This design comes from an exercise in tuning for small area and a short achievable clock period on the open sky130 flow, not from production work.
Only simulation tests tie the RTL to the original design; equivalence was not proved.
Some runs may be left out. An edit can pass the tests and still lose a function that they never use.
Power figures rest on the tool's default switching activity, not on a simulated workload.

run_1/layer_met1.png
Bar = 200 um.
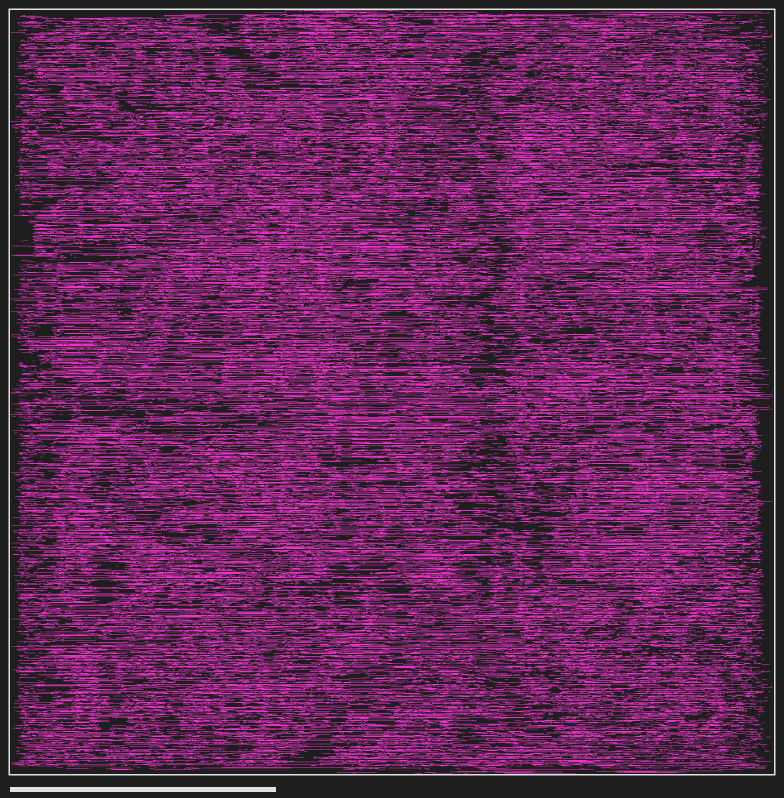
run_1/layer_met2.png
Bar = 200 um.
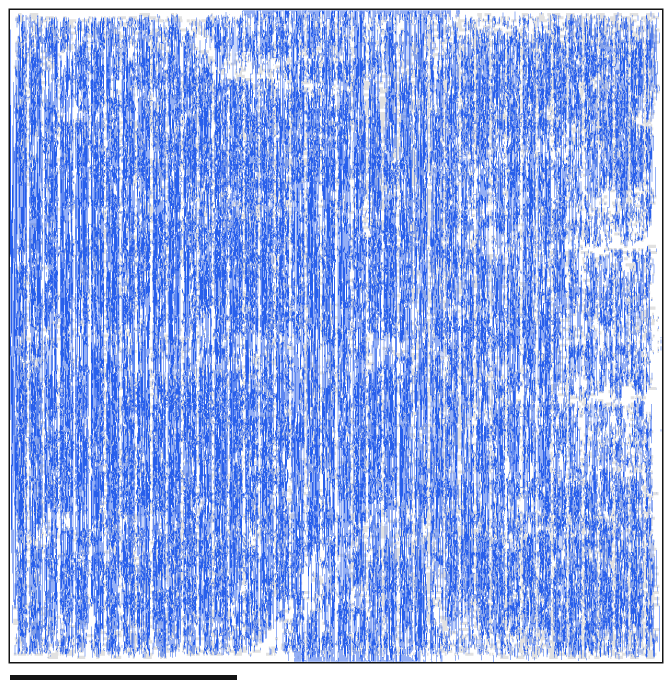
run_1/layer_met3.png
Bar = 200 um.
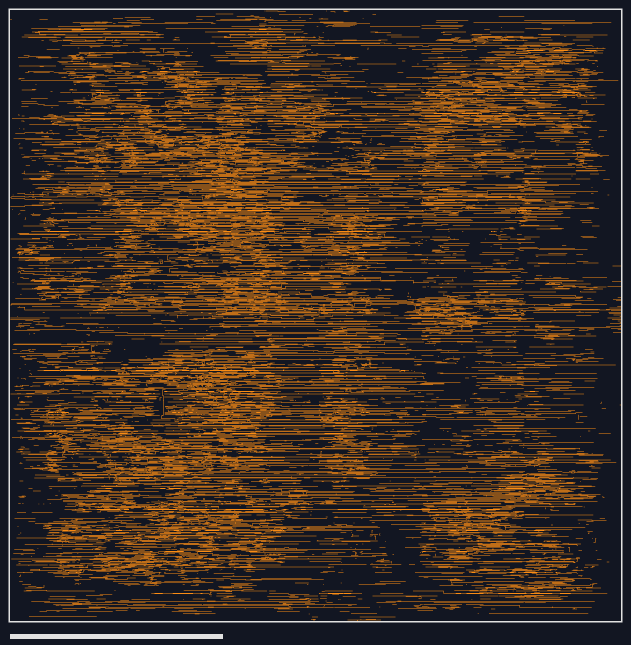
run_1/layer_met4.png
Bar = 200 um.
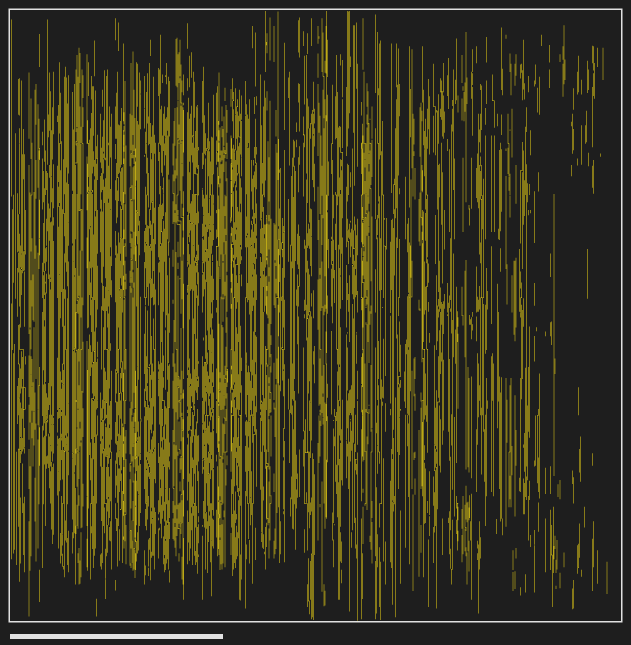
<file path="design.v">
module OTTER_MUL_E(input [31:0] a, input [31:0] b, output [91:0] r);
wire one_0;
wire two_0;
wire neg_0;
wire pp_0_0;
wire pp_0_1;
wire pp_0_2;
wire pp_0_3;
wire pp_0_4;
wire pp_0_5;
wire pp_0_6;
wire pp_0_7;
wire pp_0_8;
wire pp_0_9;
wire pp_0_10;
wire pp_0_11;
wire pp_0_12;
wire pp_0_13;
wire pp_0_14;
wire pp_0_15;
wire pp_0_16;
wire pp_0_17;
wire pp_0_18;
wire pp_0_19;
wire pp_0_20;
wire pp_0_21;
wire pp_0_22;
wire pp_0_23;
wire pp_0_24;
wire pp_0_25;
wire pp_0_26;
wire pp_0_27;
wire pp_0_28;
wire pp_0_29;
wire pp_0_30;
wire pp_0_31;
wire one_1;
wire two_1;
wire neg_1;
wire pp_1_0;
wire pp_1_1;
wire pp_1_2;
wire pp_1_3;
wire pp_1_4;
wire pp_1_5;
wire pp_1_6;
wire pp_1_7;
wire pp_1_8;
wire pp_1_9;
wire pp_1_10;
wire pp_1_11;
wire pp_1_12;
wire pp_1_13;
wire pp_1_14;
wire pp_1_15;
wire pp_1_16;
wire pp_1_17;
wire pp_1_18;
wire pp_1_19;
wire pp_1_20;
wire pp_1_21;
wire pp_1_22;
wire pp_1_23;
wire pp_1_24;
wire pp_1_25;
wire pp_1_26;
wire pp_1_27;
wire pp_1_28;
wire pp_1_29;
wire one_2;
wire two_2;
wire neg_2;
wire pp_2_0;
wire pp_2_1;
wire pp_2_2;
wire pp_2_3;
wire pp_2_4;
wire pp_2_5;
wire pp_2_6;
wire pp_2_7;
wire pp_2_8;
wire pp_2_9;
wire pp_2_10;
wire pp_2_11;
wire pp_2_12;
wire pp_2_13;
wire pp_2_14;
wire pp_2_15;
wire pp_2_16;
wire pp_2_17;
wire pp_2_18;
wire pp_2_19;
wire pp_2_20;
wire pp_2_21;
wire pp_2_22;
wire pp_2_23;
wire pp_2_24;
wire pp_2_25;
wire pp_2_26;
wire pp_2_27;
wire one_3;
wire two_3;
wire neg_3;
wire pp_3_0;
wire pp_3_1;
wire pp_3_2;
wire pp_3_3;
wire pp_3_4;
wire pp_3_5;
wire pp_3_6;
wire pp_3_7;
wire pp_3_8;
wire pp_3_9;
wire pp_3_10;
wire pp_3_11;
wire pp_3_12;
wire pp_3_13;
wire pp_3_14;
wire pp_3_15;
wire pp_3_16;
wire pp_3_17;
wire pp_3_18;
wire pp_3_19;
wire pp_3_20;
wire pp_3_21;
wire pp_3_22;
wire pp_3_23;
wire pp_3_24;
wire pp_3_25;
wire one_4;
wire two_4;
wire neg_4;
wire pp_4_0;
wire pp_4_1;
wire pp_4_2;
wire pp_4_3;
wire pp_4_4;
wire pp_4_5;
wire pp_4_6;
wire pp_4_7;
wire pp_4_8;
wire pp_4_9;
wire pp_4_10;
wire pp_4_11;
wire pp_4_12;
wire pp_4_13;
wire pp_4_14;
wire pp_4_15;
wire pp_4_16;
wire pp_4_17;
wire pp_4_18;
wire pp_4_19;
wire pp_4_20;
wire pp_4_21;
wire pp_4_22;
wire pp_4_23;
wire one_5;
wire two_5;
wire neg_5;
wire pp_5_0;
wire pp_5_1;
wire pp_5_2;
wire pp_5_3;
wire pp_5_4;
wire pp_5_5;
wire pp_5_6;
wire pp_5_7;
wire pp_5_8;
wire pp_5_9;
wire pp_5_10;
wire pp_5_11;
wire pp_5_12;
wire pp_5_13;
wire pp_5_14;
wire pp_5_15;
wire pp_5_16;
wire pp_5_17;
wire pp_5_18;
wire pp_5_19;
wire pp_5_20;
wire pp_5_21;
wire one_6;
wire two_6;
wire neg_6;
wire pp_6_0;
wire pp_6_1;
wire pp_6_2;
wire pp_6_3;
wire pp_6_4;
wire pp_6_5;
wire pp_6_6;
wire pp_6_7;
wire pp_6_8;
wire pp_6_9;
wire pp_6_10;
wire pp_6_11;
wire pp_6_12;
wire pp_6_13;
wire pp_6_14;
wire pp_6_15;
wire pp_6_16;
wire pp_6_17;
wire pp_6_18;
wire pp_6_19;
wire one_7;
wire two_7;
wire neg_7;
wire pp_7_0;
wire pp_7_1;
wire pp_7_2;
wire pp_7_3;
wire pp_7_4;
wire pp_7_5;
wire pp_7_6;
wire pp_7_7;
wire pp_7_8;
wire pp_7_9;
wire pp_7_10;
wire pp_7_11;
wire pp_7_12;
wire pp_7_13;
wire pp_7_14;
wire pp_7_15;
wire pp_7_16;
wire pp_7_17;
wire one_8;
wire two_8;
wire neg_8;
wire pp_8_0;
wire pp_8_1;
wire pp_8_2;
wire pp_8_3;
wire pp_8_4;
wire pp_8_5;
wire pp_8_6;
wire pp_8_7;
wire pp_8_8;
wire pp_8_9;
wire pp_8_10;
wire pp_8_11;
wire pp_8_12;
wire pp_8_13;
wire pp_8_14;
wire pp_8_15;
wire one_9;
wire two_9;
wire neg_9;
wire pp_9_0;
wire pp_9_1;
wire pp_9_2;
wire pp_9_3;
wire pp_9_4;
wire pp_9_5;
wire pp_9_6;
wire pp_9_7;
wire pp_9_8;
wire pp_9_9;
wire pp_9_10;
wire pp_9_11;
wire pp_9_12;
wire pp_9_13;
wire one_10;
wire two_10;
wire neg_10;
wire pp_10_0;
wire pp_10_1;
wire pp_10_2;
wire pp_10_3;
wire pp_10_4;
wire pp_10_5;
wire pp_10_6;
wire pp_10_7;
wire pp_10_8;
wire pp_10_9;
wire pp_10_10;
wire pp_10_11;
wire one_11;
wire two_11;
wire neg_11;
wire pp_11_0;
wire pp_11_1;
wire pp_11_2;
wire pp_11_3;
wire pp_11_4;
wire pp_11_5;
wire pp_11_6;
wire pp_11_7;
wire pp_11_8;
wire pp_11_9;
wire one_12;
wire two_12;
wire neg_12;
wire pp_12_0;
wire pp_12_1;
wire pp_12_2;
wire pp_12_3;
wire pp_12_4;
wire pp_12_5;
wire pp_12_6;
wire pp_12_7;
wire one_13;
wire two_13;
wire neg_13;
wire pp_13_0;
wire pp_13_1;
wire pp_13_2;
wire pp_13_3;
wire pp_13_4;
wire pp_13_5;
wire one_14;
wire two_14;
wire neg_14;
wire pp_14_0;
wire pp_14_1;
wire pp_14_2;
wire pp_14_3;
wire one_15;
wire two_15;
wire neg_15;
wire pp_15_0;
wire pp_15_1;
wire s1;
wire c2;
wire s3;
wire c4;
wire s5;
wire c6;
wire s7;
wire c8;
wire s9;
wire c10;
wire s11;
wire c12;
wire s13;
wire c14;
wire s15;
wire c16;
wire s17;
wire c18;
wire s19;
wire c20;
wire s21;
wire c22;
wire s23;
wire c24;
wire s25;
wire c26;
wire s27;
wire c28;
wire s29;
wire c30;
wire s31;
wire c32;
wire s33;
wire c34;
wire s35;
wire c36;
wire s37;
wire c38;
wire s39;
wire c40;
wire s41;
wire c42;
wire s43;
wire c44;
wire s45;
wire c46;
wire s47;
wire c48;
wire s49;
wire c50;
wire s51;
wire c52;
wire s53;
wire c54;
wire s55;
wire c56;
wire s57;
wire c58;
wire s59;
wire c60;
wire s61;
wire c62;
wire s63;
wire c64;
wire s65;
wire c66;
wire s67;
wire c68;
wire s69;
wire c70;
wire s71;
wire c72;
wire s73;
wire c74;
wire s75;
wire c76;
wire s77;
wire c78;
wire s79;
wire c80;
wire s81;
wire c82;
wire s83;
wire c84;
wire s85;
wire c86;
wire s87;
wire c88;
wire s89;
wire c90;
wire s91;
wire c92;
wire s93;
wire c94;
wire s95;
wire c96;
wire s97;
wire c98;
wire s99;
wire c100;
wire s101;
wire c102;
wire s103;
wire c104;
wire s105;
wire c106;
wire s107;
wire c108;
wire s109;
wire c110;
wire s111;
wire c112;
wire s113;
wire c114;
wire s115;
wire c116;
wire s117;
wire c118;
wire s119;
wire c120;
wire s121;
wire c122;
wire s123;
wire c124;
wire s125;
wire c126;
wire s127;
wire c128;
wire s129;
wire c130;
wire s131;
wire c132;
wire s133;
wire c134;
wire s135;
wire c136;
wire s137;
wire c138;
wire s139;
wire c140;
wire s141;
wire c142;
wire s143;
wire c144;
wire s145;
wire c146;
wire s147;
wire c148;
wire s149;
wire c150;
wire s151;
wire c152;
wire s153;
wire c154;
wire s155;
wire c156;
wire s157;
wire c158;
wire s159;
wire c160;
wire s161;
wire c162;
wire s163;
wire c164;
wire s165;
wire c166;
wire s167;
wire c168;
wire s169;
wire c170;
wire s171;
wire c172;
wire s173;
wire c174;
wire s175;
wire c176;
wire s177;
wire c178;
wire s179;
wire c180;
wire s181;
wire c182;
wire s183;
wire c184;
wire s185;
wire c186;
wire s187;
wire c188;
wire s189;
wire c190;
wire s191;
wire c192;
wire s193;
wire c194;
wire s195;
wire c196;
wire s197;
wire c198;
wire s199;
wire c200;
wire s201;
wire c202;
wire s203;
wire c204;
wire s205;
wire c206;
wire s207;
wire c208;
wire s209;
wire c210;
wire s211;
wire c212;
wire s213;
wire c214;
wire s215;
wire c216;
wire s217;
wire c218;
wire s219;
wire c220;
wire s221;
wire c222;
wire s223;
wire c224;
wire s225;
wire c226;
wire s227;
wire c228;
wire s229;
wire c230;
wire s231;
wire c232;
wire s233;
wire c234;
wire s235;
wire c236;
wire s237;
wire c238;
wire s239;
wire c240;
wire s241;
wire c242;
wire s243;
wire c244;
wire s245;
wire c246;
wire s247;
wire c248;
wire s249;
wire c250;
wire s251;
wire c252;
wire s253;
wire c254;
wire s255;
wire c256;
wire s257;
wire c258;
wire s259;
wire c260;
wire s261;
wire c262;
wire s263;
wire c264;
wire s265;
wire c266;
wire s267;
wire c268;
wire s269;
wire c270;
wire s271;
wire c272;
wire s273;
wire c274;
wire s275;
wire c276;
wire s277;
wire c278;
wire s279;
wire c280;
wire s281;
wire c282;
wire s283;
wire c284;
wire s285;
wire c286;
wire s287;
wire c288;
wire s289;
wire c290;
wire s291;
wire c292;
wire s293;
wire c294;
wire s295;
wire c296;
wire s297;
wire c298;
wire s299;
wire c300;
wire s301;
wire c302;
wire s303;
wire c304;
wire s305;
wire c306;
wire s307;
wire c308;
wire s309;
wire c310;
wire s311;
wire c312;
wire s313;
wire c314;
wire s315;
wire c316;
wire s317;
wire c318;
wire s319;
wire c320;
wire s321;
wire c322;
wire s323;
wire c324;
wire s325;
wire c326;
wire s327;
wire c328;
wire s329;
wire c330;
wire s331;
wire c332;
wire s333;
wire c334;
wire s335;
wire c336;
wire s337;
wire c338;
wire s339;
wire c340;
wire s341;
wire c342;
wire s343;
wire c344;
wire s345;
wire c346;
wire s347;
wire c348;
wire s349;
wire c350;
wire s351;
wire c352;
wire s353;
wire c354;
wire s355;
wire c356;
wire s357;
wire c358;
wire s359;
wire c360;
wire s361;
wire c362;
wire s363;
wire c364;
wire s365;
wire c366;
wire s367;
wire c368;
wire s369;
wire c370;
wire s371;
wire c372;
wire s373;
wire c374;
wire s375;
wire c376;
wire s377;
wire c378;
wire s379;
wire c380;
wire s381;
wire c382;
wire s383;
wire c384;
wire s385;
wire c386;
wire s387;
wire c388;
wire s389;
wire c390;
wire s391;
wire c392;
wire s393;
wire c394;
wire s395;
wire c396;
wire s397;
wire c398;
wire s399;
wire c400;
wire s401;
wire c402;
wire s403;
wire c404;
wire s405;
wire c406;
wire s407;
wire c408;
wire s409;
wire c410;
wire s411;
wire c412;
wire s413;
wire c414;
wire s415;
wire c416;
wire s417;
wire c418;
wire s419;
wire c420;
assign one_0 = b[0] ^ 1'b0;
assign two_0 = (b[1] & ~b[0] & ~1'b0) | (~b[1] & b[0] & 1'b0);
assign neg_0 = b[1];
assign pp_0_0 = ((one_0 & a[0]) | (two_0 & 1'b0)) ^ neg_0;
assign pp_0_1 = ((one_0 & a[1]) | (two_0 & a[0])) ^ neg_0;
assign pp_0_2 = ((one_0 & a[2]) | (two_0 & a[1])) ^ neg_0;
assign pp_0_3 = ((one_0 & a[3]) | (two_0 & a[2])) ^ neg_0;
assign pp_0_4 = ((one_0 & a[4]) | (two_0 & a[3])) ^ neg_0;
assign pp_0_5 = ((one_0 & a[5]) | (two_0 & a[4])) ^ neg_0;
assign pp_0_6 = ((one_0 & a[6]) | (two_0 & a[5])) ^ neg_0;
assign pp_0_7 = ((one_0 & a[7]) | (two_0 & a[6])) ^ neg_0;
assign pp_0_8 = ((one_0 & a[8]) | (two_0 & a[7])) ^ neg_0;
assign pp_0_9 = ((one_0 & a[9]) | (two_0 & a[8])) ^ neg_0;
assign pp_0_10 = ((one_0 & a[10]) | (two_0 & a[9])) ^ neg_0;
assign pp_0_11 = ((one_0 & a[11]) | (two_0 & a[10])) ^ neg_0;
assign pp_0_12 = ((one_0 & a[12]) | (two_0 & a[11])) ^ neg_0;
assign pp_0_13 = ((one_0 & a[13]) | (two_0 & a[12])) ^ neg_0;
assign pp_0_14 = ((one_0 & a[14]) | (two_0 & a[13])) ^ neg_0;
assign pp_0_15 = ((one_0 & a[15]) | (two_0 & a[14])) ^ neg_0;
assign pp_0_16 = ((one_0 & a[16]) | (two_0 & a[15])) ^ neg_0;
assign pp_0_17 = ((one_0 & a[17]) | (two_0 & a[16])) ^ neg_0;
assign pp_0_18 = ((one_0 & a[18]) | (two_0 & a[17])) ^ neg_0;
assign pp_0_19 = ((one_0 & a[19]) | (two_0 & a[18])) ^ neg_0;
assign pp_0_20 = ((one_0 & a[20]) | (two_0 & a[19])) ^ neg_0;
assign pp_0_21 = ((one_0 & a[21]) | (two_0 & a[20])) ^ neg_0;
assign pp_0_22 = ((one_0 & a[22]) | (two_0 & a[21])) ^ neg_0;
assign pp_0_23 = ((one_0 & a[23]) | (two_0 & a[22])) ^ neg_0;
assign pp_0_24 = ((one_0 & a[24]) | (two_0 & a[23])) ^ neg_0;
assign pp_0_25 = ((one_0 & a[25]) | (two_0 & a[24])) ^ neg_0;
assign pp_0_26 = ((one_0 & a[26]) | (two_0 & a[25])) ^ neg_0;
assign pp_0_27 = ((one_0 & a[27]) | (two_0 & a[26])) ^ neg_0;
assign pp_0_28 = ((one_0 & a[28]) | (two_0 & a[27])) ^ neg_0;
assign pp_0_29 = ((one_0 & a[29]) | (two_0 & a[28])) ^ neg_0;
assign pp_0_30 = ((one_0 & a[30]) | (two_0 & a[29])) ^ neg_0;
assign pp_0_31 = ((one_0 & a[31]) | (two_0 & a[30])) ^ neg_0;
assign one_1 = b[2] ^ b[1];
assign two_1 = (b[3] & ~b[2] & ~b[1]) | (~b[3] & b[2] & b[1]);
assign neg_1 = b[3];
assign pp_1_0 = ((one_1 & a[0]) | (two_1 & 1'b0)) ^ neg_1;
assign pp_1_1 = ((one_1 & a[1]) | (two_1 & a[0])) ^ neg_1;
assign pp_1_2 = ((one_1 & a[2]) | (two_1 & a[1])) ^ neg_1;
assign pp_1_3 = ((one_1 & a[3]) | (two_1 & a[2])) ^ neg_1;
assign pp_1_4 = ((one_1 & a[4]) | (two_1 & a[3])) ^ neg_1;
assign pp_1_5 = ((one_1 & a[5]) | (two_1 & a[4])) ^ neg_1;
assign pp_1_6 = ((one_1 & a[6]) | (two_1 & a[5])) ^ neg_1;
assign pp_1_7 = ((one_1 & a[7]) | (two_1 & a[6])) ^ neg_1;
assign pp_1_8 = ((one_1 & a[8]) | (two_1 & a[7])) ^ neg_1;
assign pp_1_9 = ((one_1 & a[9]) | (two_1 & a[8])) ^ neg_1;
assign pp_1_10 = ((one_1 & a[10]) | (two_1 & a[9])) ^ neg_1;
assign pp_1_11 = ((one_1 & a[11]) | (two_1 & a[10])) ^ neg_1;
assign pp_1_12 = ((one_1 & a[12]) | (two_1 & a[11])) ^ neg_1;
assign pp_1_13 = ((one_1 & a[13]) | (two_1 & a[12])) ^ neg_1;
assign pp_1_14 = ((one_1 & a[14]) | (two_1 & a[13])) ^ neg_1;
assign pp_1_15 = ((one_1 & a[15]) | (two_1 & a[14])) ^ neg_1;
assign pp_1_16 = ((one_1 & a[16]) | (two_1 & a[15])) ^ neg_1;
assign pp_1_17 = ((one_1 & a[17]) | (two_1 & a[16])) ^ neg_1;
assign pp_1_18 = ((one_1 & a[18]) | (two_1 & a[17])) ^ neg_1;
assign pp_1_19 = ((one_1 & a[19]) | (two_1 & a[18])) ^ neg_1;
assign pp_1_20 = ((one_1 & a[20]) | (two_1 & a[19])) ^ neg_1;
assign pp_1_21 = ((one_1 & a[21]) | (two_1 & a[20])) ^ neg_1;
assign pp_1_22 = ((one_1 & a[22]) | (two_1 & a[21])) ^ neg_1;
assign pp_1_23 = ((one_1 & a[23]) | (two_1 & a[22])) ^ neg_1;
assign pp_1_24 = ((one_1 & a[24]) | (two_1 & a[23])) ^ neg_1;
assign pp_1_25 = ((one_1 & a[25]) | (two_1 & a[24])) ^ neg_1;
assign pp_1_26 = ((one_1 & a[26]) | (two_1 & a[25])) ^ neg_1;
assign pp_1_27 = ((one_1 & a[27]) | (two_1 & a[26])) ^ neg_1;
assign pp_1_28 = ((one_1 & a[28]) | (two_1 & a[27])) ^ neg_1;
assign pp_1_29 = ((one_1 & a[29]) | (two_1 & a[28])) ^ neg_1;
assign one_2 = b[4] ^ b[3];
assign two_2 = (b[5] & ~b[4] & ~b[3]) | (~b[5] & b[4] & b[3]);
assign neg_2 = b[5];
assign pp_2_0 = ((one_2 & a[0]) | (two_2 & 1'b0)) ^ neg_2;
assign pp_2_1 = ((one_2 & a[1]) | (two_2 & a[0])) ^ neg_2;
assign pp_2_2 = ((one_2 & a[2]) | (two_2 & a[1])) ^ neg_2;
assign pp_2_3 = ((one_2 & a[3]) | (two_2 & a[2])) ^ neg_2;
assign pp_2_4 = ((one_2 & a[4]) | (two_2 & a[3])) ^ neg_2;
assign pp_2_5 = ((one_2 & a[5]) | (two_2 & a[4])) ^ neg_2;
assign pp_2_6 = ((one_2 & a[6]) | (two_2 & a[5])) ^ neg_2;
assign pp_2_7 = ((one_2 & a[7]) | (two_2 & a[6])) ^ neg_2;
assign pp_2_8 = ((one_2 & a[8]) | (two_2 & a[7])) ^ neg_2;
assign pp_2_9 = ((one_2 & a[9]) | (two_2 & a[8])) ^ neg_2;
assign pp_2_10 = ((one_2 & a[10]) | (two_2 & a[9])) ^ neg_2;
assign pp_2_11 = ((one_2 & a[11]) | (two_2 & a[10])) ^ neg_2;
assign pp_2_12 = ((one_2 & a[12]) | (two_2 & a[11])) ^ neg_2;
assign pp_2_13 = ((one_2 & a[13]) | (two_2 & a[12])) ^ neg_2;
assign pp_2_14 = ((one_2 & a[14]) | (two_2 & a[13])) ^ neg_2;
assign pp_2_15 = ((one_2 & a[15]) | (two_2 & a[14])) ^ neg_2;
assign pp_2_16 = ((one_2 & a[16]) | (two_2 & a[15])) ^ neg_2;
assign pp_2_17 = ((one_2 & a[17]) | (two_2 & a[16])) ^ neg_2;
assign pp_2_18 = ((one_2 & a[18]) | (two_2 & a[17])) ^ neg_2;
assign pp_2_19 = ((one_2 & a[19]) | (two_2 & a[18])) ^ neg_2;
assign pp_2_20 = ((one_2 & a[20]) | (two_2 & a[19])) ^ neg_2;
assign pp_2_21 = ((one_2 & a[21]) | (two_2 & a[20])) ^ neg_2;
assign pp_2_22 = ((one_2 & a[22]) | (two_2 & a[21])) ^ neg_2;
assign pp_2_23 = ((one_2 & a[23]) | (two_2 & a[22])) ^ neg_2;
assign pp_2_24 = ((one_2 & a[24]) | (two_2 & a[23])) ^ neg_2;
assign pp_2_25 = ((one_2 & a[25]) | (two_2 & a[24])) ^ neg_2;
assign pp_2_26 = ((one_2 & a[26]) | (two_2 & a[25])) ^ neg_2;
assign pp_2_27 = ((one_2 & a[27]) | (two_2 & a[26])) ^ neg_2;
assign one_3 = b[6] ^ b[5];
assign two_3 = (b[7] & ~b[6] & ~b[5]) | (~b[7] & b[6] & b[5]);
assign neg_3 = b[7];
assign pp_3_0 = ((one_3 & a[0]) | (two_3 & 1'b0)) ^ neg_3;
assign pp_3_1 = ((one_3 & a[1]) | (two_3 & a[0])) ^ neg_3;
assign pp_3_2 = ((one_3 & a[2]) | (two_3 & a[1])) ^ neg_3;
assign pp_3_3 = ((one_3 & a[3]) | (two_3 & a[2])) ^ neg_3;
assign pp_3_4 = ((one_3 & a[4]) | (two_3 & a[3])) ^ neg_3;
assign pp_3_5 = ((one_3 & a[5]) | (two_3 & a[4])) ^ neg_3;
assign pp_3_6 = ((one_3 & a[6]) | (two_3 & a[5])) ^ neg_3;
assign pp_3_7 = ((one_3 & a[7]) | (two_3 & a[6])) ^ neg_3;
assign pp_3_8 = ((one_3 & a[8]) | (two_3 & a[7])) ^ neg_3;
assign pp_3_9 = ((one_3 & a[9]) | (two_3 & a[8])) ^ neg_3;
assign pp_3_10 = ((one_3 & a[10]) | (two_3 & a[9])) ^ neg_3;
assign pp_3_11 = ((one_3 & a[11]) | (two_3 & a[10])) ^ neg_3;
assign pp_3_12 = ((one_3 & a[12]) | (two_3 & a[11])) ^ neg_3;
assign pp_3_13 = ((one_3 & a[13]) | (two_3 & a[12])) ^ neg_3;
assign pp_3_14 = ((one_3 & a[14]) | (two_3 & a[13])) ^ neg_3;
assign pp_3_15 = ((one_3 & a[15]) | (two_3 & a[14])) ^ neg_3;
assign pp_3_16 = ((one_3 & a[16]) | (two_3 & a[15])) ^ neg_3;
assign pp_3_17 = ((one_3 & a[17]) | (two_3 & a[16])) ^ neg_3;
assign pp_3_18 = ((one_3 & a[18]) | (two_3 & a[17])) ^ neg_3;
assign pp_3_19 = ((one_3 & a[19]) | (two_3 & a[18])) ^ neg_3;
assign pp_3_20 = ((one_3 & a[20]) | (two_3 & a[19])) ^ neg_3;
assign pp_3_21 = ((one_3 & a[21]) | (two_3 & a[20])) ^ neg_3;
assign pp_3_22 = ((one_3 & a[22]) | (two_3 & a[21])) ^ neg_3;
assign pp_3_23 = ((one_3 & a[23]) | (two_3 & a[22])) ^ neg_3;
assign pp_3_24 = ((one_3 & a[24]) | (two_3 & a[23])) ^ neg_3;
assign pp_3_25 = ((one_3 & a[25]) | (two_3 & a[24])) ^ neg_3;
assign one_4 = b[8] ^ b[7];
assign two_4 = (b[9] & ~b[8] & ~b[7]) | (~b[9] & b[8] & b[7]);
assign neg_4 = b[9];
assign pp_4_0 = ((one_4 & a[0]) | (two_4 & 1'b0)) ^ neg_4;
assign pp_4_1 = ((one_4 & a[1]) | (two_4 & a[0])) ^ neg_4;
assign pp_4_2 = ((one_4 & a[2]) | (two_4 & a[1])) ^ neg_4;
assign pp_4_3 = ((one_4 & a[3]) | (two_4 & a[2])) ^ neg_4;
assign pp_4_4 = ((one_4 & a[4]) | (two_4 & a[3])) ^ neg_4;
assign pp_4_5 = ((one_4 & a[5]) | (two_4 & a[4])) ^ neg_4;
assign pp_4_6 = ((one_4 & a[6]) | (two_4 & a[5])) ^ neg_4;
assign pp_4_7 = ((one_4 & a[7]) | (two_4 & a[6])) ^ neg_4;
assign pp_4_8 = ((one_4 & a[8]) | (two_4 & a[7])) ^ neg_4;
assign pp_4_9 = ((one_4 & a[9]) | (two_4 & a[8])) ^ neg_4;
assign pp_4_10 = ((one_4 & a[10]) | (two_4 & a[9])) ^ neg_4;
assign pp_4_11 = ((one_4 & a[11]) | (two_4 & a[10])) ^ neg_4;
assign pp_4_12 = ((one_4 & a[12]) | (two_4 & a[11])) ^ neg_4;
assign pp_4_13 = ((one_4 & a[13]) | (two_4 & a[12])) ^ neg_4;
assign pp_4_14 = ((one_4 & a[14]) | (two_4 & a[13])) ^ neg_4;
assign pp_4_15 = ((one_4 & a[15]) | (two_4 & a[14])) ^ neg_4;
assign pp_4_16 = ((one_4 & a[16]) | (two_4 & a[15])) ^ neg_4;
assign pp_4_17 = ((one_4 & a[17]) | (two_4 & a[16])) ^ neg_4;
assign pp_4_18 = ((one_4 & a[18]) | (two_4 & a[17])) ^ neg_4;
assign pp_4_19 = ((one_4 & a[19]) | (two_4 & a[18])) ^ neg_4;
assign pp_4_20 = ((one_4 & a[20]) | (two_4 & a[19])) ^ neg_4;
assign pp_4_21 = ((one_4 & a[21]) | (two_4 & a[20])) ^ neg_4;
assign pp_4_22 = ((one_4 & a[22]) | (two_4 & a[21])) ^ neg_4;
assign pp_4_23 = ((one_4 & a[23]) | (two_4 & a[22])) ^ neg_4;
assign one_5 = b[10] ^ b[9];
assign two_5 = (b[11] & ~b[10] & ~b[9]) | (~b[11] & b[10] & b[9]);
assign neg_5 = b[11];
assign pp_5_0 = ((one_5 & a[0]) | (two_5 & 1'b0)) ^ neg_5;
assign pp_5_1 = ((one_5 & a[1]) | (two_5 & a[0])) ^ neg_5;
assign pp_5_2 = ((one_5 & a[2]) | (two_5 & a[1])) ^ neg_5;
assign pp_5_3 = ((one_5 & a[3]) | (two_5 & a[2])) ^ neg_5;
assign pp_5_4 = ((one_5 & a[4]) | (two_5 & a[3])) ^ neg_5;
assign pp_5_5 = ((one_5 & a[5]) | (two_5 & a[4])) ^ neg_5;
assign pp_5_6 = ((one_5 & a[6]) | (two_5 & a[5])) ^ neg_5;
assign pp_5_7 = ((one_5 & a[7]) | (two_5 & a[6])) ^ neg_5;
assign pp_5_8 = ((one_5 & a[8]) | (two_5 & a[7])) ^ neg_5;
assign pp_5_9 = ((one_5 & a[9]) | (two_5 & a[8])) ^ neg_5;
assign pp_5_10 = ((one_5 & a[10]) | (two_5 & a[9])) ^ neg_5;
assign pp_5_11 = ((one_5 & a[11]) | (two_5 & a[10])) ^ neg_5;
assign pp_5_12 = ((one_5 & a[12]) | (two_5 & a[11])) ^ neg_5;
assign pp_5_13 = ((one_5 & a[13]) | (two_5 & a[12])) ^ neg_5;
assign pp_5_14 = ((one_5 & a[14]) | (two_5 & a[13])) ^ neg_5;
assign pp_5_15 = ((one_5 & a[15]) | (two_5 & a[14])) ^ neg_5;
assign pp_5_16 = ((one_5 & a[16]) | (two_5 & a[15])) ^ neg_5;
assign pp_5_17 = ((one_5 & a[17]) | (two_5 & a[16])) ^ neg_5;
assign pp_5_18 = ((one_5 & a[18]) | (two_5 & a[17])) ^ neg_5;
assign pp_5_19 = ((one_5 & a[19]) | (two_5 & a[18])) ^ neg_5;
assign pp_5_20 = ((one_5 & a[20]) | (two_5 & a[19])) ^ neg_5;
assign pp_5_21 = ((one_5 & a[21]) | (two_5 & a[20])) ^ neg_5;
assign one_6 = b[12] ^ b[11];
assign two_6 = (b[13] & ~b[12] & ~b[11]) | (~b[13] & b[12] & b[11]);
assign neg_6 = b[13];
assign pp_6_0 = ((one_6 & a[0]) | (two_6 & 1'b0)) ^ neg_6;
assign pp_6_1 = ((one_6 & a[1]) | (two_6 & a[0])) ^ neg_6;
assign pp_6_2 = ((one_6 & a[2]) | (two_6 & a[1])) ^ neg_6;
assign pp_6_3 = ((one_6 & a[3]) | (two_6 & a[2])) ^ neg_6;
assign pp_6_4 = ((one_6 & a[4]) | (two_6 & a[3])) ^ neg_6;
assign pp_6_5 = ((one_6 & a[5]) | (two_6 & a[4])) ^ neg_6;
assign pp_6_6 = ((one_6 & a[6]) | (two_6 & a[5])) ^ neg_6;
assign pp_6_7 = ((one_6 & a[7]) | (two_6 & a[6])) ^ neg_6;
assign pp_6_8 = ((one_6 & a[8]) | (two_6 & a[7])) ^ neg_6;
assign pp_6_9 = ((one_6 & a[9]) | (two_6 & a[8])) ^ neg_6;
assign pp_6_10 = ((one_6 & a[10]) | (two_6 & a[9])) ^ neg_6;
assign pp_6_11 = ((one_6 & a[11]) | (two_6 & a[10])) ^ neg_6;
assign pp_6_12 = ((one_6 & a[12]) | (two_6 & a[11])) ^ neg_6;
assign pp_6_13 = ((one_6 & a[13]) | (two_6 & a[12])) ^ neg_6;
assign pp_6_14 = ((one_6 & a[14]) | (two_6 & a[13])) ^ neg_6;
assign pp_6_15 = ((one_6 & a[15]) | (two_6 & a[14])) ^ neg_6;
assign pp_6_16 = ((one_6 & a[16]) | (two_6 & a[15])) ^ neg_6;
assign pp_6_17 = ((one_6 & a[17]) | (two_6 & a[16])) ^ neg_6;
assign pp_6_18 = ((one_6 & a[18]) | (two_6 & a[17])) ^ neg_6;
assign pp_6_19 = ((one_6 & a[19]) | (two_6 & a[18])) ^ neg_6;
assign one_7 = b[14] ^ b[13];
assign two_7 = (b[15] & ~b[14] & ~b[13]) | (~b[15] & b[14] & b[13]);
assign neg_7 = b[15];
assign pp_7_0 = ((one_7 & a[0]) | (two_7 & 1'b0)) ^ neg_7;
assign pp_7_1 = ((one_7 & a[1]) | (two_7 & a[0])) ^ neg_7;
assign pp_7_2 = ((one_7 & a[2]) | (two_7 & a[1])) ^ neg_7;
assign pp_7_3 = ((one_7 & a[3]) | (two_7 & a[2])) ^ neg_7;
assign pp_7_4 = ((one_7 & a[4]) | (two_7 & a[3])) ^ neg_7;
assign pp_7_5 = ((one_7 & a[5]) | (two_7 & a[4])) ^ neg_7;
assign pp_7_6 = ((one_7 & a[6]) | (two_7 & a[5])) ^ neg_7;
assign pp_7_7 = ((one_7 & a[7]) | (two_7 & a[6])) ^ neg_7;
assign pp_7_8 = ((one_7 & a[8]) | (two_7 & a[7])) ^ neg_7;
assign pp_7_9 = ((one_7 & a[9]) | (two_7 & a[8])) ^ neg_7;
assign pp_7_10 = ((one_7 & a[10]) | (two_7 & a[9])) ^ neg_7;
assign pp_7_11 = ((one_7 & a[11]) | (two_7 & a[10])) ^ neg_7;
assign pp_7_12 = ((one_7 & a[12]) | (two_7 & a[11])) ^ neg_7;
assign pp_7_13 = ((one_7 & a[13]) | (two_7 & a[12])) ^ neg_7;
assign pp_7_14 = ((one_7 & a[14]) | (two_7 & a[13])) ^ neg_7;
assign pp_7_15 = ((one_7 & a[15]) | (two_7 & a[14])) ^ neg_7;
assign pp_7_16 = ((one_7 & a[16]) | (two_7 & a[15])) ^ neg_7;
assign pp_7_17 = ((one_7 & a[17]) | (two_7 & a[16])) ^ neg_7;
assign one_8 = b[16] ^ b[15];
assign two_8 = (b[17] & ~b[16] & ~b[15]) | (~b[17] & b[16] & b[15]);
assign neg_8 = b[17];
assign pp_8_0 = ((one_8 & a[0]) | (two_8 & 1'b0)) ^ neg_8;
assign pp_8_1 = ((one_8 & a[1]) | (two_8 & a[0])) ^ neg_8;
assign pp_8_2 = ((one_8 & a[2]) | (two_8 & a[1])) ^ neg_8;
assign pp_8_3 = ((one_8 & a[3]) | (two_8 & a[2])) ^ neg_8;
assign pp_8_4 = ((one_8 & a[4]) | (two_8 & a[3])) ^ neg_8;
assign pp_8_5 = ((one_8 & a[5]) | (two_8 & a[4])) ^ neg_8;
assign pp_8_6 = ((one_8 & a[6]) | (two_8 & a[5])) ^ neg_8;
assign pp_8_7 = ((one_8 & a[7]) | (two_8 & a[6])) ^ neg_8;
assign pp_8_8 = ((one_8 & a[8]) | (two_8 & a[7])) ^ neg_8;
assign pp_8_9 = ((one_8 & a[9]) | (two_8 & a[8])) ^ neg_8;
assign pp_8_10 = ((one_8 & a[10]) | (two_8 & a[9])) ^ neg_8;
assign pp_8_11 = ((one_8 & a[11]) | (two_8 & a[10])) ^ neg_8;
assign pp_8_12 = ((one_8 & a[12]) | (two_8 & a[11])) ^ neg_8;
assign pp_8_13 = ((one_8 & a[13]) | (two_8 & a[12])) ^ neg_8;
assign pp_8_14 = ((one_8 & a[14]) | (two_8 & a[13])) ^ neg_8;
assign pp_8_15 = ((one_8 & a[15]) | (two_8 & a[14])) ^ neg_8;
assign one_9 = b[18] ^ b[17];
assign two_9 = (b[19] & ~b[18] & ~b[17]) | (~b[19] & b[18] & b[17]);
assign neg_9 = b[19];
assign pp_9_0 = ((one_9 & a[0]) | (two_9 & 1'b0)) ^ neg_9;
assign pp_9_1 = ((one_9 & a[1]) | (two_9 & a[0])) ^ neg_9;
assign pp_9_2 = ((one_9 & a[2]) | (two_9 & a[1])) ^ neg_9;
assign pp_9_3 = ((one_9 & a[3]) | (two_9 & a[2])) ^ neg_9;
assign pp_9_4 = ((one_9 & a[4]) | (two_9 & a[3])) ^ neg_9;
assign pp_9_5 = ((one_9 & a[5]) | (two_9 & a[4])) ^ neg_9;
assign pp_9_6 = ((one_9 & a[6]) | (two_9 & a[5])) ^ neg_9;
assign pp_9_7 = ((one_9 & a[7]) | (two_9 & a[6])) ^ neg_9;
assign pp_9_8 = ((one_9 & a[8]) | (two_9 & a[7])) ^ neg_9;
assign pp_9_9 = ((one_9 & a[9]) | (two_9 & a[8])) ^ neg_9;
assign pp_9_10 = ((one_9 & a[10]) | (two_9 & a[9])) ^ neg_9;
assign pp_9_11 = ((one_9 & a[11]) | (two_9 & a[10])) ^ neg_9;
assign pp_9_12 = ((one_9 & a[12]) | (two_9 & a[11])) ^ neg_9;
assign pp_9_13 = ((one_9 & a[13]) | (two_9 & a[12])) ^ neg_9;
assign one_10 = b[20] ^ b[19];
assign two_10 = (b[21] & ~b[20] & ~b[19]) | (~b[21] & b[20] & b[19]);
assign neg_10 = b[21];
assign pp_10_0 = ((one_10 & a[0]) | (two_10 & 1'b0)) ^ neg_10;
assign pp_10_1 = ((one_10 & a[1]) | (two_10 & a[0])) ^ neg_10;
assign pp_10_2 = ((one_10 & a[2]) | (two_10 & a[1])) ^ neg_10;
assign pp_10_3 = ((one_10 & a[3]) | (two_10 & a[2])) ^ neg_10;
assign pp_10_4 = ((one_10 & a[4]) | (two_10 & a[3])) ^ neg_10;
assign pp_10_5 = ((one_10 & a[5]) | (two_10 & a[4])) ^ neg_10;
assign pp_10_6 = ((one_10 & a[6]) | (two_10 & a[5])) ^ neg_10;
assign pp_10_7 = ((one_10 & a[7]) | (two_10 & a[6])) ^ neg_10;
assign pp_10_8 = ((one_10 & a[8]) | (two_10 & a[7])) ^ neg_10;
assign pp_10_9 = ((one_10 & a[9]) | (two_10 & a[8])) ^ neg_10;
assign pp_10_10 = ((one_10 & a[10]) | (two_10 & a[9])) ^ neg_10;
assign pp_10_11 = ((one_10 & a[11]) | (two_10 & a[10])) ^ neg_10;
assign one_11 = b[22] ^ b[21];
assign two_11 = (b[23] & ~b[22] & ~b[21]) | (~b[23] & b[22] & b[21]);
assign neg_11 = b[23];
assign pp_11_0 = ((one_11 & a[0]) | (two_11 & 1'b0)) ^ neg_11;
assign pp_11_1 = ((one_11 & a[1]) | (two_11 & a[0])) ^ neg_11;
assign pp_11_2 = ((one_11 & a[2]) | (two_11 & a[1])) ^ neg_11;
assign pp_11_3 = ((one_11 & a[3]) | (two_11 & a[2])) ^ neg_11;
assign pp_11_4 = ((one_11 & a[4]) | (two_11 & a[3])) ^ neg_11;
assign pp_11_5 = ((one_11 & a[5]) | (two_11 & a[4])) ^ neg_11;
assign pp_11_6 = ((one_11 & a[6]) | (two_11 & a[5])) ^ neg_11;
assign pp_11_7 = ((one_11 & a[7]) | (two_11 & a[6])) ^ neg_11;
assign pp_11_8 = ((one_11 & a[8]) | (two_11 & a[7])) ^ neg_11;
assign pp_11_9 = ((one_11 & a[9]) | (two_11 & a[8])) ^ neg_11;
assign one_12 = b[24] ^ b[23];
assign two_12 = (b[25] & ~b[24] & ~b[23]) | (~b[25] & b[24] & b[23]);
assign neg_12 = b[25];
assign pp_12_0 = ((one_12 & a[0]) | (two_12 & 1'b0)) ^ neg_12;
assign pp_12_1 = ((one_12 & a[1]) | (two_12 & a[0])) ^ neg_12;
assign pp_12_2 = ((one_12 & a[2]) | (two_12 & a[1])) ^ neg_12;
assign pp_12_3 = ((one_12 & a[3]) | (two_12 & a[2])) ^ neg_12;
assign pp_12_4 = ((one_12 & a[4]) | (two_12 & a[3])) ^ neg_12;
assign pp_12_5 = ((one_12 & a[5]) | (two_12 & a[4])) ^ neg_12;
assign pp_12_6 = ((one_12 & a[6]) | (two_12 & a[5])) ^ neg_12;
assign pp_12_7 = ((one_12 & a[7]) | (two_12 & a[6])) ^ neg_12;
assign one_13 = b[26] ^ b[25];
assign two_13 = (b[27] & ~b[26] & ~b[25]) | (~b[27] & b[26] & b[25]);
assign neg_13 = b[27];
assign pp_13_0 = ((one_13 & a[0]) | (two_13 & 1'b0)) ^ neg_13;
assign pp_13_1 = ((one_13 & a[1]) | (two_13 & a[0])) ^ neg_13;
assign pp_13_2 = ((one_13 & a[2]) | (two_13 & a[1])) ^ neg_13;
assign pp_13_3 = ((one_13 & a[3]) | (two_13 & a[2])) ^ neg_13;
assign pp_13_4 = ((one_13 & a[4]) | (two_13 & a[3])) ^ neg_13;
assign pp_13_5 = ((one_13 & a[5]) | (two_13 & a[4])) ^ neg_13;
assign one_14 = b[28] ^ b[27];
assign two_14 = (b[29] & ~b[28] & ~b[27]) | (~b[29] & b[28] & b[27]);
assign neg_14 = b[29];
assign pp_14_0 = ((one_14 & a[0]) | (two_14 & 1'b0)) ^ neg_14;
assign pp_14_1 = ((one_14 & a[1]) | (two_14 & a[0])) ^ neg_14;
assign pp_14_2 = ((one_14 & a[2]) | (two_14 & a[1])) ^ neg_14;
assign pp_14_3 = ((one_14 & a[3]) | (two_14 & a[2])) ^ neg_14;
assign one_15 = b[30] ^ b[29];
assign two_15 = (b[31] & ~b[30] & ~b[29]) | (~b[31] & b[30] & b[29]);
assign neg_15 = b[31];
assign pp_15_0 = ((one_15 & a[0]) | (two_15 & 1'b0)) ^ neg_15;
assign pp_15_1 = ((one_15 & a[1]) | (two_15 & a[0])) ^ neg_15;
assign s1 = pp_0_24 ^ pp_1_22;
assign c2 = pp_0_24 & pp_1_22;
assign s3 = pp_0_25 ^ pp_1_23;
assign c4 = pp_0_25 & pp_1_23;
assign s5 = pp_0_26 ^ pp_1_24 ^ pp_2_22;
assign c6 = (pp_0_26 & pp_1_24) | (pp_0_26 & pp_2_22) | (pp_1_24 & pp_2_22);
assign s7 = pp_3_20 ^ pp_4_18;
assign c8 = pp_3_20 & pp_4_18;
assign s9 = pp_0_27 ^ pp_1_25 ^ pp_2_23;
assign c10 = (pp_0_27 & pp_1_25) | (pp_0_27 & pp_2_23) | (pp_1_25 & pp_2_23);
assign s11 = pp_3_21 ^ pp_4_19;
assign c12 = pp_3_21 & pp_4_19;
assign s13 = pp_0_28 ^ pp_1_26 ^ pp_2_24;
assign c14 = (pp_0_28 & pp_1_26) | (pp_0_28 & pp_2_24) | (pp_1_26 & pp_2_24);
assign s15 = pp_3_22 ^ pp_4_20 ^ pp_5_18;
assign c16 = (pp_3_22 & pp_4_20) | (pp_3_22 & pp_5_18) | (pp_4_20 & pp_5_18);
assign s17 = pp_6_16 ^ pp_7_14;
assign c18 = pp_6_16 & pp_7_14;
assign s19 = pp_0_29 ^ pp_1_27 ^ pp_2_25;
assign c20 = (pp_0_29 & pp_1_27) | (pp_0_29 & pp_2_25) | (pp_1_27 & pp_2_25);
assign s21 = pp_3_23 ^ pp_4_21 ^ pp_5_19;
assign c22 = (pp_3_23 & pp_4_21) | (pp_3_23 & pp_5_19) | (pp_4_21 & pp_5_19);
assign s23 = pp_6_17 ^ pp_7_15;
assign c24 = pp_6_17 & pp_7_15;
assign s25 = pp_0_30 ^ pp_1_28 ^ pp_2_26;
assign c26 = (pp_0_30 & pp_1_28) | (pp_0_30 & pp_2_26) | (pp_1_28 & pp_2_26);
assign s27 = pp_3_24 ^ pp_4_22 ^ pp_5_20;
assign c28 = (pp_3_24 & pp_4_22) | (pp_3_24 & pp_5_20) | (pp_4_22 & pp_5_20);
assign s29 = pp_6_18 ^ pp_7_16 ^ pp_8_14;
assign c30 = (pp_6_18 & pp_7_16) | (pp_6_18 & pp_8_14) | (pp_7_16 & pp_8_14);
assign s31 = pp_9_12 ^ pp_10_10;
assign c32 = pp_9_12 & pp_10_10;
assign s33 = pp_0_31 ^ pp_1_29 ^ pp_2_27;
assign c34 = (pp_0_31 & pp_1_29) | (pp_0_31 & pp_2_27) | (pp_1_29 & pp_2_27);
assign s35 = pp_3_25 ^ pp_4_23 ^ pp_5_21;
assign c36 = (pp_3_25 & pp_4_23) | (pp_3_25 & pp_5_21) | (pp_4_23 & pp_5_21);
assign s37 = pp_6_19 ^ pp_7_17 ^ pp_8_15;
assign c38 = (pp_6_19 & pp_7_17) | (pp_6_19 & pp_8_15) | (pp_7_17 & pp_8_15);
assign s39 = pp_9_13 ^ pp_10_11;
assign c40 = pp_9_13 & pp_10_11;
assign s41 = pp_0_16 ^ pp_1_14;
assign c42 = pp_0_16 & pp_1_14;
assign s43 = pp_0_17 ^ pp_1_15;
assign c44 = pp_0_17 & pp_1_15;
assign s45 = pp_0_18 ^ pp_1_16 ^ pp_2_14;
assign c46 = (pp_0_18 & pp_1_16) | (pp_0_18 & pp_2_14) | (pp_1_16 & pp_2_14);
assign s47 = pp_3_12 ^ pp_4_10;
assign c48 = pp_3_12 & pp_4_10;
assign s49 = pp_0_19 ^ pp_1_17 ^ pp_2_15;
assign c50 = (pp_0_19 & pp_1_17) | (pp_0_19 & pp_2_15) | (pp_1_17 & pp_2_15);
assign s51 = pp_3_13 ^ pp_4_11;
assign c52 = pp_3_13 & pp_4_11;
assign s53 = pp_0_20 ^ pp_1_18 ^ pp_2_16;
assign c54 = (pp_0_20 & pp_1_18) | (pp_0_20 & pp_2_16) | (pp_1_18 & pp_2_16);
assign s55 = pp_3_14 ^ pp_4_12 ^ pp_5_10;
assign c56 = (pp_3_14 & pp_4_12) | (pp_3_14 & pp_5_10) | (pp_4_12 & pp_5_10);
assign s57 = pp_6_8 ^ pp_7_6;
assign c58 = pp_6_8 & pp_7_6;
assign s59 = pp_0_21 ^ pp_1_19 ^ pp_2_17;
assign c60 = (pp_0_21 & pp_1_19) | (pp_0_21 & pp_2_17) | (pp_1_19 & pp_2_17);
assign s61 = pp_3_15 ^ pp_4_13 ^ pp_5_11;
assign c62 = (pp_3_15 & pp_4_13) | (pp_3_15 & pp_5_11) | (pp_4_13 & pp_5_11);
assign s63 = pp_6_9 ^ pp_7_7;
assign c64 = pp_6_9 & pp_7_7;
assign s65 = pp_0_22 ^ pp_1_20 ^ pp_2_18;
assign c66 = (pp_0_22 & pp_1_20) | (pp_0_22 & pp_2_18) | (pp_1_20 & pp_2_18);
assign s67 = pp_3_16 ^ pp_4_14 ^ pp_5_12;
assign c68 = (pp_3_16 & pp_4_14) | (pp_3_16 & pp_5_12) | (pp_4_14 & pp_5_12);
assign s69 = pp_6_10 ^ pp_7_8 ^ pp_8_6;
assign c70 = (pp_6_10 & pp_7_8) | (pp_6_10 & pp_8_6) | (pp_7_8 & pp_8_6);
assign s71 = pp_9_4 ^ pp_10_2;
assign c72 = pp_9_4 & pp_10_2;
assign s73 = pp_0_23 ^ pp_1_21 ^ pp_2_19;
assign c74 = (pp_0_23 & pp_1_21) | (pp_0_23 & pp_2_19) | (pp_1_21 & pp_2_19);
assign s75 = pp_3_17 ^ pp_4_15 ^ pp_5_13;
assign c76 = (pp_3_17 & pp_4_15) | (pp_3_17 & pp_5_13) | (pp_4_15 & pp_5_13);
assign s77 = pp_6_11 ^ pp_7_9 ^ pp_8_7;
assign c78 = (pp_6_11 & pp_7_9) | (pp_6_11 & pp_8_7) | (pp_7_9 & pp_8_7);
assign s79 = pp_9_5 ^ pp_10_3;
assign c80 = pp_9_5 & pp_10_3;
assign s81 = pp_2_20 ^ pp_3_18 ^ pp_4_16;
assign c82 = (pp_2_20 & pp_3_18) | (pp_2_20 & pp_4_16) | (pp_3_18 & pp_4_16);
assign s83 = pp_5_14 ^ pp_6_12 ^ pp_7_10;
assign c84 = (pp_5_14 & pp_6_12) | (pp_5_14 & pp_7_10) | (pp_6_12 & pp_7_10);
assign s85 = pp_8_8 ^ pp_9_6 ^ pp_10_4;
assign c86 = (pp_8_8 & pp_9_6) | (pp_8_8 & pp_10_4) | (pp_9_6 & pp_10_4);
assign s87 = pp_11_2 ^ pp_12_0 ^ neg_12;
assign c88 = (pp_11_2 & pp_12_0) | (pp_11_2 & neg_12) | (pp_12_0 & neg_12);
assign s89 = pp_2_21 ^ pp_3_19 ^ pp_4_17;
assign c90 = (pp_2_21 & pp_3_19) | (pp_2_21 & pp_4_17) | (pp_3_19 & pp_4_17);
assign s91 = pp_5_15 ^ pp_6_13 ^ pp_7_11;
assign c92 = (pp_5_15 & pp_6_13) | (pp_5_15 & pp_7_11) | (pp_6_13 & pp_7_11);
assign s93 = pp_8_9 ^ pp_9_7 ^ pp_10_5;
assign c94 = (pp_8_9 & pp_9_7) | (pp_8_9 & pp_10_5) | (pp_9_7 & pp_10_5);
assign s95 = pp_11_3 ^ pp_12_1 ^ s3;
assign c96 = (pp_11_3 & pp_12_1) | (pp_11_3 & s3) | (pp_12_1 & s3);
assign s97 = pp_5_16 ^ pp_6_14 ^ pp_7_12;
assign c98 = (pp_5_16 & pp_6_14) | (pp_5_16 & pp_7_12) | (pp_6_14 & pp_7_12);
assign s99 = pp_8_10 ^ pp_9_8 ^ pp_10_6;
assign c100 = (pp_8_10 & pp_9_8) | (pp_8_10 & pp_10_6) | (pp_9_8 & pp_10_6);
assign s101 = pp_11_4 ^ pp_12_2 ^ pp_13_0;
assign c102 = (pp_11_4 & pp_12_2) | (pp_11_4 & pp_13_0) | (pp_12_2 & pp_13_0);
assign s103 = neg_13 ^ s5 ^ s7;
assign c104 = (neg_13 & s5) | (neg_13 & s7) | (s5 & s7);
assign s105 = pp_5_17 ^ pp_6_15 ^ pp_7_13;
assign c106 = (pp_5_17 & pp_6_15) | (pp_5_17 & pp_7_13) | (pp_6_15 & pp_7_13);
assign s107 = pp_8_11 ^ pp_9_9 ^ pp_10_7;
assign c108 = (pp_8_11 & pp_9_9) | (pp_8_11 & pp_10_7) | (pp_9_9 & pp_10_7);
assign s109 = pp_11_5 ^ pp_12_3 ^ pp_13_1;
assign c110 = (pp_11_5 & pp_12_3) | (pp_11_5 & pp_13_1) | (pp_12_3 & pp_13_1);
assign s111 = s9 ^ s11 ^ c6;
assign c112 = (s9 & s11) | (s9 & c6) | (s11 & c6);
assign s113 = pp_8_12 ^ pp_9_10 ^ pp_10_8;
assign c114 = (pp_8_12 & pp_9_10) | (pp_8_12 & pp_10_8) | (pp_9_10 & pp_10_8);
assign s115 = pp_11_6 ^ pp_12_4 ^ pp_13_2;
assign c116 = (pp_11_6 & pp_12_4) | (pp_11_6 & pp_13_2) | (pp_12_4 & pp_13_2);
assign s117 = pp_14_0 ^ neg_14 ^ s13;
assign c118 = (pp_14_0 & neg_14) | (pp_14_0 & s13) | (neg_14 & s13);
assign s119 = s15 ^ s17 ^ c10;
assign c120 = (s15 & s17) | (s15 & c10) | (s17 & c10);
assign s121 = pp_8_13 ^ pp_9_11 ^ pp_10_9;
assign c122 = (pp_8_13 & pp_9_11) | (pp_8_13 & pp_10_9) | (pp_9_11 & pp_10_9);
assign s123 = pp_11_7 ^ pp_12_5 ^ pp_13_3;
assign c124 = (pp_11_7 & pp_12_5) | (pp_11_7 & pp_13_3) | (pp_12_5 & pp_13_3);
assign s125 = pp_14_1 ^ s19 ^ s21;
assign c126 = (pp_14_1 & s19) | (pp_14_1 & s21) | (s19 & s21);
assign s127 = s23 ^ c14 ^ c16;
assign c128 = (s23 & c14) | (s23 & c16) | (c14 & c16);
assign s129 = pp_11_8 ^ pp_12_6 ^ pp_13_4;
assign c130 = (pp_11_8 & pp_12_6) | (pp_11_8 & pp_13_4) | (pp_12_6 & pp_13_4);
assign s131 = pp_14_2 ^ pp_15_0 ^ neg_15;
assign c132 = (pp_14_2 & pp_15_0) | (pp_14_2 & neg_15) | (pp_15_0 & neg_15);
assign s133 = s25 ^ s27 ^ s29;
assign c134 = (s25 & s27) | (s25 & s29) | (s27 & s29);
assign s135 = s31 ^ c20 ^ c22;
assign c136 = (s31 & c20) | (s31 & c22) | (c20 & c22);
assign s137 = pp_11_9 ^ pp_12_7 ^ pp_13_5;
assign c138 = (pp_11_9 & pp_12_7) | (pp_11_9 & pp_13_5) | (pp_12_7 & pp_13_5);
assign s139 = pp_14_3 ^ pp_15_1 ^ s33;
assign c140 = (pp_14_3 & pp_15_1) | (pp_14_3 & s33) | (pp_15_1 & s33);
assign s141 = s35 ^ s37 ^ s39;
assign c142 = (s35 & s37) | (s35 & s39) | (s37 & s39);
assign s143 = c26 ^ c28 ^ c30;
assign c144 = (c26 & c28) | (c26 & c30) | (c28 & c30);
assign s145 = pp_0_10 ^ pp_1_8;
assign c146 = pp_0_10 & pp_1_8;
assign s147 = pp_0_11 ^ pp_1_9;
assign c148 = pp_0_11 & pp_1_9;
assign s149 = pp_0_12 ^ pp_1_10 ^ pp_2_8;
assign c150 = (pp_0_12 & pp_1_10) | (pp_0_12 & pp_2_8) | (pp_1_10 & pp_2_8);
assign s151 = pp_3_6 ^ pp_4_4;
assign c152 = pp_3_6 & pp_4_4;
assign s153 = pp_0_13 ^ pp_1_11 ^ pp_2_9;
assign c154 = (pp_0_13 & pp_1_11) | (pp_0_13 & pp_2_9) | (pp_1_11 & pp_2_9);
assign s155 = pp_3_7 ^ pp_4_5;
assign c156 = pp_3_7 & pp_4_5;
assign s157 = pp_0_14 ^ pp_1_12 ^ pp_2_10;
assign c158 = (pp_0_14 & pp_1_12) | (pp_0_14 & pp_2_10) | (pp_1_12 & pp_2_10);
assign s159 = pp_3_8 ^ pp_4_6 ^ pp_5_4;
assign c160 = (pp_3_8 & pp_4_6) | (pp_3_8 & pp_5_4) | (pp_4_6 & pp_5_4);
assign s161 = pp_6_2 ^ pp_7_0;
assign c162 = pp_6_2 & pp_7_0;
assign s163 = pp_0_15 ^ pp_1_13 ^ pp_2_11;
assign c164 = (pp_0_15 & pp_1_13) | (pp_0_15 & pp_2_11) | (pp_1_13 & pp_2_11);
assign s165 = pp_3_9 ^ pp_4_7 ^ pp_5_5;
assign c166 = (pp_3_9 & pp_4_7) | (pp_3_9 & pp_5_5) | (pp_4_7 & pp_5_5);
assign s167 = pp_6_3 ^ pp_7_1;
assign c168 = pp_6_3 & pp_7_1;
assign s169 = pp_2_12 ^ pp_3_10 ^ pp_4_8;
assign c170 = (pp_2_12 & pp_3_10) | (pp_2_12 & pp_4_8) | (pp_3_10 & pp_4_8);
assign s171 = pp_5_6 ^ pp_6_4 ^ pp_7_2;
assign c172 = (pp_5_6 & pp_6_4) | (pp_5_6 & pp_7_2) | (pp_6_4 & pp_7_2);
assign s173 = pp_8_0 ^ neg_8 ^ s41;
assign c174 = (pp_8_0 & neg_8) | (pp_8_0 & s41) | (neg_8 & s41);
assign s175 = pp_2_13 ^ pp_3_11 ^ pp_4_9;
assign c176 = (pp_2_13 & pp_3_11) | (pp_2_13 & pp_4_9) | (pp_3_11 & pp_4_9);
assign s177 = pp_5_7 ^ pp_6_5 ^ pp_7_3;
assign c178 = (pp_5_7 & pp_6_5) | (pp_5_7 & pp_7_3) | (pp_6_5 & pp_7_3);
assign s179 = pp_8_1 ^ s43 ^ c42;
assign c180 = (pp_8_1 & s43) | (pp_8_1 & c42) | (s43 & c42);
assign s181 = pp_5_8 ^ pp_6_6 ^ pp_7_4;
assign c182 = (pp_5_8 & pp_6_6) | (pp_5_8 & pp_7_4) | (pp_6_6 & pp_7_4);
assign s183 = pp_8_2 ^ pp_9_0 ^ neg_9;
assign c184 = (pp_8_2 & pp_9_0) | (pp_8_2 & neg_9) | (pp_9_0 & neg_9);
assign s185 = s45 ^ s47 ^ c44;
assign c186 = (s45 & s47) | (s45 & c44) | (s47 & c44);
assign s187 = pp_5_9 ^ pp_6_7 ^ pp_7_5;
assign c188 = (pp_5_9 & pp_6_7) | (pp_5_9 & pp_7_5) | (pp_6_7 & pp_7_5);
assign s189 = pp_8_3 ^ pp_9_1 ^ s49;
assign c190 = (pp_8_3 & pp_9_1) | (pp_8_3 & s49) | (pp_9_1 & s49);
assign s191 = s51 ^ c46 ^ c48;
assign c192 = (s51 & c46) | (s51 & c48) | (c46 & c48);
assign s193 = pp_8_4 ^ pp_9_2 ^ pp_10_0;
assign c194 = (pp_8_4 & pp_9_2) | (pp_8_4 & pp_10_0) | (pp_9_2 & pp_10_0);
assign s195 = neg_10 ^ s53 ^ s55;
assign c196 = (neg_10 & s53) | (neg_10 & s55) | (s53 & s55);
assign s197 = s57 ^ c50 ^ c52;
assign c198 = (s57 & c50) | (s57 & c52) | (c50 & c52);
assign s199 = pp_8_5 ^ pp_9_3 ^ pp_10_1;
assign c200 = (pp_8_5 & pp_9_3) | (pp_8_5 & pp_10_1) | (pp_9_3 & pp_10_1);
assign s201 = s59 ^ s61 ^ s63;
assign c202 = (s59 & s61) | (s59 & s63) | (s61 & s63);
assign s203 = c54 ^ c56 ^ c58;
assign c204 = (c54 & c56) | (c54 & c58) | (c56 & c58);
assign s205 = pp_11_0 ^ neg_11 ^ s65;
assign c206 = (pp_11_0 & neg_11) | (pp_11_0 & s65) | (neg_11 & s65);
assign s207 = s67 ^ s69 ^ s71;
assign c208 = (s67 & s69) | (s67 & s71) | (s69 & s71);
assign s209 = c60 ^ c62 ^ c64;
assign c210 = (c60 & c62) | (c60 & c64) | (c62 & c64);
assign s211 = pp_11_1 ^ s73 ^ s75;
assign c212 = (pp_11_1 & s73) | (pp_11_1 & s75) | (s73 & s75);
assign s213 = s77 ^ s79 ^ c66;
assign c214 = (s77 & s79) | (s77 & c66) | (s79 & c66);
assign s215 = c68 ^ c70 ^ c72;
assign c216 = (c68 & c70) | (c68 & c72) | (c70 & c72);
assign s217 = s1 ^ s81 ^ s83;
assign c218 = (s1 & s81) | (s1 & s83) | (s81 & s83);
assign s219 = s85 ^ s87 ^ c74;
assign c220 = (s85 & s87) | (s85 & c74) | (s87 & c74);
assign s221 = c76 ^ c78 ^ c80;
assign c222 = (c76 & c78) | (c76 & c80) | (c78 & c80);
assign s223 = c2 ^ s89 ^ s91;
assign c224 = (c2 & s89) | (c2 & s91) | (s89 & s91);
assign s225 = s93 ^ s95 ^ c82;
assign c226 = (s93 & s95) | (s93 & c82) | (s95 & c82);
assign s227 = c84 ^ c86 ^ c88;
assign c228 = (c84 & c86) | (c84 & c88) | (c86 & c88);
assign s229 = c4 ^ s97 ^ s99;
assign c230 = (c4 & s97) | (c4 & s99) | (s97 & s99);
assign s231 = s101 ^ s103 ^ c90;
assign c232 = (s101 & s103) | (s101 & c90) | (s103 & c90);
assign s233 = c92 ^ c94 ^ c96;
assign c234 = (c92 & c94) | (c92 & c96) | (c94 & c96);
assign s235 = c8 ^ s105 ^ s107;
assign c236 = (c8 & s105) | (c8 & s107) | (s105 & s107);
assign s237 = s109 ^ s111 ^ c98;
assign c238 = (s109 & s111) | (s109 & c98) | (s111 & c98);
assign s239 = c100 ^ c102 ^ c104;
assign c240 = (c100 & c102) | (c100 & c104) | (c102 & c104);
assign s241 = c12 ^ s113 ^ s115;
assign c242 = (c12 & s113) | (c12 & s115) | (s113 & s115);
assign s243 = s117 ^ s119 ^ c106;
assign c244 = (s117 & s119) | (s117 & c106) | (s119 & c106);
assign s245 = c108 ^ c110 ^ c112;
assign c246 = (c108 & c110) | (c108 & c112) | (c110 & c112);
assign s247 = c18 ^ s121 ^ s123;
assign c248 = (c18 & s121) | (c18 & s123) | (s121 & s123);
assign s249 = s125 ^ s127 ^ c114;
assign c250 = (s125 & s127) | (s125 & c114) | (s127 & c114);
assign s251 = c116 ^ c118 ^ c120;
assign c252 = (c116 & c118) | (c116 & c120) | (c118 & c120);
assign s253 = c24 ^ s129 ^ s131;
assign c254 = (c24 & s129) | (c24 & s131) | (s129 & s131);
assign s255 = s133 ^ s135 ^ c122;
assign c256 = (s133 & s135) | (s133 & c122) | (s135 & c122);
assign s257 = c124 ^ c126 ^ c128;
assign c258 = (c124 & c126) | (c124 & c128) | (c126 & c128);
assign s259 = c32 ^ s137 ^ s139;
assign c260 = (c32 & s137) | (c32 & s139) | (s137 & s139);
assign s261 = s141 ^ s143 ^ c130;
assign c262 = (s141 & s143) | (s141 & c130) | (s143 & c130);
assign s263 = c132 ^ c134 ^ c136;
assign c264 = (c132 & c134) | (c132 & c136) | (c134 & c136);
assign s265 = pp_0_6 ^ pp_1_4;
assign c266 = pp_0_6 & pp_1_4;
assign s267 = pp_0_7 ^ pp_1_5;
assign c268 = pp_0_7 & pp_1_5;
assign s269 = pp_0_8 ^ pp_1_6 ^ pp_2_4;
assign c270 = (pp_0_8 & pp_1_6) | (pp_0_8 & pp_2_4) | (pp_1_6 & pp_2_4);
assign s271 = pp_3_2 ^ pp_4_0;
assign c272 = pp_3_2 & pp_4_0;
assign s273 = pp_0_9 ^ pp_1_7 ^ pp_2_5;
assign c274 = (pp_0_9 & pp_1_7) | (pp_0_9 & pp_2_5) | (pp_1_7 & pp_2_5);
assign s275 = pp_3_3 ^ pp_4_1;
assign c276 = pp_3_3 & pp_4_1;
assign s277 = pp_2_6 ^ pp_3_4 ^ pp_4_2;
assign c278 = (pp_2_6 & pp_3_4) | (pp_2_6 & pp_4_2) | (pp_3_4 & pp_4_2);
assign s279 = pp_5_0 ^ neg_5 ^ s145;
assign c280 = (pp_5_0 & neg_5) | (pp_5_0 & s145) | (neg_5 & s145);
assign s281 = pp_2_7 ^ pp_3_5 ^ pp_4_3;
assign c282 = (pp_2_7 & pp_3_5) | (pp_2_7 & pp_4_3) | (pp_3_5 & pp_4_3);
assign s283 = pp_5_1 ^ s147 ^ c146;
assign c284 = (pp_5_1 & s147) | (pp_5_1 & c146) | (s147 & c146);
assign s285 = pp_5_2 ^ pp_6_0 ^ neg_6;
assign c286 = (pp_5_2 & pp_6_0) | (pp_5_2 & neg_6) | (pp_6_0 & neg_6);
assign s287 = s149 ^ s151 ^ c148;
assign c288 = (s149 & s151) | (s149 & c148) | (s151 & c148);
assign s289 = pp_5_3 ^ pp_6_1 ^ s153;
assign c290 = (pp_5_3 & pp_6_1) | (pp_5_3 & s153) | (pp_6_1 & s153);
assign s291 = s155 ^ c150 ^ c152;
assign c292 = (s155 & c150) | (s155 & c152) | (c150 & c152);
assign s293 = neg_7 ^ s157 ^ s159;
assign c294 = (neg_7 & s157) | (neg_7 & s159) | (s157 & s159);
assign s295 = s161 ^ c154 ^ c156;
assign c296 = (s161 & c154) | (s161 & c156) | (c154 & c156);
assign s297 = s163 ^ s165 ^ s167;
assign c298 = (s163 & s165) | (s163 & s167) | (s165 & s167);
assign s299 = c158 ^ c160 ^ c162;
assign c300 = (c158 & c160) | (c158 & c162) | (c160 & c162);
assign s301 = s169 ^ s171 ^ s173;
assign c302 = (s169 & s171) | (s169 & s173) | (s171 & s173);
assign s303 = c164 ^ c166 ^ c168;
assign c304 = (c164 & c166) | (c164 & c168) | (c166 & c168);
assign s305 = s175 ^ s177 ^ s179;
assign c306 = (s175 & s177) | (s175 & s179) | (s177 & s179);
assign s307 = c170 ^ c172 ^ c174;
assign c308 = (c170 & c172) | (c170 & c174) | (c172 & c174);
assign s309 = s181 ^ s183 ^ s185;
assign c310 = (s181 & s183) | (s181 & s185) | (s183 & s185);
assign s311 = c176 ^ c178 ^ c180;
assign c312 = (c176 & c178) | (c176 & c180) | (c178 & c180);
assign s313 = s187 ^ s189 ^ s191;
assign c314 = (s187 & s189) | (s187 & s191) | (s189 & s191);
assign s315 = c182 ^ c184 ^ c186;
assign c316 = (c182 & c184) | (c182 & c186) | (c184 & c186);
assign s317 = s193 ^ s195 ^ s197;
assign c318 = (s193 & s195) | (s193 & s197) | (s195 & s197);
assign s319 = c188 ^ c190 ^ c192;
assign c320 = (c188 & c190) | (c188 & c192) | (c190 & c192);
assign s321 = s199 ^ s201 ^ s203;
assign c322 = (s199 & s201) | (s199 & s203) | (s201 & s203);
assign s323 = c194 ^ c196 ^ c198;
assign c324 = (c194 & c196) | (c194 & c198) | (c196 & c198);
assign s325 = s205 ^ s207 ^ s209;
assign c326 = (s205 & s207) | (s205 & s209) | (s207 & s209);
assign s327 = c200 ^ c202 ^ c204;
assign c328 = (c200 & c202) | (c200 & c204) | (c202 & c204);
assign s329 = s211 ^ s213 ^ s215;
assign c330 = (s211 & s213) | (s211 & s215) | (s213 & s215);
assign s331 = c206 ^ c208 ^ c210;
assign c332 = (c206 & c208) | (c206 & c210) | (c208 & c210);
assign s333 = s217 ^ s219 ^ s221;
assign c334 = (s217 & s219) | (s217 & s221) | (s219 & s221);
assign s335 = c212 ^ c214 ^ c216;
assign c336 = (c212 & c214) | (c212 & c216) | (c214 & c216);
assign s337 = s223 ^ s225 ^ s227;
assign c338 = (s223 & s225) | (s223 & s227) | (s225 & s227);
assign s339 = c218 ^ c220 ^ c222;
assign c340 = (c218 & c220) | (c218 & c222) | (c220 & c222);
assign s341 = s229 ^ s231 ^ s233;
assign c342 = (s229 & s231) | (s229 & s233) | (s231 & s233);
assign s343 = c224 ^ c226 ^ c228;
assign c344 = (c224 & c226) | (c224 & c228) | (c226 & c228);
assign s345 = s235 ^ s237 ^ s239;
assign c346 = (s235 & s237) | (s235 & s239) | (s237 & s239);
assign s347 = c230 ^ c232 ^ c234;
assign c348 = (c230 & c232) | (c230 & c234) | (c232 & c234);
assign s349 = s241 ^ s243 ^ s245;
assign c350 = (s241 & s243) | (s241 & s245) | (s243 & s245);
assign s351 = c236 ^ c238 ^ c240;
assign c352 = (c236 & c238) | (c236 & c240) | (c238 & c240);
assign s353 = s247 ^ s249 ^ s251;
assign c354 = (s247 & s249) | (s247 & s251) | (s249 & s251);
assign s355 = c242 ^ c244 ^ c246;
assign c356 = (c242 & c244) | (c242 & c246) | (c244 & c246);
assign s357 = s253 ^ s255 ^ s257;
assign c358 = (s253 & s255) | (s253 & s257) | (s255 & s257);
assign s359 = c248 ^ c250 ^ c252;
assign c360 = (c248 & c250) | (c248 & c252) | (c250 & c252);
assign s361 = s259 ^ s261 ^ s263;
assign c362 = (s259 & s261) | (s259 & s263) | (s261 & s263);
assign s363 = c254 ^ c256 ^ c258;
assign c364 = (c254 & c256) | (c254 & c258) | (c256 & c258);
assign s365 = pp_0_4 ^ pp_1_2;
assign c366 = pp_0_4 & pp_1_2;
assign s367 = pp_0_5 ^ pp_1_3;
assign c368 = pp_0_5 & pp_1_3;
assign s369 = pp_2_2 ^ pp_3_0 ^ neg_3;
assign c370 = (pp_2_2 & pp_3_0) | (pp_2_2 & neg_3) | (pp_3_0 & neg_3);
assign s371 = pp_2_3 ^ pp_3_1 ^ s267;
assign c372 = (pp_2_3 & pp_3_1) | (pp_2_3 & s267) | (pp_3_1 & s267);
assign s373 = neg_4 ^ s269 ^ s271;
assign c374 = (neg_4 & s269) | (neg_4 & s271) | (s269 & s271);
assign s375 = s273 ^ s275 ^ c270;
assign c376 = (s273 & s275) | (s273 & c270) | (s275 & c270);
assign s377 = s277 ^ s279 ^ c274;
assign c378 = (s277 & s279) | (s277 & c274) | (s279 & c274);
assign s379 = s281 ^ s283 ^ c278;
assign c380 = (s281 & s283) | (s281 & c278) | (s283 & c278);
assign s381 = s285 ^ s287 ^ c282;
assign c382 = (s285 & s287) | (s285 & c282) | (s287 & c282);
assign s383 = s289 ^ s291 ^ c286;
assign c384 = (s289 & s291) | (s289 & c286) | (s291 & c286);
assign s385 = s293 ^ s295 ^ c290;
assign c386 = (s293 & s295) | (s293 & c290) | (s295 & c290);
assign s387 = s297 ^ s299 ^ c294;
assign c388 = (s297 & s299) | (s297 & c294) | (s299 & c294);
assign s389 = s301 ^ s303 ^ c298;
assign c390 = (s301 & s303) | (s301 & c298) | (s303 & c298);
assign s391 = s305 ^ s307 ^ c302;
assign c392 = (s305 & s307) | (s305 & c302) | (s307 & c302);
assign s393 = s309 ^ s311 ^ c306;
assign c394 = (s309 & s311) | (s309 & c306) | (s311 & c306);
assign s395 = s313 ^ s315 ^ c310;
assign c396 = (s313 & s315) | (s313 & c310) | (s315 & c310);
assign s397 = s317 ^ s319 ^ c314;
assign c398 = (s317 & s319) | (s317 & c314) | (s319 & c314);
assign s399 = s321 ^ s323 ^ c318;
assign c400 = (s321 & s323) | (s321 & c318) | (s323 & c318);
assign s401 = s325 ^ s327 ^ c322;
assign c402 = (s325 & s327) | (s325 & c322) | (s327 & c322);
assign s403 = s329 ^ s331 ^ c326;
assign c404 = (s329 & s331) | (s329 & c326) | (s331 & c326);
assign s405 = s333 ^ s335 ^ c330;
assign c406 = (s333 & s335) | (s333 & c330) | (s335 & c330);
assign s407 = s337 ^ s339 ^ c334;
assign c408 = (s337 & s339) | (s337 & c334) | (s339 & c334);
assign s409 = s341 ^ s343 ^ c338;
assign c410 = (s341 & s343) | (s341 & c338) | (s343 & c338);
assign s411 = s345 ^ s347 ^ c342;
assign c412 = (s345 & s347) | (s345 & c342) | (s347 & c342);
assign s413 = s349 ^ s351 ^ c346;
assign c414 = (s349 & s351) | (s349 & c346) | (s351 & c346);
assign s415 = s353 ^ s355 ^ c350;
assign c416 = (s353 & s355) | (s353 & c350) | (s355 & c350);
assign s417 = s357 ^ s359 ^ c354;
assign c418 = (s357 & s359) | (s357 & c354) | (s359 & c354);
assign s419 = s361 ^ s363 ^ c358;
assign c420 = (s361 & s363) | (s361 & c358) | (s363 & c358);
assign r[0] = pp_0_0;
assign r[1] = neg_0;
assign r[2] = pp_0_1;
assign r[3] = pp_0_2;
assign r[4] = pp_1_0;
assign r[5] = neg_1;
assign r[6] = pp_0_3;
assign r[7] = pp_1_1;
assign r[8] = pp_2_0;
assign r[9] = neg_2;
assign r[10] = s365;
assign r[11] = pp_2_1;
assign r[12] = s367;
assign r[13] = c366;
assign r[14] = s265;
assign r[15] = s369;
assign r[16] = c368;
assign r[17] = c266;
assign r[18] = s371;
assign r[19] = c370;
assign r[20] = c268;
assign r[21] = s373;
assign r[22] = c372;
assign r[23] = c272;
assign r[24] = s375;
assign r[25] = c374;
assign r[26] = c276;
assign r[27] = s377;
assign r[28] = c376;
assign r[29] = c280;
assign r[30] = s379;
assign r[31] = c378;
assign r[32] = c284;
assign r[33] = s381;
assign r[34] = c380;
assign r[35] = c288;
assign r[36] = s383;
assign r[37] = c382;
assign r[38] = c292;
assign r[39] = s385;
assign r[40] = c384;
assign r[41] = c296;
assign r[42] = s387;
assign r[43] = c386;
assign r[44] = c300;
assign r[45] = s389;
assign r[46] = c388;
assign r[47] = c304;
assign r[48] = s391;
assign r[49] = c390;
assign r[50] = c308;
assign r[51] = s393;
assign r[52] = c392;
assign r[53] = c312;
assign r[54] = s395;
assign r[55] = c394;
assign r[56] = c316;
assign r[57] = s397;
assign r[58] = c396;
assign r[59] = c320;
assign r[60] = s399;
assign r[61] = c398;
assign r[62] = c324;
assign r[63] = s401;
assign r[64] = c400;
assign r[65] = c328;
assign r[66] = s403;
assign r[67] = c402;
assign r[68] = c332;
assign r[69] = s405;
assign r[70] = c404;
assign r[71] = c336;
assign r[72] = s407;
assign r[73] = c406;
assign r[74] = c340;
assign r[75] = s409;
assign r[76] = c408;
assign r[77] = c344;
assign r[78] = s411;
assign r[79] = c410;
assign r[80] = c348;
assign r[81] = s413;
assign r[82] = c412;
assign r[83] = c352;
assign r[84] = s415;
assign r[85] = c414;
assign r[86] = c356;
assign r[87] = s417;
assign r[88] = c416;
assign r[89] = c360;
assign r[90] = s419;
assign r[91] = c418;
endmodule
module OTTER_MUL_M(input [91:0] r, output [31:0] p);
wire s421;
wire c422;
wire s423;
wire c424;
wire s425;
wire c426;
wire s427;
wire c428;
wire s429;
wire c430;
wire s431;
wire c432;
wire s433;
wire c434;
wire s435;
wire c436;
wire s437;
wire c438;
wire s439;
wire c440;
wire s441;
wire c442;
wire s443;
wire c444;
wire s445;
wire c446;
wire s447;
wire c448;
wire s449;
wire c450;
wire s451;
wire c452;
wire s453;
wire c454;
wire s455;
wire c456;
wire s457;
wire c458;
wire s459;
wire c460;
wire s461;
wire c462;
wire s463;
wire c464;
wire s465;
wire c466;
wire s467;
wire c468;
wire s469;
wire c470;
wire s471;
wire c472;
wire s473;
wire c474;
wire s475;
wire c476;
wire s477;
wire c478;
wire s479;
wire c480;
assign s421 = r[3] ^ r[4];
assign c422 = r[3] & r[4];
assign s423 = r[6] ^ r[7];
assign c424 = r[6] & r[7];
assign s425 = r[8] ^ r[9] ^ r[10];
assign c426 = (r[8] & r[9]) | (r[8] & r[10]) | (r[9] & r[10]);
assign s427 = r[11] ^ r[12] ^ r[13];
assign c428 = (r[11] & r[12]) | (r[11] & r[13]) | (r[12] & r[13]);
assign s429 = r[14] ^ r[15] ^ r[16];
assign c430 = (r[14] & r[15]) | (r[14] & r[16]) | (r[15] & r[16]);
assign s431 = r[17] ^ r[18] ^ r[19];
assign c432 = (r[17] & r[18]) | (r[17] & r[19]) | (r[18] & r[19]);
assign s433 = r[20] ^ r[21] ^ r[22];
assign c434 = (r[20] & r[21]) | (r[20] & r[22]) | (r[21] & r[22]);
assign s435 = r[23] ^ r[24] ^ r[25];
assign c436 = (r[23] & r[24]) | (r[23] & r[25]) | (r[24] & r[25]);
assign s437 = r[26] ^ r[27] ^ r[28];
assign c438 = (r[26] & r[27]) | (r[26] & r[28]) | (r[27] & r[28]);
assign s439 = r[29] ^ r[30] ^ r[31];
assign c440 = (r[29] & r[30]) | (r[29] & r[31]) | (r[30] & r[31]);
assign s441 = r[32] ^ r[33] ^ r[34];
assign c442 = (r[32] & r[33]) | (r[32] & r[34]) | (r[33] & r[34]);
assign s443 = r[35] ^ r[36] ^ r[37];
assign c444 = (r[35] & r[36]) | (r[35] & r[37]) | (r[36] & r[37]);
assign s445 = r[38] ^ r[39] ^ r[40];
assign c446 = (r[38] & r[39]) | (r[38] & r[40]) | (r[39] & r[40]);
assign s447 = r[41] ^ r[42] ^ r[43];
assign c448 = (r[41] & r[42]) | (r[41] & r[43]) | (r[42] & r[43]);
assign s449 = r[44] ^ r[45] ^ r[46];
assign c450 = (r[44] & r[45]) | (r[44] & r[46]) | (r[45] & r[46]);
assign s451 = r[47] ^ r[48] ^ r[49];
assign c452 = (r[47] & r[48]) | (r[47] & r[49]) | (r[48] & r[49]);
assign s453 = r[50] ^ r[51] ^ r[52];
assign c454 = (r[50] & r[51]) | (r[50] & r[52]) | (r[51] & r[52]);
assign s455 = r[53] ^ r[54] ^ r[55];
assign c456 = (r[53] & r[54]) | (r[53] & r[55]) | (r[54] & r[55]);
assign s457 = r[56] ^ r[57] ^ r[58];
assign c458 = (r[56] & r[57]) | (r[56] & r[58]) | (r[57] & r[58]);
assign s459 = r[59] ^ r[60] ^ r[61];
assign c460 = (r[59] & r[60]) | (r[59] & r[61]) | (r[60] & r[61]);
assign s461 = r[62] ^ r[63] ^ r[64];
assign c462 = (r[62] & r[63]) | (r[62] & r[64]) | (r[63] & r[64]);
assign s463 = r[65] ^ r[66] ^ r[67];
assign c464 = (r[65] & r[66]) | (r[65] & r[67]) | (r[66] & r[67]);
assign s465 = r[68] ^ r[69] ^ r[70];
assign c466 = (r[68] & r[69]) | (r[68] & r[70]) | (r[69] & r[70]);
assign s467 = r[71] ^ r[72] ^ r[73];
assign c468 = (r[71] & r[72]) | (r[71] & r[73]) | (r[72] & r[73]);
assign s469 = r[74] ^ r[75] ^ r[76];
assign c470 = (r[74] & r[75]) | (r[74] & r[76]) | (r[75] & r[76]);
assign s471 = r[77] ^ r[78] ^ r[79];
assign c472 = (r[77] & r[78]) | (r[77] & r[79]) | (r[78] & r[79]);
assign s473 = r[80] ^ r[81] ^ r[82];
assign c474 = (r[80] & r[81]) | (r[80] & r[82]) | (r[81] & r[82]);
assign s475 = r[83] ^ r[84] ^ r[85];
assign c476 = (r[83] & r[84]) | (r[83] & r[85]) | (r[84] & r[85]);
assign s477 = r[86] ^ r[87] ^ r[88];
assign c478 = (r[86] & r[87]) | (r[86] & r[88]) | (r[87] & r[88]);
assign s479 = r[89] ^ r[90] ^ r[91];
assign c480 = (r[89] & r[90]) | (r[89] & r[91]) | (r[90] & r[91]);
assign p = {s479, s477, s475, s473, s471, s469, s467, s465, s463, s461, s459, s457, s455, s453, s451, s449, s447, s445, s443, s441, s439, s437, s435, s433, s431, s429, s427, s425, s423, r[5], r[2], r[0]} + {c478, c476, c474, c472, c470, c468, c466, c464, c462, c460, c458, c456, c454, c452, c450, c448, c446, c444, c442, c440, c438, c436, c434, c432, c430, c428, c426, c424, c422, s421, 1'b0, r[1]};
endmodule
module OTTER_ALU #(parameter NB = 92) (
    input [3:0] ALU_fun,
    input [31:0] RS1, RS2, OpB,
    output logic [31:0] ALUOut,
    output [NB-1:0] MulRows,
    output [31:0] Sum
);
    wire [31:0] A = RS1;
    wire [31:0] B = OpB;
    wire sub = ALU_fun[3] | ALU_fun[1];
    wire [33:0] t = {1'b0, A, 1'b1} + {{1'b0, B} ^ {33{sub}}, sub};
    wire [32:0] s = t[33:1];
    assign Sum = s[31:0];
    wire LTU = s[32];
    wire LT = (A[31] ^ B[31]) ? A[31] : s[31];
    wire [31:0] x = A ^ B;
    OTTER_MUL_E MUL (.a(RS1), .b(RS2), .r(MulRows));
    wire left = ~ALU_fun[2];
    logic [31:0] Arev, shr, shl;
    always_comb for (int i = 0; i < 32; i++) Arev[i] = A[31 - i];
    wire [31:0] shin = left ? Arev : A;
    wire fill = ALU_fun[3] & A[31];
    assign shr = 32'($signed({fill, shin}) >>> B[4:0]);
    always_comb for (int i = 0; i < 32; i++) shl[i] = shr[31 - i];
    always_comb begin
        case (ALU_fun)
            4'd0, 4'd8: ALUOut = s[31:0];
            4'd1:  ALUOut = shl;
            4'd5, 4'd13: ALUOut = shr;
            4'd2:  ALUOut = {31'd0, LT};
            4'd3:  ALUOut = {31'd0, LTU};
            4'd4:  ALUOut = x;
            4'd6:  ALUOut = A | B;
            4'd7:  ALUOut = A & B;
            default: ALUOut = 32'd0;
        endcase
    end
endmodule
module OTTER_registerFile(
    input clock,
    input [4:0] Read1, Read2, Read1_2, Read2_2,
    input [4:0] WriteReg, WriteReg_2,
    input RegWrite, RegWrite_2,
    input [31:0] WriteData, WriteData_2,
    output logic [31:0] Data1, Data2, Data1_2, Data2_2
);
    logic [31:0] RF [1:31];
    logic [31:1] s1, s2, h;
    always_comb
        for (int i = 1; i < 32; i++) begin
            s2[i] = RegWrite_2 & (WriteReg_2 == i);
            s1[i] = RegWrite & (WriteReg == i) & ~s2[i];
            h[i] = ~(s1[i] | s2[i]);
        end
    always_ff @(posedge clock)
        for (int i = 1; i < 32; i++)
            RF[i] <= ({32{s2[i]}} & WriteData_2) | ({32{s1[i]}} & WriteData) | ({32{h[i]}} & RF[i]);
    always_comb begin
        Data1 = 0; Data2 = 0; Data1_2 = 0; Data2_2 = 0;
        for (int i = 1; i < 32; i++) begin
            Data1 = Data1 | ({32{Read1 == i}} & RF[i]);
            Data2 = Data2 | ({32{Read2 == i}} & RF[i]);
            Data1_2 = Data1_2 | ({32{Read1_2 == i}} & RF[i]);
            Data2_2 = Data2_2 | ({32{Read2_2 == i}} & RF[i]);
        end
    end
endmodule
module OTTER_CU_DECODER_PIPE #(parameter LANE2 = 0) (
    input [31:0] IR,
    input [31:0] P, Q,
    output UseA, UseB,
    output [31:0] AltA, Imm, Tgt,
    output logic [3:0] AluFun,
    output RegWrite,           
    output [4:0] Rd,
    output IsLoad, IsStore,
    output [2:0] Func3,
    output RedirStatic,        
    output IsJump,             
    output IsLink,             
    output IsSys,
    output BrEq, BrLt, BrLtu, BrInv
);
    wire [6:0] op = IR[6:0];
    wire [2:0] f3 = IR[14:12];
    wire f7b5 = IR[30];
    wire isLUI   = op == 7'b0110111;
    wire isAUIPC = op == 7'b0010111;
    wire isJAL   = op == 7'b1101111;
    wire isJALR  = op == 7'b1100111;
    wire isBR    = op == 7'b1100011;
    wire isLD    = op == 7'b0000011;
    wire isST    = op == 7'b0100011;
    wire isOPI   = op == 7'b0010011;
    wire isOP    = op == 7'b0110011;
    wire isSYS   = op == 7'b1110011;
    wire isOther = ~(isLUI | isAUIPC | isJAL | isJALR | isBR | isLD | isST | isOPI | isOP | isSYS);
    wire auipcAlu = isAUIPC & (LANE2 != 0);
    wire opCopy = isOP & f7b5 & (f3 == 3'b001);
    wire opZero = isOP & f7b5 & (f3 == 3'b011 || f3 == 3'b100 || f3 == 3'b110 || f3 == 3'b111);
    always_comb begin
        if (isOP) begin
            if (f7b5 && (f3 == 3'b000 || f3 == 3'b010 || f3 == 3'b101)) AluFun = {1'b1, f3};
            else if (f7b5) AluFun = 4'd0;
            else AluFun = {1'b0, f3};
        end else if (isOPI) AluFun = {(f3 == 3'b101) & f7b5, f3};
        else if (isBR) AluFun = 4'd8;
        else AluFun = 4'd0;
    end
    wire [31:0] I_imm = {{20{IR[31]}}, IR[31:20]};
    wire [31:0] S_imm = {{20{IR[31]}}, IR[31:25], IR[11:7]};
    wire [31:0] U_imm = {IR[31:12], 12'd0};
    wire [31:0] B_imm = {{20{IR[31]}}, IR[7], IR[30:25], IR[11:8], 1'b0};
    wire [31:0] J_imm = {{12{IR[31]}}, IR[19:12], IR[20], IR[30:21], 1'b0};
    wire [31:0] Pb = LANE2 ? P + 32'd4 : P;
    wire [31:0] Qb = LANE2 ? Q + 32'd4 : Q;
    wire [31:0] LINK = Qb + 32'd8;
    wire useA = ~(isLUI | isSYS | isJAL | isAUIPC | opZero);
    wire useB = (isOP & ~opZero & ~opCopy) | isBR | isOther;
    assign UseA = useA;
    assign UseB = useB;
    assign AltA = ({32{isJAL}} & Pb) | ({32{auipcAlu}} & Qb);
    assign Imm = ({32{isOPI | isLD | isJALR}} & I_imm)
               | ({32{isST}} & S_imm)
               | ({32{isLUI}} & U_imm)
               | ({32{isJAL}} & J_imm)
               | ({32{auipcAlu}} & 32'd8);
    wire [13:0] bl = {1'b0, Qb[12:0]} + {1'b0, B_imm[12:0]};
    wire [18:0] qh = Qb[31:13];
    wire [18:0] qh_p = qh + 19'd1;
    wire [18:0] qh_m = qh - 19'd1;
    wire b_up = bl[13] & ~IR[31], b_dn = ~bl[13] & IR[31];
    wire [18:0] bh = ({19{b_up}} & qh_p) | ({19{b_dn}} & qh_m) | ({19{~(b_up | b_dn)}} & qh);
    wire [31:0] tgtB = {bh, bl[12:0]};
    wire link = isJAL | isJALR | (isAUIPC & (LANE2 == 0));
    assign Tgt = ({32{link}} & LINK) | ({32{~link}} & tgtB);
    assign RegWrite = ~(isBR | isST) & (IR[11:7] != 5'd0);
    assign Rd = IR[11:7];
    assign IsLoad = isLD;
    assign IsStore = isST;
    assign Func3 = f3;
    assign IsJump = isJAL | isJALR;
    assign IsLink = link;
    assign IsSys = isSYS & (f3 == 3'b000);
    assign RedirStatic = isJAL | isJALR | IsSys;
    assign BrEq  = isBR & ~f3[2] & ~f3[1] & (LANE2 == 0);
    assign BrLt  = isBR & ((f3[2] & ~f3[1]) | (~f3[2] & ~f3[1] & (LANE2 != 0)));
    assign BrLtu = isBR & f3[2] & f3[1];
    assign BrInv = isBR & f3[0] & (f3[2] | ~f3[1]);
endmodule
module OTTER_mem_store(
    input [1:0] OFF,            
    input [31:0] DIN,           
    input WRITE,                
    input IO,
    input WIDE,
    input [1:0] SIZE,
    output [3:0] BE,
    output [31:0] WDATA
);
    logic [3:0] weA;
    always_comb
        case (SIZE)
            2'd0: weA = 4'b0001 << OFF;
            2'd1: weA = 4'b0011 << OFF;
            2'd2: weA = 4'b1111;
            default: weA = 4'b0000;
        endcase
    assign BE = (WRITE & ~IO) ? weA : 4'b0000;
    wire sh = SIZE == 2'd1;
    assign WDATA[7:0]   = DIN[7:0];
    assign WDATA[15:8]  = (WIDE | (sh & OFF == 2'd0)) ? DIN[15:8] : DIN[7:0];
    assign WDATA[23:16] = WIDE ? DIN[23:16] : (sh & OFF == 2'd1) ? DIN[15:8] : DIN[7:0];
    assign WDATA[31:24] = WIDE ? DIN[31:24] : (sh & OFF == 2'd2) ? DIN[15:8] : DIN[7:0];
endmodule
module OTTER_mem_load(
    input [1:0] OFF,
    input [2:0] Func3,
    input IO,
    input [31:0] RDATA,
    output logic [31:0] DOUT
);
    logic [31:0] m;
    assign m = RDATA;
    always_comb begin
        DOUT = 32'd0;
        if (!IO)
            case (Func3)
                3'd0: case (OFF)
                        2'd3: DOUT = {{24{m[31]}}, m[31:24]};
                        2'd2: DOUT = {{24{m[23]}}, m[23:16]};
                        2'd1: DOUT = {{24{m[15]}}, m[15:8]};
                        2'd0: DOUT = {{24{m[7]}}, m[7:0]};
                      endcase
                3'd1: case (OFF)
                        2'd3: DOUT = {8'd0, {16{m[31]}}, m[31:24]};
                        2'd2: DOUT = {{16{m[31]}}, m[31:16]};
                        2'd1: DOUT = {{16{m[23]}}, m[23:8]};
                        2'd0: DOUT = {{16{m[15]}}, m[15:0]};
                      endcase
                3'd2: case (OFF)
                        2'd1: DOUT = {8'd0, m[31:8]};
                        2'd0: DOUT = m;
                        default: DOUT = 32'd0;
                      endcase
                3'd4: case (OFF)
                        2'd3: DOUT = {24'd0, m[31:24]};
                        2'd2: DOUT = {24'd0, m[23:16]};
                        2'd1: DOUT = {24'd0, m[15:8]};
                        2'd0: DOUT = {24'd0, m[7:0]};
                      endcase
                3'd5: case (OFF)
                        2'd3: DOUT = m;
                        2'd2: DOUT = {16'd0, m[31:16]};
                        2'd1: DOUT = {16'd0, m[23:8]};
                        2'd0: DOUT = {16'd0, m[15:0]};
                      endcase
                default: DOUT = 32'd0;
            endcase
    end
endmodule
module OTTER_io_detect(
    input [31:0] A,
    input [31:0] IMM,
    output IO
);
    wire s = IMM[11];
    wire [12:0] lo = {1'b0, A[11:0]} + {1'b0, IMM[11:0]};
    wire c12 = lo[12];
    wire mid_ones = &A[23:12];
    wire mid_zero = ~|A[23:12];
    wire c24 = s ? (c12 | ~mid_zero) : (c12 & mid_ones);
    wire [7:0] hi = A[31:24];
    wire io_0 = hi >= 8'h11;
    wire io_p = (hi + 8'd1) >= 8'h11;
    wire io_m = (hi - 8'd1) >= 8'h11;
    assign IO = (c24 & ~s) ? io_p : (~c24 & s) ? io_m : io_0;
endmodule
`timescale 1ns / 1ps
module OTTER_MCU(input CLK,
                input RESET,
                output [31:0] IMEM_ADDR,
                input [31:0] IMEM_RDATA1,
                input [31:0] IMEM_RDATA2,
                output [31:0] DMEM_ADDR1,
                output [31:0] DMEM_WDATA1,
                output [3:0] DMEM_BE1,
                input [31:0] DMEM_RDATA1,
                output [31:0] DMEM_ADDR2,
                output [31:0] DMEM_WDATA2,
                output [3:0] DMEM_BE2,
                input [31:0] DMEM_RDATA2,
                output [31:0] IOBUS_OUT,
                output [31:0] IOBUS_ADDR,
                output logic IOBUS_WR
);
    logic [31:0] pc, prev_pc;
    wire [31:0] IR = IMEM_RDATA1;
    wire [31:0] IR_2 = IMEM_RDATA2;
    assign IMEM_ADDR = pc;
    wire [31:0] A, B, A_2, B_2;
    logic [4:0] m_rd, m_rd_2;
    logic m_we, m_we_2;
    wire [31:0] wd, wd_2;
    OTTER_registerFile RF (.clock(CLK),
        .Read1(IR[19:15]), .Read2(IR[24:20]), .Read1_2(IR_2[19:15]), .Read2_2(IR_2[24:20]),
        .WriteReg(m_rd), .WriteReg_2(m_rd_2), .RegWrite(m_we), .RegWrite_2(m_we_2),
        .WriteData(wd), .WriteData_2(wd_2),
        .Data1(A), .Data2(B), .Data1_2(A_2), .Data2_2(B_2));
    wire [31:0] d_imm, d_tgt, d_alta, d_imm_2, d_tgt_2, d_alta_2;
    wire d_useA, d_useB, d_useA_2, d_useB_2;
    wire [3:0] d_fun, d_fun_2;
    wire d_we, d_we_2, d_ld, d_ld_2, d_st, d_st_2;
    wire [4:0] d_rd, d_rd_2;
    wire [2:0] d_f3, d_f3_2;
    wire d_rs, d_rs_2, d_jump, d_jump_2, d_link, d_link_2, d_sys, d_sys_2;
    wire d_beq, d_blt, d_bltu, d_binv, d_beq_2, d_blt_2, d_bltu_2, d_binv_2;
    OTTER_CU_DECODER_PIPE #(.LANE2(0)) DEC (.IR(IR), .P(pc), .Q(prev_pc),
        .UseA(d_useA), .UseB(d_useB), .AltA(d_alta), .Imm(d_imm), .Tgt(d_tgt), .AluFun(d_fun), .RegWrite(d_we), .Rd(d_rd),
        .IsLoad(d_ld), .IsStore(d_st), .Func3(d_f3), .RedirStatic(d_rs), .IsJump(d_jump), .IsLink(d_link),
        .IsSys(d_sys), .BrEq(d_beq), .BrLt(d_blt), .BrLtu(d_bltu), .BrInv(d_binv));
    OTTER_CU_DECODER_PIPE #(.LANE2(1)) DEC_2 (.IR(IR_2), .P(pc), .Q(prev_pc),
        .UseA(d_useA_2), .UseB(d_useB_2), .AltA(d_alta_2), .Imm(d_imm_2), .Tgt(d_tgt_2), .AluFun(d_fun_2), .RegWrite(d_we_2), .Rd(d_rd_2),
        .IsLoad(d_ld_2), .IsStore(d_st_2), .Func3(d_f3_2), .RedirStatic(d_rs_2), .IsJump(d_jump_2), .IsLink(d_link_2),
        .IsSys(d_sys_2), .BrEq(d_beq_2), .BrLt(d_blt_2), .BrLtu(d_bltu_2), .BrInv(d_binv_2));
    logic [31:0] e_A, e_B, e_opB, e_tgt, e_A_2, e_B_2, e_opB_2, e_tgt_2;
    logic [3:0] e_fun, e_fun_2;
    logic e_we, e_we_2, e_ld, e_ld_2, e_st, e_st_2;
    logic [4:0] e_rd, e_rd_2;
    logic [2:0] e_f3, e_f3_2;
    logic e_rs, e_rs_2, e_jump, e_jump_2, e_link, e_link_2, e_sys, e_sys_2;
    logic e_beq, e_blt, e_bltu, e_binv, e_beq_2, e_blt_2, e_bltu_2, e_binv_2;
    always_ff @(posedge CLK) begin
        prev_pc <= pc;
        e_A <= ({32{d_useA}} & A) | d_alta; e_B <= B; e_opB <= d_useB ? B : d_imm;
        e_tgt <= d_tgt; e_fun <= d_fun;
        e_we <= d_we; e_rd <= d_rd; e_ld <= d_ld; e_st <= d_st; e_f3 <= d_f3;
        e_rs <= d_rs; e_jump <= d_jump; e_link <= d_link; e_sys <= d_sys;
        e_beq <= d_beq; e_blt <= d_blt; e_bltu <= d_bltu; e_binv <= d_binv;
        e_A_2 <= ({32{d_useA_2}} & A_2) | d_alta_2; e_B_2 <= B_2; e_opB_2 <= d_useB_2 ? B_2 : d_imm_2;
        e_tgt_2 <= d_tgt_2; e_fun_2 <= d_fun_2;
        e_we_2 <= d_we_2; e_rd_2 <= d_rd_2; e_ld_2 <= d_ld_2; e_st_2 <= d_st_2; e_f3_2 <= d_f3_2;
        e_rs_2 <= d_rs_2; e_jump_2 <= d_jump_2; e_link_2 <= d_link_2; e_sys_2 <= d_sys_2;
        e_beq_2 <= d_beq_2; e_blt_2 <= d_blt_2; e_bltu_2 <= d_bltu_2; e_binv_2 <= d_binv_2;
    end
    localparam NB = 92;      
    wire [31:0] alu, alu_2, sum, sum_2;
    wire [NB-1:0] mrow, mrow_2;
    OTTER_ALU #(.NB(NB)) ALU (.ALU_fun(e_fun), .RS1(e_A), .RS2(e_B), .OpB(e_opB), .ALUOut(alu), .MulRows(mrow), .Sum(sum));
    OTTER_ALU #(.NB(NB)) ALU_2 (.ALU_fun(e_fun_2), .RS1(e_A_2), .RS2(e_B_2), .OpB(e_opB_2), .ALUOut(alu_2), .MulRows(mrow_2), .Sum(sum_2));
    wire ltu = e_A < e_B;
    wire lt = (e_A[31] ^ e_B[31]) ? e_A[31] : ltu;
    wire eq = e_A == e_B;
    wire ltu_2 = e_A_2 < e_B_2;
    wire lt_2 = (e_A_2[31] ^ e_B_2[31]) ? e_A_2[31] : ltu_2;
    wire r1 = e_rs | (((e_beq & eq) | (e_blt & lt) | (e_bltu & ltu)) ^ e_binv);
    wire r2 = e_rs_2 | (((e_blt_2 & lt_2) | (e_bltu_2 & ltu_2)) ^ e_binv_2);
    logic [31:0] pc_value;
    always_comb begin
        if (r1 & ~r2) pc_value = e_jump ? sum : (e_sys ? e_tgt_2 : e_tgt);
        else if (r2 & ~r1) pc_value = e_jump_2 ? sum_2 : (e_sys_2 ? pc + 32'd8 : e_tgt_2);
        else pc_value = pc + 32'd8;
    end
    always_ff @(posedge CLK) begin
        if (RESET) pc <= 32'd0;
        else pc <= pc_value;
    end
    wire io, io_2;
    OTTER_io_detect IOD (.A(e_A), .IMM(e_opB), .IO(io));
    OTTER_io_detect IOD_2 (.A(e_A_2), .IMM(e_opB_2), .IO(io_2));
    wire [3:0] be, be_2;
    wire [31:0] wdat, wdat_2;
    OTTER_mem_store ST (.OFF(sum[1:0]), .DIN(e_B), .WRITE(e_st), .IO(io), .WIDE(io | e_f3[1:0] == 2'd2),
        .SIZE(e_f3[1:0]), .BE(be), .WDATA(wdat));
    OTTER_mem_store ST_2 (.OFF(sum_2[1:0]), .DIN(e_B_2), .WRITE(e_st_2), .IO(io_2), .WIDE(e_f3_2[1:0] == 2'd2),
        .SIZE(e_f3_2[1:0]), .BE(be_2), .WDATA(wdat_2));
    wire mul = e_fun == 4'd10;
    wire mul_2 = e_fun_2 == 4'd10;
    logic [31:0] m_res, m_res_2, m_wd, m_wd_2;
    logic m_ld, m_ld_2, m_mul, m_mul_2, m_io, m_io_2, m_iowr;
    logic [3:0] m_be, m_be_2;
    logic [NB-1:64] m_mx, m_mx_2;
    logic [2:0] m_f3, m_f3_2;
    always_ff @(posedge CLK) begin
        m_res <= mul ? mrow[31:0] : (e_link ? e_tgt : alu);
        m_res_2 <= mul_2 ? mrow_2[31:0] : (e_link_2 ? e_tgt_2 : alu_2);
        m_wd <= mul ? mrow[63:32] : wdat;
        m_wd_2 <= mul_2 ? mrow_2[63:32] : wdat_2;
        m_mx <= mrow[NB-1:64]; m_mx_2 <= mrow_2[NB-1:64];
        m_mul <= mul; m_mul_2 <= mul_2;
        m_be <= be; m_be_2 <= be_2;
        m_iowr <= e_st & io;
        m_io <= io; m_io_2 <= io_2;
        m_we <= e_we; m_we_2 <= e_we_2; m_rd <= e_rd; m_rd_2 <= e_rd_2;
        m_ld <= e_ld; m_ld_2 <= e_ld_2;
        m_f3 <= e_f3; m_f3_2 <= e_f3_2;
    end
    assign DMEM_ADDR1 = m_res;
    assign DMEM_ADDR2 = m_res_2;
    assign DMEM_BE1 = m_be;
    assign DMEM_BE2 = m_be_2;
    assign DMEM_WDATA1 = m_wd;
    assign DMEM_WDATA2 = m_wd_2;
    assign IOBUS_ADDR = m_res;
    assign IOBUS_OUT = m_wd;
    assign IOBUS_WR = m_iowr;
    wire [31:0] dout, dout_2;
    OTTER_mem_load LD (.OFF(m_res[1:0]), .Func3(m_f3), .IO(m_io), .RDATA(DMEM_RDATA1), .DOUT(dout));
    OTTER_mem_load LD_2 (.OFF(m_res_2[1:0]), .Func3(m_f3_2), .IO(m_io_2), .RDATA(DMEM_RDATA2), .DOUT(dout_2));
    wire [31:0] prod, prod_2;
    OTTER_MUL_M MULM (.r({m_mx, m_wd, m_res}), .p(prod));
    OTTER_MUL_M MULM_2 (.r({m_mx_2, m_wd_2, m_res_2}), .p(prod_2));
    assign wd = m_mul ? prod : (m_ld ? dout : m_res);
    assign wd_2 = m_mul_2 ? prod_2 : (m_ld_2 ? dout_2 : m_res_2);
endmodule
</file>
<file path="flow/run.sh">
#!/bin/bash
set -euo pipefail
MARGIN=6.3
FLOWDIR=$(cd "$(dirname "$0")" && pwd)
R=orfs/results/sky130hd/OTTER_MCU/base

bash standard.sh synth > std_synth.log 2>&1
cp $R/1_2_yosys.v std_1_2_yosys.v

bash standard.sh SYNTH_SCRIPT=$FLOWDIR/synth_area.tcl do-yosys > synth_area.log 2>&1
python3 $FLOWDIR/check_regs.py std_1_2_yosys.v $R/1_2_yosys.v > check_regs.log 2>&1
bash standard.sh do-1_synth > synth_odb.log 2>&1

CTS="-sink_clustering_enable -repair_clock_nets -sink_clustering_size 20 -sink_clustering_max_diameter 100 -dont_use_dummy_load"
bash standard.sh SETUP_SLACK_MARGIN=$MARGIN "BUFFER_PORTS_ARGS=-buffer_cell sky130_fd_sc_hd__buf_1" "CTS_ARGS=$CTS" finish > layout.log 2>&1
</file>
<file path="flow/abc_area.script">
&get -n
&st
&dch
&nf -R 0 -p
&put
buffer -c
topo
stime -c
dnsize -c
</file>
<file path="flow/check_regs.py">
#!/usr/bin/env python3
"""Compare the registers (flip-flop instances: name and cell type) of two netlists.
Exit 1 if they differ."""
import re, sys
def regs(path):
    s = open(path).read()
    out = {}
    for cell, name in re.findall(r'^\s*(sky130_fd_sc_hd__\w+)\s+(\S+)\s*\(', s, re.M):
        base = cell.replace('sky130_fd_sc_hd__', '')
        if re.match(r'(s?e?df|dfb|dfr|dfs|dfx|edf|sdf|dl)', base):
            out[name] = re.sub(r'_\d+$', '', base)
    return out
a, b = regs(sys.argv[1]), regs(sys.argv[2])
print(f"standard: {len(a)} registers, this synthesis: {len(b)} registers")
bad = [n for n in set(a) | set(b) if a.get(n) != b.get(n)]
for n in sorted(bad)[:50]:
    print("differs:", n, a.get(n), b.get(n))
sys.exit(1 if bad else 0)
</file>
<file path="flow/synth_area.tcl">
# The standard flow's synthesis script (synth_recipe.tcl), with ABC's mapping script replaced by
# abc_area.script from this folder
set abc_area_script [file join [file dirname [file normalize [info script]]] abc_area.script]
proc synth {args} { yosys synth -nofsm -noshare {*}$args }
proc abc {args} {
  set i [lsearch $args -script]
  if {$i >= 0} { lset args [expr {$i + 1}] $::abc_area_script }
  yosys abc {*}$args
}
source $::env(SCRIPTS_DIR)/synth.tcl
# left out here: clear keep_hierarchy, flatten, clean up, hide names made inside functions, write 1_2_yosys.v
</file>
<file path="standard.sh">
#!/bin/bash
# synth_recipe.tcl (not shown) runs the flow's synth.tcl, then flattens the netlist and writes it again
# the make line also repeats each setting of config.mk as NAME=value (left out here)
make -C /OpenROAD-flow-scripts/flow DESIGN_CONFIG=/design/flow/config.mk WORK_HOME=/design/flow/orfs CLKGATE_MAP_FILE= SYNTH_SCRIPT=/design/flow/synth_recipe.tcl "${@:-finish}"
</file>
<file path="config.mk">
export PLATFORM = sky130hd
export DESIGN_NAME = OTTER_MCU
export DESIGN_NICKNAME = OTTER_MCU
export VERILOG_FILES = /design/flow/design.v
export SDC_FILE = /design/flow/constraint.sdc
export NUM_CORES = 8
export LEC_CHECK = 0
export CAP_MARGIN = 20
export CELL_PAD_IN_SITES_DETAIL_PLACEMENT = 1
export CELL_PAD_IN_SITES_GLOBAL_PLACEMENT = 2
export CORE_MARGIN = 2
export CORE_UTILIZATION = 38
export PLACE_DENSITY = 0.55
export SLEW_MARGIN = 20
</file>
<file path="constraint.sdc">
create_clock -name core_clock -period 11.0 [get_ports {CLK}]
set_input_delay 2.2000 -clock core_clock [delete_from_list [all_inputs] [get_ports {CLK}]]
set_output_delay 2.2000 -clock core_clock [all_outputs]
set_load 0.01 [all_outputs]
</file>
==> out/qor.yml, run 1 <==
outcome:
  outcome: "timing/DRC/antenna clean"
floorplan:
  start_util: 0.381
  core-area_um2: 324000
  die-area_um2: 329000
  fp-row-count: 209
  die_h_um: 574
  ios: 363
  die_x_um: 574
global_route:
  use_met2: 0.762
  grt_util_met1: 0.637
  grt_pass1_vias: 144000
  gr-usage-all-layers: 0.554
  grt_max_degree: 95
  grt_pass1_wl_mm: 1280
  gr-usage-met3: 0.256
  gr-total-overflow: 0
  gr-max-usage-layer: "met2"
  antenna_found_initial: 130
sta:
  setup_ws_ps: 5620
  slew_headroom: 0.0368
  fin_crit_ps: 5380
  fmax_mhz: 186
  rsz0062_at_grt: "yes"
  fin_skew_ps: 204
  worst_pin_slew_ps: 1440
  setup_viol: 0
  final_max_slew_viol_count: 0
  period_share: 0.489
yosys:
  synth_xor_area_frac: 0.0691
  synth_flop_cell: "dfxtp_1"
  synth_area_um2: 123000
  syn_area_per_cell_um2: 7.94
  synth_warnings: 8
  netlist_instances: 15500
  synth_top_family_by_area: "compound AO/OA/AOI/OAI gates"
  synth_edf_count: 0
  ys_ff_latch: 1573
  postSynth.asyncResetShare: 0
  ys_types: 78
  synth.area.mux_share: 0.0285
  synthSimpleGateAreaFrac: 0.162
  synth_fa_ha_area_frac: 0.104
  syn_nets: 16500
worst_setup_path:
  start_kind: "input pin"
  worstPathMaxFanout: 22
  slowest_delay_ps: 930
  required_ps: 11820
  critPathTopFamily: "simple AND/OR/NAND/NOR gates"
  crit_slowest_cell: "nand4_1"
  cp_common_cell: "nand4_1"
  crit_path_end_kind: "flop"
  arrival_ps: 6210
  path_cells: "buf_8 > nand2_4 > nor3_2 > buf_4 > buf_6 > a22oi_1 > nand4_1 > a211oi_4 > nand4_1 > nor2_2 > o21ai_2"
  critical_path_class: "input pin to flop"
clocking:
  cts_max_level: 3
  cts_setup_buffers: 35
  clk_latency_ps: 1060
  clock-sinks: 1573
  cts_buffer_depth: 4
  hold_buffers: 0
  cts_root_buf: "clkbuf_16"
  cts_resized: 361
  tritoncts: "yes"
placed_design:
  io_buffers: 362
  dp_hpwl_mm: 668
  gp_congestion: 1.10
  dpl_worst_slack_ps: 4170
drt:
  m1WireLength_mm: 331
  wl_met3_mm: 142
  via_count: 153000
  routedWlPerCell_um: 48.9
  first_pass_iters: 15
  drc: 0
  routed.top_layer: "met5"
  routed_wl_mm: 961
  ant_nets: 0
  wl_met2_mm: 376
  avgViaCountPerCell: 7.78
  drt_iter0_drc: 31400
pwr:
  p_leak_uw: 0.0518
  power_per_cell_area_nw_per_um2: 414
  vdd_drop_max_mv: 2.02
layout:
  area_delta_synth_final_pct: 12.2
  regMostFlops: "RF.RF"
  multi_input_area_um2: 86500
  final_common_cell: "nand2_1"
  fin_nets: 16100
  layout-drive-gt1-share: 0.123
  largest_reg_flops: 992
  layout_common_cells: "2,490 x nand2_1, 1,662 x a22oi_1, 1,499 x dfxtp_1, 778 x xnor2_1, 744 x a21oi_1"
min_path:
  hp-class: "flop to flop"
job:
  max_cap_viol_count: 0
Back to the opening pictures, layer_met1.png:
longest straight run	308 um
main direction	horizontal
wire length on this layer	331 mm

Back to the opening pictures, layer_met2.png:
longest straight run	198 um
wire length on this layer	376 mm
main direction	vertical
share of all routed wire	39%
nets with wire on the layer	14,256

Back to the opening pictures, layer_met3.png:
share of all routed wire	15%
nets with wire on the layer	3,030
longest straight run	393 um
main direction	horizontal

Back to the opening pictures, layer_met4.png:
main direction	vertical
nets with wire on the layer	1,289
longest straight run	311 um
wire length on this layer	111 mm

==> run 1: worst paths after layout <==
kind	slack [ps]	to	depth (start not counted)	from
worst max-delay path	5620	e_A[31]	11	IMEM_RDATA1[18]
worst min-delay path	330	m_we_2	0	e_we_2
worst max register to register	6160	pc[1]	17	e_B[25]
worst min register to register	330	m_we_2	0	e_we_2
==> run 1: synth_stat cells, types with 52 or more instances <==
| library cell | number | share of area |
|---|---|---|
| a221oi_1 | 153 | 0.011 |
| nand3_1 | 292 | 0.012 |
| nor3_1 | 193 | 0.0078 |
| inv_1 | 476 | 0.014 |
| a222oi_1 | 696 | 0.056 |
| a221o_1 | 155 | 0.013 |
| o221ai_1 | 484 | 0.034 |
| a22oi_1 | 1674 | 0.10 |
| nor2_1 | 836 | 0.025 |
| nand4_1 | 337 | 0.017 |
| buf_4 | 192 | 0.012 |
| nor4_1 | 58 | 0.0029 |
| fa_1 | 376 | 0.061 |
| dfxtp_1 | 1573 | 0.26 |
| xor2_1 | 176 | 0.012 |
| a211oi_1 | 94 | 0.0057 |
| o21a_1 | 52 | 0.0032 |
| mux2i_1 | 128 | 0.010 |
| ha_1 | 421 | 0.043 |
| a21oi_1 | 793 | 0.032 |
| mux2_2 | 55 | 0.0050 |
| buf_1 | 153 | 0.0047 |
| xnor2_1 | 797 | 0.057 |
| mux4_2 | 72 | 0.013 |
| o21ai_0 | 627 | 0.025 |
| nand2_1 | 2521 | 0.077 |
| clkbuf_1 | 1352 | 0.041 |
| a22o_1 | 98 | 0.0070 |
| nand2b_1 | 72 | 0.0036 |
==> run 1: area by class of cell <==
class | count | share of cell area
antenna | 103 | 0.00186
clock buffer | 117 | 0.0211
inverter | 507 | 0.0146
timing repair buffer | 1265 | 0.0709
tap | 4325 | 0.0391
sequential | 1573 | 0.228
multi-input combinational | 11800 | 0.624
==> run 1: per-stage QoR <==
step | power (uW) | util | hold WS (ps) | std cells | instance area, um^2
floorplan | 32500 | - | 310 | 15500 | 123000
global placement | 47700 | 0.402 | 310 | 19200 | 130000
detailed placement | 49100 | 0.402 | 315 | 19200 | 130000
CTS | 54400 | 0.417 | 327 | 19400 | 135000
global route | 59700 | 0.427 | 331 | 19600 | 138000
finish | 57300 | 0.428 | 331 | 19600 | 139000
==> run 1: report_power, final <==
part           total [uW]  internal (uW)  switching (uW)
logic               40200          14200           25900
clock network        4280           1870            2420
registers           12900           8280            4590
run_1/ir_drop.png
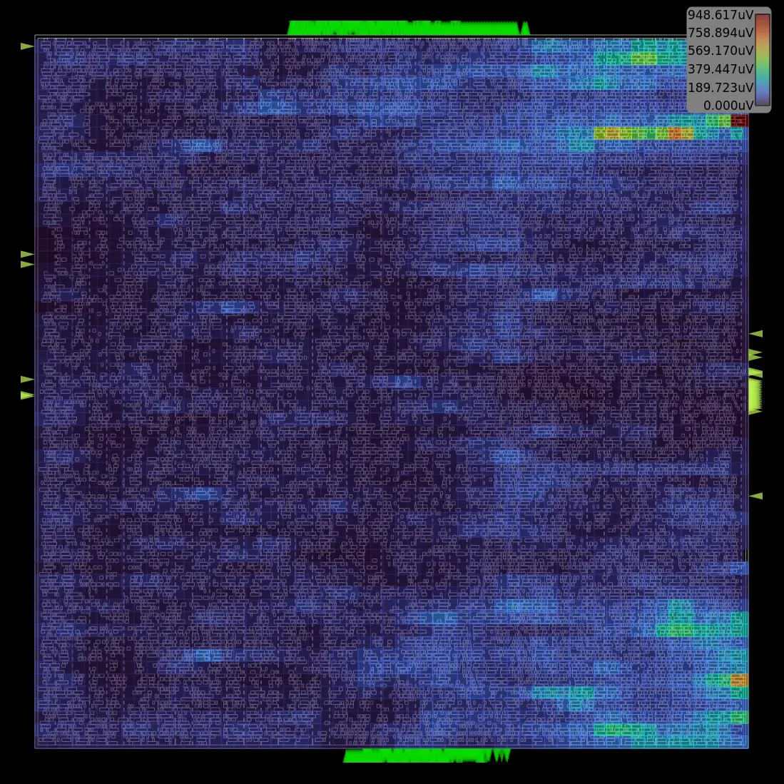

--- run 2 (diff from run 1) ---
--- a/design.v
+++ b/design.v
@@ -1740,5 +1740,5 @@
     input RegWrite, RegWrite_2,
     input [31:0] WriteData, WriteData_2,
-    output logic [31:0] Data1, Data2, Data1_2, Data2_2
+    output [31:0] Data1, Data2, Data1_2, Data2_2
 );
     logic [31:0] RF [1:31];
@@ -1753,13 +1753,18 @@
         for (int i = 1; i < 32; i++)
             RF[i] <= ({32{s2[i]}} & WriteData_2) | ({32{s1[i]}} & WriteData) | ({32{h[i]}} & RF[i]);
-    always_comb begin
-        Data1 = 0; Data2 = 0; Data1_2 = 0; Data2_2 = 0;
-        for (int i = 1; i < 32; i++) begin
-            Data1 = Data1 | ({32{Read1 == i}} & RF[i]);
-            Data2 = Data2 | ({32{Read2 == i}} & RF[i]);
-            Data1_2 = Data1_2 | ({32{Read1_2 == i}} & RF[i]);
-            Data2_2 = Data2_2 | ({32{Read2_2 == i}} & RF[i]);
-        end
-    end
+    function automatic logic [31:0] rd(input logic [4:0] a);
+        logic [31:0] sel;
+        logic [31:0] p [0:15];
+        logic [31:0] q [0:3];
+        for (int i = 0; i < 32; i++) sel[i] = (a == i);
+        p[0] = ~({32{sel[1]}} & RF[1]);
+        for (int i = 1; i < 16; i++) p[i] = ~(({32{sel[2*i]}} & RF[2*i]) | ({32{sel[2*i+1]}} & RF[2*i+1]));
+        for (int i = 0; i < 4; i++) q[i] = ~(p[4*i] & p[4*i+1] & p[4*i+2] & p[4*i+3]);
+        rd = q[0] | q[1] | q[2] | q[3];
+    endfunction
+    assign Data1 = rd(Read1);
+    assign Data2 = rd(Read2);
+    assign Data1_2 = rd(Read1_2);
+    assign Data2_2 = rd(Read2_2);
 endmodule
 module OTTER_CU_DECODER_PIPE #(parameter LANE2 = 0) (
--- a/config.mk
+++ b/config.mk
@@ -10,5 +10,5 @@
 export CELL_PAD_IN_SITES_GLOBAL_PLACEMENT = 2
 export CORE_MARGIN = 2
-export CORE_UTILIZATION = 38
-export PLACE_DENSITY = 0.55
+export CORE_UTILIZATION = 30
+export PLACE_DENSITY = 0.45
 export SLEW_MARGIN = 20
run_2/ir_drop.png
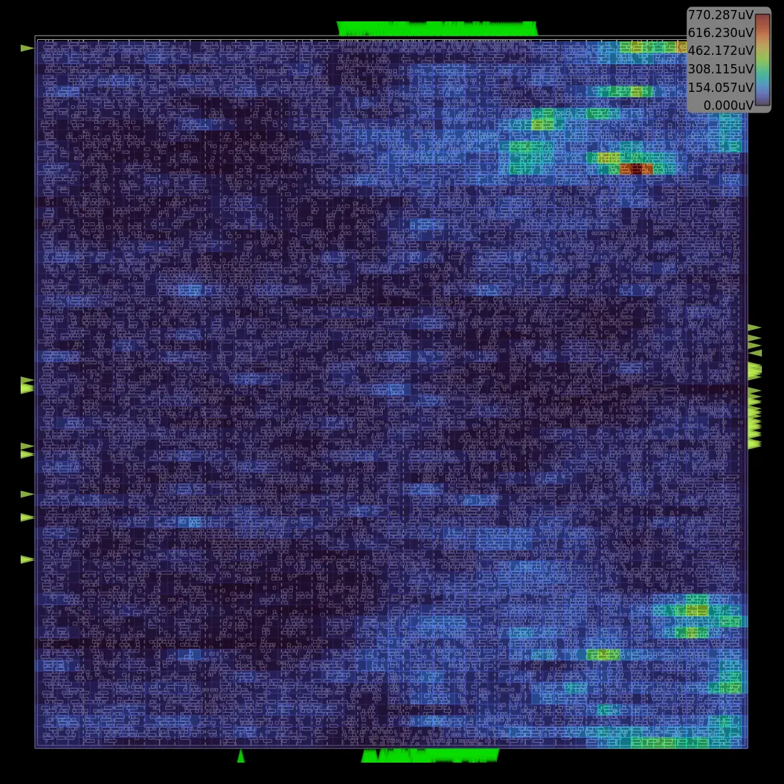
Net Switching: 34,600 uW
Power Density: 426 nW/um^2
Internal Pwr Total: 25,300 uW

run_2/layer_met1.png
Bar = 200 um.
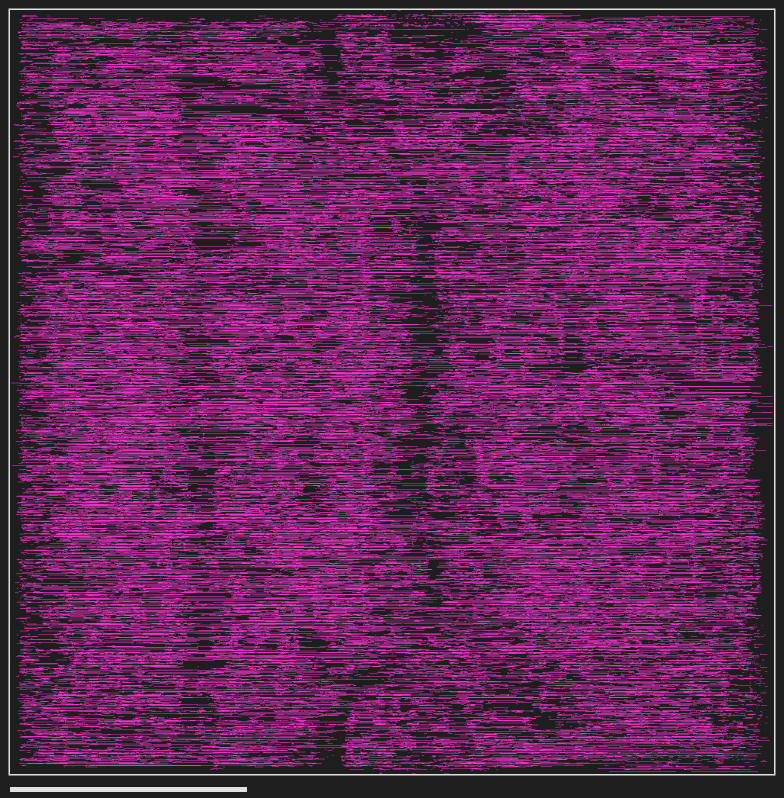
longest straight run	401 um
main direction	horizontal
wire length on this layer	383 mm

run_2/layer_met3.png
Bar = 200 um.
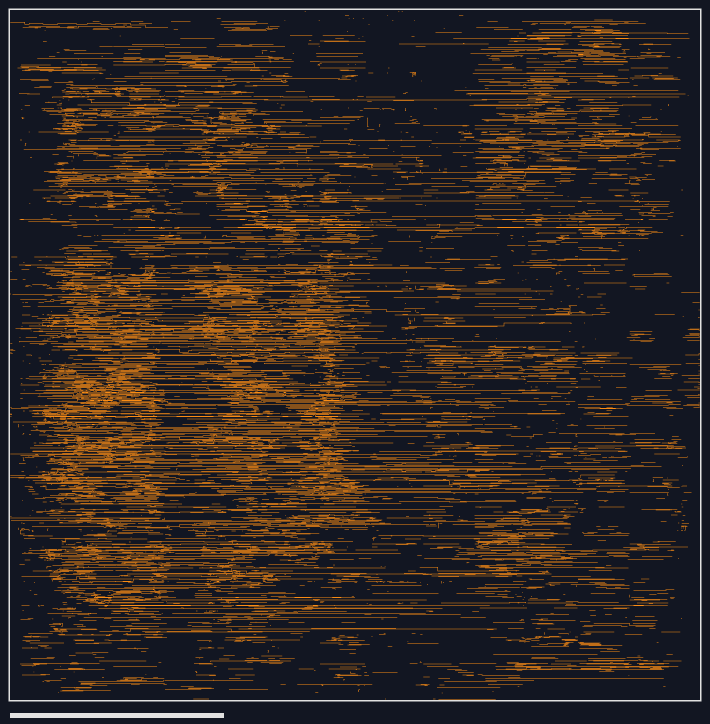
main direction	horizontal
share of all routed wire	12%
longest straight run	417 um

run_2/layer_met2.png
Bar = 200 um.
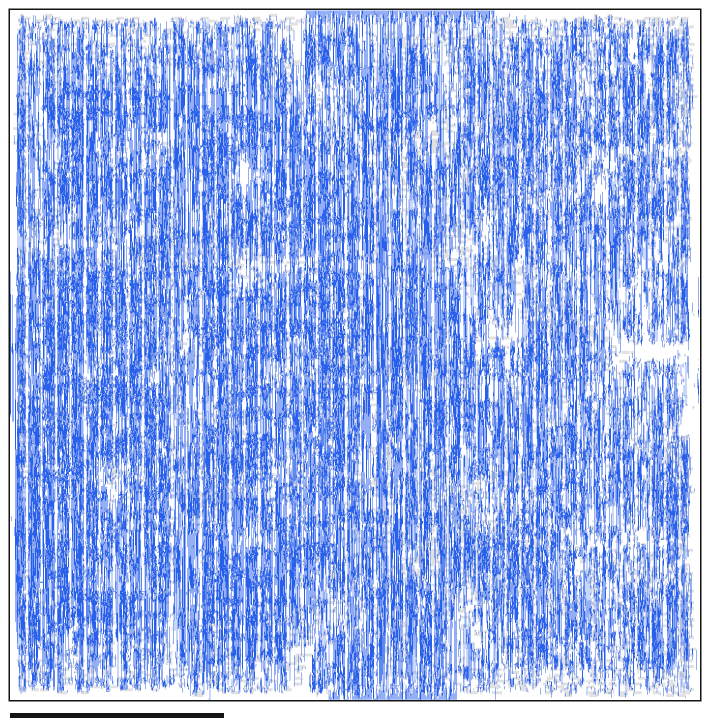
share of all routed wire	42%
longest straight run	250 um
wire length on this layer	419 mm
main direction	vertical
nets with wire on the layer	13,801

==> run 2 against run 1 <==
  * Clock-buffer cell count grew 4
  * Synthesized area is essentially flat
  * Wire length grew 4.5%
  * Clock power grew 2%
  * Cell area grew 1.5%
  * Power grew 4.5%
  * Register-to-register slack gained 20 ps
  * Cell count grew 4.4%
  * Largest power group unchanged
==> out/qor.yml, run 2 <==
outcome:
  outcome: "timing/DRC/antenna clean"
floorplan:
  start_util: 0.301
  ios: 363
  die_x_um: 645
  die_h_um: 645
  core-area_um2: 410000
  fp-row-count: 235
yosys:
  synth_warnings: 16
  synth_edf_count: 0
  ys_types: 80
  ys_ff_latch: 1573
  synth_flop_cell: "dfxtp_1"
  netlist_instances: 15200
  syn_area_per_cell_um2: 8.10
  syn_nets: 16200
  synth_top_area_frac: 0.255
  yosysMostFrequentCell: "nand2_1"
  synth.top_cells.by_area: "dfxtp_1 26%, a22oi_1 10%, nand2_1 6.3%"
  ys_top_cells_by_count: "2,076 x nand2_1, 1,724 x a22oi_1, 1,573 x dfxtp_1, 1,370 x clkbuf_1, 800 x xnor2_1"
  postSynth.asyncResetShare: 0
  yosys.area.top_type: "dfxtp_1"
global_route:
  grt_pass1_vias: 141000
  gr-usage-all-layers: 0.459
  grt_util_met1: 0.567
  gr-max-usage-layer: "met2"
  gr-total-overflow: 0
  grt_pass1_wl_mm: 1320
  grt_max_degree: 93
  use_met2: 0.679
  gr-usage-met3: 0.156
worst_setup_path:
  required_ps: 11760
  arrival_ps: 6070
  crit_slowest_cell: "nand4_1"
  critical_path_class: "input pin to flop"
  slowest_delay_ps: 960
  crit_path_end_kind: "flop"
  path_cells: "buf_8 > buf_8 > buf_12 > nand2b_4 > nor3_2 > buf_6 > a222oi_1 > nand4_1 > a2111oi_4 > nand4_1 > a22o_1"
  worstPathMaxFanout: 22
  rr_worst_depth: 11
sta:
  fmax_mhz: 189
  fin_skew_ps: 120
  rsz0062_at_grt: "yes"
  fin_crit_ps: 5300
  setup_viol: 0
  slew_headroom: 0.0855
  period_share: 0.482
  final_max_slew_viol_count: 0
  worst_pin_slew_ps: 1370
clocking:
  cts_root_buf: "clkbuf_16"
  cts_max_level: 3
  clk_latency_ps: 1000
  clock-sinks: 1573
layout:
  fin_nets: 15900
  multi_input_area_um2: 86400
  layout-drive-gt1-share: 0.129
  largest_reg_flops: 992
  final_common_cell: "nand2_1"
  stdcell_area_um2: 141000
  regMostFlops: "RF.RF"
  area_delta_synth_final_pct: 13.9
drt:
  routedWlPerCell_um: 49.0
  routed_wl_mm: 1000
  avgViaCountPerCell: 7.18
  first_pass_iters: 13
  drt_iter0_drc: 26600
  drc: 0
pwr:
  vdd_drop_max_mv: 0.719
  p_comb_frac: 0.701
  p_leak_uw: 0.0518
  p_sw_frac: 0.577
  p_seq_frac: 0.225
  pwr-share-clk: 0.073
placed_design:
  placed_area_um2: 132000
  io_buffers: 362
  gp_congestion: 1.07
min_path:
  hp-class: "flop to flop"
  hold_depth: 0
job:
  max_cap_viol_count: 0
run 2: cell count changes in the layout (fill, tap and decap cells not counted), moves of 27 or more:
cell      previous run  this run
nand2_1           2490      2042
nor2_1             724       514
o21ai_0            579       743
a22o_1              98       204
a221oi_1           130       222
a221o_1            150        60
buf_4              717       774
a22oi_1           1662      1709
nor2_4              41        79
nor2_2              71        37
diode_2            103        70
a222oi_1           696       666
nand3_1            274       301
run 2: area by class of cell:
| type | count | share of cell area |
|---|---|---|
| multi-input cells | 11400 | 0.614 |
| repair buffers | 1317 | 0.0748 |
| repair inverters | 1 | 0.0000356 |
| diodes | 70 | 0.00125 |
| clock buffers | 121 | 0.0215 |
| inverters | 520 | 0.0147 |
| well taps | 5451 | 0.0485 |
| flip-flops and latches | 1573 | 0.225 |
run 2: what timing repair did:
action                                  4_1_cts  5_1_grt
cloned                                       20        5
buffers inserted                            150       80
endpoints found under the setup margin      439      266
hold endpoints to repair                      0        0
hold buffers                                  0        0
pin swaps                                    81       89
gates resized for setup                     494      257
run 2: final timing paths:
kind	from	to	slack, ps
setup / recovery	IMEM_RDATA1[16]	e_A[27]	5700
hold / removal	e_rd[0]	m_rd[0]	330
setup reg to reg	e_A[5]	m_res[8]	6180
hold reg to reg	e_rd[0]	m_rd[0]	330
run 2: metrics by stage:
stage	cells	worst slack, ps	utilization	hold slack (ps)
detailed placement	20100	3310	0.322	313
global route	20500	6000	0.343	329
global placement	20000	3430	0.322	314
floorplan	15200	6300	-	310
CTS	20300	6090	0.339	327
finish	20500	5700	0.343	325
run 2: kinds of logic after synthesis:
logic type / share of synthesized area
simple gates: 0.144
flops: 0.255
compound gates: 0.322
mux: 0.0325
xor+xnor: 0.0697
fa+ha+maj: 0.104
buf+inv: 0.0732
run 2: power groups by stage:
stage	Combinational, uW	Sequential [uW]	Clock (uW)
after global routing	45000	13400	4540
final	42000	13500	4370
after detailed placement	39600	13200	0
after CTS	40800	13100	4370
after global placement	38900	13200	0
after floorplan	23400	10300	0
run 2: per-layer routing:
layer / vias up / part of all wire
met5: - / 0.00059
met4: 86 / 0.081
met3: 3132 / 0.12
met2: 11300 / 0.42
met1: 75500 / 0.38
li1: 57200 / -
run 2: worst max-delay path, delay by kind of cell:
family | cells | cell delay [ps]
and+or+nand+nor | 4 | 1650
AOI/OAI and AO/OA | 3 | 1550
buffers and inverters | 4 | 590
run_2/layer_met4.png
Bar = 200 um.
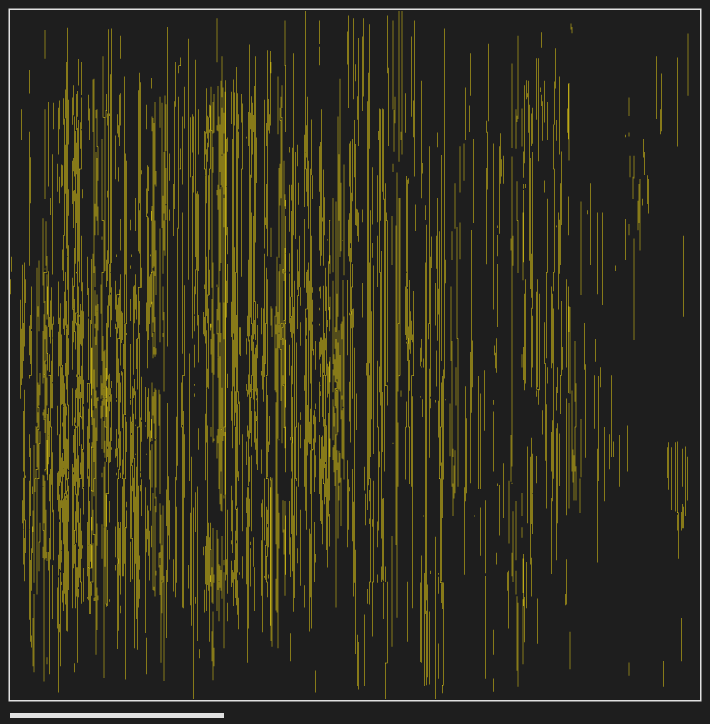

--- run 3 (diff from run 2) ---
--- a/flow/run.sh
+++ b/flow/run.sh
@@ -1,5 +1,5 @@
 #!/bin/bash
 set -euo pipefail
-MARGIN=6.3
+MARGIN=6.45
 FLOWDIR=$(cd "$(dirname "$0")" && pwd)
 R=orfs/results/sky130hd/OTTER_MCU/base
@@ -8,5 +8,5 @@
 cp $R/1_2_yosys.v std_1_2_yosys.v
 
-bash standard.sh SYNTH_SCRIPT=$FLOWDIR/synth_area.tcl do-yosys > synth_area.log 2>&1
+bash standard.sh SYNTH_SCRIPT=$FLOWDIR/synth_area.tcl "SYNTH_OPERATIONS_ARGS=-extra-map $FLOWDIR/no_extra_map.v" do-yosys > synth_area.log 2>&1
 python3 $FLOWDIR/check_regs.py std_1_2_yosys.v $R/1_2_yosys.v > check_regs.log 2>&1
 bash standard.sh do-1_synth > synth_odb.log 2>&1
==> flow/no_extra_map.v (new file) <==
// intentionally empty: adders keep Yosys's default carry-lookahead mapping
run_3/layer_met4.png
Bar = 200 um.
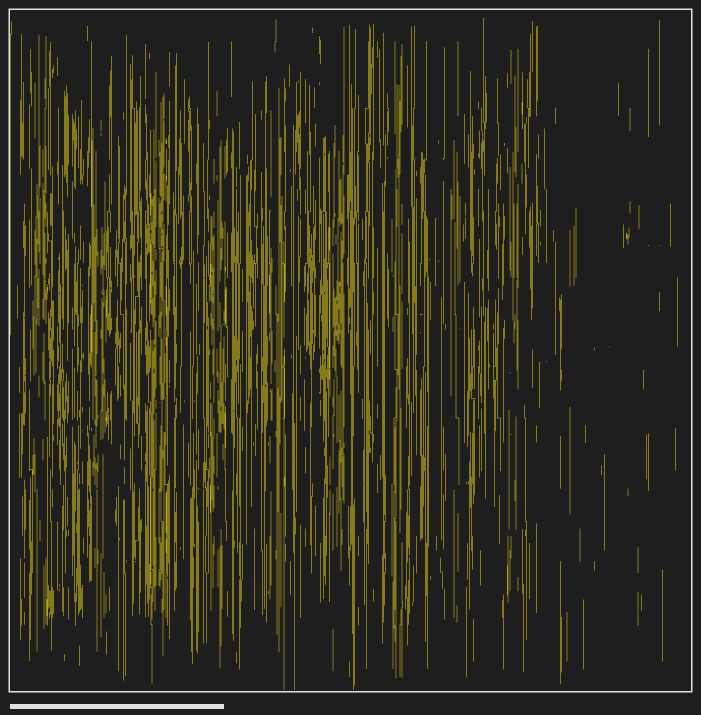
nets with wire on the layer	732
share of all routed wire	8.1%
longest straight run	528 um

run_3/layer_met2.png
Bar = 200 um.
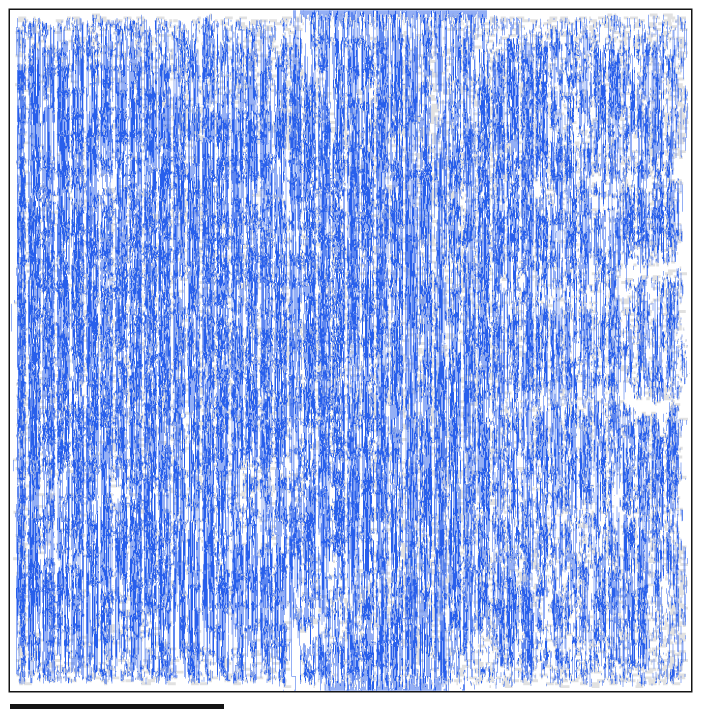
nets with wire on the layer	13,377
main direction	vertical
wire length on this layer	407 mm
longest straight run	261 um

==> run 3 against run 2 <==
  * Still clean on timing, DRC and antenna
  * Synthesized cell count fell by 6.6%
  * Via count fell by 4.4%
  * Critical path depth increased by 1
  * Worst hold slack better by 1.2 ps
  * Maximum frequency grew 6.5%
  * Clock power up 3%
  * Clock skew increased by 47 ps
  * Non-clock buffer count up 175
  * Cell count down 5.0%
  * First-iteration DRC count is 3.8% lower
  * Critical path type unchanged
  * Largest power group unchanged
==> out/qor.yml, run 3 <==
outcome:
  outcome: "timing/DRC/antenna clean"
global_route:
  gr-usage-all-layers: 0.455
  gr-total-overflow: 0
  grt_max_degree: 82
  antenna_found_initial: 139
  grt_pass1_wl_mm: 1270
  grt_pass1_vias: 133000
yosys:
  synth_top_area_frac: 0.262
  yosys.area.top_type: "dfxtp_1"
  synth_flop_cell: "dfxtp_1"
  synth_area_um2: 120000
  syn_area_per_cell_um2: 8.45
  synth_edf_count: 0
  yosysSeqAreaShare: 0.262
  ys_top_cells_by_count: "1,801 x nand2_1, 1,573 x dfxtp_1, 1,349 x clkbuf_1, 1,214 x a22oi_1, 881 x o221ai_1"
  synth.top_cells.by_area: "dfxtp_1 26%, a22oi_1 7.6%, fa_1 7.5%"
  ys_ff_latch: 1573
  synth_warnings: 16
  ys_types: 74
  postSynth.asyncResetShare: 0
  syn_nets: 15300
  netlist_instances: 14200
  yosysMostFrequentCell: "nand2_1"
sta:
  final_max_slew_viol_count: 0
  fin_crit_ps: 4980
  rsz0062_at_grt: "yes"
  setup_tns_ps: 0
  slew_headroom: 0.0582
  period_share: 0.453
  whs_ps: 326
  fmax_mhz: 201
  fin_skew_ps: 167
  worst_pin_slew_ps: 1410
  setup_viol: 0
  finalHoldViolations: 0
floorplan:
  fp-row-count: 232
  ios: 363
  core-area_um2: 399000
  die-area_um2: 406000
  die_x_um: 637
  die_h_um: 637
  start_util: 0.301
pwr:
  p_comb_frac: 0.708
  finalPower_uw: 61300
  vdd_drop_max_mv: 0.418
  p_leak_uw: 0.0537
  power_per_cell_area_nw_per_um2: 427
  p_seq_frac: 0.218
  pwr-share-clk: 0.073
  p_sw_frac: 0.554
layout:
  stdcell_area_um2: 144000
  fin_nets: 15300
  area_delta_synth_final_pct: 19.4
  regMostFlops: "RF.RF"
  layout-drive-gt1-share: 0.184
  fillers: 45300
  layout_common_cells: "1,727 x nand2_1, 1,435 x dfxtp_1, 1,164 x a22oi_1, 796 x buf_4, 686 x o221ai_1"
  final_common_cell: "nand2_1"
  largest_reg_flops: 992
  fin_util: 0.360
clocking:
  cts.clk_slew.worst_paths_ps: 90
  clock-sinks: 1573
  cts_resized: 1012
  cts_root_buf: "clkbuf_16"
  cts_buffers: 125
  cts_max_level: 3
  clk_latency_ps: 1070
  cts_setup_buffers: 277
  cts_buffer_depth: 4
  hold_buffers: 0
  tritoncts: "yes"
drt:
  ant_nets: 0
  routedWlPerCell_um: 50.4
  first_pass_iters: 13
  avgViaCountPerCell: 7.22
  drc: 0
  routed_wl_mm: 982
  via_count: 141000
  drt_iter0_drc: 25600
min_path:
  hold_depth: 0
  min-delay-start: "e_rd[2]"
  hp-class: "flop to flop"
  hold-path-endpoint: "m_rd[2]"
worst_setup_path:
  critical_path_class: "input pin to flop"
  slowest_delay_ps: 880
  arrival_ps: 5780
  path_cells: "buf_12 > nand2b_4 > buf_8 > buf_4 > nor3b_2 > buf_8 > buf_12 > a22oi_2 > nand3_2 > a2111oi_4 > nand4_1 > a22o_1"
  critPathTopFamily: "compound AO/OA/AOI/OAI gates"
  rr_worst_depth: 20
  r2r-start: "m_res_2[11]"
  worstPathMaxFanout: 24
  crit_slowest_cell: "nand4_1"
  required_ps: 11800
  start_kind: "input pin"
  cp.buffers_inverters: 5
  crit_path_end_kind: "flop"
  r2r_slack_ps: 6160
  r2r_end: "RF.RF[31][31]"
placed_design:
  dp_hpwl_mm: 680
  io_buffers: 362
  placed_area_um2: 128000
  gp_congestion: 1.04
job:
  max_cap_viol_count: 0
run_3/ir_drop.png
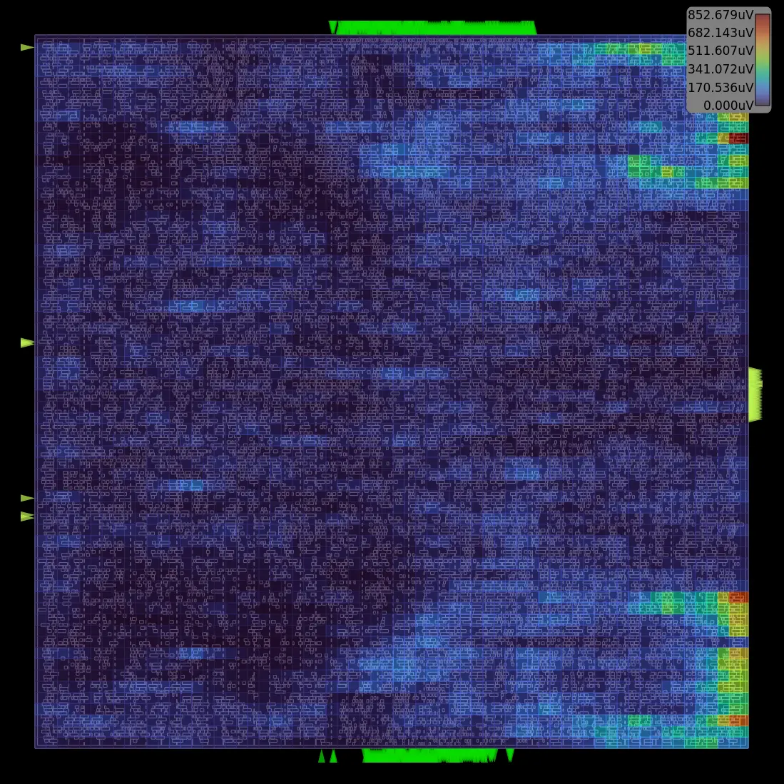
Internal Pwr Total: 27,300 uW
Net Switching: 33,900 uW

run_3/layer_met1.png
Bar = 200 um.
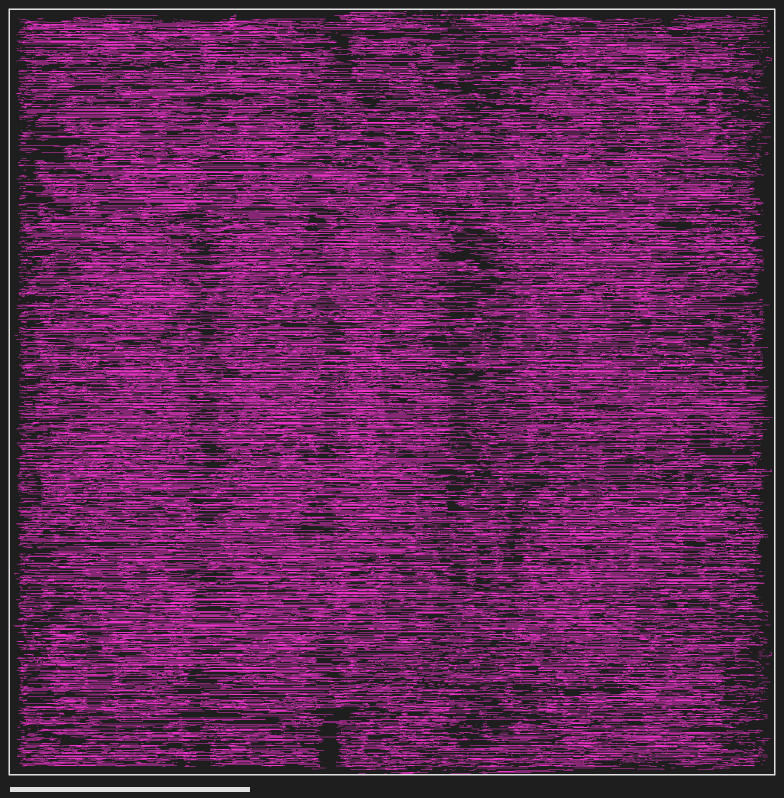
nets with wire on the layer	14,419
longest straight run	242 um
share of all routed wire	38%
main direction	horizontal
wire length on this layer	377 mm

[run 3: changes by cell type after synthesis, moves of 90 or more]
cell / delta
inv_1: +90
xnor2_1: -113
nand2_1: -275
a21oi_1: -173
a22oi_1: -510
nor2_1: -129
a221o_1: +97
ha_1: +104
o221ai_1: +390
o21ai_0: -298
nand4_1: -90
[run 3: per-stage QoR]
step / setup slack, ps / std cells
global route: 6040 / 19400
finish: 6020 / 19500
floorplan: 6200 / 14200
global placement: 1030 / 18800
detailed placement: 3840 / 18800
CTS: 6150 / 19200
[run 3: metal layers]
layer,GRT usage,part of all wire,vias to the layer above,routed length (um)
li1,-,-,54000,-
met5,0.00803,0.00091,-,889
met1,0.564,0.38,72900,377000
met4,0.289,0.081,78,79300
met3,0.154,0.12,2943,118000
met2,0.673,0.41,10800,407000
[run 3: layout make-up]
cell class / count / area, um^2 / area share
multi-input cells: 10400 / 86000 / 0.599
repair inverters: 2 / 13.8 / 0.0000959
diodes: 68 / 170 / 0.00119
clock buffers: 125 / 3130 / 0.0218
flip-flops and latches: 1573 / 31800 / 0.222
inverters: 607 / 2430 / 0.0169
repair buffers: 1492 / 13400 / 0.0932
well taps: 5265 / 6590 / 0.0459
[run 3: how the worst max path moves through the flow]
stage / slack, ps / from / cells after the start / to
6_report: 6020 / IMEM_RDATA1[16] / 12 / e_A[22]
2_1_floorplan: 6200 / IMEM_RDATA2[8] / 16 / e_tgt_2[14]
3_5_place_dp: 3840 / IMEM_RDATA2[22] / 12 / e_opB_2[24]
4_1_cts: 6150 / m_res_2[16] / 20 / RF.RF[31][31]
5_1_grt: 6040 / m_res_2[11] / 20 / RF.RF[31][31]
3_3_place_gp: 1030 / IMEM_RDATA2[18] / 10 / e_A_2[15]
[run 3: cell families (layout without fill, tap and decap cells)]
family / count (synthesis) / in the layout / share of synthesized area
AO/OA/AOI/OAI: 4896 / 4896 / 0.313
multiplexers: 241 / 241 / 0.0296
AND/OR/NAND/NOR: 3395 / 3396 / 0.126
buffers and inverters: 2302 / 2226 / 0.0779
XOR/XNOR: 848 / 848 / 0.0625
other: 0 / 68 / 0
flip-flops: 1573 / 1573 / 0.262
adder cells (fa/ha/maj): 973 / 973 / 0.129
[run 3: power groups by stage]
stage	Sequential (uW)	Clock [uW]	Combinational (uW)
finish	13400	4490	43400
floorplan	10500	0	24000
global route	13400	4670	47100
global placement	13100	0	38200
detailed placement	13100	0	39100
CTS	13000	4480	41700
run_3/layer_met3.png
Bar = 200 um.
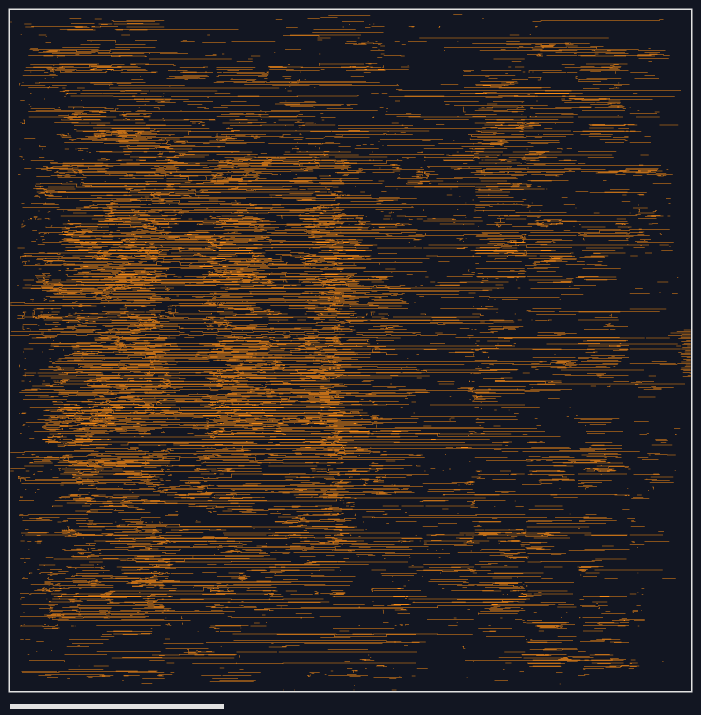

--- run 4 (diff from run 3) ---
--- a/flow/run.sh
+++ b/flow/run.sh
@@ -1,5 +1,5 @@
 #!/bin/bash
 set -euo pipefail
-MARGIN=6.45
+MARGIN=6.15
 FLOWDIR=$(cd "$(dirname "$0")" && pwd)
 R=orfs/results/sky130hd/OTTER_MCU/base
run_4/layer_met3.png
Bar = 200 um.
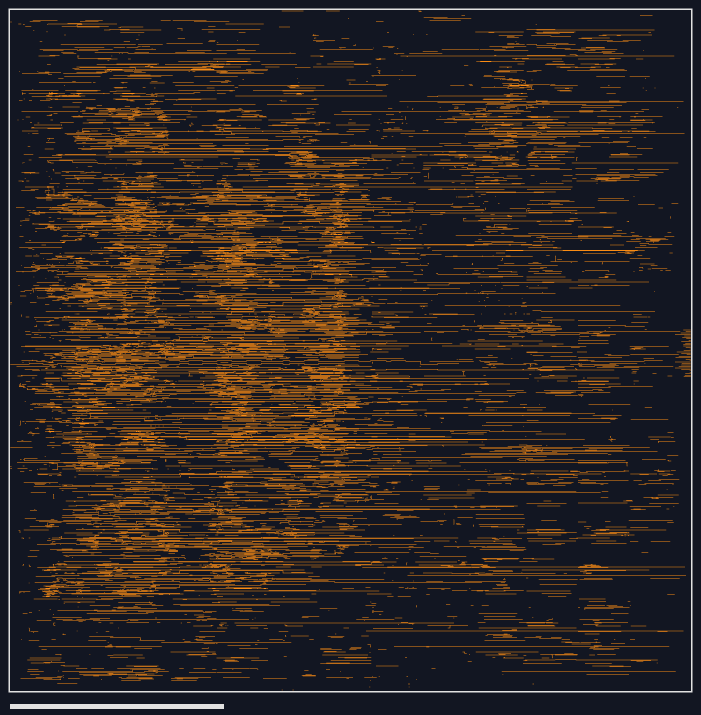
longest straight run	308 um
main direction	horizontal
share of all routed wire	11%

run_4/layer_met4.png
Bar = 200 um.
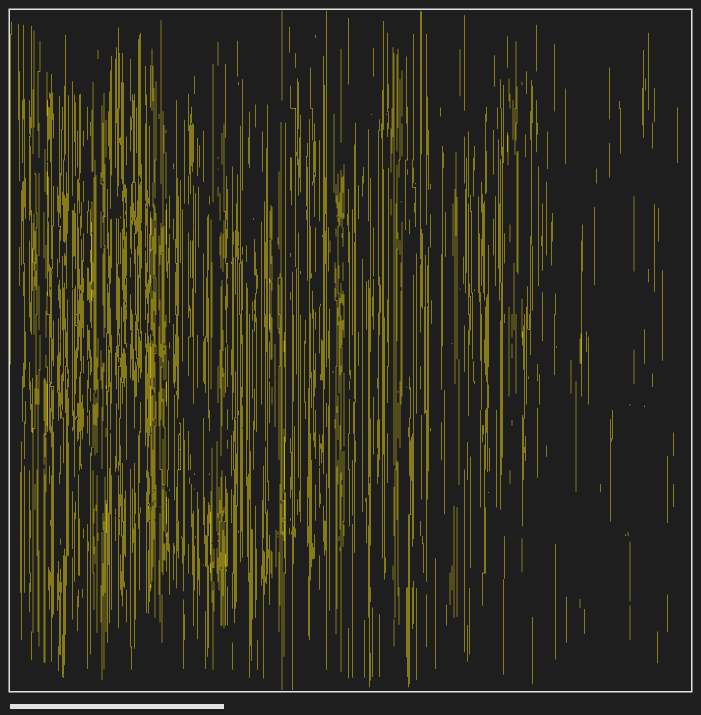
share of all routed wire	7.9%
longest straight run	487 um

==> run 4 against run 3 <==
  * Maximum frequency down 5.2%
  * Synthesized area unchanged
  * Via count is 1.3% lower
  * First-iteration DRC count is 5.6% lower
  * Register-to-register slack got worse by 130 ps
  * Clock skew shrank 11 ps
  * Power decreased by 2.1%
  * Global-route usage decreased by 0.63 points
  * Wire length decreased by 2.2%
  * Worst hold slack got worse by 20 ps
  * Sequential share of layout area up 0.74 points
  * Flip-flop and latch count is the same
  * Critical endpoint is now e_opB_2[6]
  * Largest cell class unchanged
==> out/qor.yml, run 4 <==
worst_setup_path:
  worstPathMaxFanout: 22
  cp-endpoint: "e_opB_2[6]"
  critPathLaunch: "IMEM_RDATA2[23]"
  required_ps: 11810
  r2r-start: "m_res_2[10]"
  crit_path_end_kind: "flop"
  critical_path_class: "input pin to flop"
  rr_worst_depth: 21
  r2r_end: "RF.RF[18][31]"
  arrival_ps: 6070
  start_kind: "input pin"
  r2r_slack_ps: 6030
pwr:
  p_leak_uw: 0.0520
  p_seq_frac: 0.224
  vdd_drop_max_mv: 0.565
  p_int_uw: 26500
  power_per_cell_area_nw_per_um2: 433
  p_sw_frac: 0.559
  pwr-share-clk: 0.074
  p_comb_frac: 0.702
sta:
  setup_tns_ps: 0
  final_max_slew_viol_count: 0
  fin_crit_ps: 5250
  period_share: 0.478
  setup_viol: 0
  setup_ws_ps: 5750
  slew_headroom: 0.110
  worst_pin_slew_ps: 1340
  rsz0062_at_grt: "yes"
  fmax_mhz: 190
  fin_skew_ps: 156
  whs_ps: 306
  finalHoldViolations: 0
layout:
  fin_nets: 15100
  seqCellArea_um2: 31800
  fillers: 45700
  largest_reg_flops: 992
  multi_input_area_um2: 83600
  layout_common_cells: "1,736 x nand2_1, 1,447 x dfxtp_1, 1,172 x a22oi_1, 861 x o221ai_1, 778 x buf_4"
  final_common_cell: "nand2_1"
  regMostFlops: "RF.RF"
  layout-drive-gt1-share: 0.149
  area_delta_synth_final_pct: 15.4
clocking:
  cts_buffer_depth: 4
  cts_root_buf: "clkbuf_16"
  tritoncts: "yes"
  cts_buffers: 124
  hold_buffers: 0
  clk_latency_ps: 1030
  clock-sinks: 1573
  cts_resized: 593
  cts_setup_buffers: 130
  cts.clk_slew.worst_paths_ps: 80
  cts_max_level: 3
placed_design:
  dpl_worst_slack_ps: 3410
  io_buffers: 362
  gp_congestion: 1.08
  dp_hpwl_mm: 689
global_route:
  grt_pass1_wl_mm: 1260
  grt_max_degree: 75
  gr-total-overflow: 0
  gr-usage-all-layers: 0.449
  grt_pass1_vias: 133000
  antenna_found_initial: 134
drt:
  routed_wl_mm: 961
  via_count: 139000
  drt_iter0_drc: 24100
  wl_met2_mm: 403
  drc: 0
  first_pass_iters: 14
  wl_met3_mm: 110
  m1WireLength_mm: 371
  ant_nets: 0
  avgViaCountPerCell: 7.17
  routed.top_layer: "met5"
  routedWlPerCell_um: 49.6
floorplan:
  start_util: 0.301
  ios: 363
  die_h_um: 637
  die_x_um: 637
  core-area_um2: 399000
  die-area_um2: 406000
  fp-row-count: 232
yosys:
  synth.top_cells.by_area: "dfxtp_1 26%, a22oi_1 7.6%, fa_1 7.5%"
  yosys.area.top_type: "dfxtp_1"
  netlist_instances: 14200
  yosysMostFrequentCell: "nand2_1"
  ys_ff_latch: 1573
  postSynth.asyncResetShare: 0
  syn_area_per_cell_um2: 8.45
  synth_top_area_frac: 0.262
  yosysSeqAreaShare: 0.262
  synth_flop_cell: "dfxtp_1"
  ys_types: 74
  synth_edf_count: 0
  synth_warnings: 16
  synth_area_um2: 120000
  syn_nets: 15300
  ys_top_cells_by_count: "1,801 x nand2_1, 1,573 x dfxtp_1, 1,349 x clkbuf_1, 1,214 x a22oi_1, 881 x o221ai_1"
job:
  max_cap_viol_count: 0
min_path:
  hp-class: "flop to flop"
outcome:
  outcome: "timing/DRC/antenna clean"
run_4/ir_drop.png
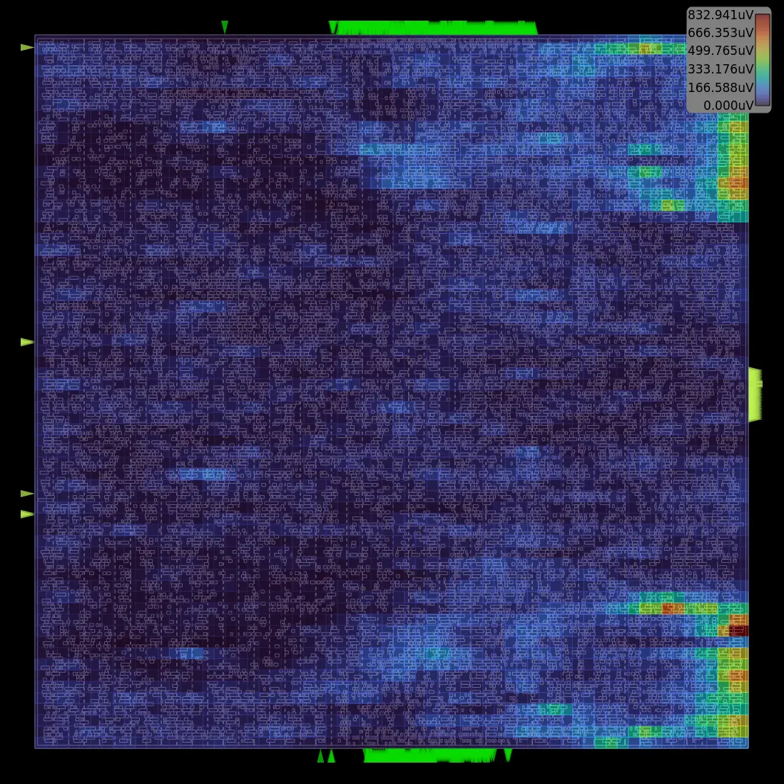
Net Switching: 33,500 uW
total power: 60,000 uW

run_4/layer_met1.png
Bar = 200 um.
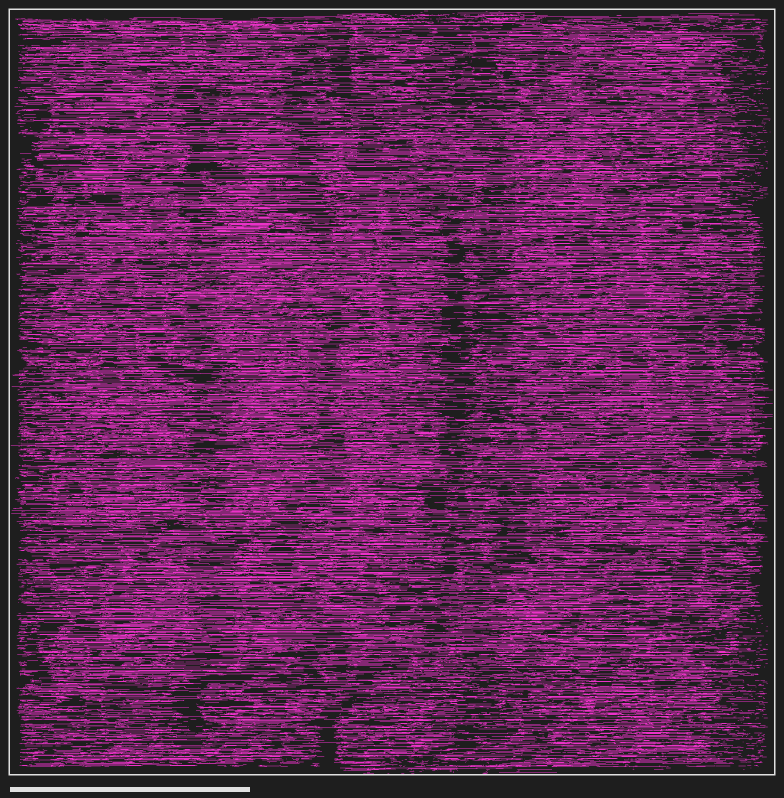
share of all routed wire	39%
longest straight run	280 um

## run 4: cell counts after synthesis
No cell type changed its count.
## run 4: area by class of cell
cell class	count	area share
inverters	607	0.0172
repair buffers	1359	0.0800
flip-flops and latches	1573	0.229
well taps	5265	0.0475
diodes	79	0.00143
clock buffers	124	0.0224
multi-input cells	10400	0.602
## run 4: worst min-delay path by stage
stage          startpoint        end  slack [ps]  depth (start not counted)
2_1_floorplan     e_f3[2]    m_f3[2]         310                          0
3_3_place_gp    e_f3_2[2]  m_f3_2[2]         310                          0
3_5_place_dp      e_rd[3]    m_rd[3]         310                          0
4_1_cts           e_f3[2]    m_f3[2]         300                          0
5_1_grt           e_f3[2]    m_f3[2]         310                          0
6_report          e_f3[2]    m_f3[2]         310                          0
## run 4: cell families (layout without fill, tap and decap cells)
| group | count (synthesis) | count (layout) | synth area share |
|---|---|---|---|
| compound gates | 4896 | 4896 | 0.313 |
| simple gates | 3395 | 3396 | 0.126 |
| buf+inv | 2302 | 2090 | 0.0779 |
| flops | 1573 | 1573 | 0.262 |
| fa+ha+maj | 973 | 973 | 0.129 |
| xor+xnor | 848 | 848 | 0.0625 |
| mux | 241 | 241 | 0.0296 |
| other cells | 0 | 79 | 0 |
## run 4: power by group through the flow
| stage | clock network [uW] | registers (uW) | logic, uW |
|---|---|---|---|
| floorplan | 0 | 10500 | 24000 |
| global placement | 0 | 13200 | 38700 |
| detailed placement | 0 | 13200 | 39500 |
| CTS | 4470 | 13100 | 41200 |
| global route | 4650 | 13400 | 45800 |
| finish | 4460 | 13400 | 42100 |
## run 4: per-layer routing
metal / GRT usage / up-vias
met2: 0.667 / 10200
met1: 0.557 / 72000
li1: - / 53700
met5: 0 / -
met4: 0.287 / 82
met3: 0.146 / 2941
## run 4: per-stage QoR
| step | cells | util | total power (uW) | instance area [um^2] |
|---|---|---|---|---|
| 2_1_floorplan | 14200 | - | 34500 | 120000 |
| 3_3_place_gp | 18800 | 0.322 | 51900 | 128000 |
| 3_5_place_dp | 18900 | 0.322 | 52700 | 129000 |
| 4_1_cts | 19100 | 0.340 | 58800 | 136000 |
| 5_1_grt | 19300 | 0.347 | 63800 | 139000 |
| 6_report | 19400 | 0.348 | 60000 | 139000 |
## run 4: critical path, stage by stage
cell and delay, ps:
buf_1 130, buf_4 240, nand2_2 330, nor3b_2 130, buf_4 160, buf_4 200, buf_4 310, a221oi_1 1140
nand3_1 700, a22o_1 380
run_4/layer_met2.png
Bar = 200 um.
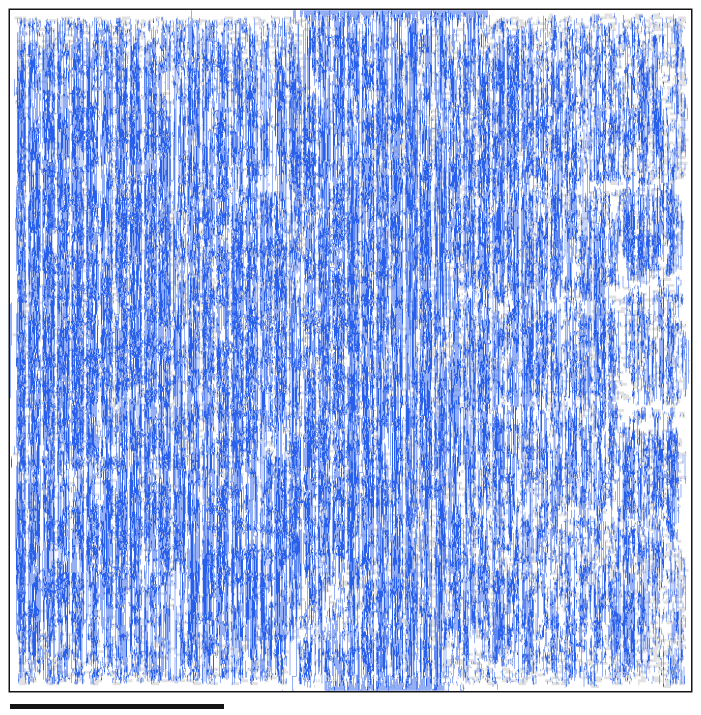

--- run 5 (diff from run 4) ---
--- a/flow/run.sh
+++ b/flow/run.sh
@@ -1,5 +1,5 @@
 #!/bin/bash
 set -euo pipefail
-MARGIN=6.15
+MARGIN=6.3
 FLOWDIR=$(cd "$(dirname "$0")" && pwd)
 R=orfs/results/sky130hd/OTTER_MCU/base
run_5/layer_met2.png
Bar = 200 um.
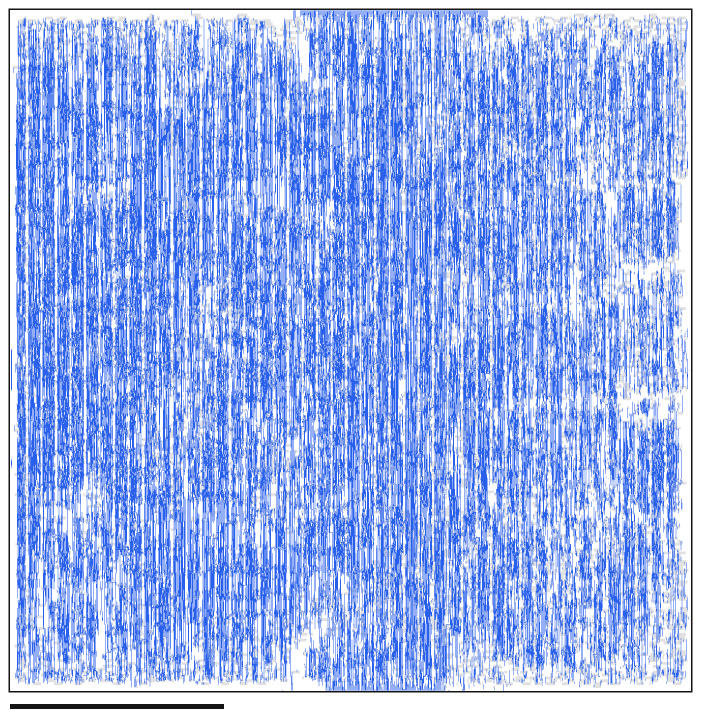
wire length on this layer	403 mm
main direction	vertical
share of all routed wire	42%
nets with wire on the layer	13,201
longest straight run	186 um

run_5/layer_met1.png
Bar = 200 um.
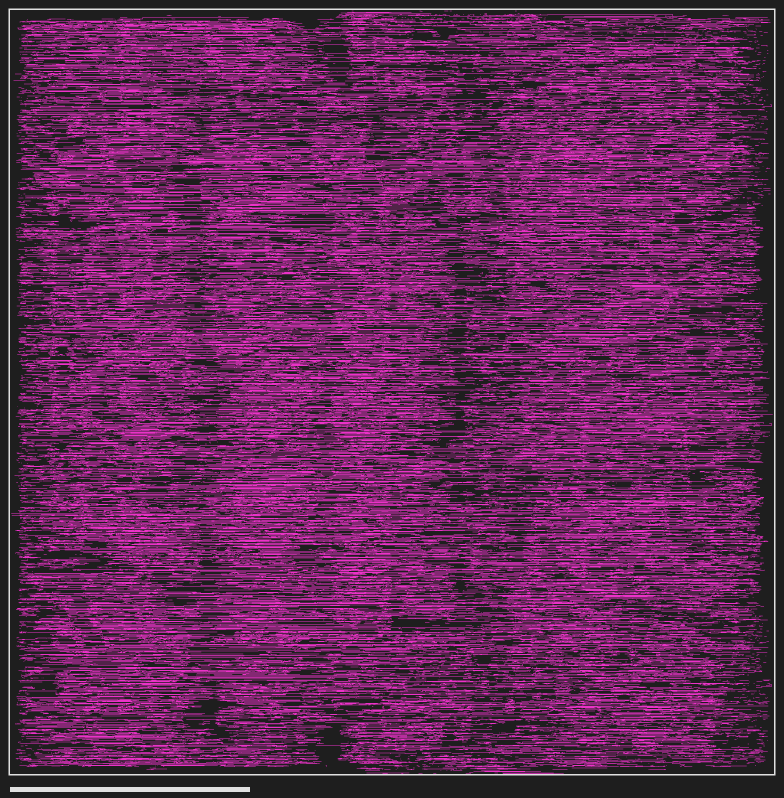
main direction	horizontal
nets with wire on the layer	14,335

run_5/layer_met3.png
Bar = 200 um.
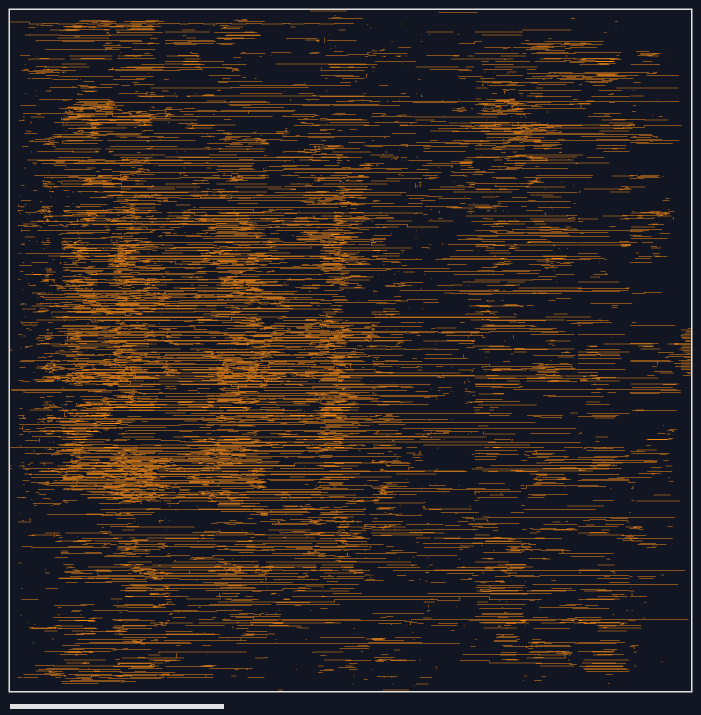
nets with wire on the layer	2,362
wire length on this layer	110 mm

run_5/layer_met4.png
Bar = 200 um.
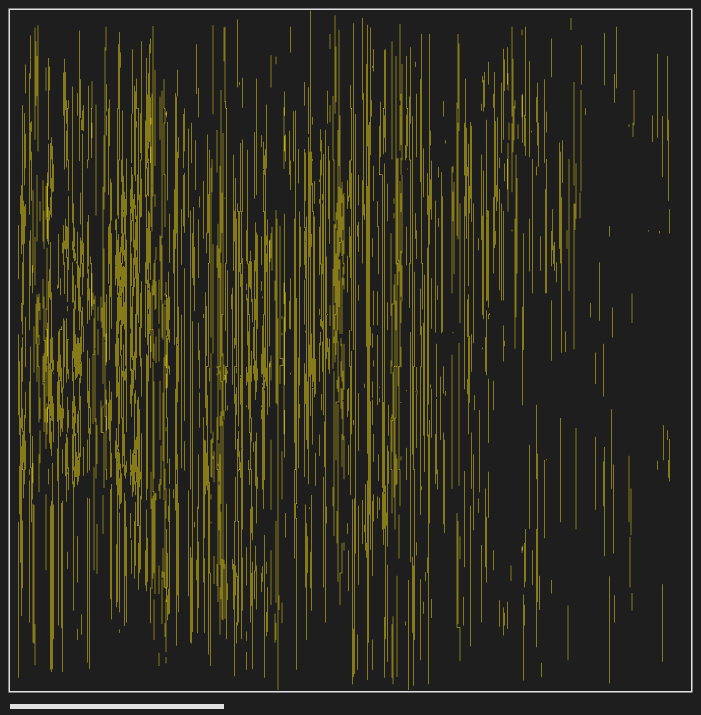
main direction	vertical
share of all routed wire	7.7%
longest straight run	484 um
wire length on this layer	74.6 mm

==> run 5 against run 4 <==
  * Still clean on timing, DRC and antenna
  * Setup slack better by 260 ps
  * Worst hold slack gained 29 ps
  * Die area unchanged
  * Clock power hardly changed
  * Critical path type unchanged
  * Critical endpoint is now e_opB[0]
  * Highest routed layer unchanged
==> out/qor.yml, run 5 <==
sta:
  fin_crit_ps: 4990
  rsz0062_at_grt: "yes"
  whs_ps: 335
  slew_headroom: 0.0276
  worst_pin_slew_ps: 1460
  fmax_mhz: 200
  finalHoldViolations: 0
  setup_viol: 0
  period_share: 0.454
  fin_skew_ps: 135
  setup_tns_ps: 0
  final_max_slew_viol_count: 0
clocking:
  cts_root_buf: "clkbuf_16"
  clk_latency_ps: 1020
  clock-sinks: 1573
  cts_max_level: 3
  tritoncts: "yes"
  cts.clk_slew.worst_paths_ps: 90
  cts_buffer_depth: 4
  cts_buffers: 123
  hold_buffers: 0
placed_design:
  dp_hpwl_mm: 688
  io_buffers: 362
  gp_congestion: 1.05
floorplan:
  die_h_um: 637
  start_util: 0.301
  die-area_um2: 406000
  die_x_um: 637
  core-area_um2: 399000
  ios: 363
  fp-row-count: 232
pwr:
  p_comb_frac: 0.708
  p_sw_uw: 33600
  p_sw_frac: 0.554
  finalPower_uw: 60700
  pwr-share-clk: 0.074
  p_leak_uw: 0.0528
  p_int_uw: 27000
  vdd_drop_max_mv: 0.457
  power_per_cell_area_nw_per_um2: 432
  p_seq_frac: 0.219
worst_setup_path:
  rr_worst_depth: 20
  cp-endpoint: "e_opB[0]"
  crit_cells: 14
  worstPathMaxFanout: 6
  critical_path_class: "input pin to flop"
  cp.buffers_inverters: 7
  r2r-start: "m_res_2[17]"
  required_ps: 11840
  crit_path_end_kind: "flop"
  arrival_ps: 5830
  r2r_slack_ps: 6070
  r2r_end: "RF.RF[9][31]"
  start_kind: "input pin"
  critPathTopFamily: "compound AO/OA/AOI/OAI gates"
  path_cells: "buf_12 > clkbuf_16 > buf_4 > nand2b_4 > nor3_4 > clkbuf_16 > a222oi_1 > nand4_1 > nor2_2 > nand4_1 > buf_6 > a222oi_1 > buf_4 > inv_2"
  crit_slowest_cell: "a222oi_1"
  slowest_delay_ps: 880
  critPathLaunch: "IMEM_RDATA1[21]"
yosys:
  synth.top_cells.by_area: "dfxtp_1 26%, a22oi_1 7.6%, fa_1 7.5%"
  synth_xor_area_frac: 0.0625
  syn_nets: 15300
  netlist_instances: 14200
  yosys.area.top_type: "dfxtp_1"
  synthSimpleGateAreaFrac: 0.126
  yosysMostFrequentCell: "nand2_1"
  ys_top_cells_by_count: "1,801 x nand2_1, 1,573 x dfxtp_1, 1,349 x clkbuf_1, 1,214 x a22oi_1, 881 x o221ai_1"
  synth_compound_area_frac: 0.313
  synth_flop_cell: "dfxtp_1"
  syn_area_per_cell_um2: 8.45
  synth_top_area_frac: 0.262
  ys_types: 74
  synth_fa_ha_area_frac: 0.129
  postSynth.asyncResetShare: 0
  synth_area_um2: 120000
  synth_edf_count: 0
  synth_top_family_by_area: "compound AO/OA/AOI/OAI gates"
  synth.area.mux_share: 0.0296
  yosysSeqAreaShare: 0.262
  ys_ff_latch: 1573
  synth_warnings: 16
job:
  max_cap_viol_count: 0
layout:
  layout-drive-gt1-share: 0.159
  largest_reg_flops: 992
  regMostFlops: "RF.RF"
  fin_nets: 15200
  final_common_cell: "nand2_1"
  area_delta_synth_final_pct: 16.7
  layout_common_cells: "1,741 x nand2_1, 1,446 x dfxtp_1, 1,175 x a22oi_1, 846 x o221ai_1, 806 x buf_4"
drt:
  drc: 0
  first_pass_iters: 13
  drt_iter0_drc: 23200
  avgViaCountPerCell: 7.17
  ant_nets: 0
  routed_wl_mm: 965
  routedWlPerCell_um: 49.7
  via_count: 139000
global_route:
  gr-usage-all-layers: 0.449
  grt_max_degree: 64
  grt_pass1_wl_mm: 1260
  antenna_found_initial: 141
  grt_pass1_vias: 134000
  gr-total-overflow: 0
outcome:
  outcome: "timing/DRC/antenna clean"
min_path:
  hp-class: "flop to flop"
## run 5: cell types whose count changed in the layout (fill, tap and decap cells not counted), sizes merged
| cell | delta |
|---|---|
| buf | +63 |
| clkdlybuf4s18 | -1 |
| clkbuf | +7 |
| diode | -12 |
| inv | -1 |
| bufbuf | +4 |
| clkinvlp | +1 |
## run 5: layout make-up
| type | instances | area (um^2) |
|---|---|---|
| Sequential cell | 1573 | 31800 |
| Antenna cell | 67 | 168 |
| Timing Repair Buffer | 1433 | 12100 |
| Multi-Input combinational cell | 10400 | 84200 |
| Fill cell | 45700 | 259000 |
| Inverter | 607 | 2420 |
| Tap cell | 5265 | 6590 |
| Clock buffer | 123 | 3080 |
## run 5: logic make-up after synthesis
| family | Yosys count |
|---|---|
| compound gates | 4896 |
| simple gates | 3395 |
| buf+inv | 2302 |
| flops | 1573 |
| fa+ha+maj | 973 |
| xor+xnor | 848 |
| mux | 241 |
## run 5: repair_timing
action | in CTS | in global routing
cloned | 20 | 17
pin swaps | 128 | 199
setup endpoints to repair | 763 | 428
resized for setup | 737 | 414
setup buffers | 178 | 138
## run 5: how the worst min path moves through the flow
| stage | startpoint | endpoint | slack (ps) | cells past startpoint |
|---|---|---|---|---|
| global placement | e_f3[2] | m_f3[2] | 310 | 0 |
| finish | e_f3[2] | m_f3[2] | 340 | 0 |
| global route | e_ld_2 | m_ld_2 | 340 | 0 |
| CTS | e_f3[2] | m_f3[2] | 340 | 0 |
| floorplan | e_f3[2] | m_f3[2] | 310 | 0 |
| detailed placement | e_rd[0] | m_rd[0] | 310 | 0 |
## run 5: power by group through the flow
stage | clock, uW | sequential [uW] | combinational, uW
detailed placement | 0 | 13100 | 39400
floorplan | 0 | 10500 | 24000
finish | 4460 | 13300 | 43000
global placement | 0 | 13100 | 38600
global route | 4640 | 13300 | 46400
CTS | 4470 | 13000 | 41500
## run 5: metrics by stage
stage               instances  setup slack [ps]   util  cell area (um^2)
floorplan               14200              6170      -            120000
global placement        18800              2120  0.322            128000
detailed placement      18900              3710  0.323            129000
CTS                     19200              6100  0.343            137000
global route            19400              5920  0.351            140000
finish                  19400              6010  0.352            140000
## run 5: metal layers
metal  global-route usage  share of wire  vias to the layer above  wire, um
li1                     -              -                    53800         -
met1                0.562           0.39                    72300    376000
met2                0.664           0.42                    10200    403000
met3                0.144           0.11                     2900    110000
met4                0.283          0.077                       88     74600
met5              0.00709         0.0013                        -      1220
--- run 6 (diff from run 5) ---
--- a/config.mk
+++ b/config.mk
@@ -11,4 +11,4 @@
 export CORE_MARGIN = 2
 export CORE_UTILIZATION = 30
-export PLACE_DENSITY = 0.45
+export PLACE_DENSITY = 0.5
 export SLEW_MARGIN = 20
run_6/ir_drop.png
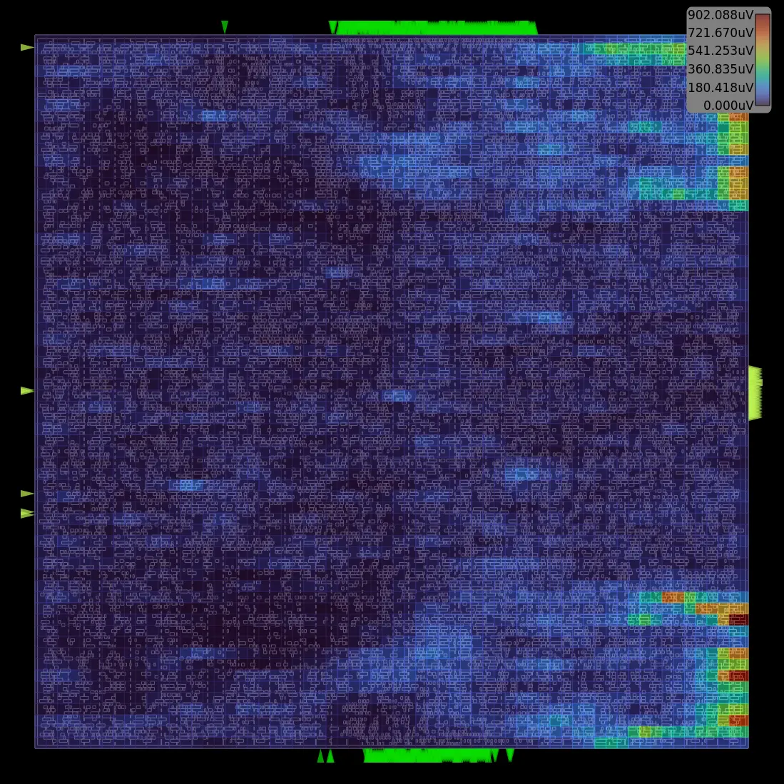
Power Density: 432 nW/um^2
Internal Pwr Total: 27,000 uW
Net Switching: 33,600 uW
total power: 60,700 uW

==> run 6 against run 5 <==
  * Critical path depth did not move
  * Non-clock buffer count did not move
  * Largest power group unchanged
  * Worst hold slack did not move
  * Synthesized cell count did not move
  * Clock skew did not move
  * Global-route usage did not move
  * Die area did not move
  * Critical endpoint unchanged
  * Combinational power barely moved
  * Highest routed layer unchanged
  * Flip-flop and latch count did not move
  * Utilization did not move
  * Wire length did not move
==> out/qor.yml, run 6 <==
job:
  max_cap_viol_count: 0
yosys:
  synth_top_area_frac: 0.262
  ys_top_cells_by_count: "1,801 x nand2_1, 1,573 x dfxtp_1, 1,349 x clkbuf_1, 1,214 x a22oi_1, 881 x o221ai_1"
  synth_flop_cell: "dfxtp_1"
  synth_edf_count: 0
  yosysSeqAreaShare: 0.262
  yosys.area.top_type: "dfxtp_1"
  netlist_instances: 14200
  synth_area_um2: 120000
  synth.top_cells.by_area: "dfxtp_1 26%, a22oi_1 7.6%, fa_1 7.5%"
  yosysMostFrequentCell: "nand2_1"
  ys_ff_latch: 1573
  synth_warnings: 16
  postSynth.asyncResetShare: 0
  ys_types: 74
  syn_area_per_cell_um2: 8.45
  syn_nets: 15300
layout:
  final_common_cell: "nand2_1"
  fin_cells: 19400
  multi_input_area_um2: 84200
  fin_nets: 15200
  layout-drive-gt1-share: 0.159
  seqCellArea_um2: 31800
  largest_reg_flops: 992
  layout_common_cells: "1,741 x nand2_1, 1,446 x dfxtp_1, 1,175 x a22oi_1, 846 x o221ai_1, 806 x buf_4"
  fillers: 45700
  stdcell_area_um2: 140000
  regMostFlops: "RF.RF"
  area_delta_synth_final_pct: 16.7
pwr:
  p_leak_uw: 0.0528
  p_comb_frac: 0.708
  vdd_drop_max_mv: 0.457
  p_seq_frac: 0.219
  pwr-share-clk: 0.074
  p_sw_frac: 0.554
floorplan:
  die_x_um: 637
  die_h_um: 637
  fp-row-count: 232
  die-area_um2: 406000
  core-area_um2: 399000
  ios: 363
  start_util: 0.301
global_route:
  grt_pass1_wl_mm: 1260
  grt_max_degree: 64
  grt_pass1_vias: 134000
  gr-total-overflow: 0
  gr-usage-all-layers: 0.449
  antenna_found_initial: 141
sta:
  fin_skew_ps: 135
  fmax_mhz: 200
  period_share: 0.454
  finalHoldViolations: 0
  setup_tns_ps: 0
  worst_pin_slew_ps: 1460
  setup_viol: 0
  final_max_slew_viol_count: 0
  slew_headroom: 0.0276
  rsz0062_at_grt: "yes"
  fin_crit_ps: 4990
worst_setup_path:
  arrival_ps: 5830
  critical_path_class: "input pin to flop"
  r2r-start: "m_res_2[17]"
  critPathLaunch: "IMEM_RDATA1[21]"
  rr_worst_depth: 20
  crit_path_end_kind: "flop"
  required_ps: 11840
  worstPathMaxFanout: 6
  start_kind: "input pin"
clocking:
  cts_root_buf: "clkbuf_16"
  cts_max_level: 3
  hold_buffers: 0
  cts_buffers: 123
  cts.clk_slew.worst_paths_ps: 90
  clk_latency_ps: 1020
  clock-sinks: 1573
  cts_buffer_depth: 4
  tritoncts: "yes"
outcome:
  outcome: "timing/DRC/antenna clean"
placed_design:
  gp_congestion: 1.05
  io_buffers: 362
  placed_area_um2: 129000
  dp_hpwl_mm: 688
  dp.cells: 18900
drt:
  ant_nets: 0
  drt_iter0_drc: 23200
  avgViaCountPerCell: 7.17
  via_count: 139000
  first_pass_iters: 13
  drc: 0
  routedWlPerCell_um: 49.7
  routed_wl_mm: 965
min_path:
  min-delay-start: "e_f3[2]"
  hp-class: "flop to flop"
  hold_depth: 0
run 6: cell counts after synthesis:
Identical to the previous run, type by type.
run 6: power by group through the flow:
stage	logic, uW	registers (uW)	clock network [uW]
after floorplan	24000	10500	0
after global placement	38600	13100	0
after detailed placement	39400	13100	0
after CTS	41500	13000	4470
after global routing	46400	13300	4640
final	43000	13300	4460
run 6: what timing repair did:
item,4_1_cts,5_1_grt
resized for setup,737,414
pin swaps,128,199
buffers inserted,178,138
endpoints found under the setup margin,763,428
gates cloned,20,17
run 6: per-stage QoR:
step,hold slack (ps),total power (uW),utilization,setup WS [ps]
global placement,312,51700,0.322,2120
floorplan,310,34500,-,6170
finish,335,60700,0.352,6010
global route,342,64400,0.351,5920
detailed placement,314,52500,0.323,3710
CTS,337,59000,0.343,6100
run 6: worst paths after layout:
check / endpoint / slack [ps]
max reg2reg: RF.RF[9][31] / 6070
min: m_f3[2] / 340
min reg2reg: m_f3[2] / 340
max: e_opB[0] / 6010
run 6: metal layers:
metal,track usage,part of all wire,vias up
met2,0.664,0.42,10200
met5,0.00709,0.0013,-
li1,-,-,53800
met4,0.283,0.077,88
met3,0.144,0.11,2900
met1,0.562,0.39,72300
run 6: logic make-up after synthesis:
kind of cell,synth area share
buffers and inverters,0.0779
AND/OR/NAND/NOR,0.126
AO/OA/AOI/OAI,0.313
flip-flops,0.262
multiplexers,0.0296
adder cells (fa/ha/maj),0.129
XOR/XNOR,0.0625
run 6: layout make-up:
cell class / count / share of cell area
Multi-Input combinational cell: 10400 / 0.600
Sequential cell: 1573 / 0.227
Timing Repair Buffer: 1433 / 0.0860
Tap cell: 5265 / 0.0470
Clock buffer: 123 / 0.0219
Inverter: 607 / 0.0172
Antenna cell: 67 / 0.00119
run 6: worst max-delay path, stage by stage:
cell	delay, ps
buf_12	120
clkbuf_16	170
buf_4	140
nand2b_4	130
nor3_4	80
clkbuf_16	180
a222oi_1	880
nand4_1	500
nor2_2	300
nand4_1	130
buf_6	190
a222oi_1	450
buf_4	270
inv_2	30

==> static timing again, ports no longer ideal <==
The flow's constraints put no driver on any port. The routed layouts listed below were extracted and timed again, unchanged, in two steps.
Step 1 sets driving cells, clkbuf_16 on the clock port and buf_2 on the other inputs (assumed; they add their load-dependent delay and slew).
Step 2 moves the port delays by t, midway between the first and last clock arrival at a register: inputs arrive t later, outputs are due t later. That takes back most of the time a late clock gives input paths.
Slacks: no drivers / after step 1 / after step 2; pairs: no drivers / after step 1.
run	shift t [ns]	setup WS [ns]	hold slack, ns
run 1	1.079	5.616 / 5.610 / 4.530	0.331 / 0.331 / 0.331
run 2	1.076	5.698 / 5.699 / 4.623	0.325 / 0.325 / 0.325
run 3	1.099	6.021 / 5.759 / 4.659	0.326 / 0.326 / 0.326
run 4	1.072	5.746 / 5.776 / 4.704	0.306 / 0.306 / 0.306
run 5	1.091	6.009 / 5.942 / 4.850	0.335 / 0.335 / 0.335
run 6	1.091	6.009 / 5.942 / 4.850	0.335 / 0.335 / 0.335
After both steps every run listed still meets setup and hold. The setup slack of run 3, which loses most, moves by -0.262 ns with the drivers and by -1.362 ns with both steps.
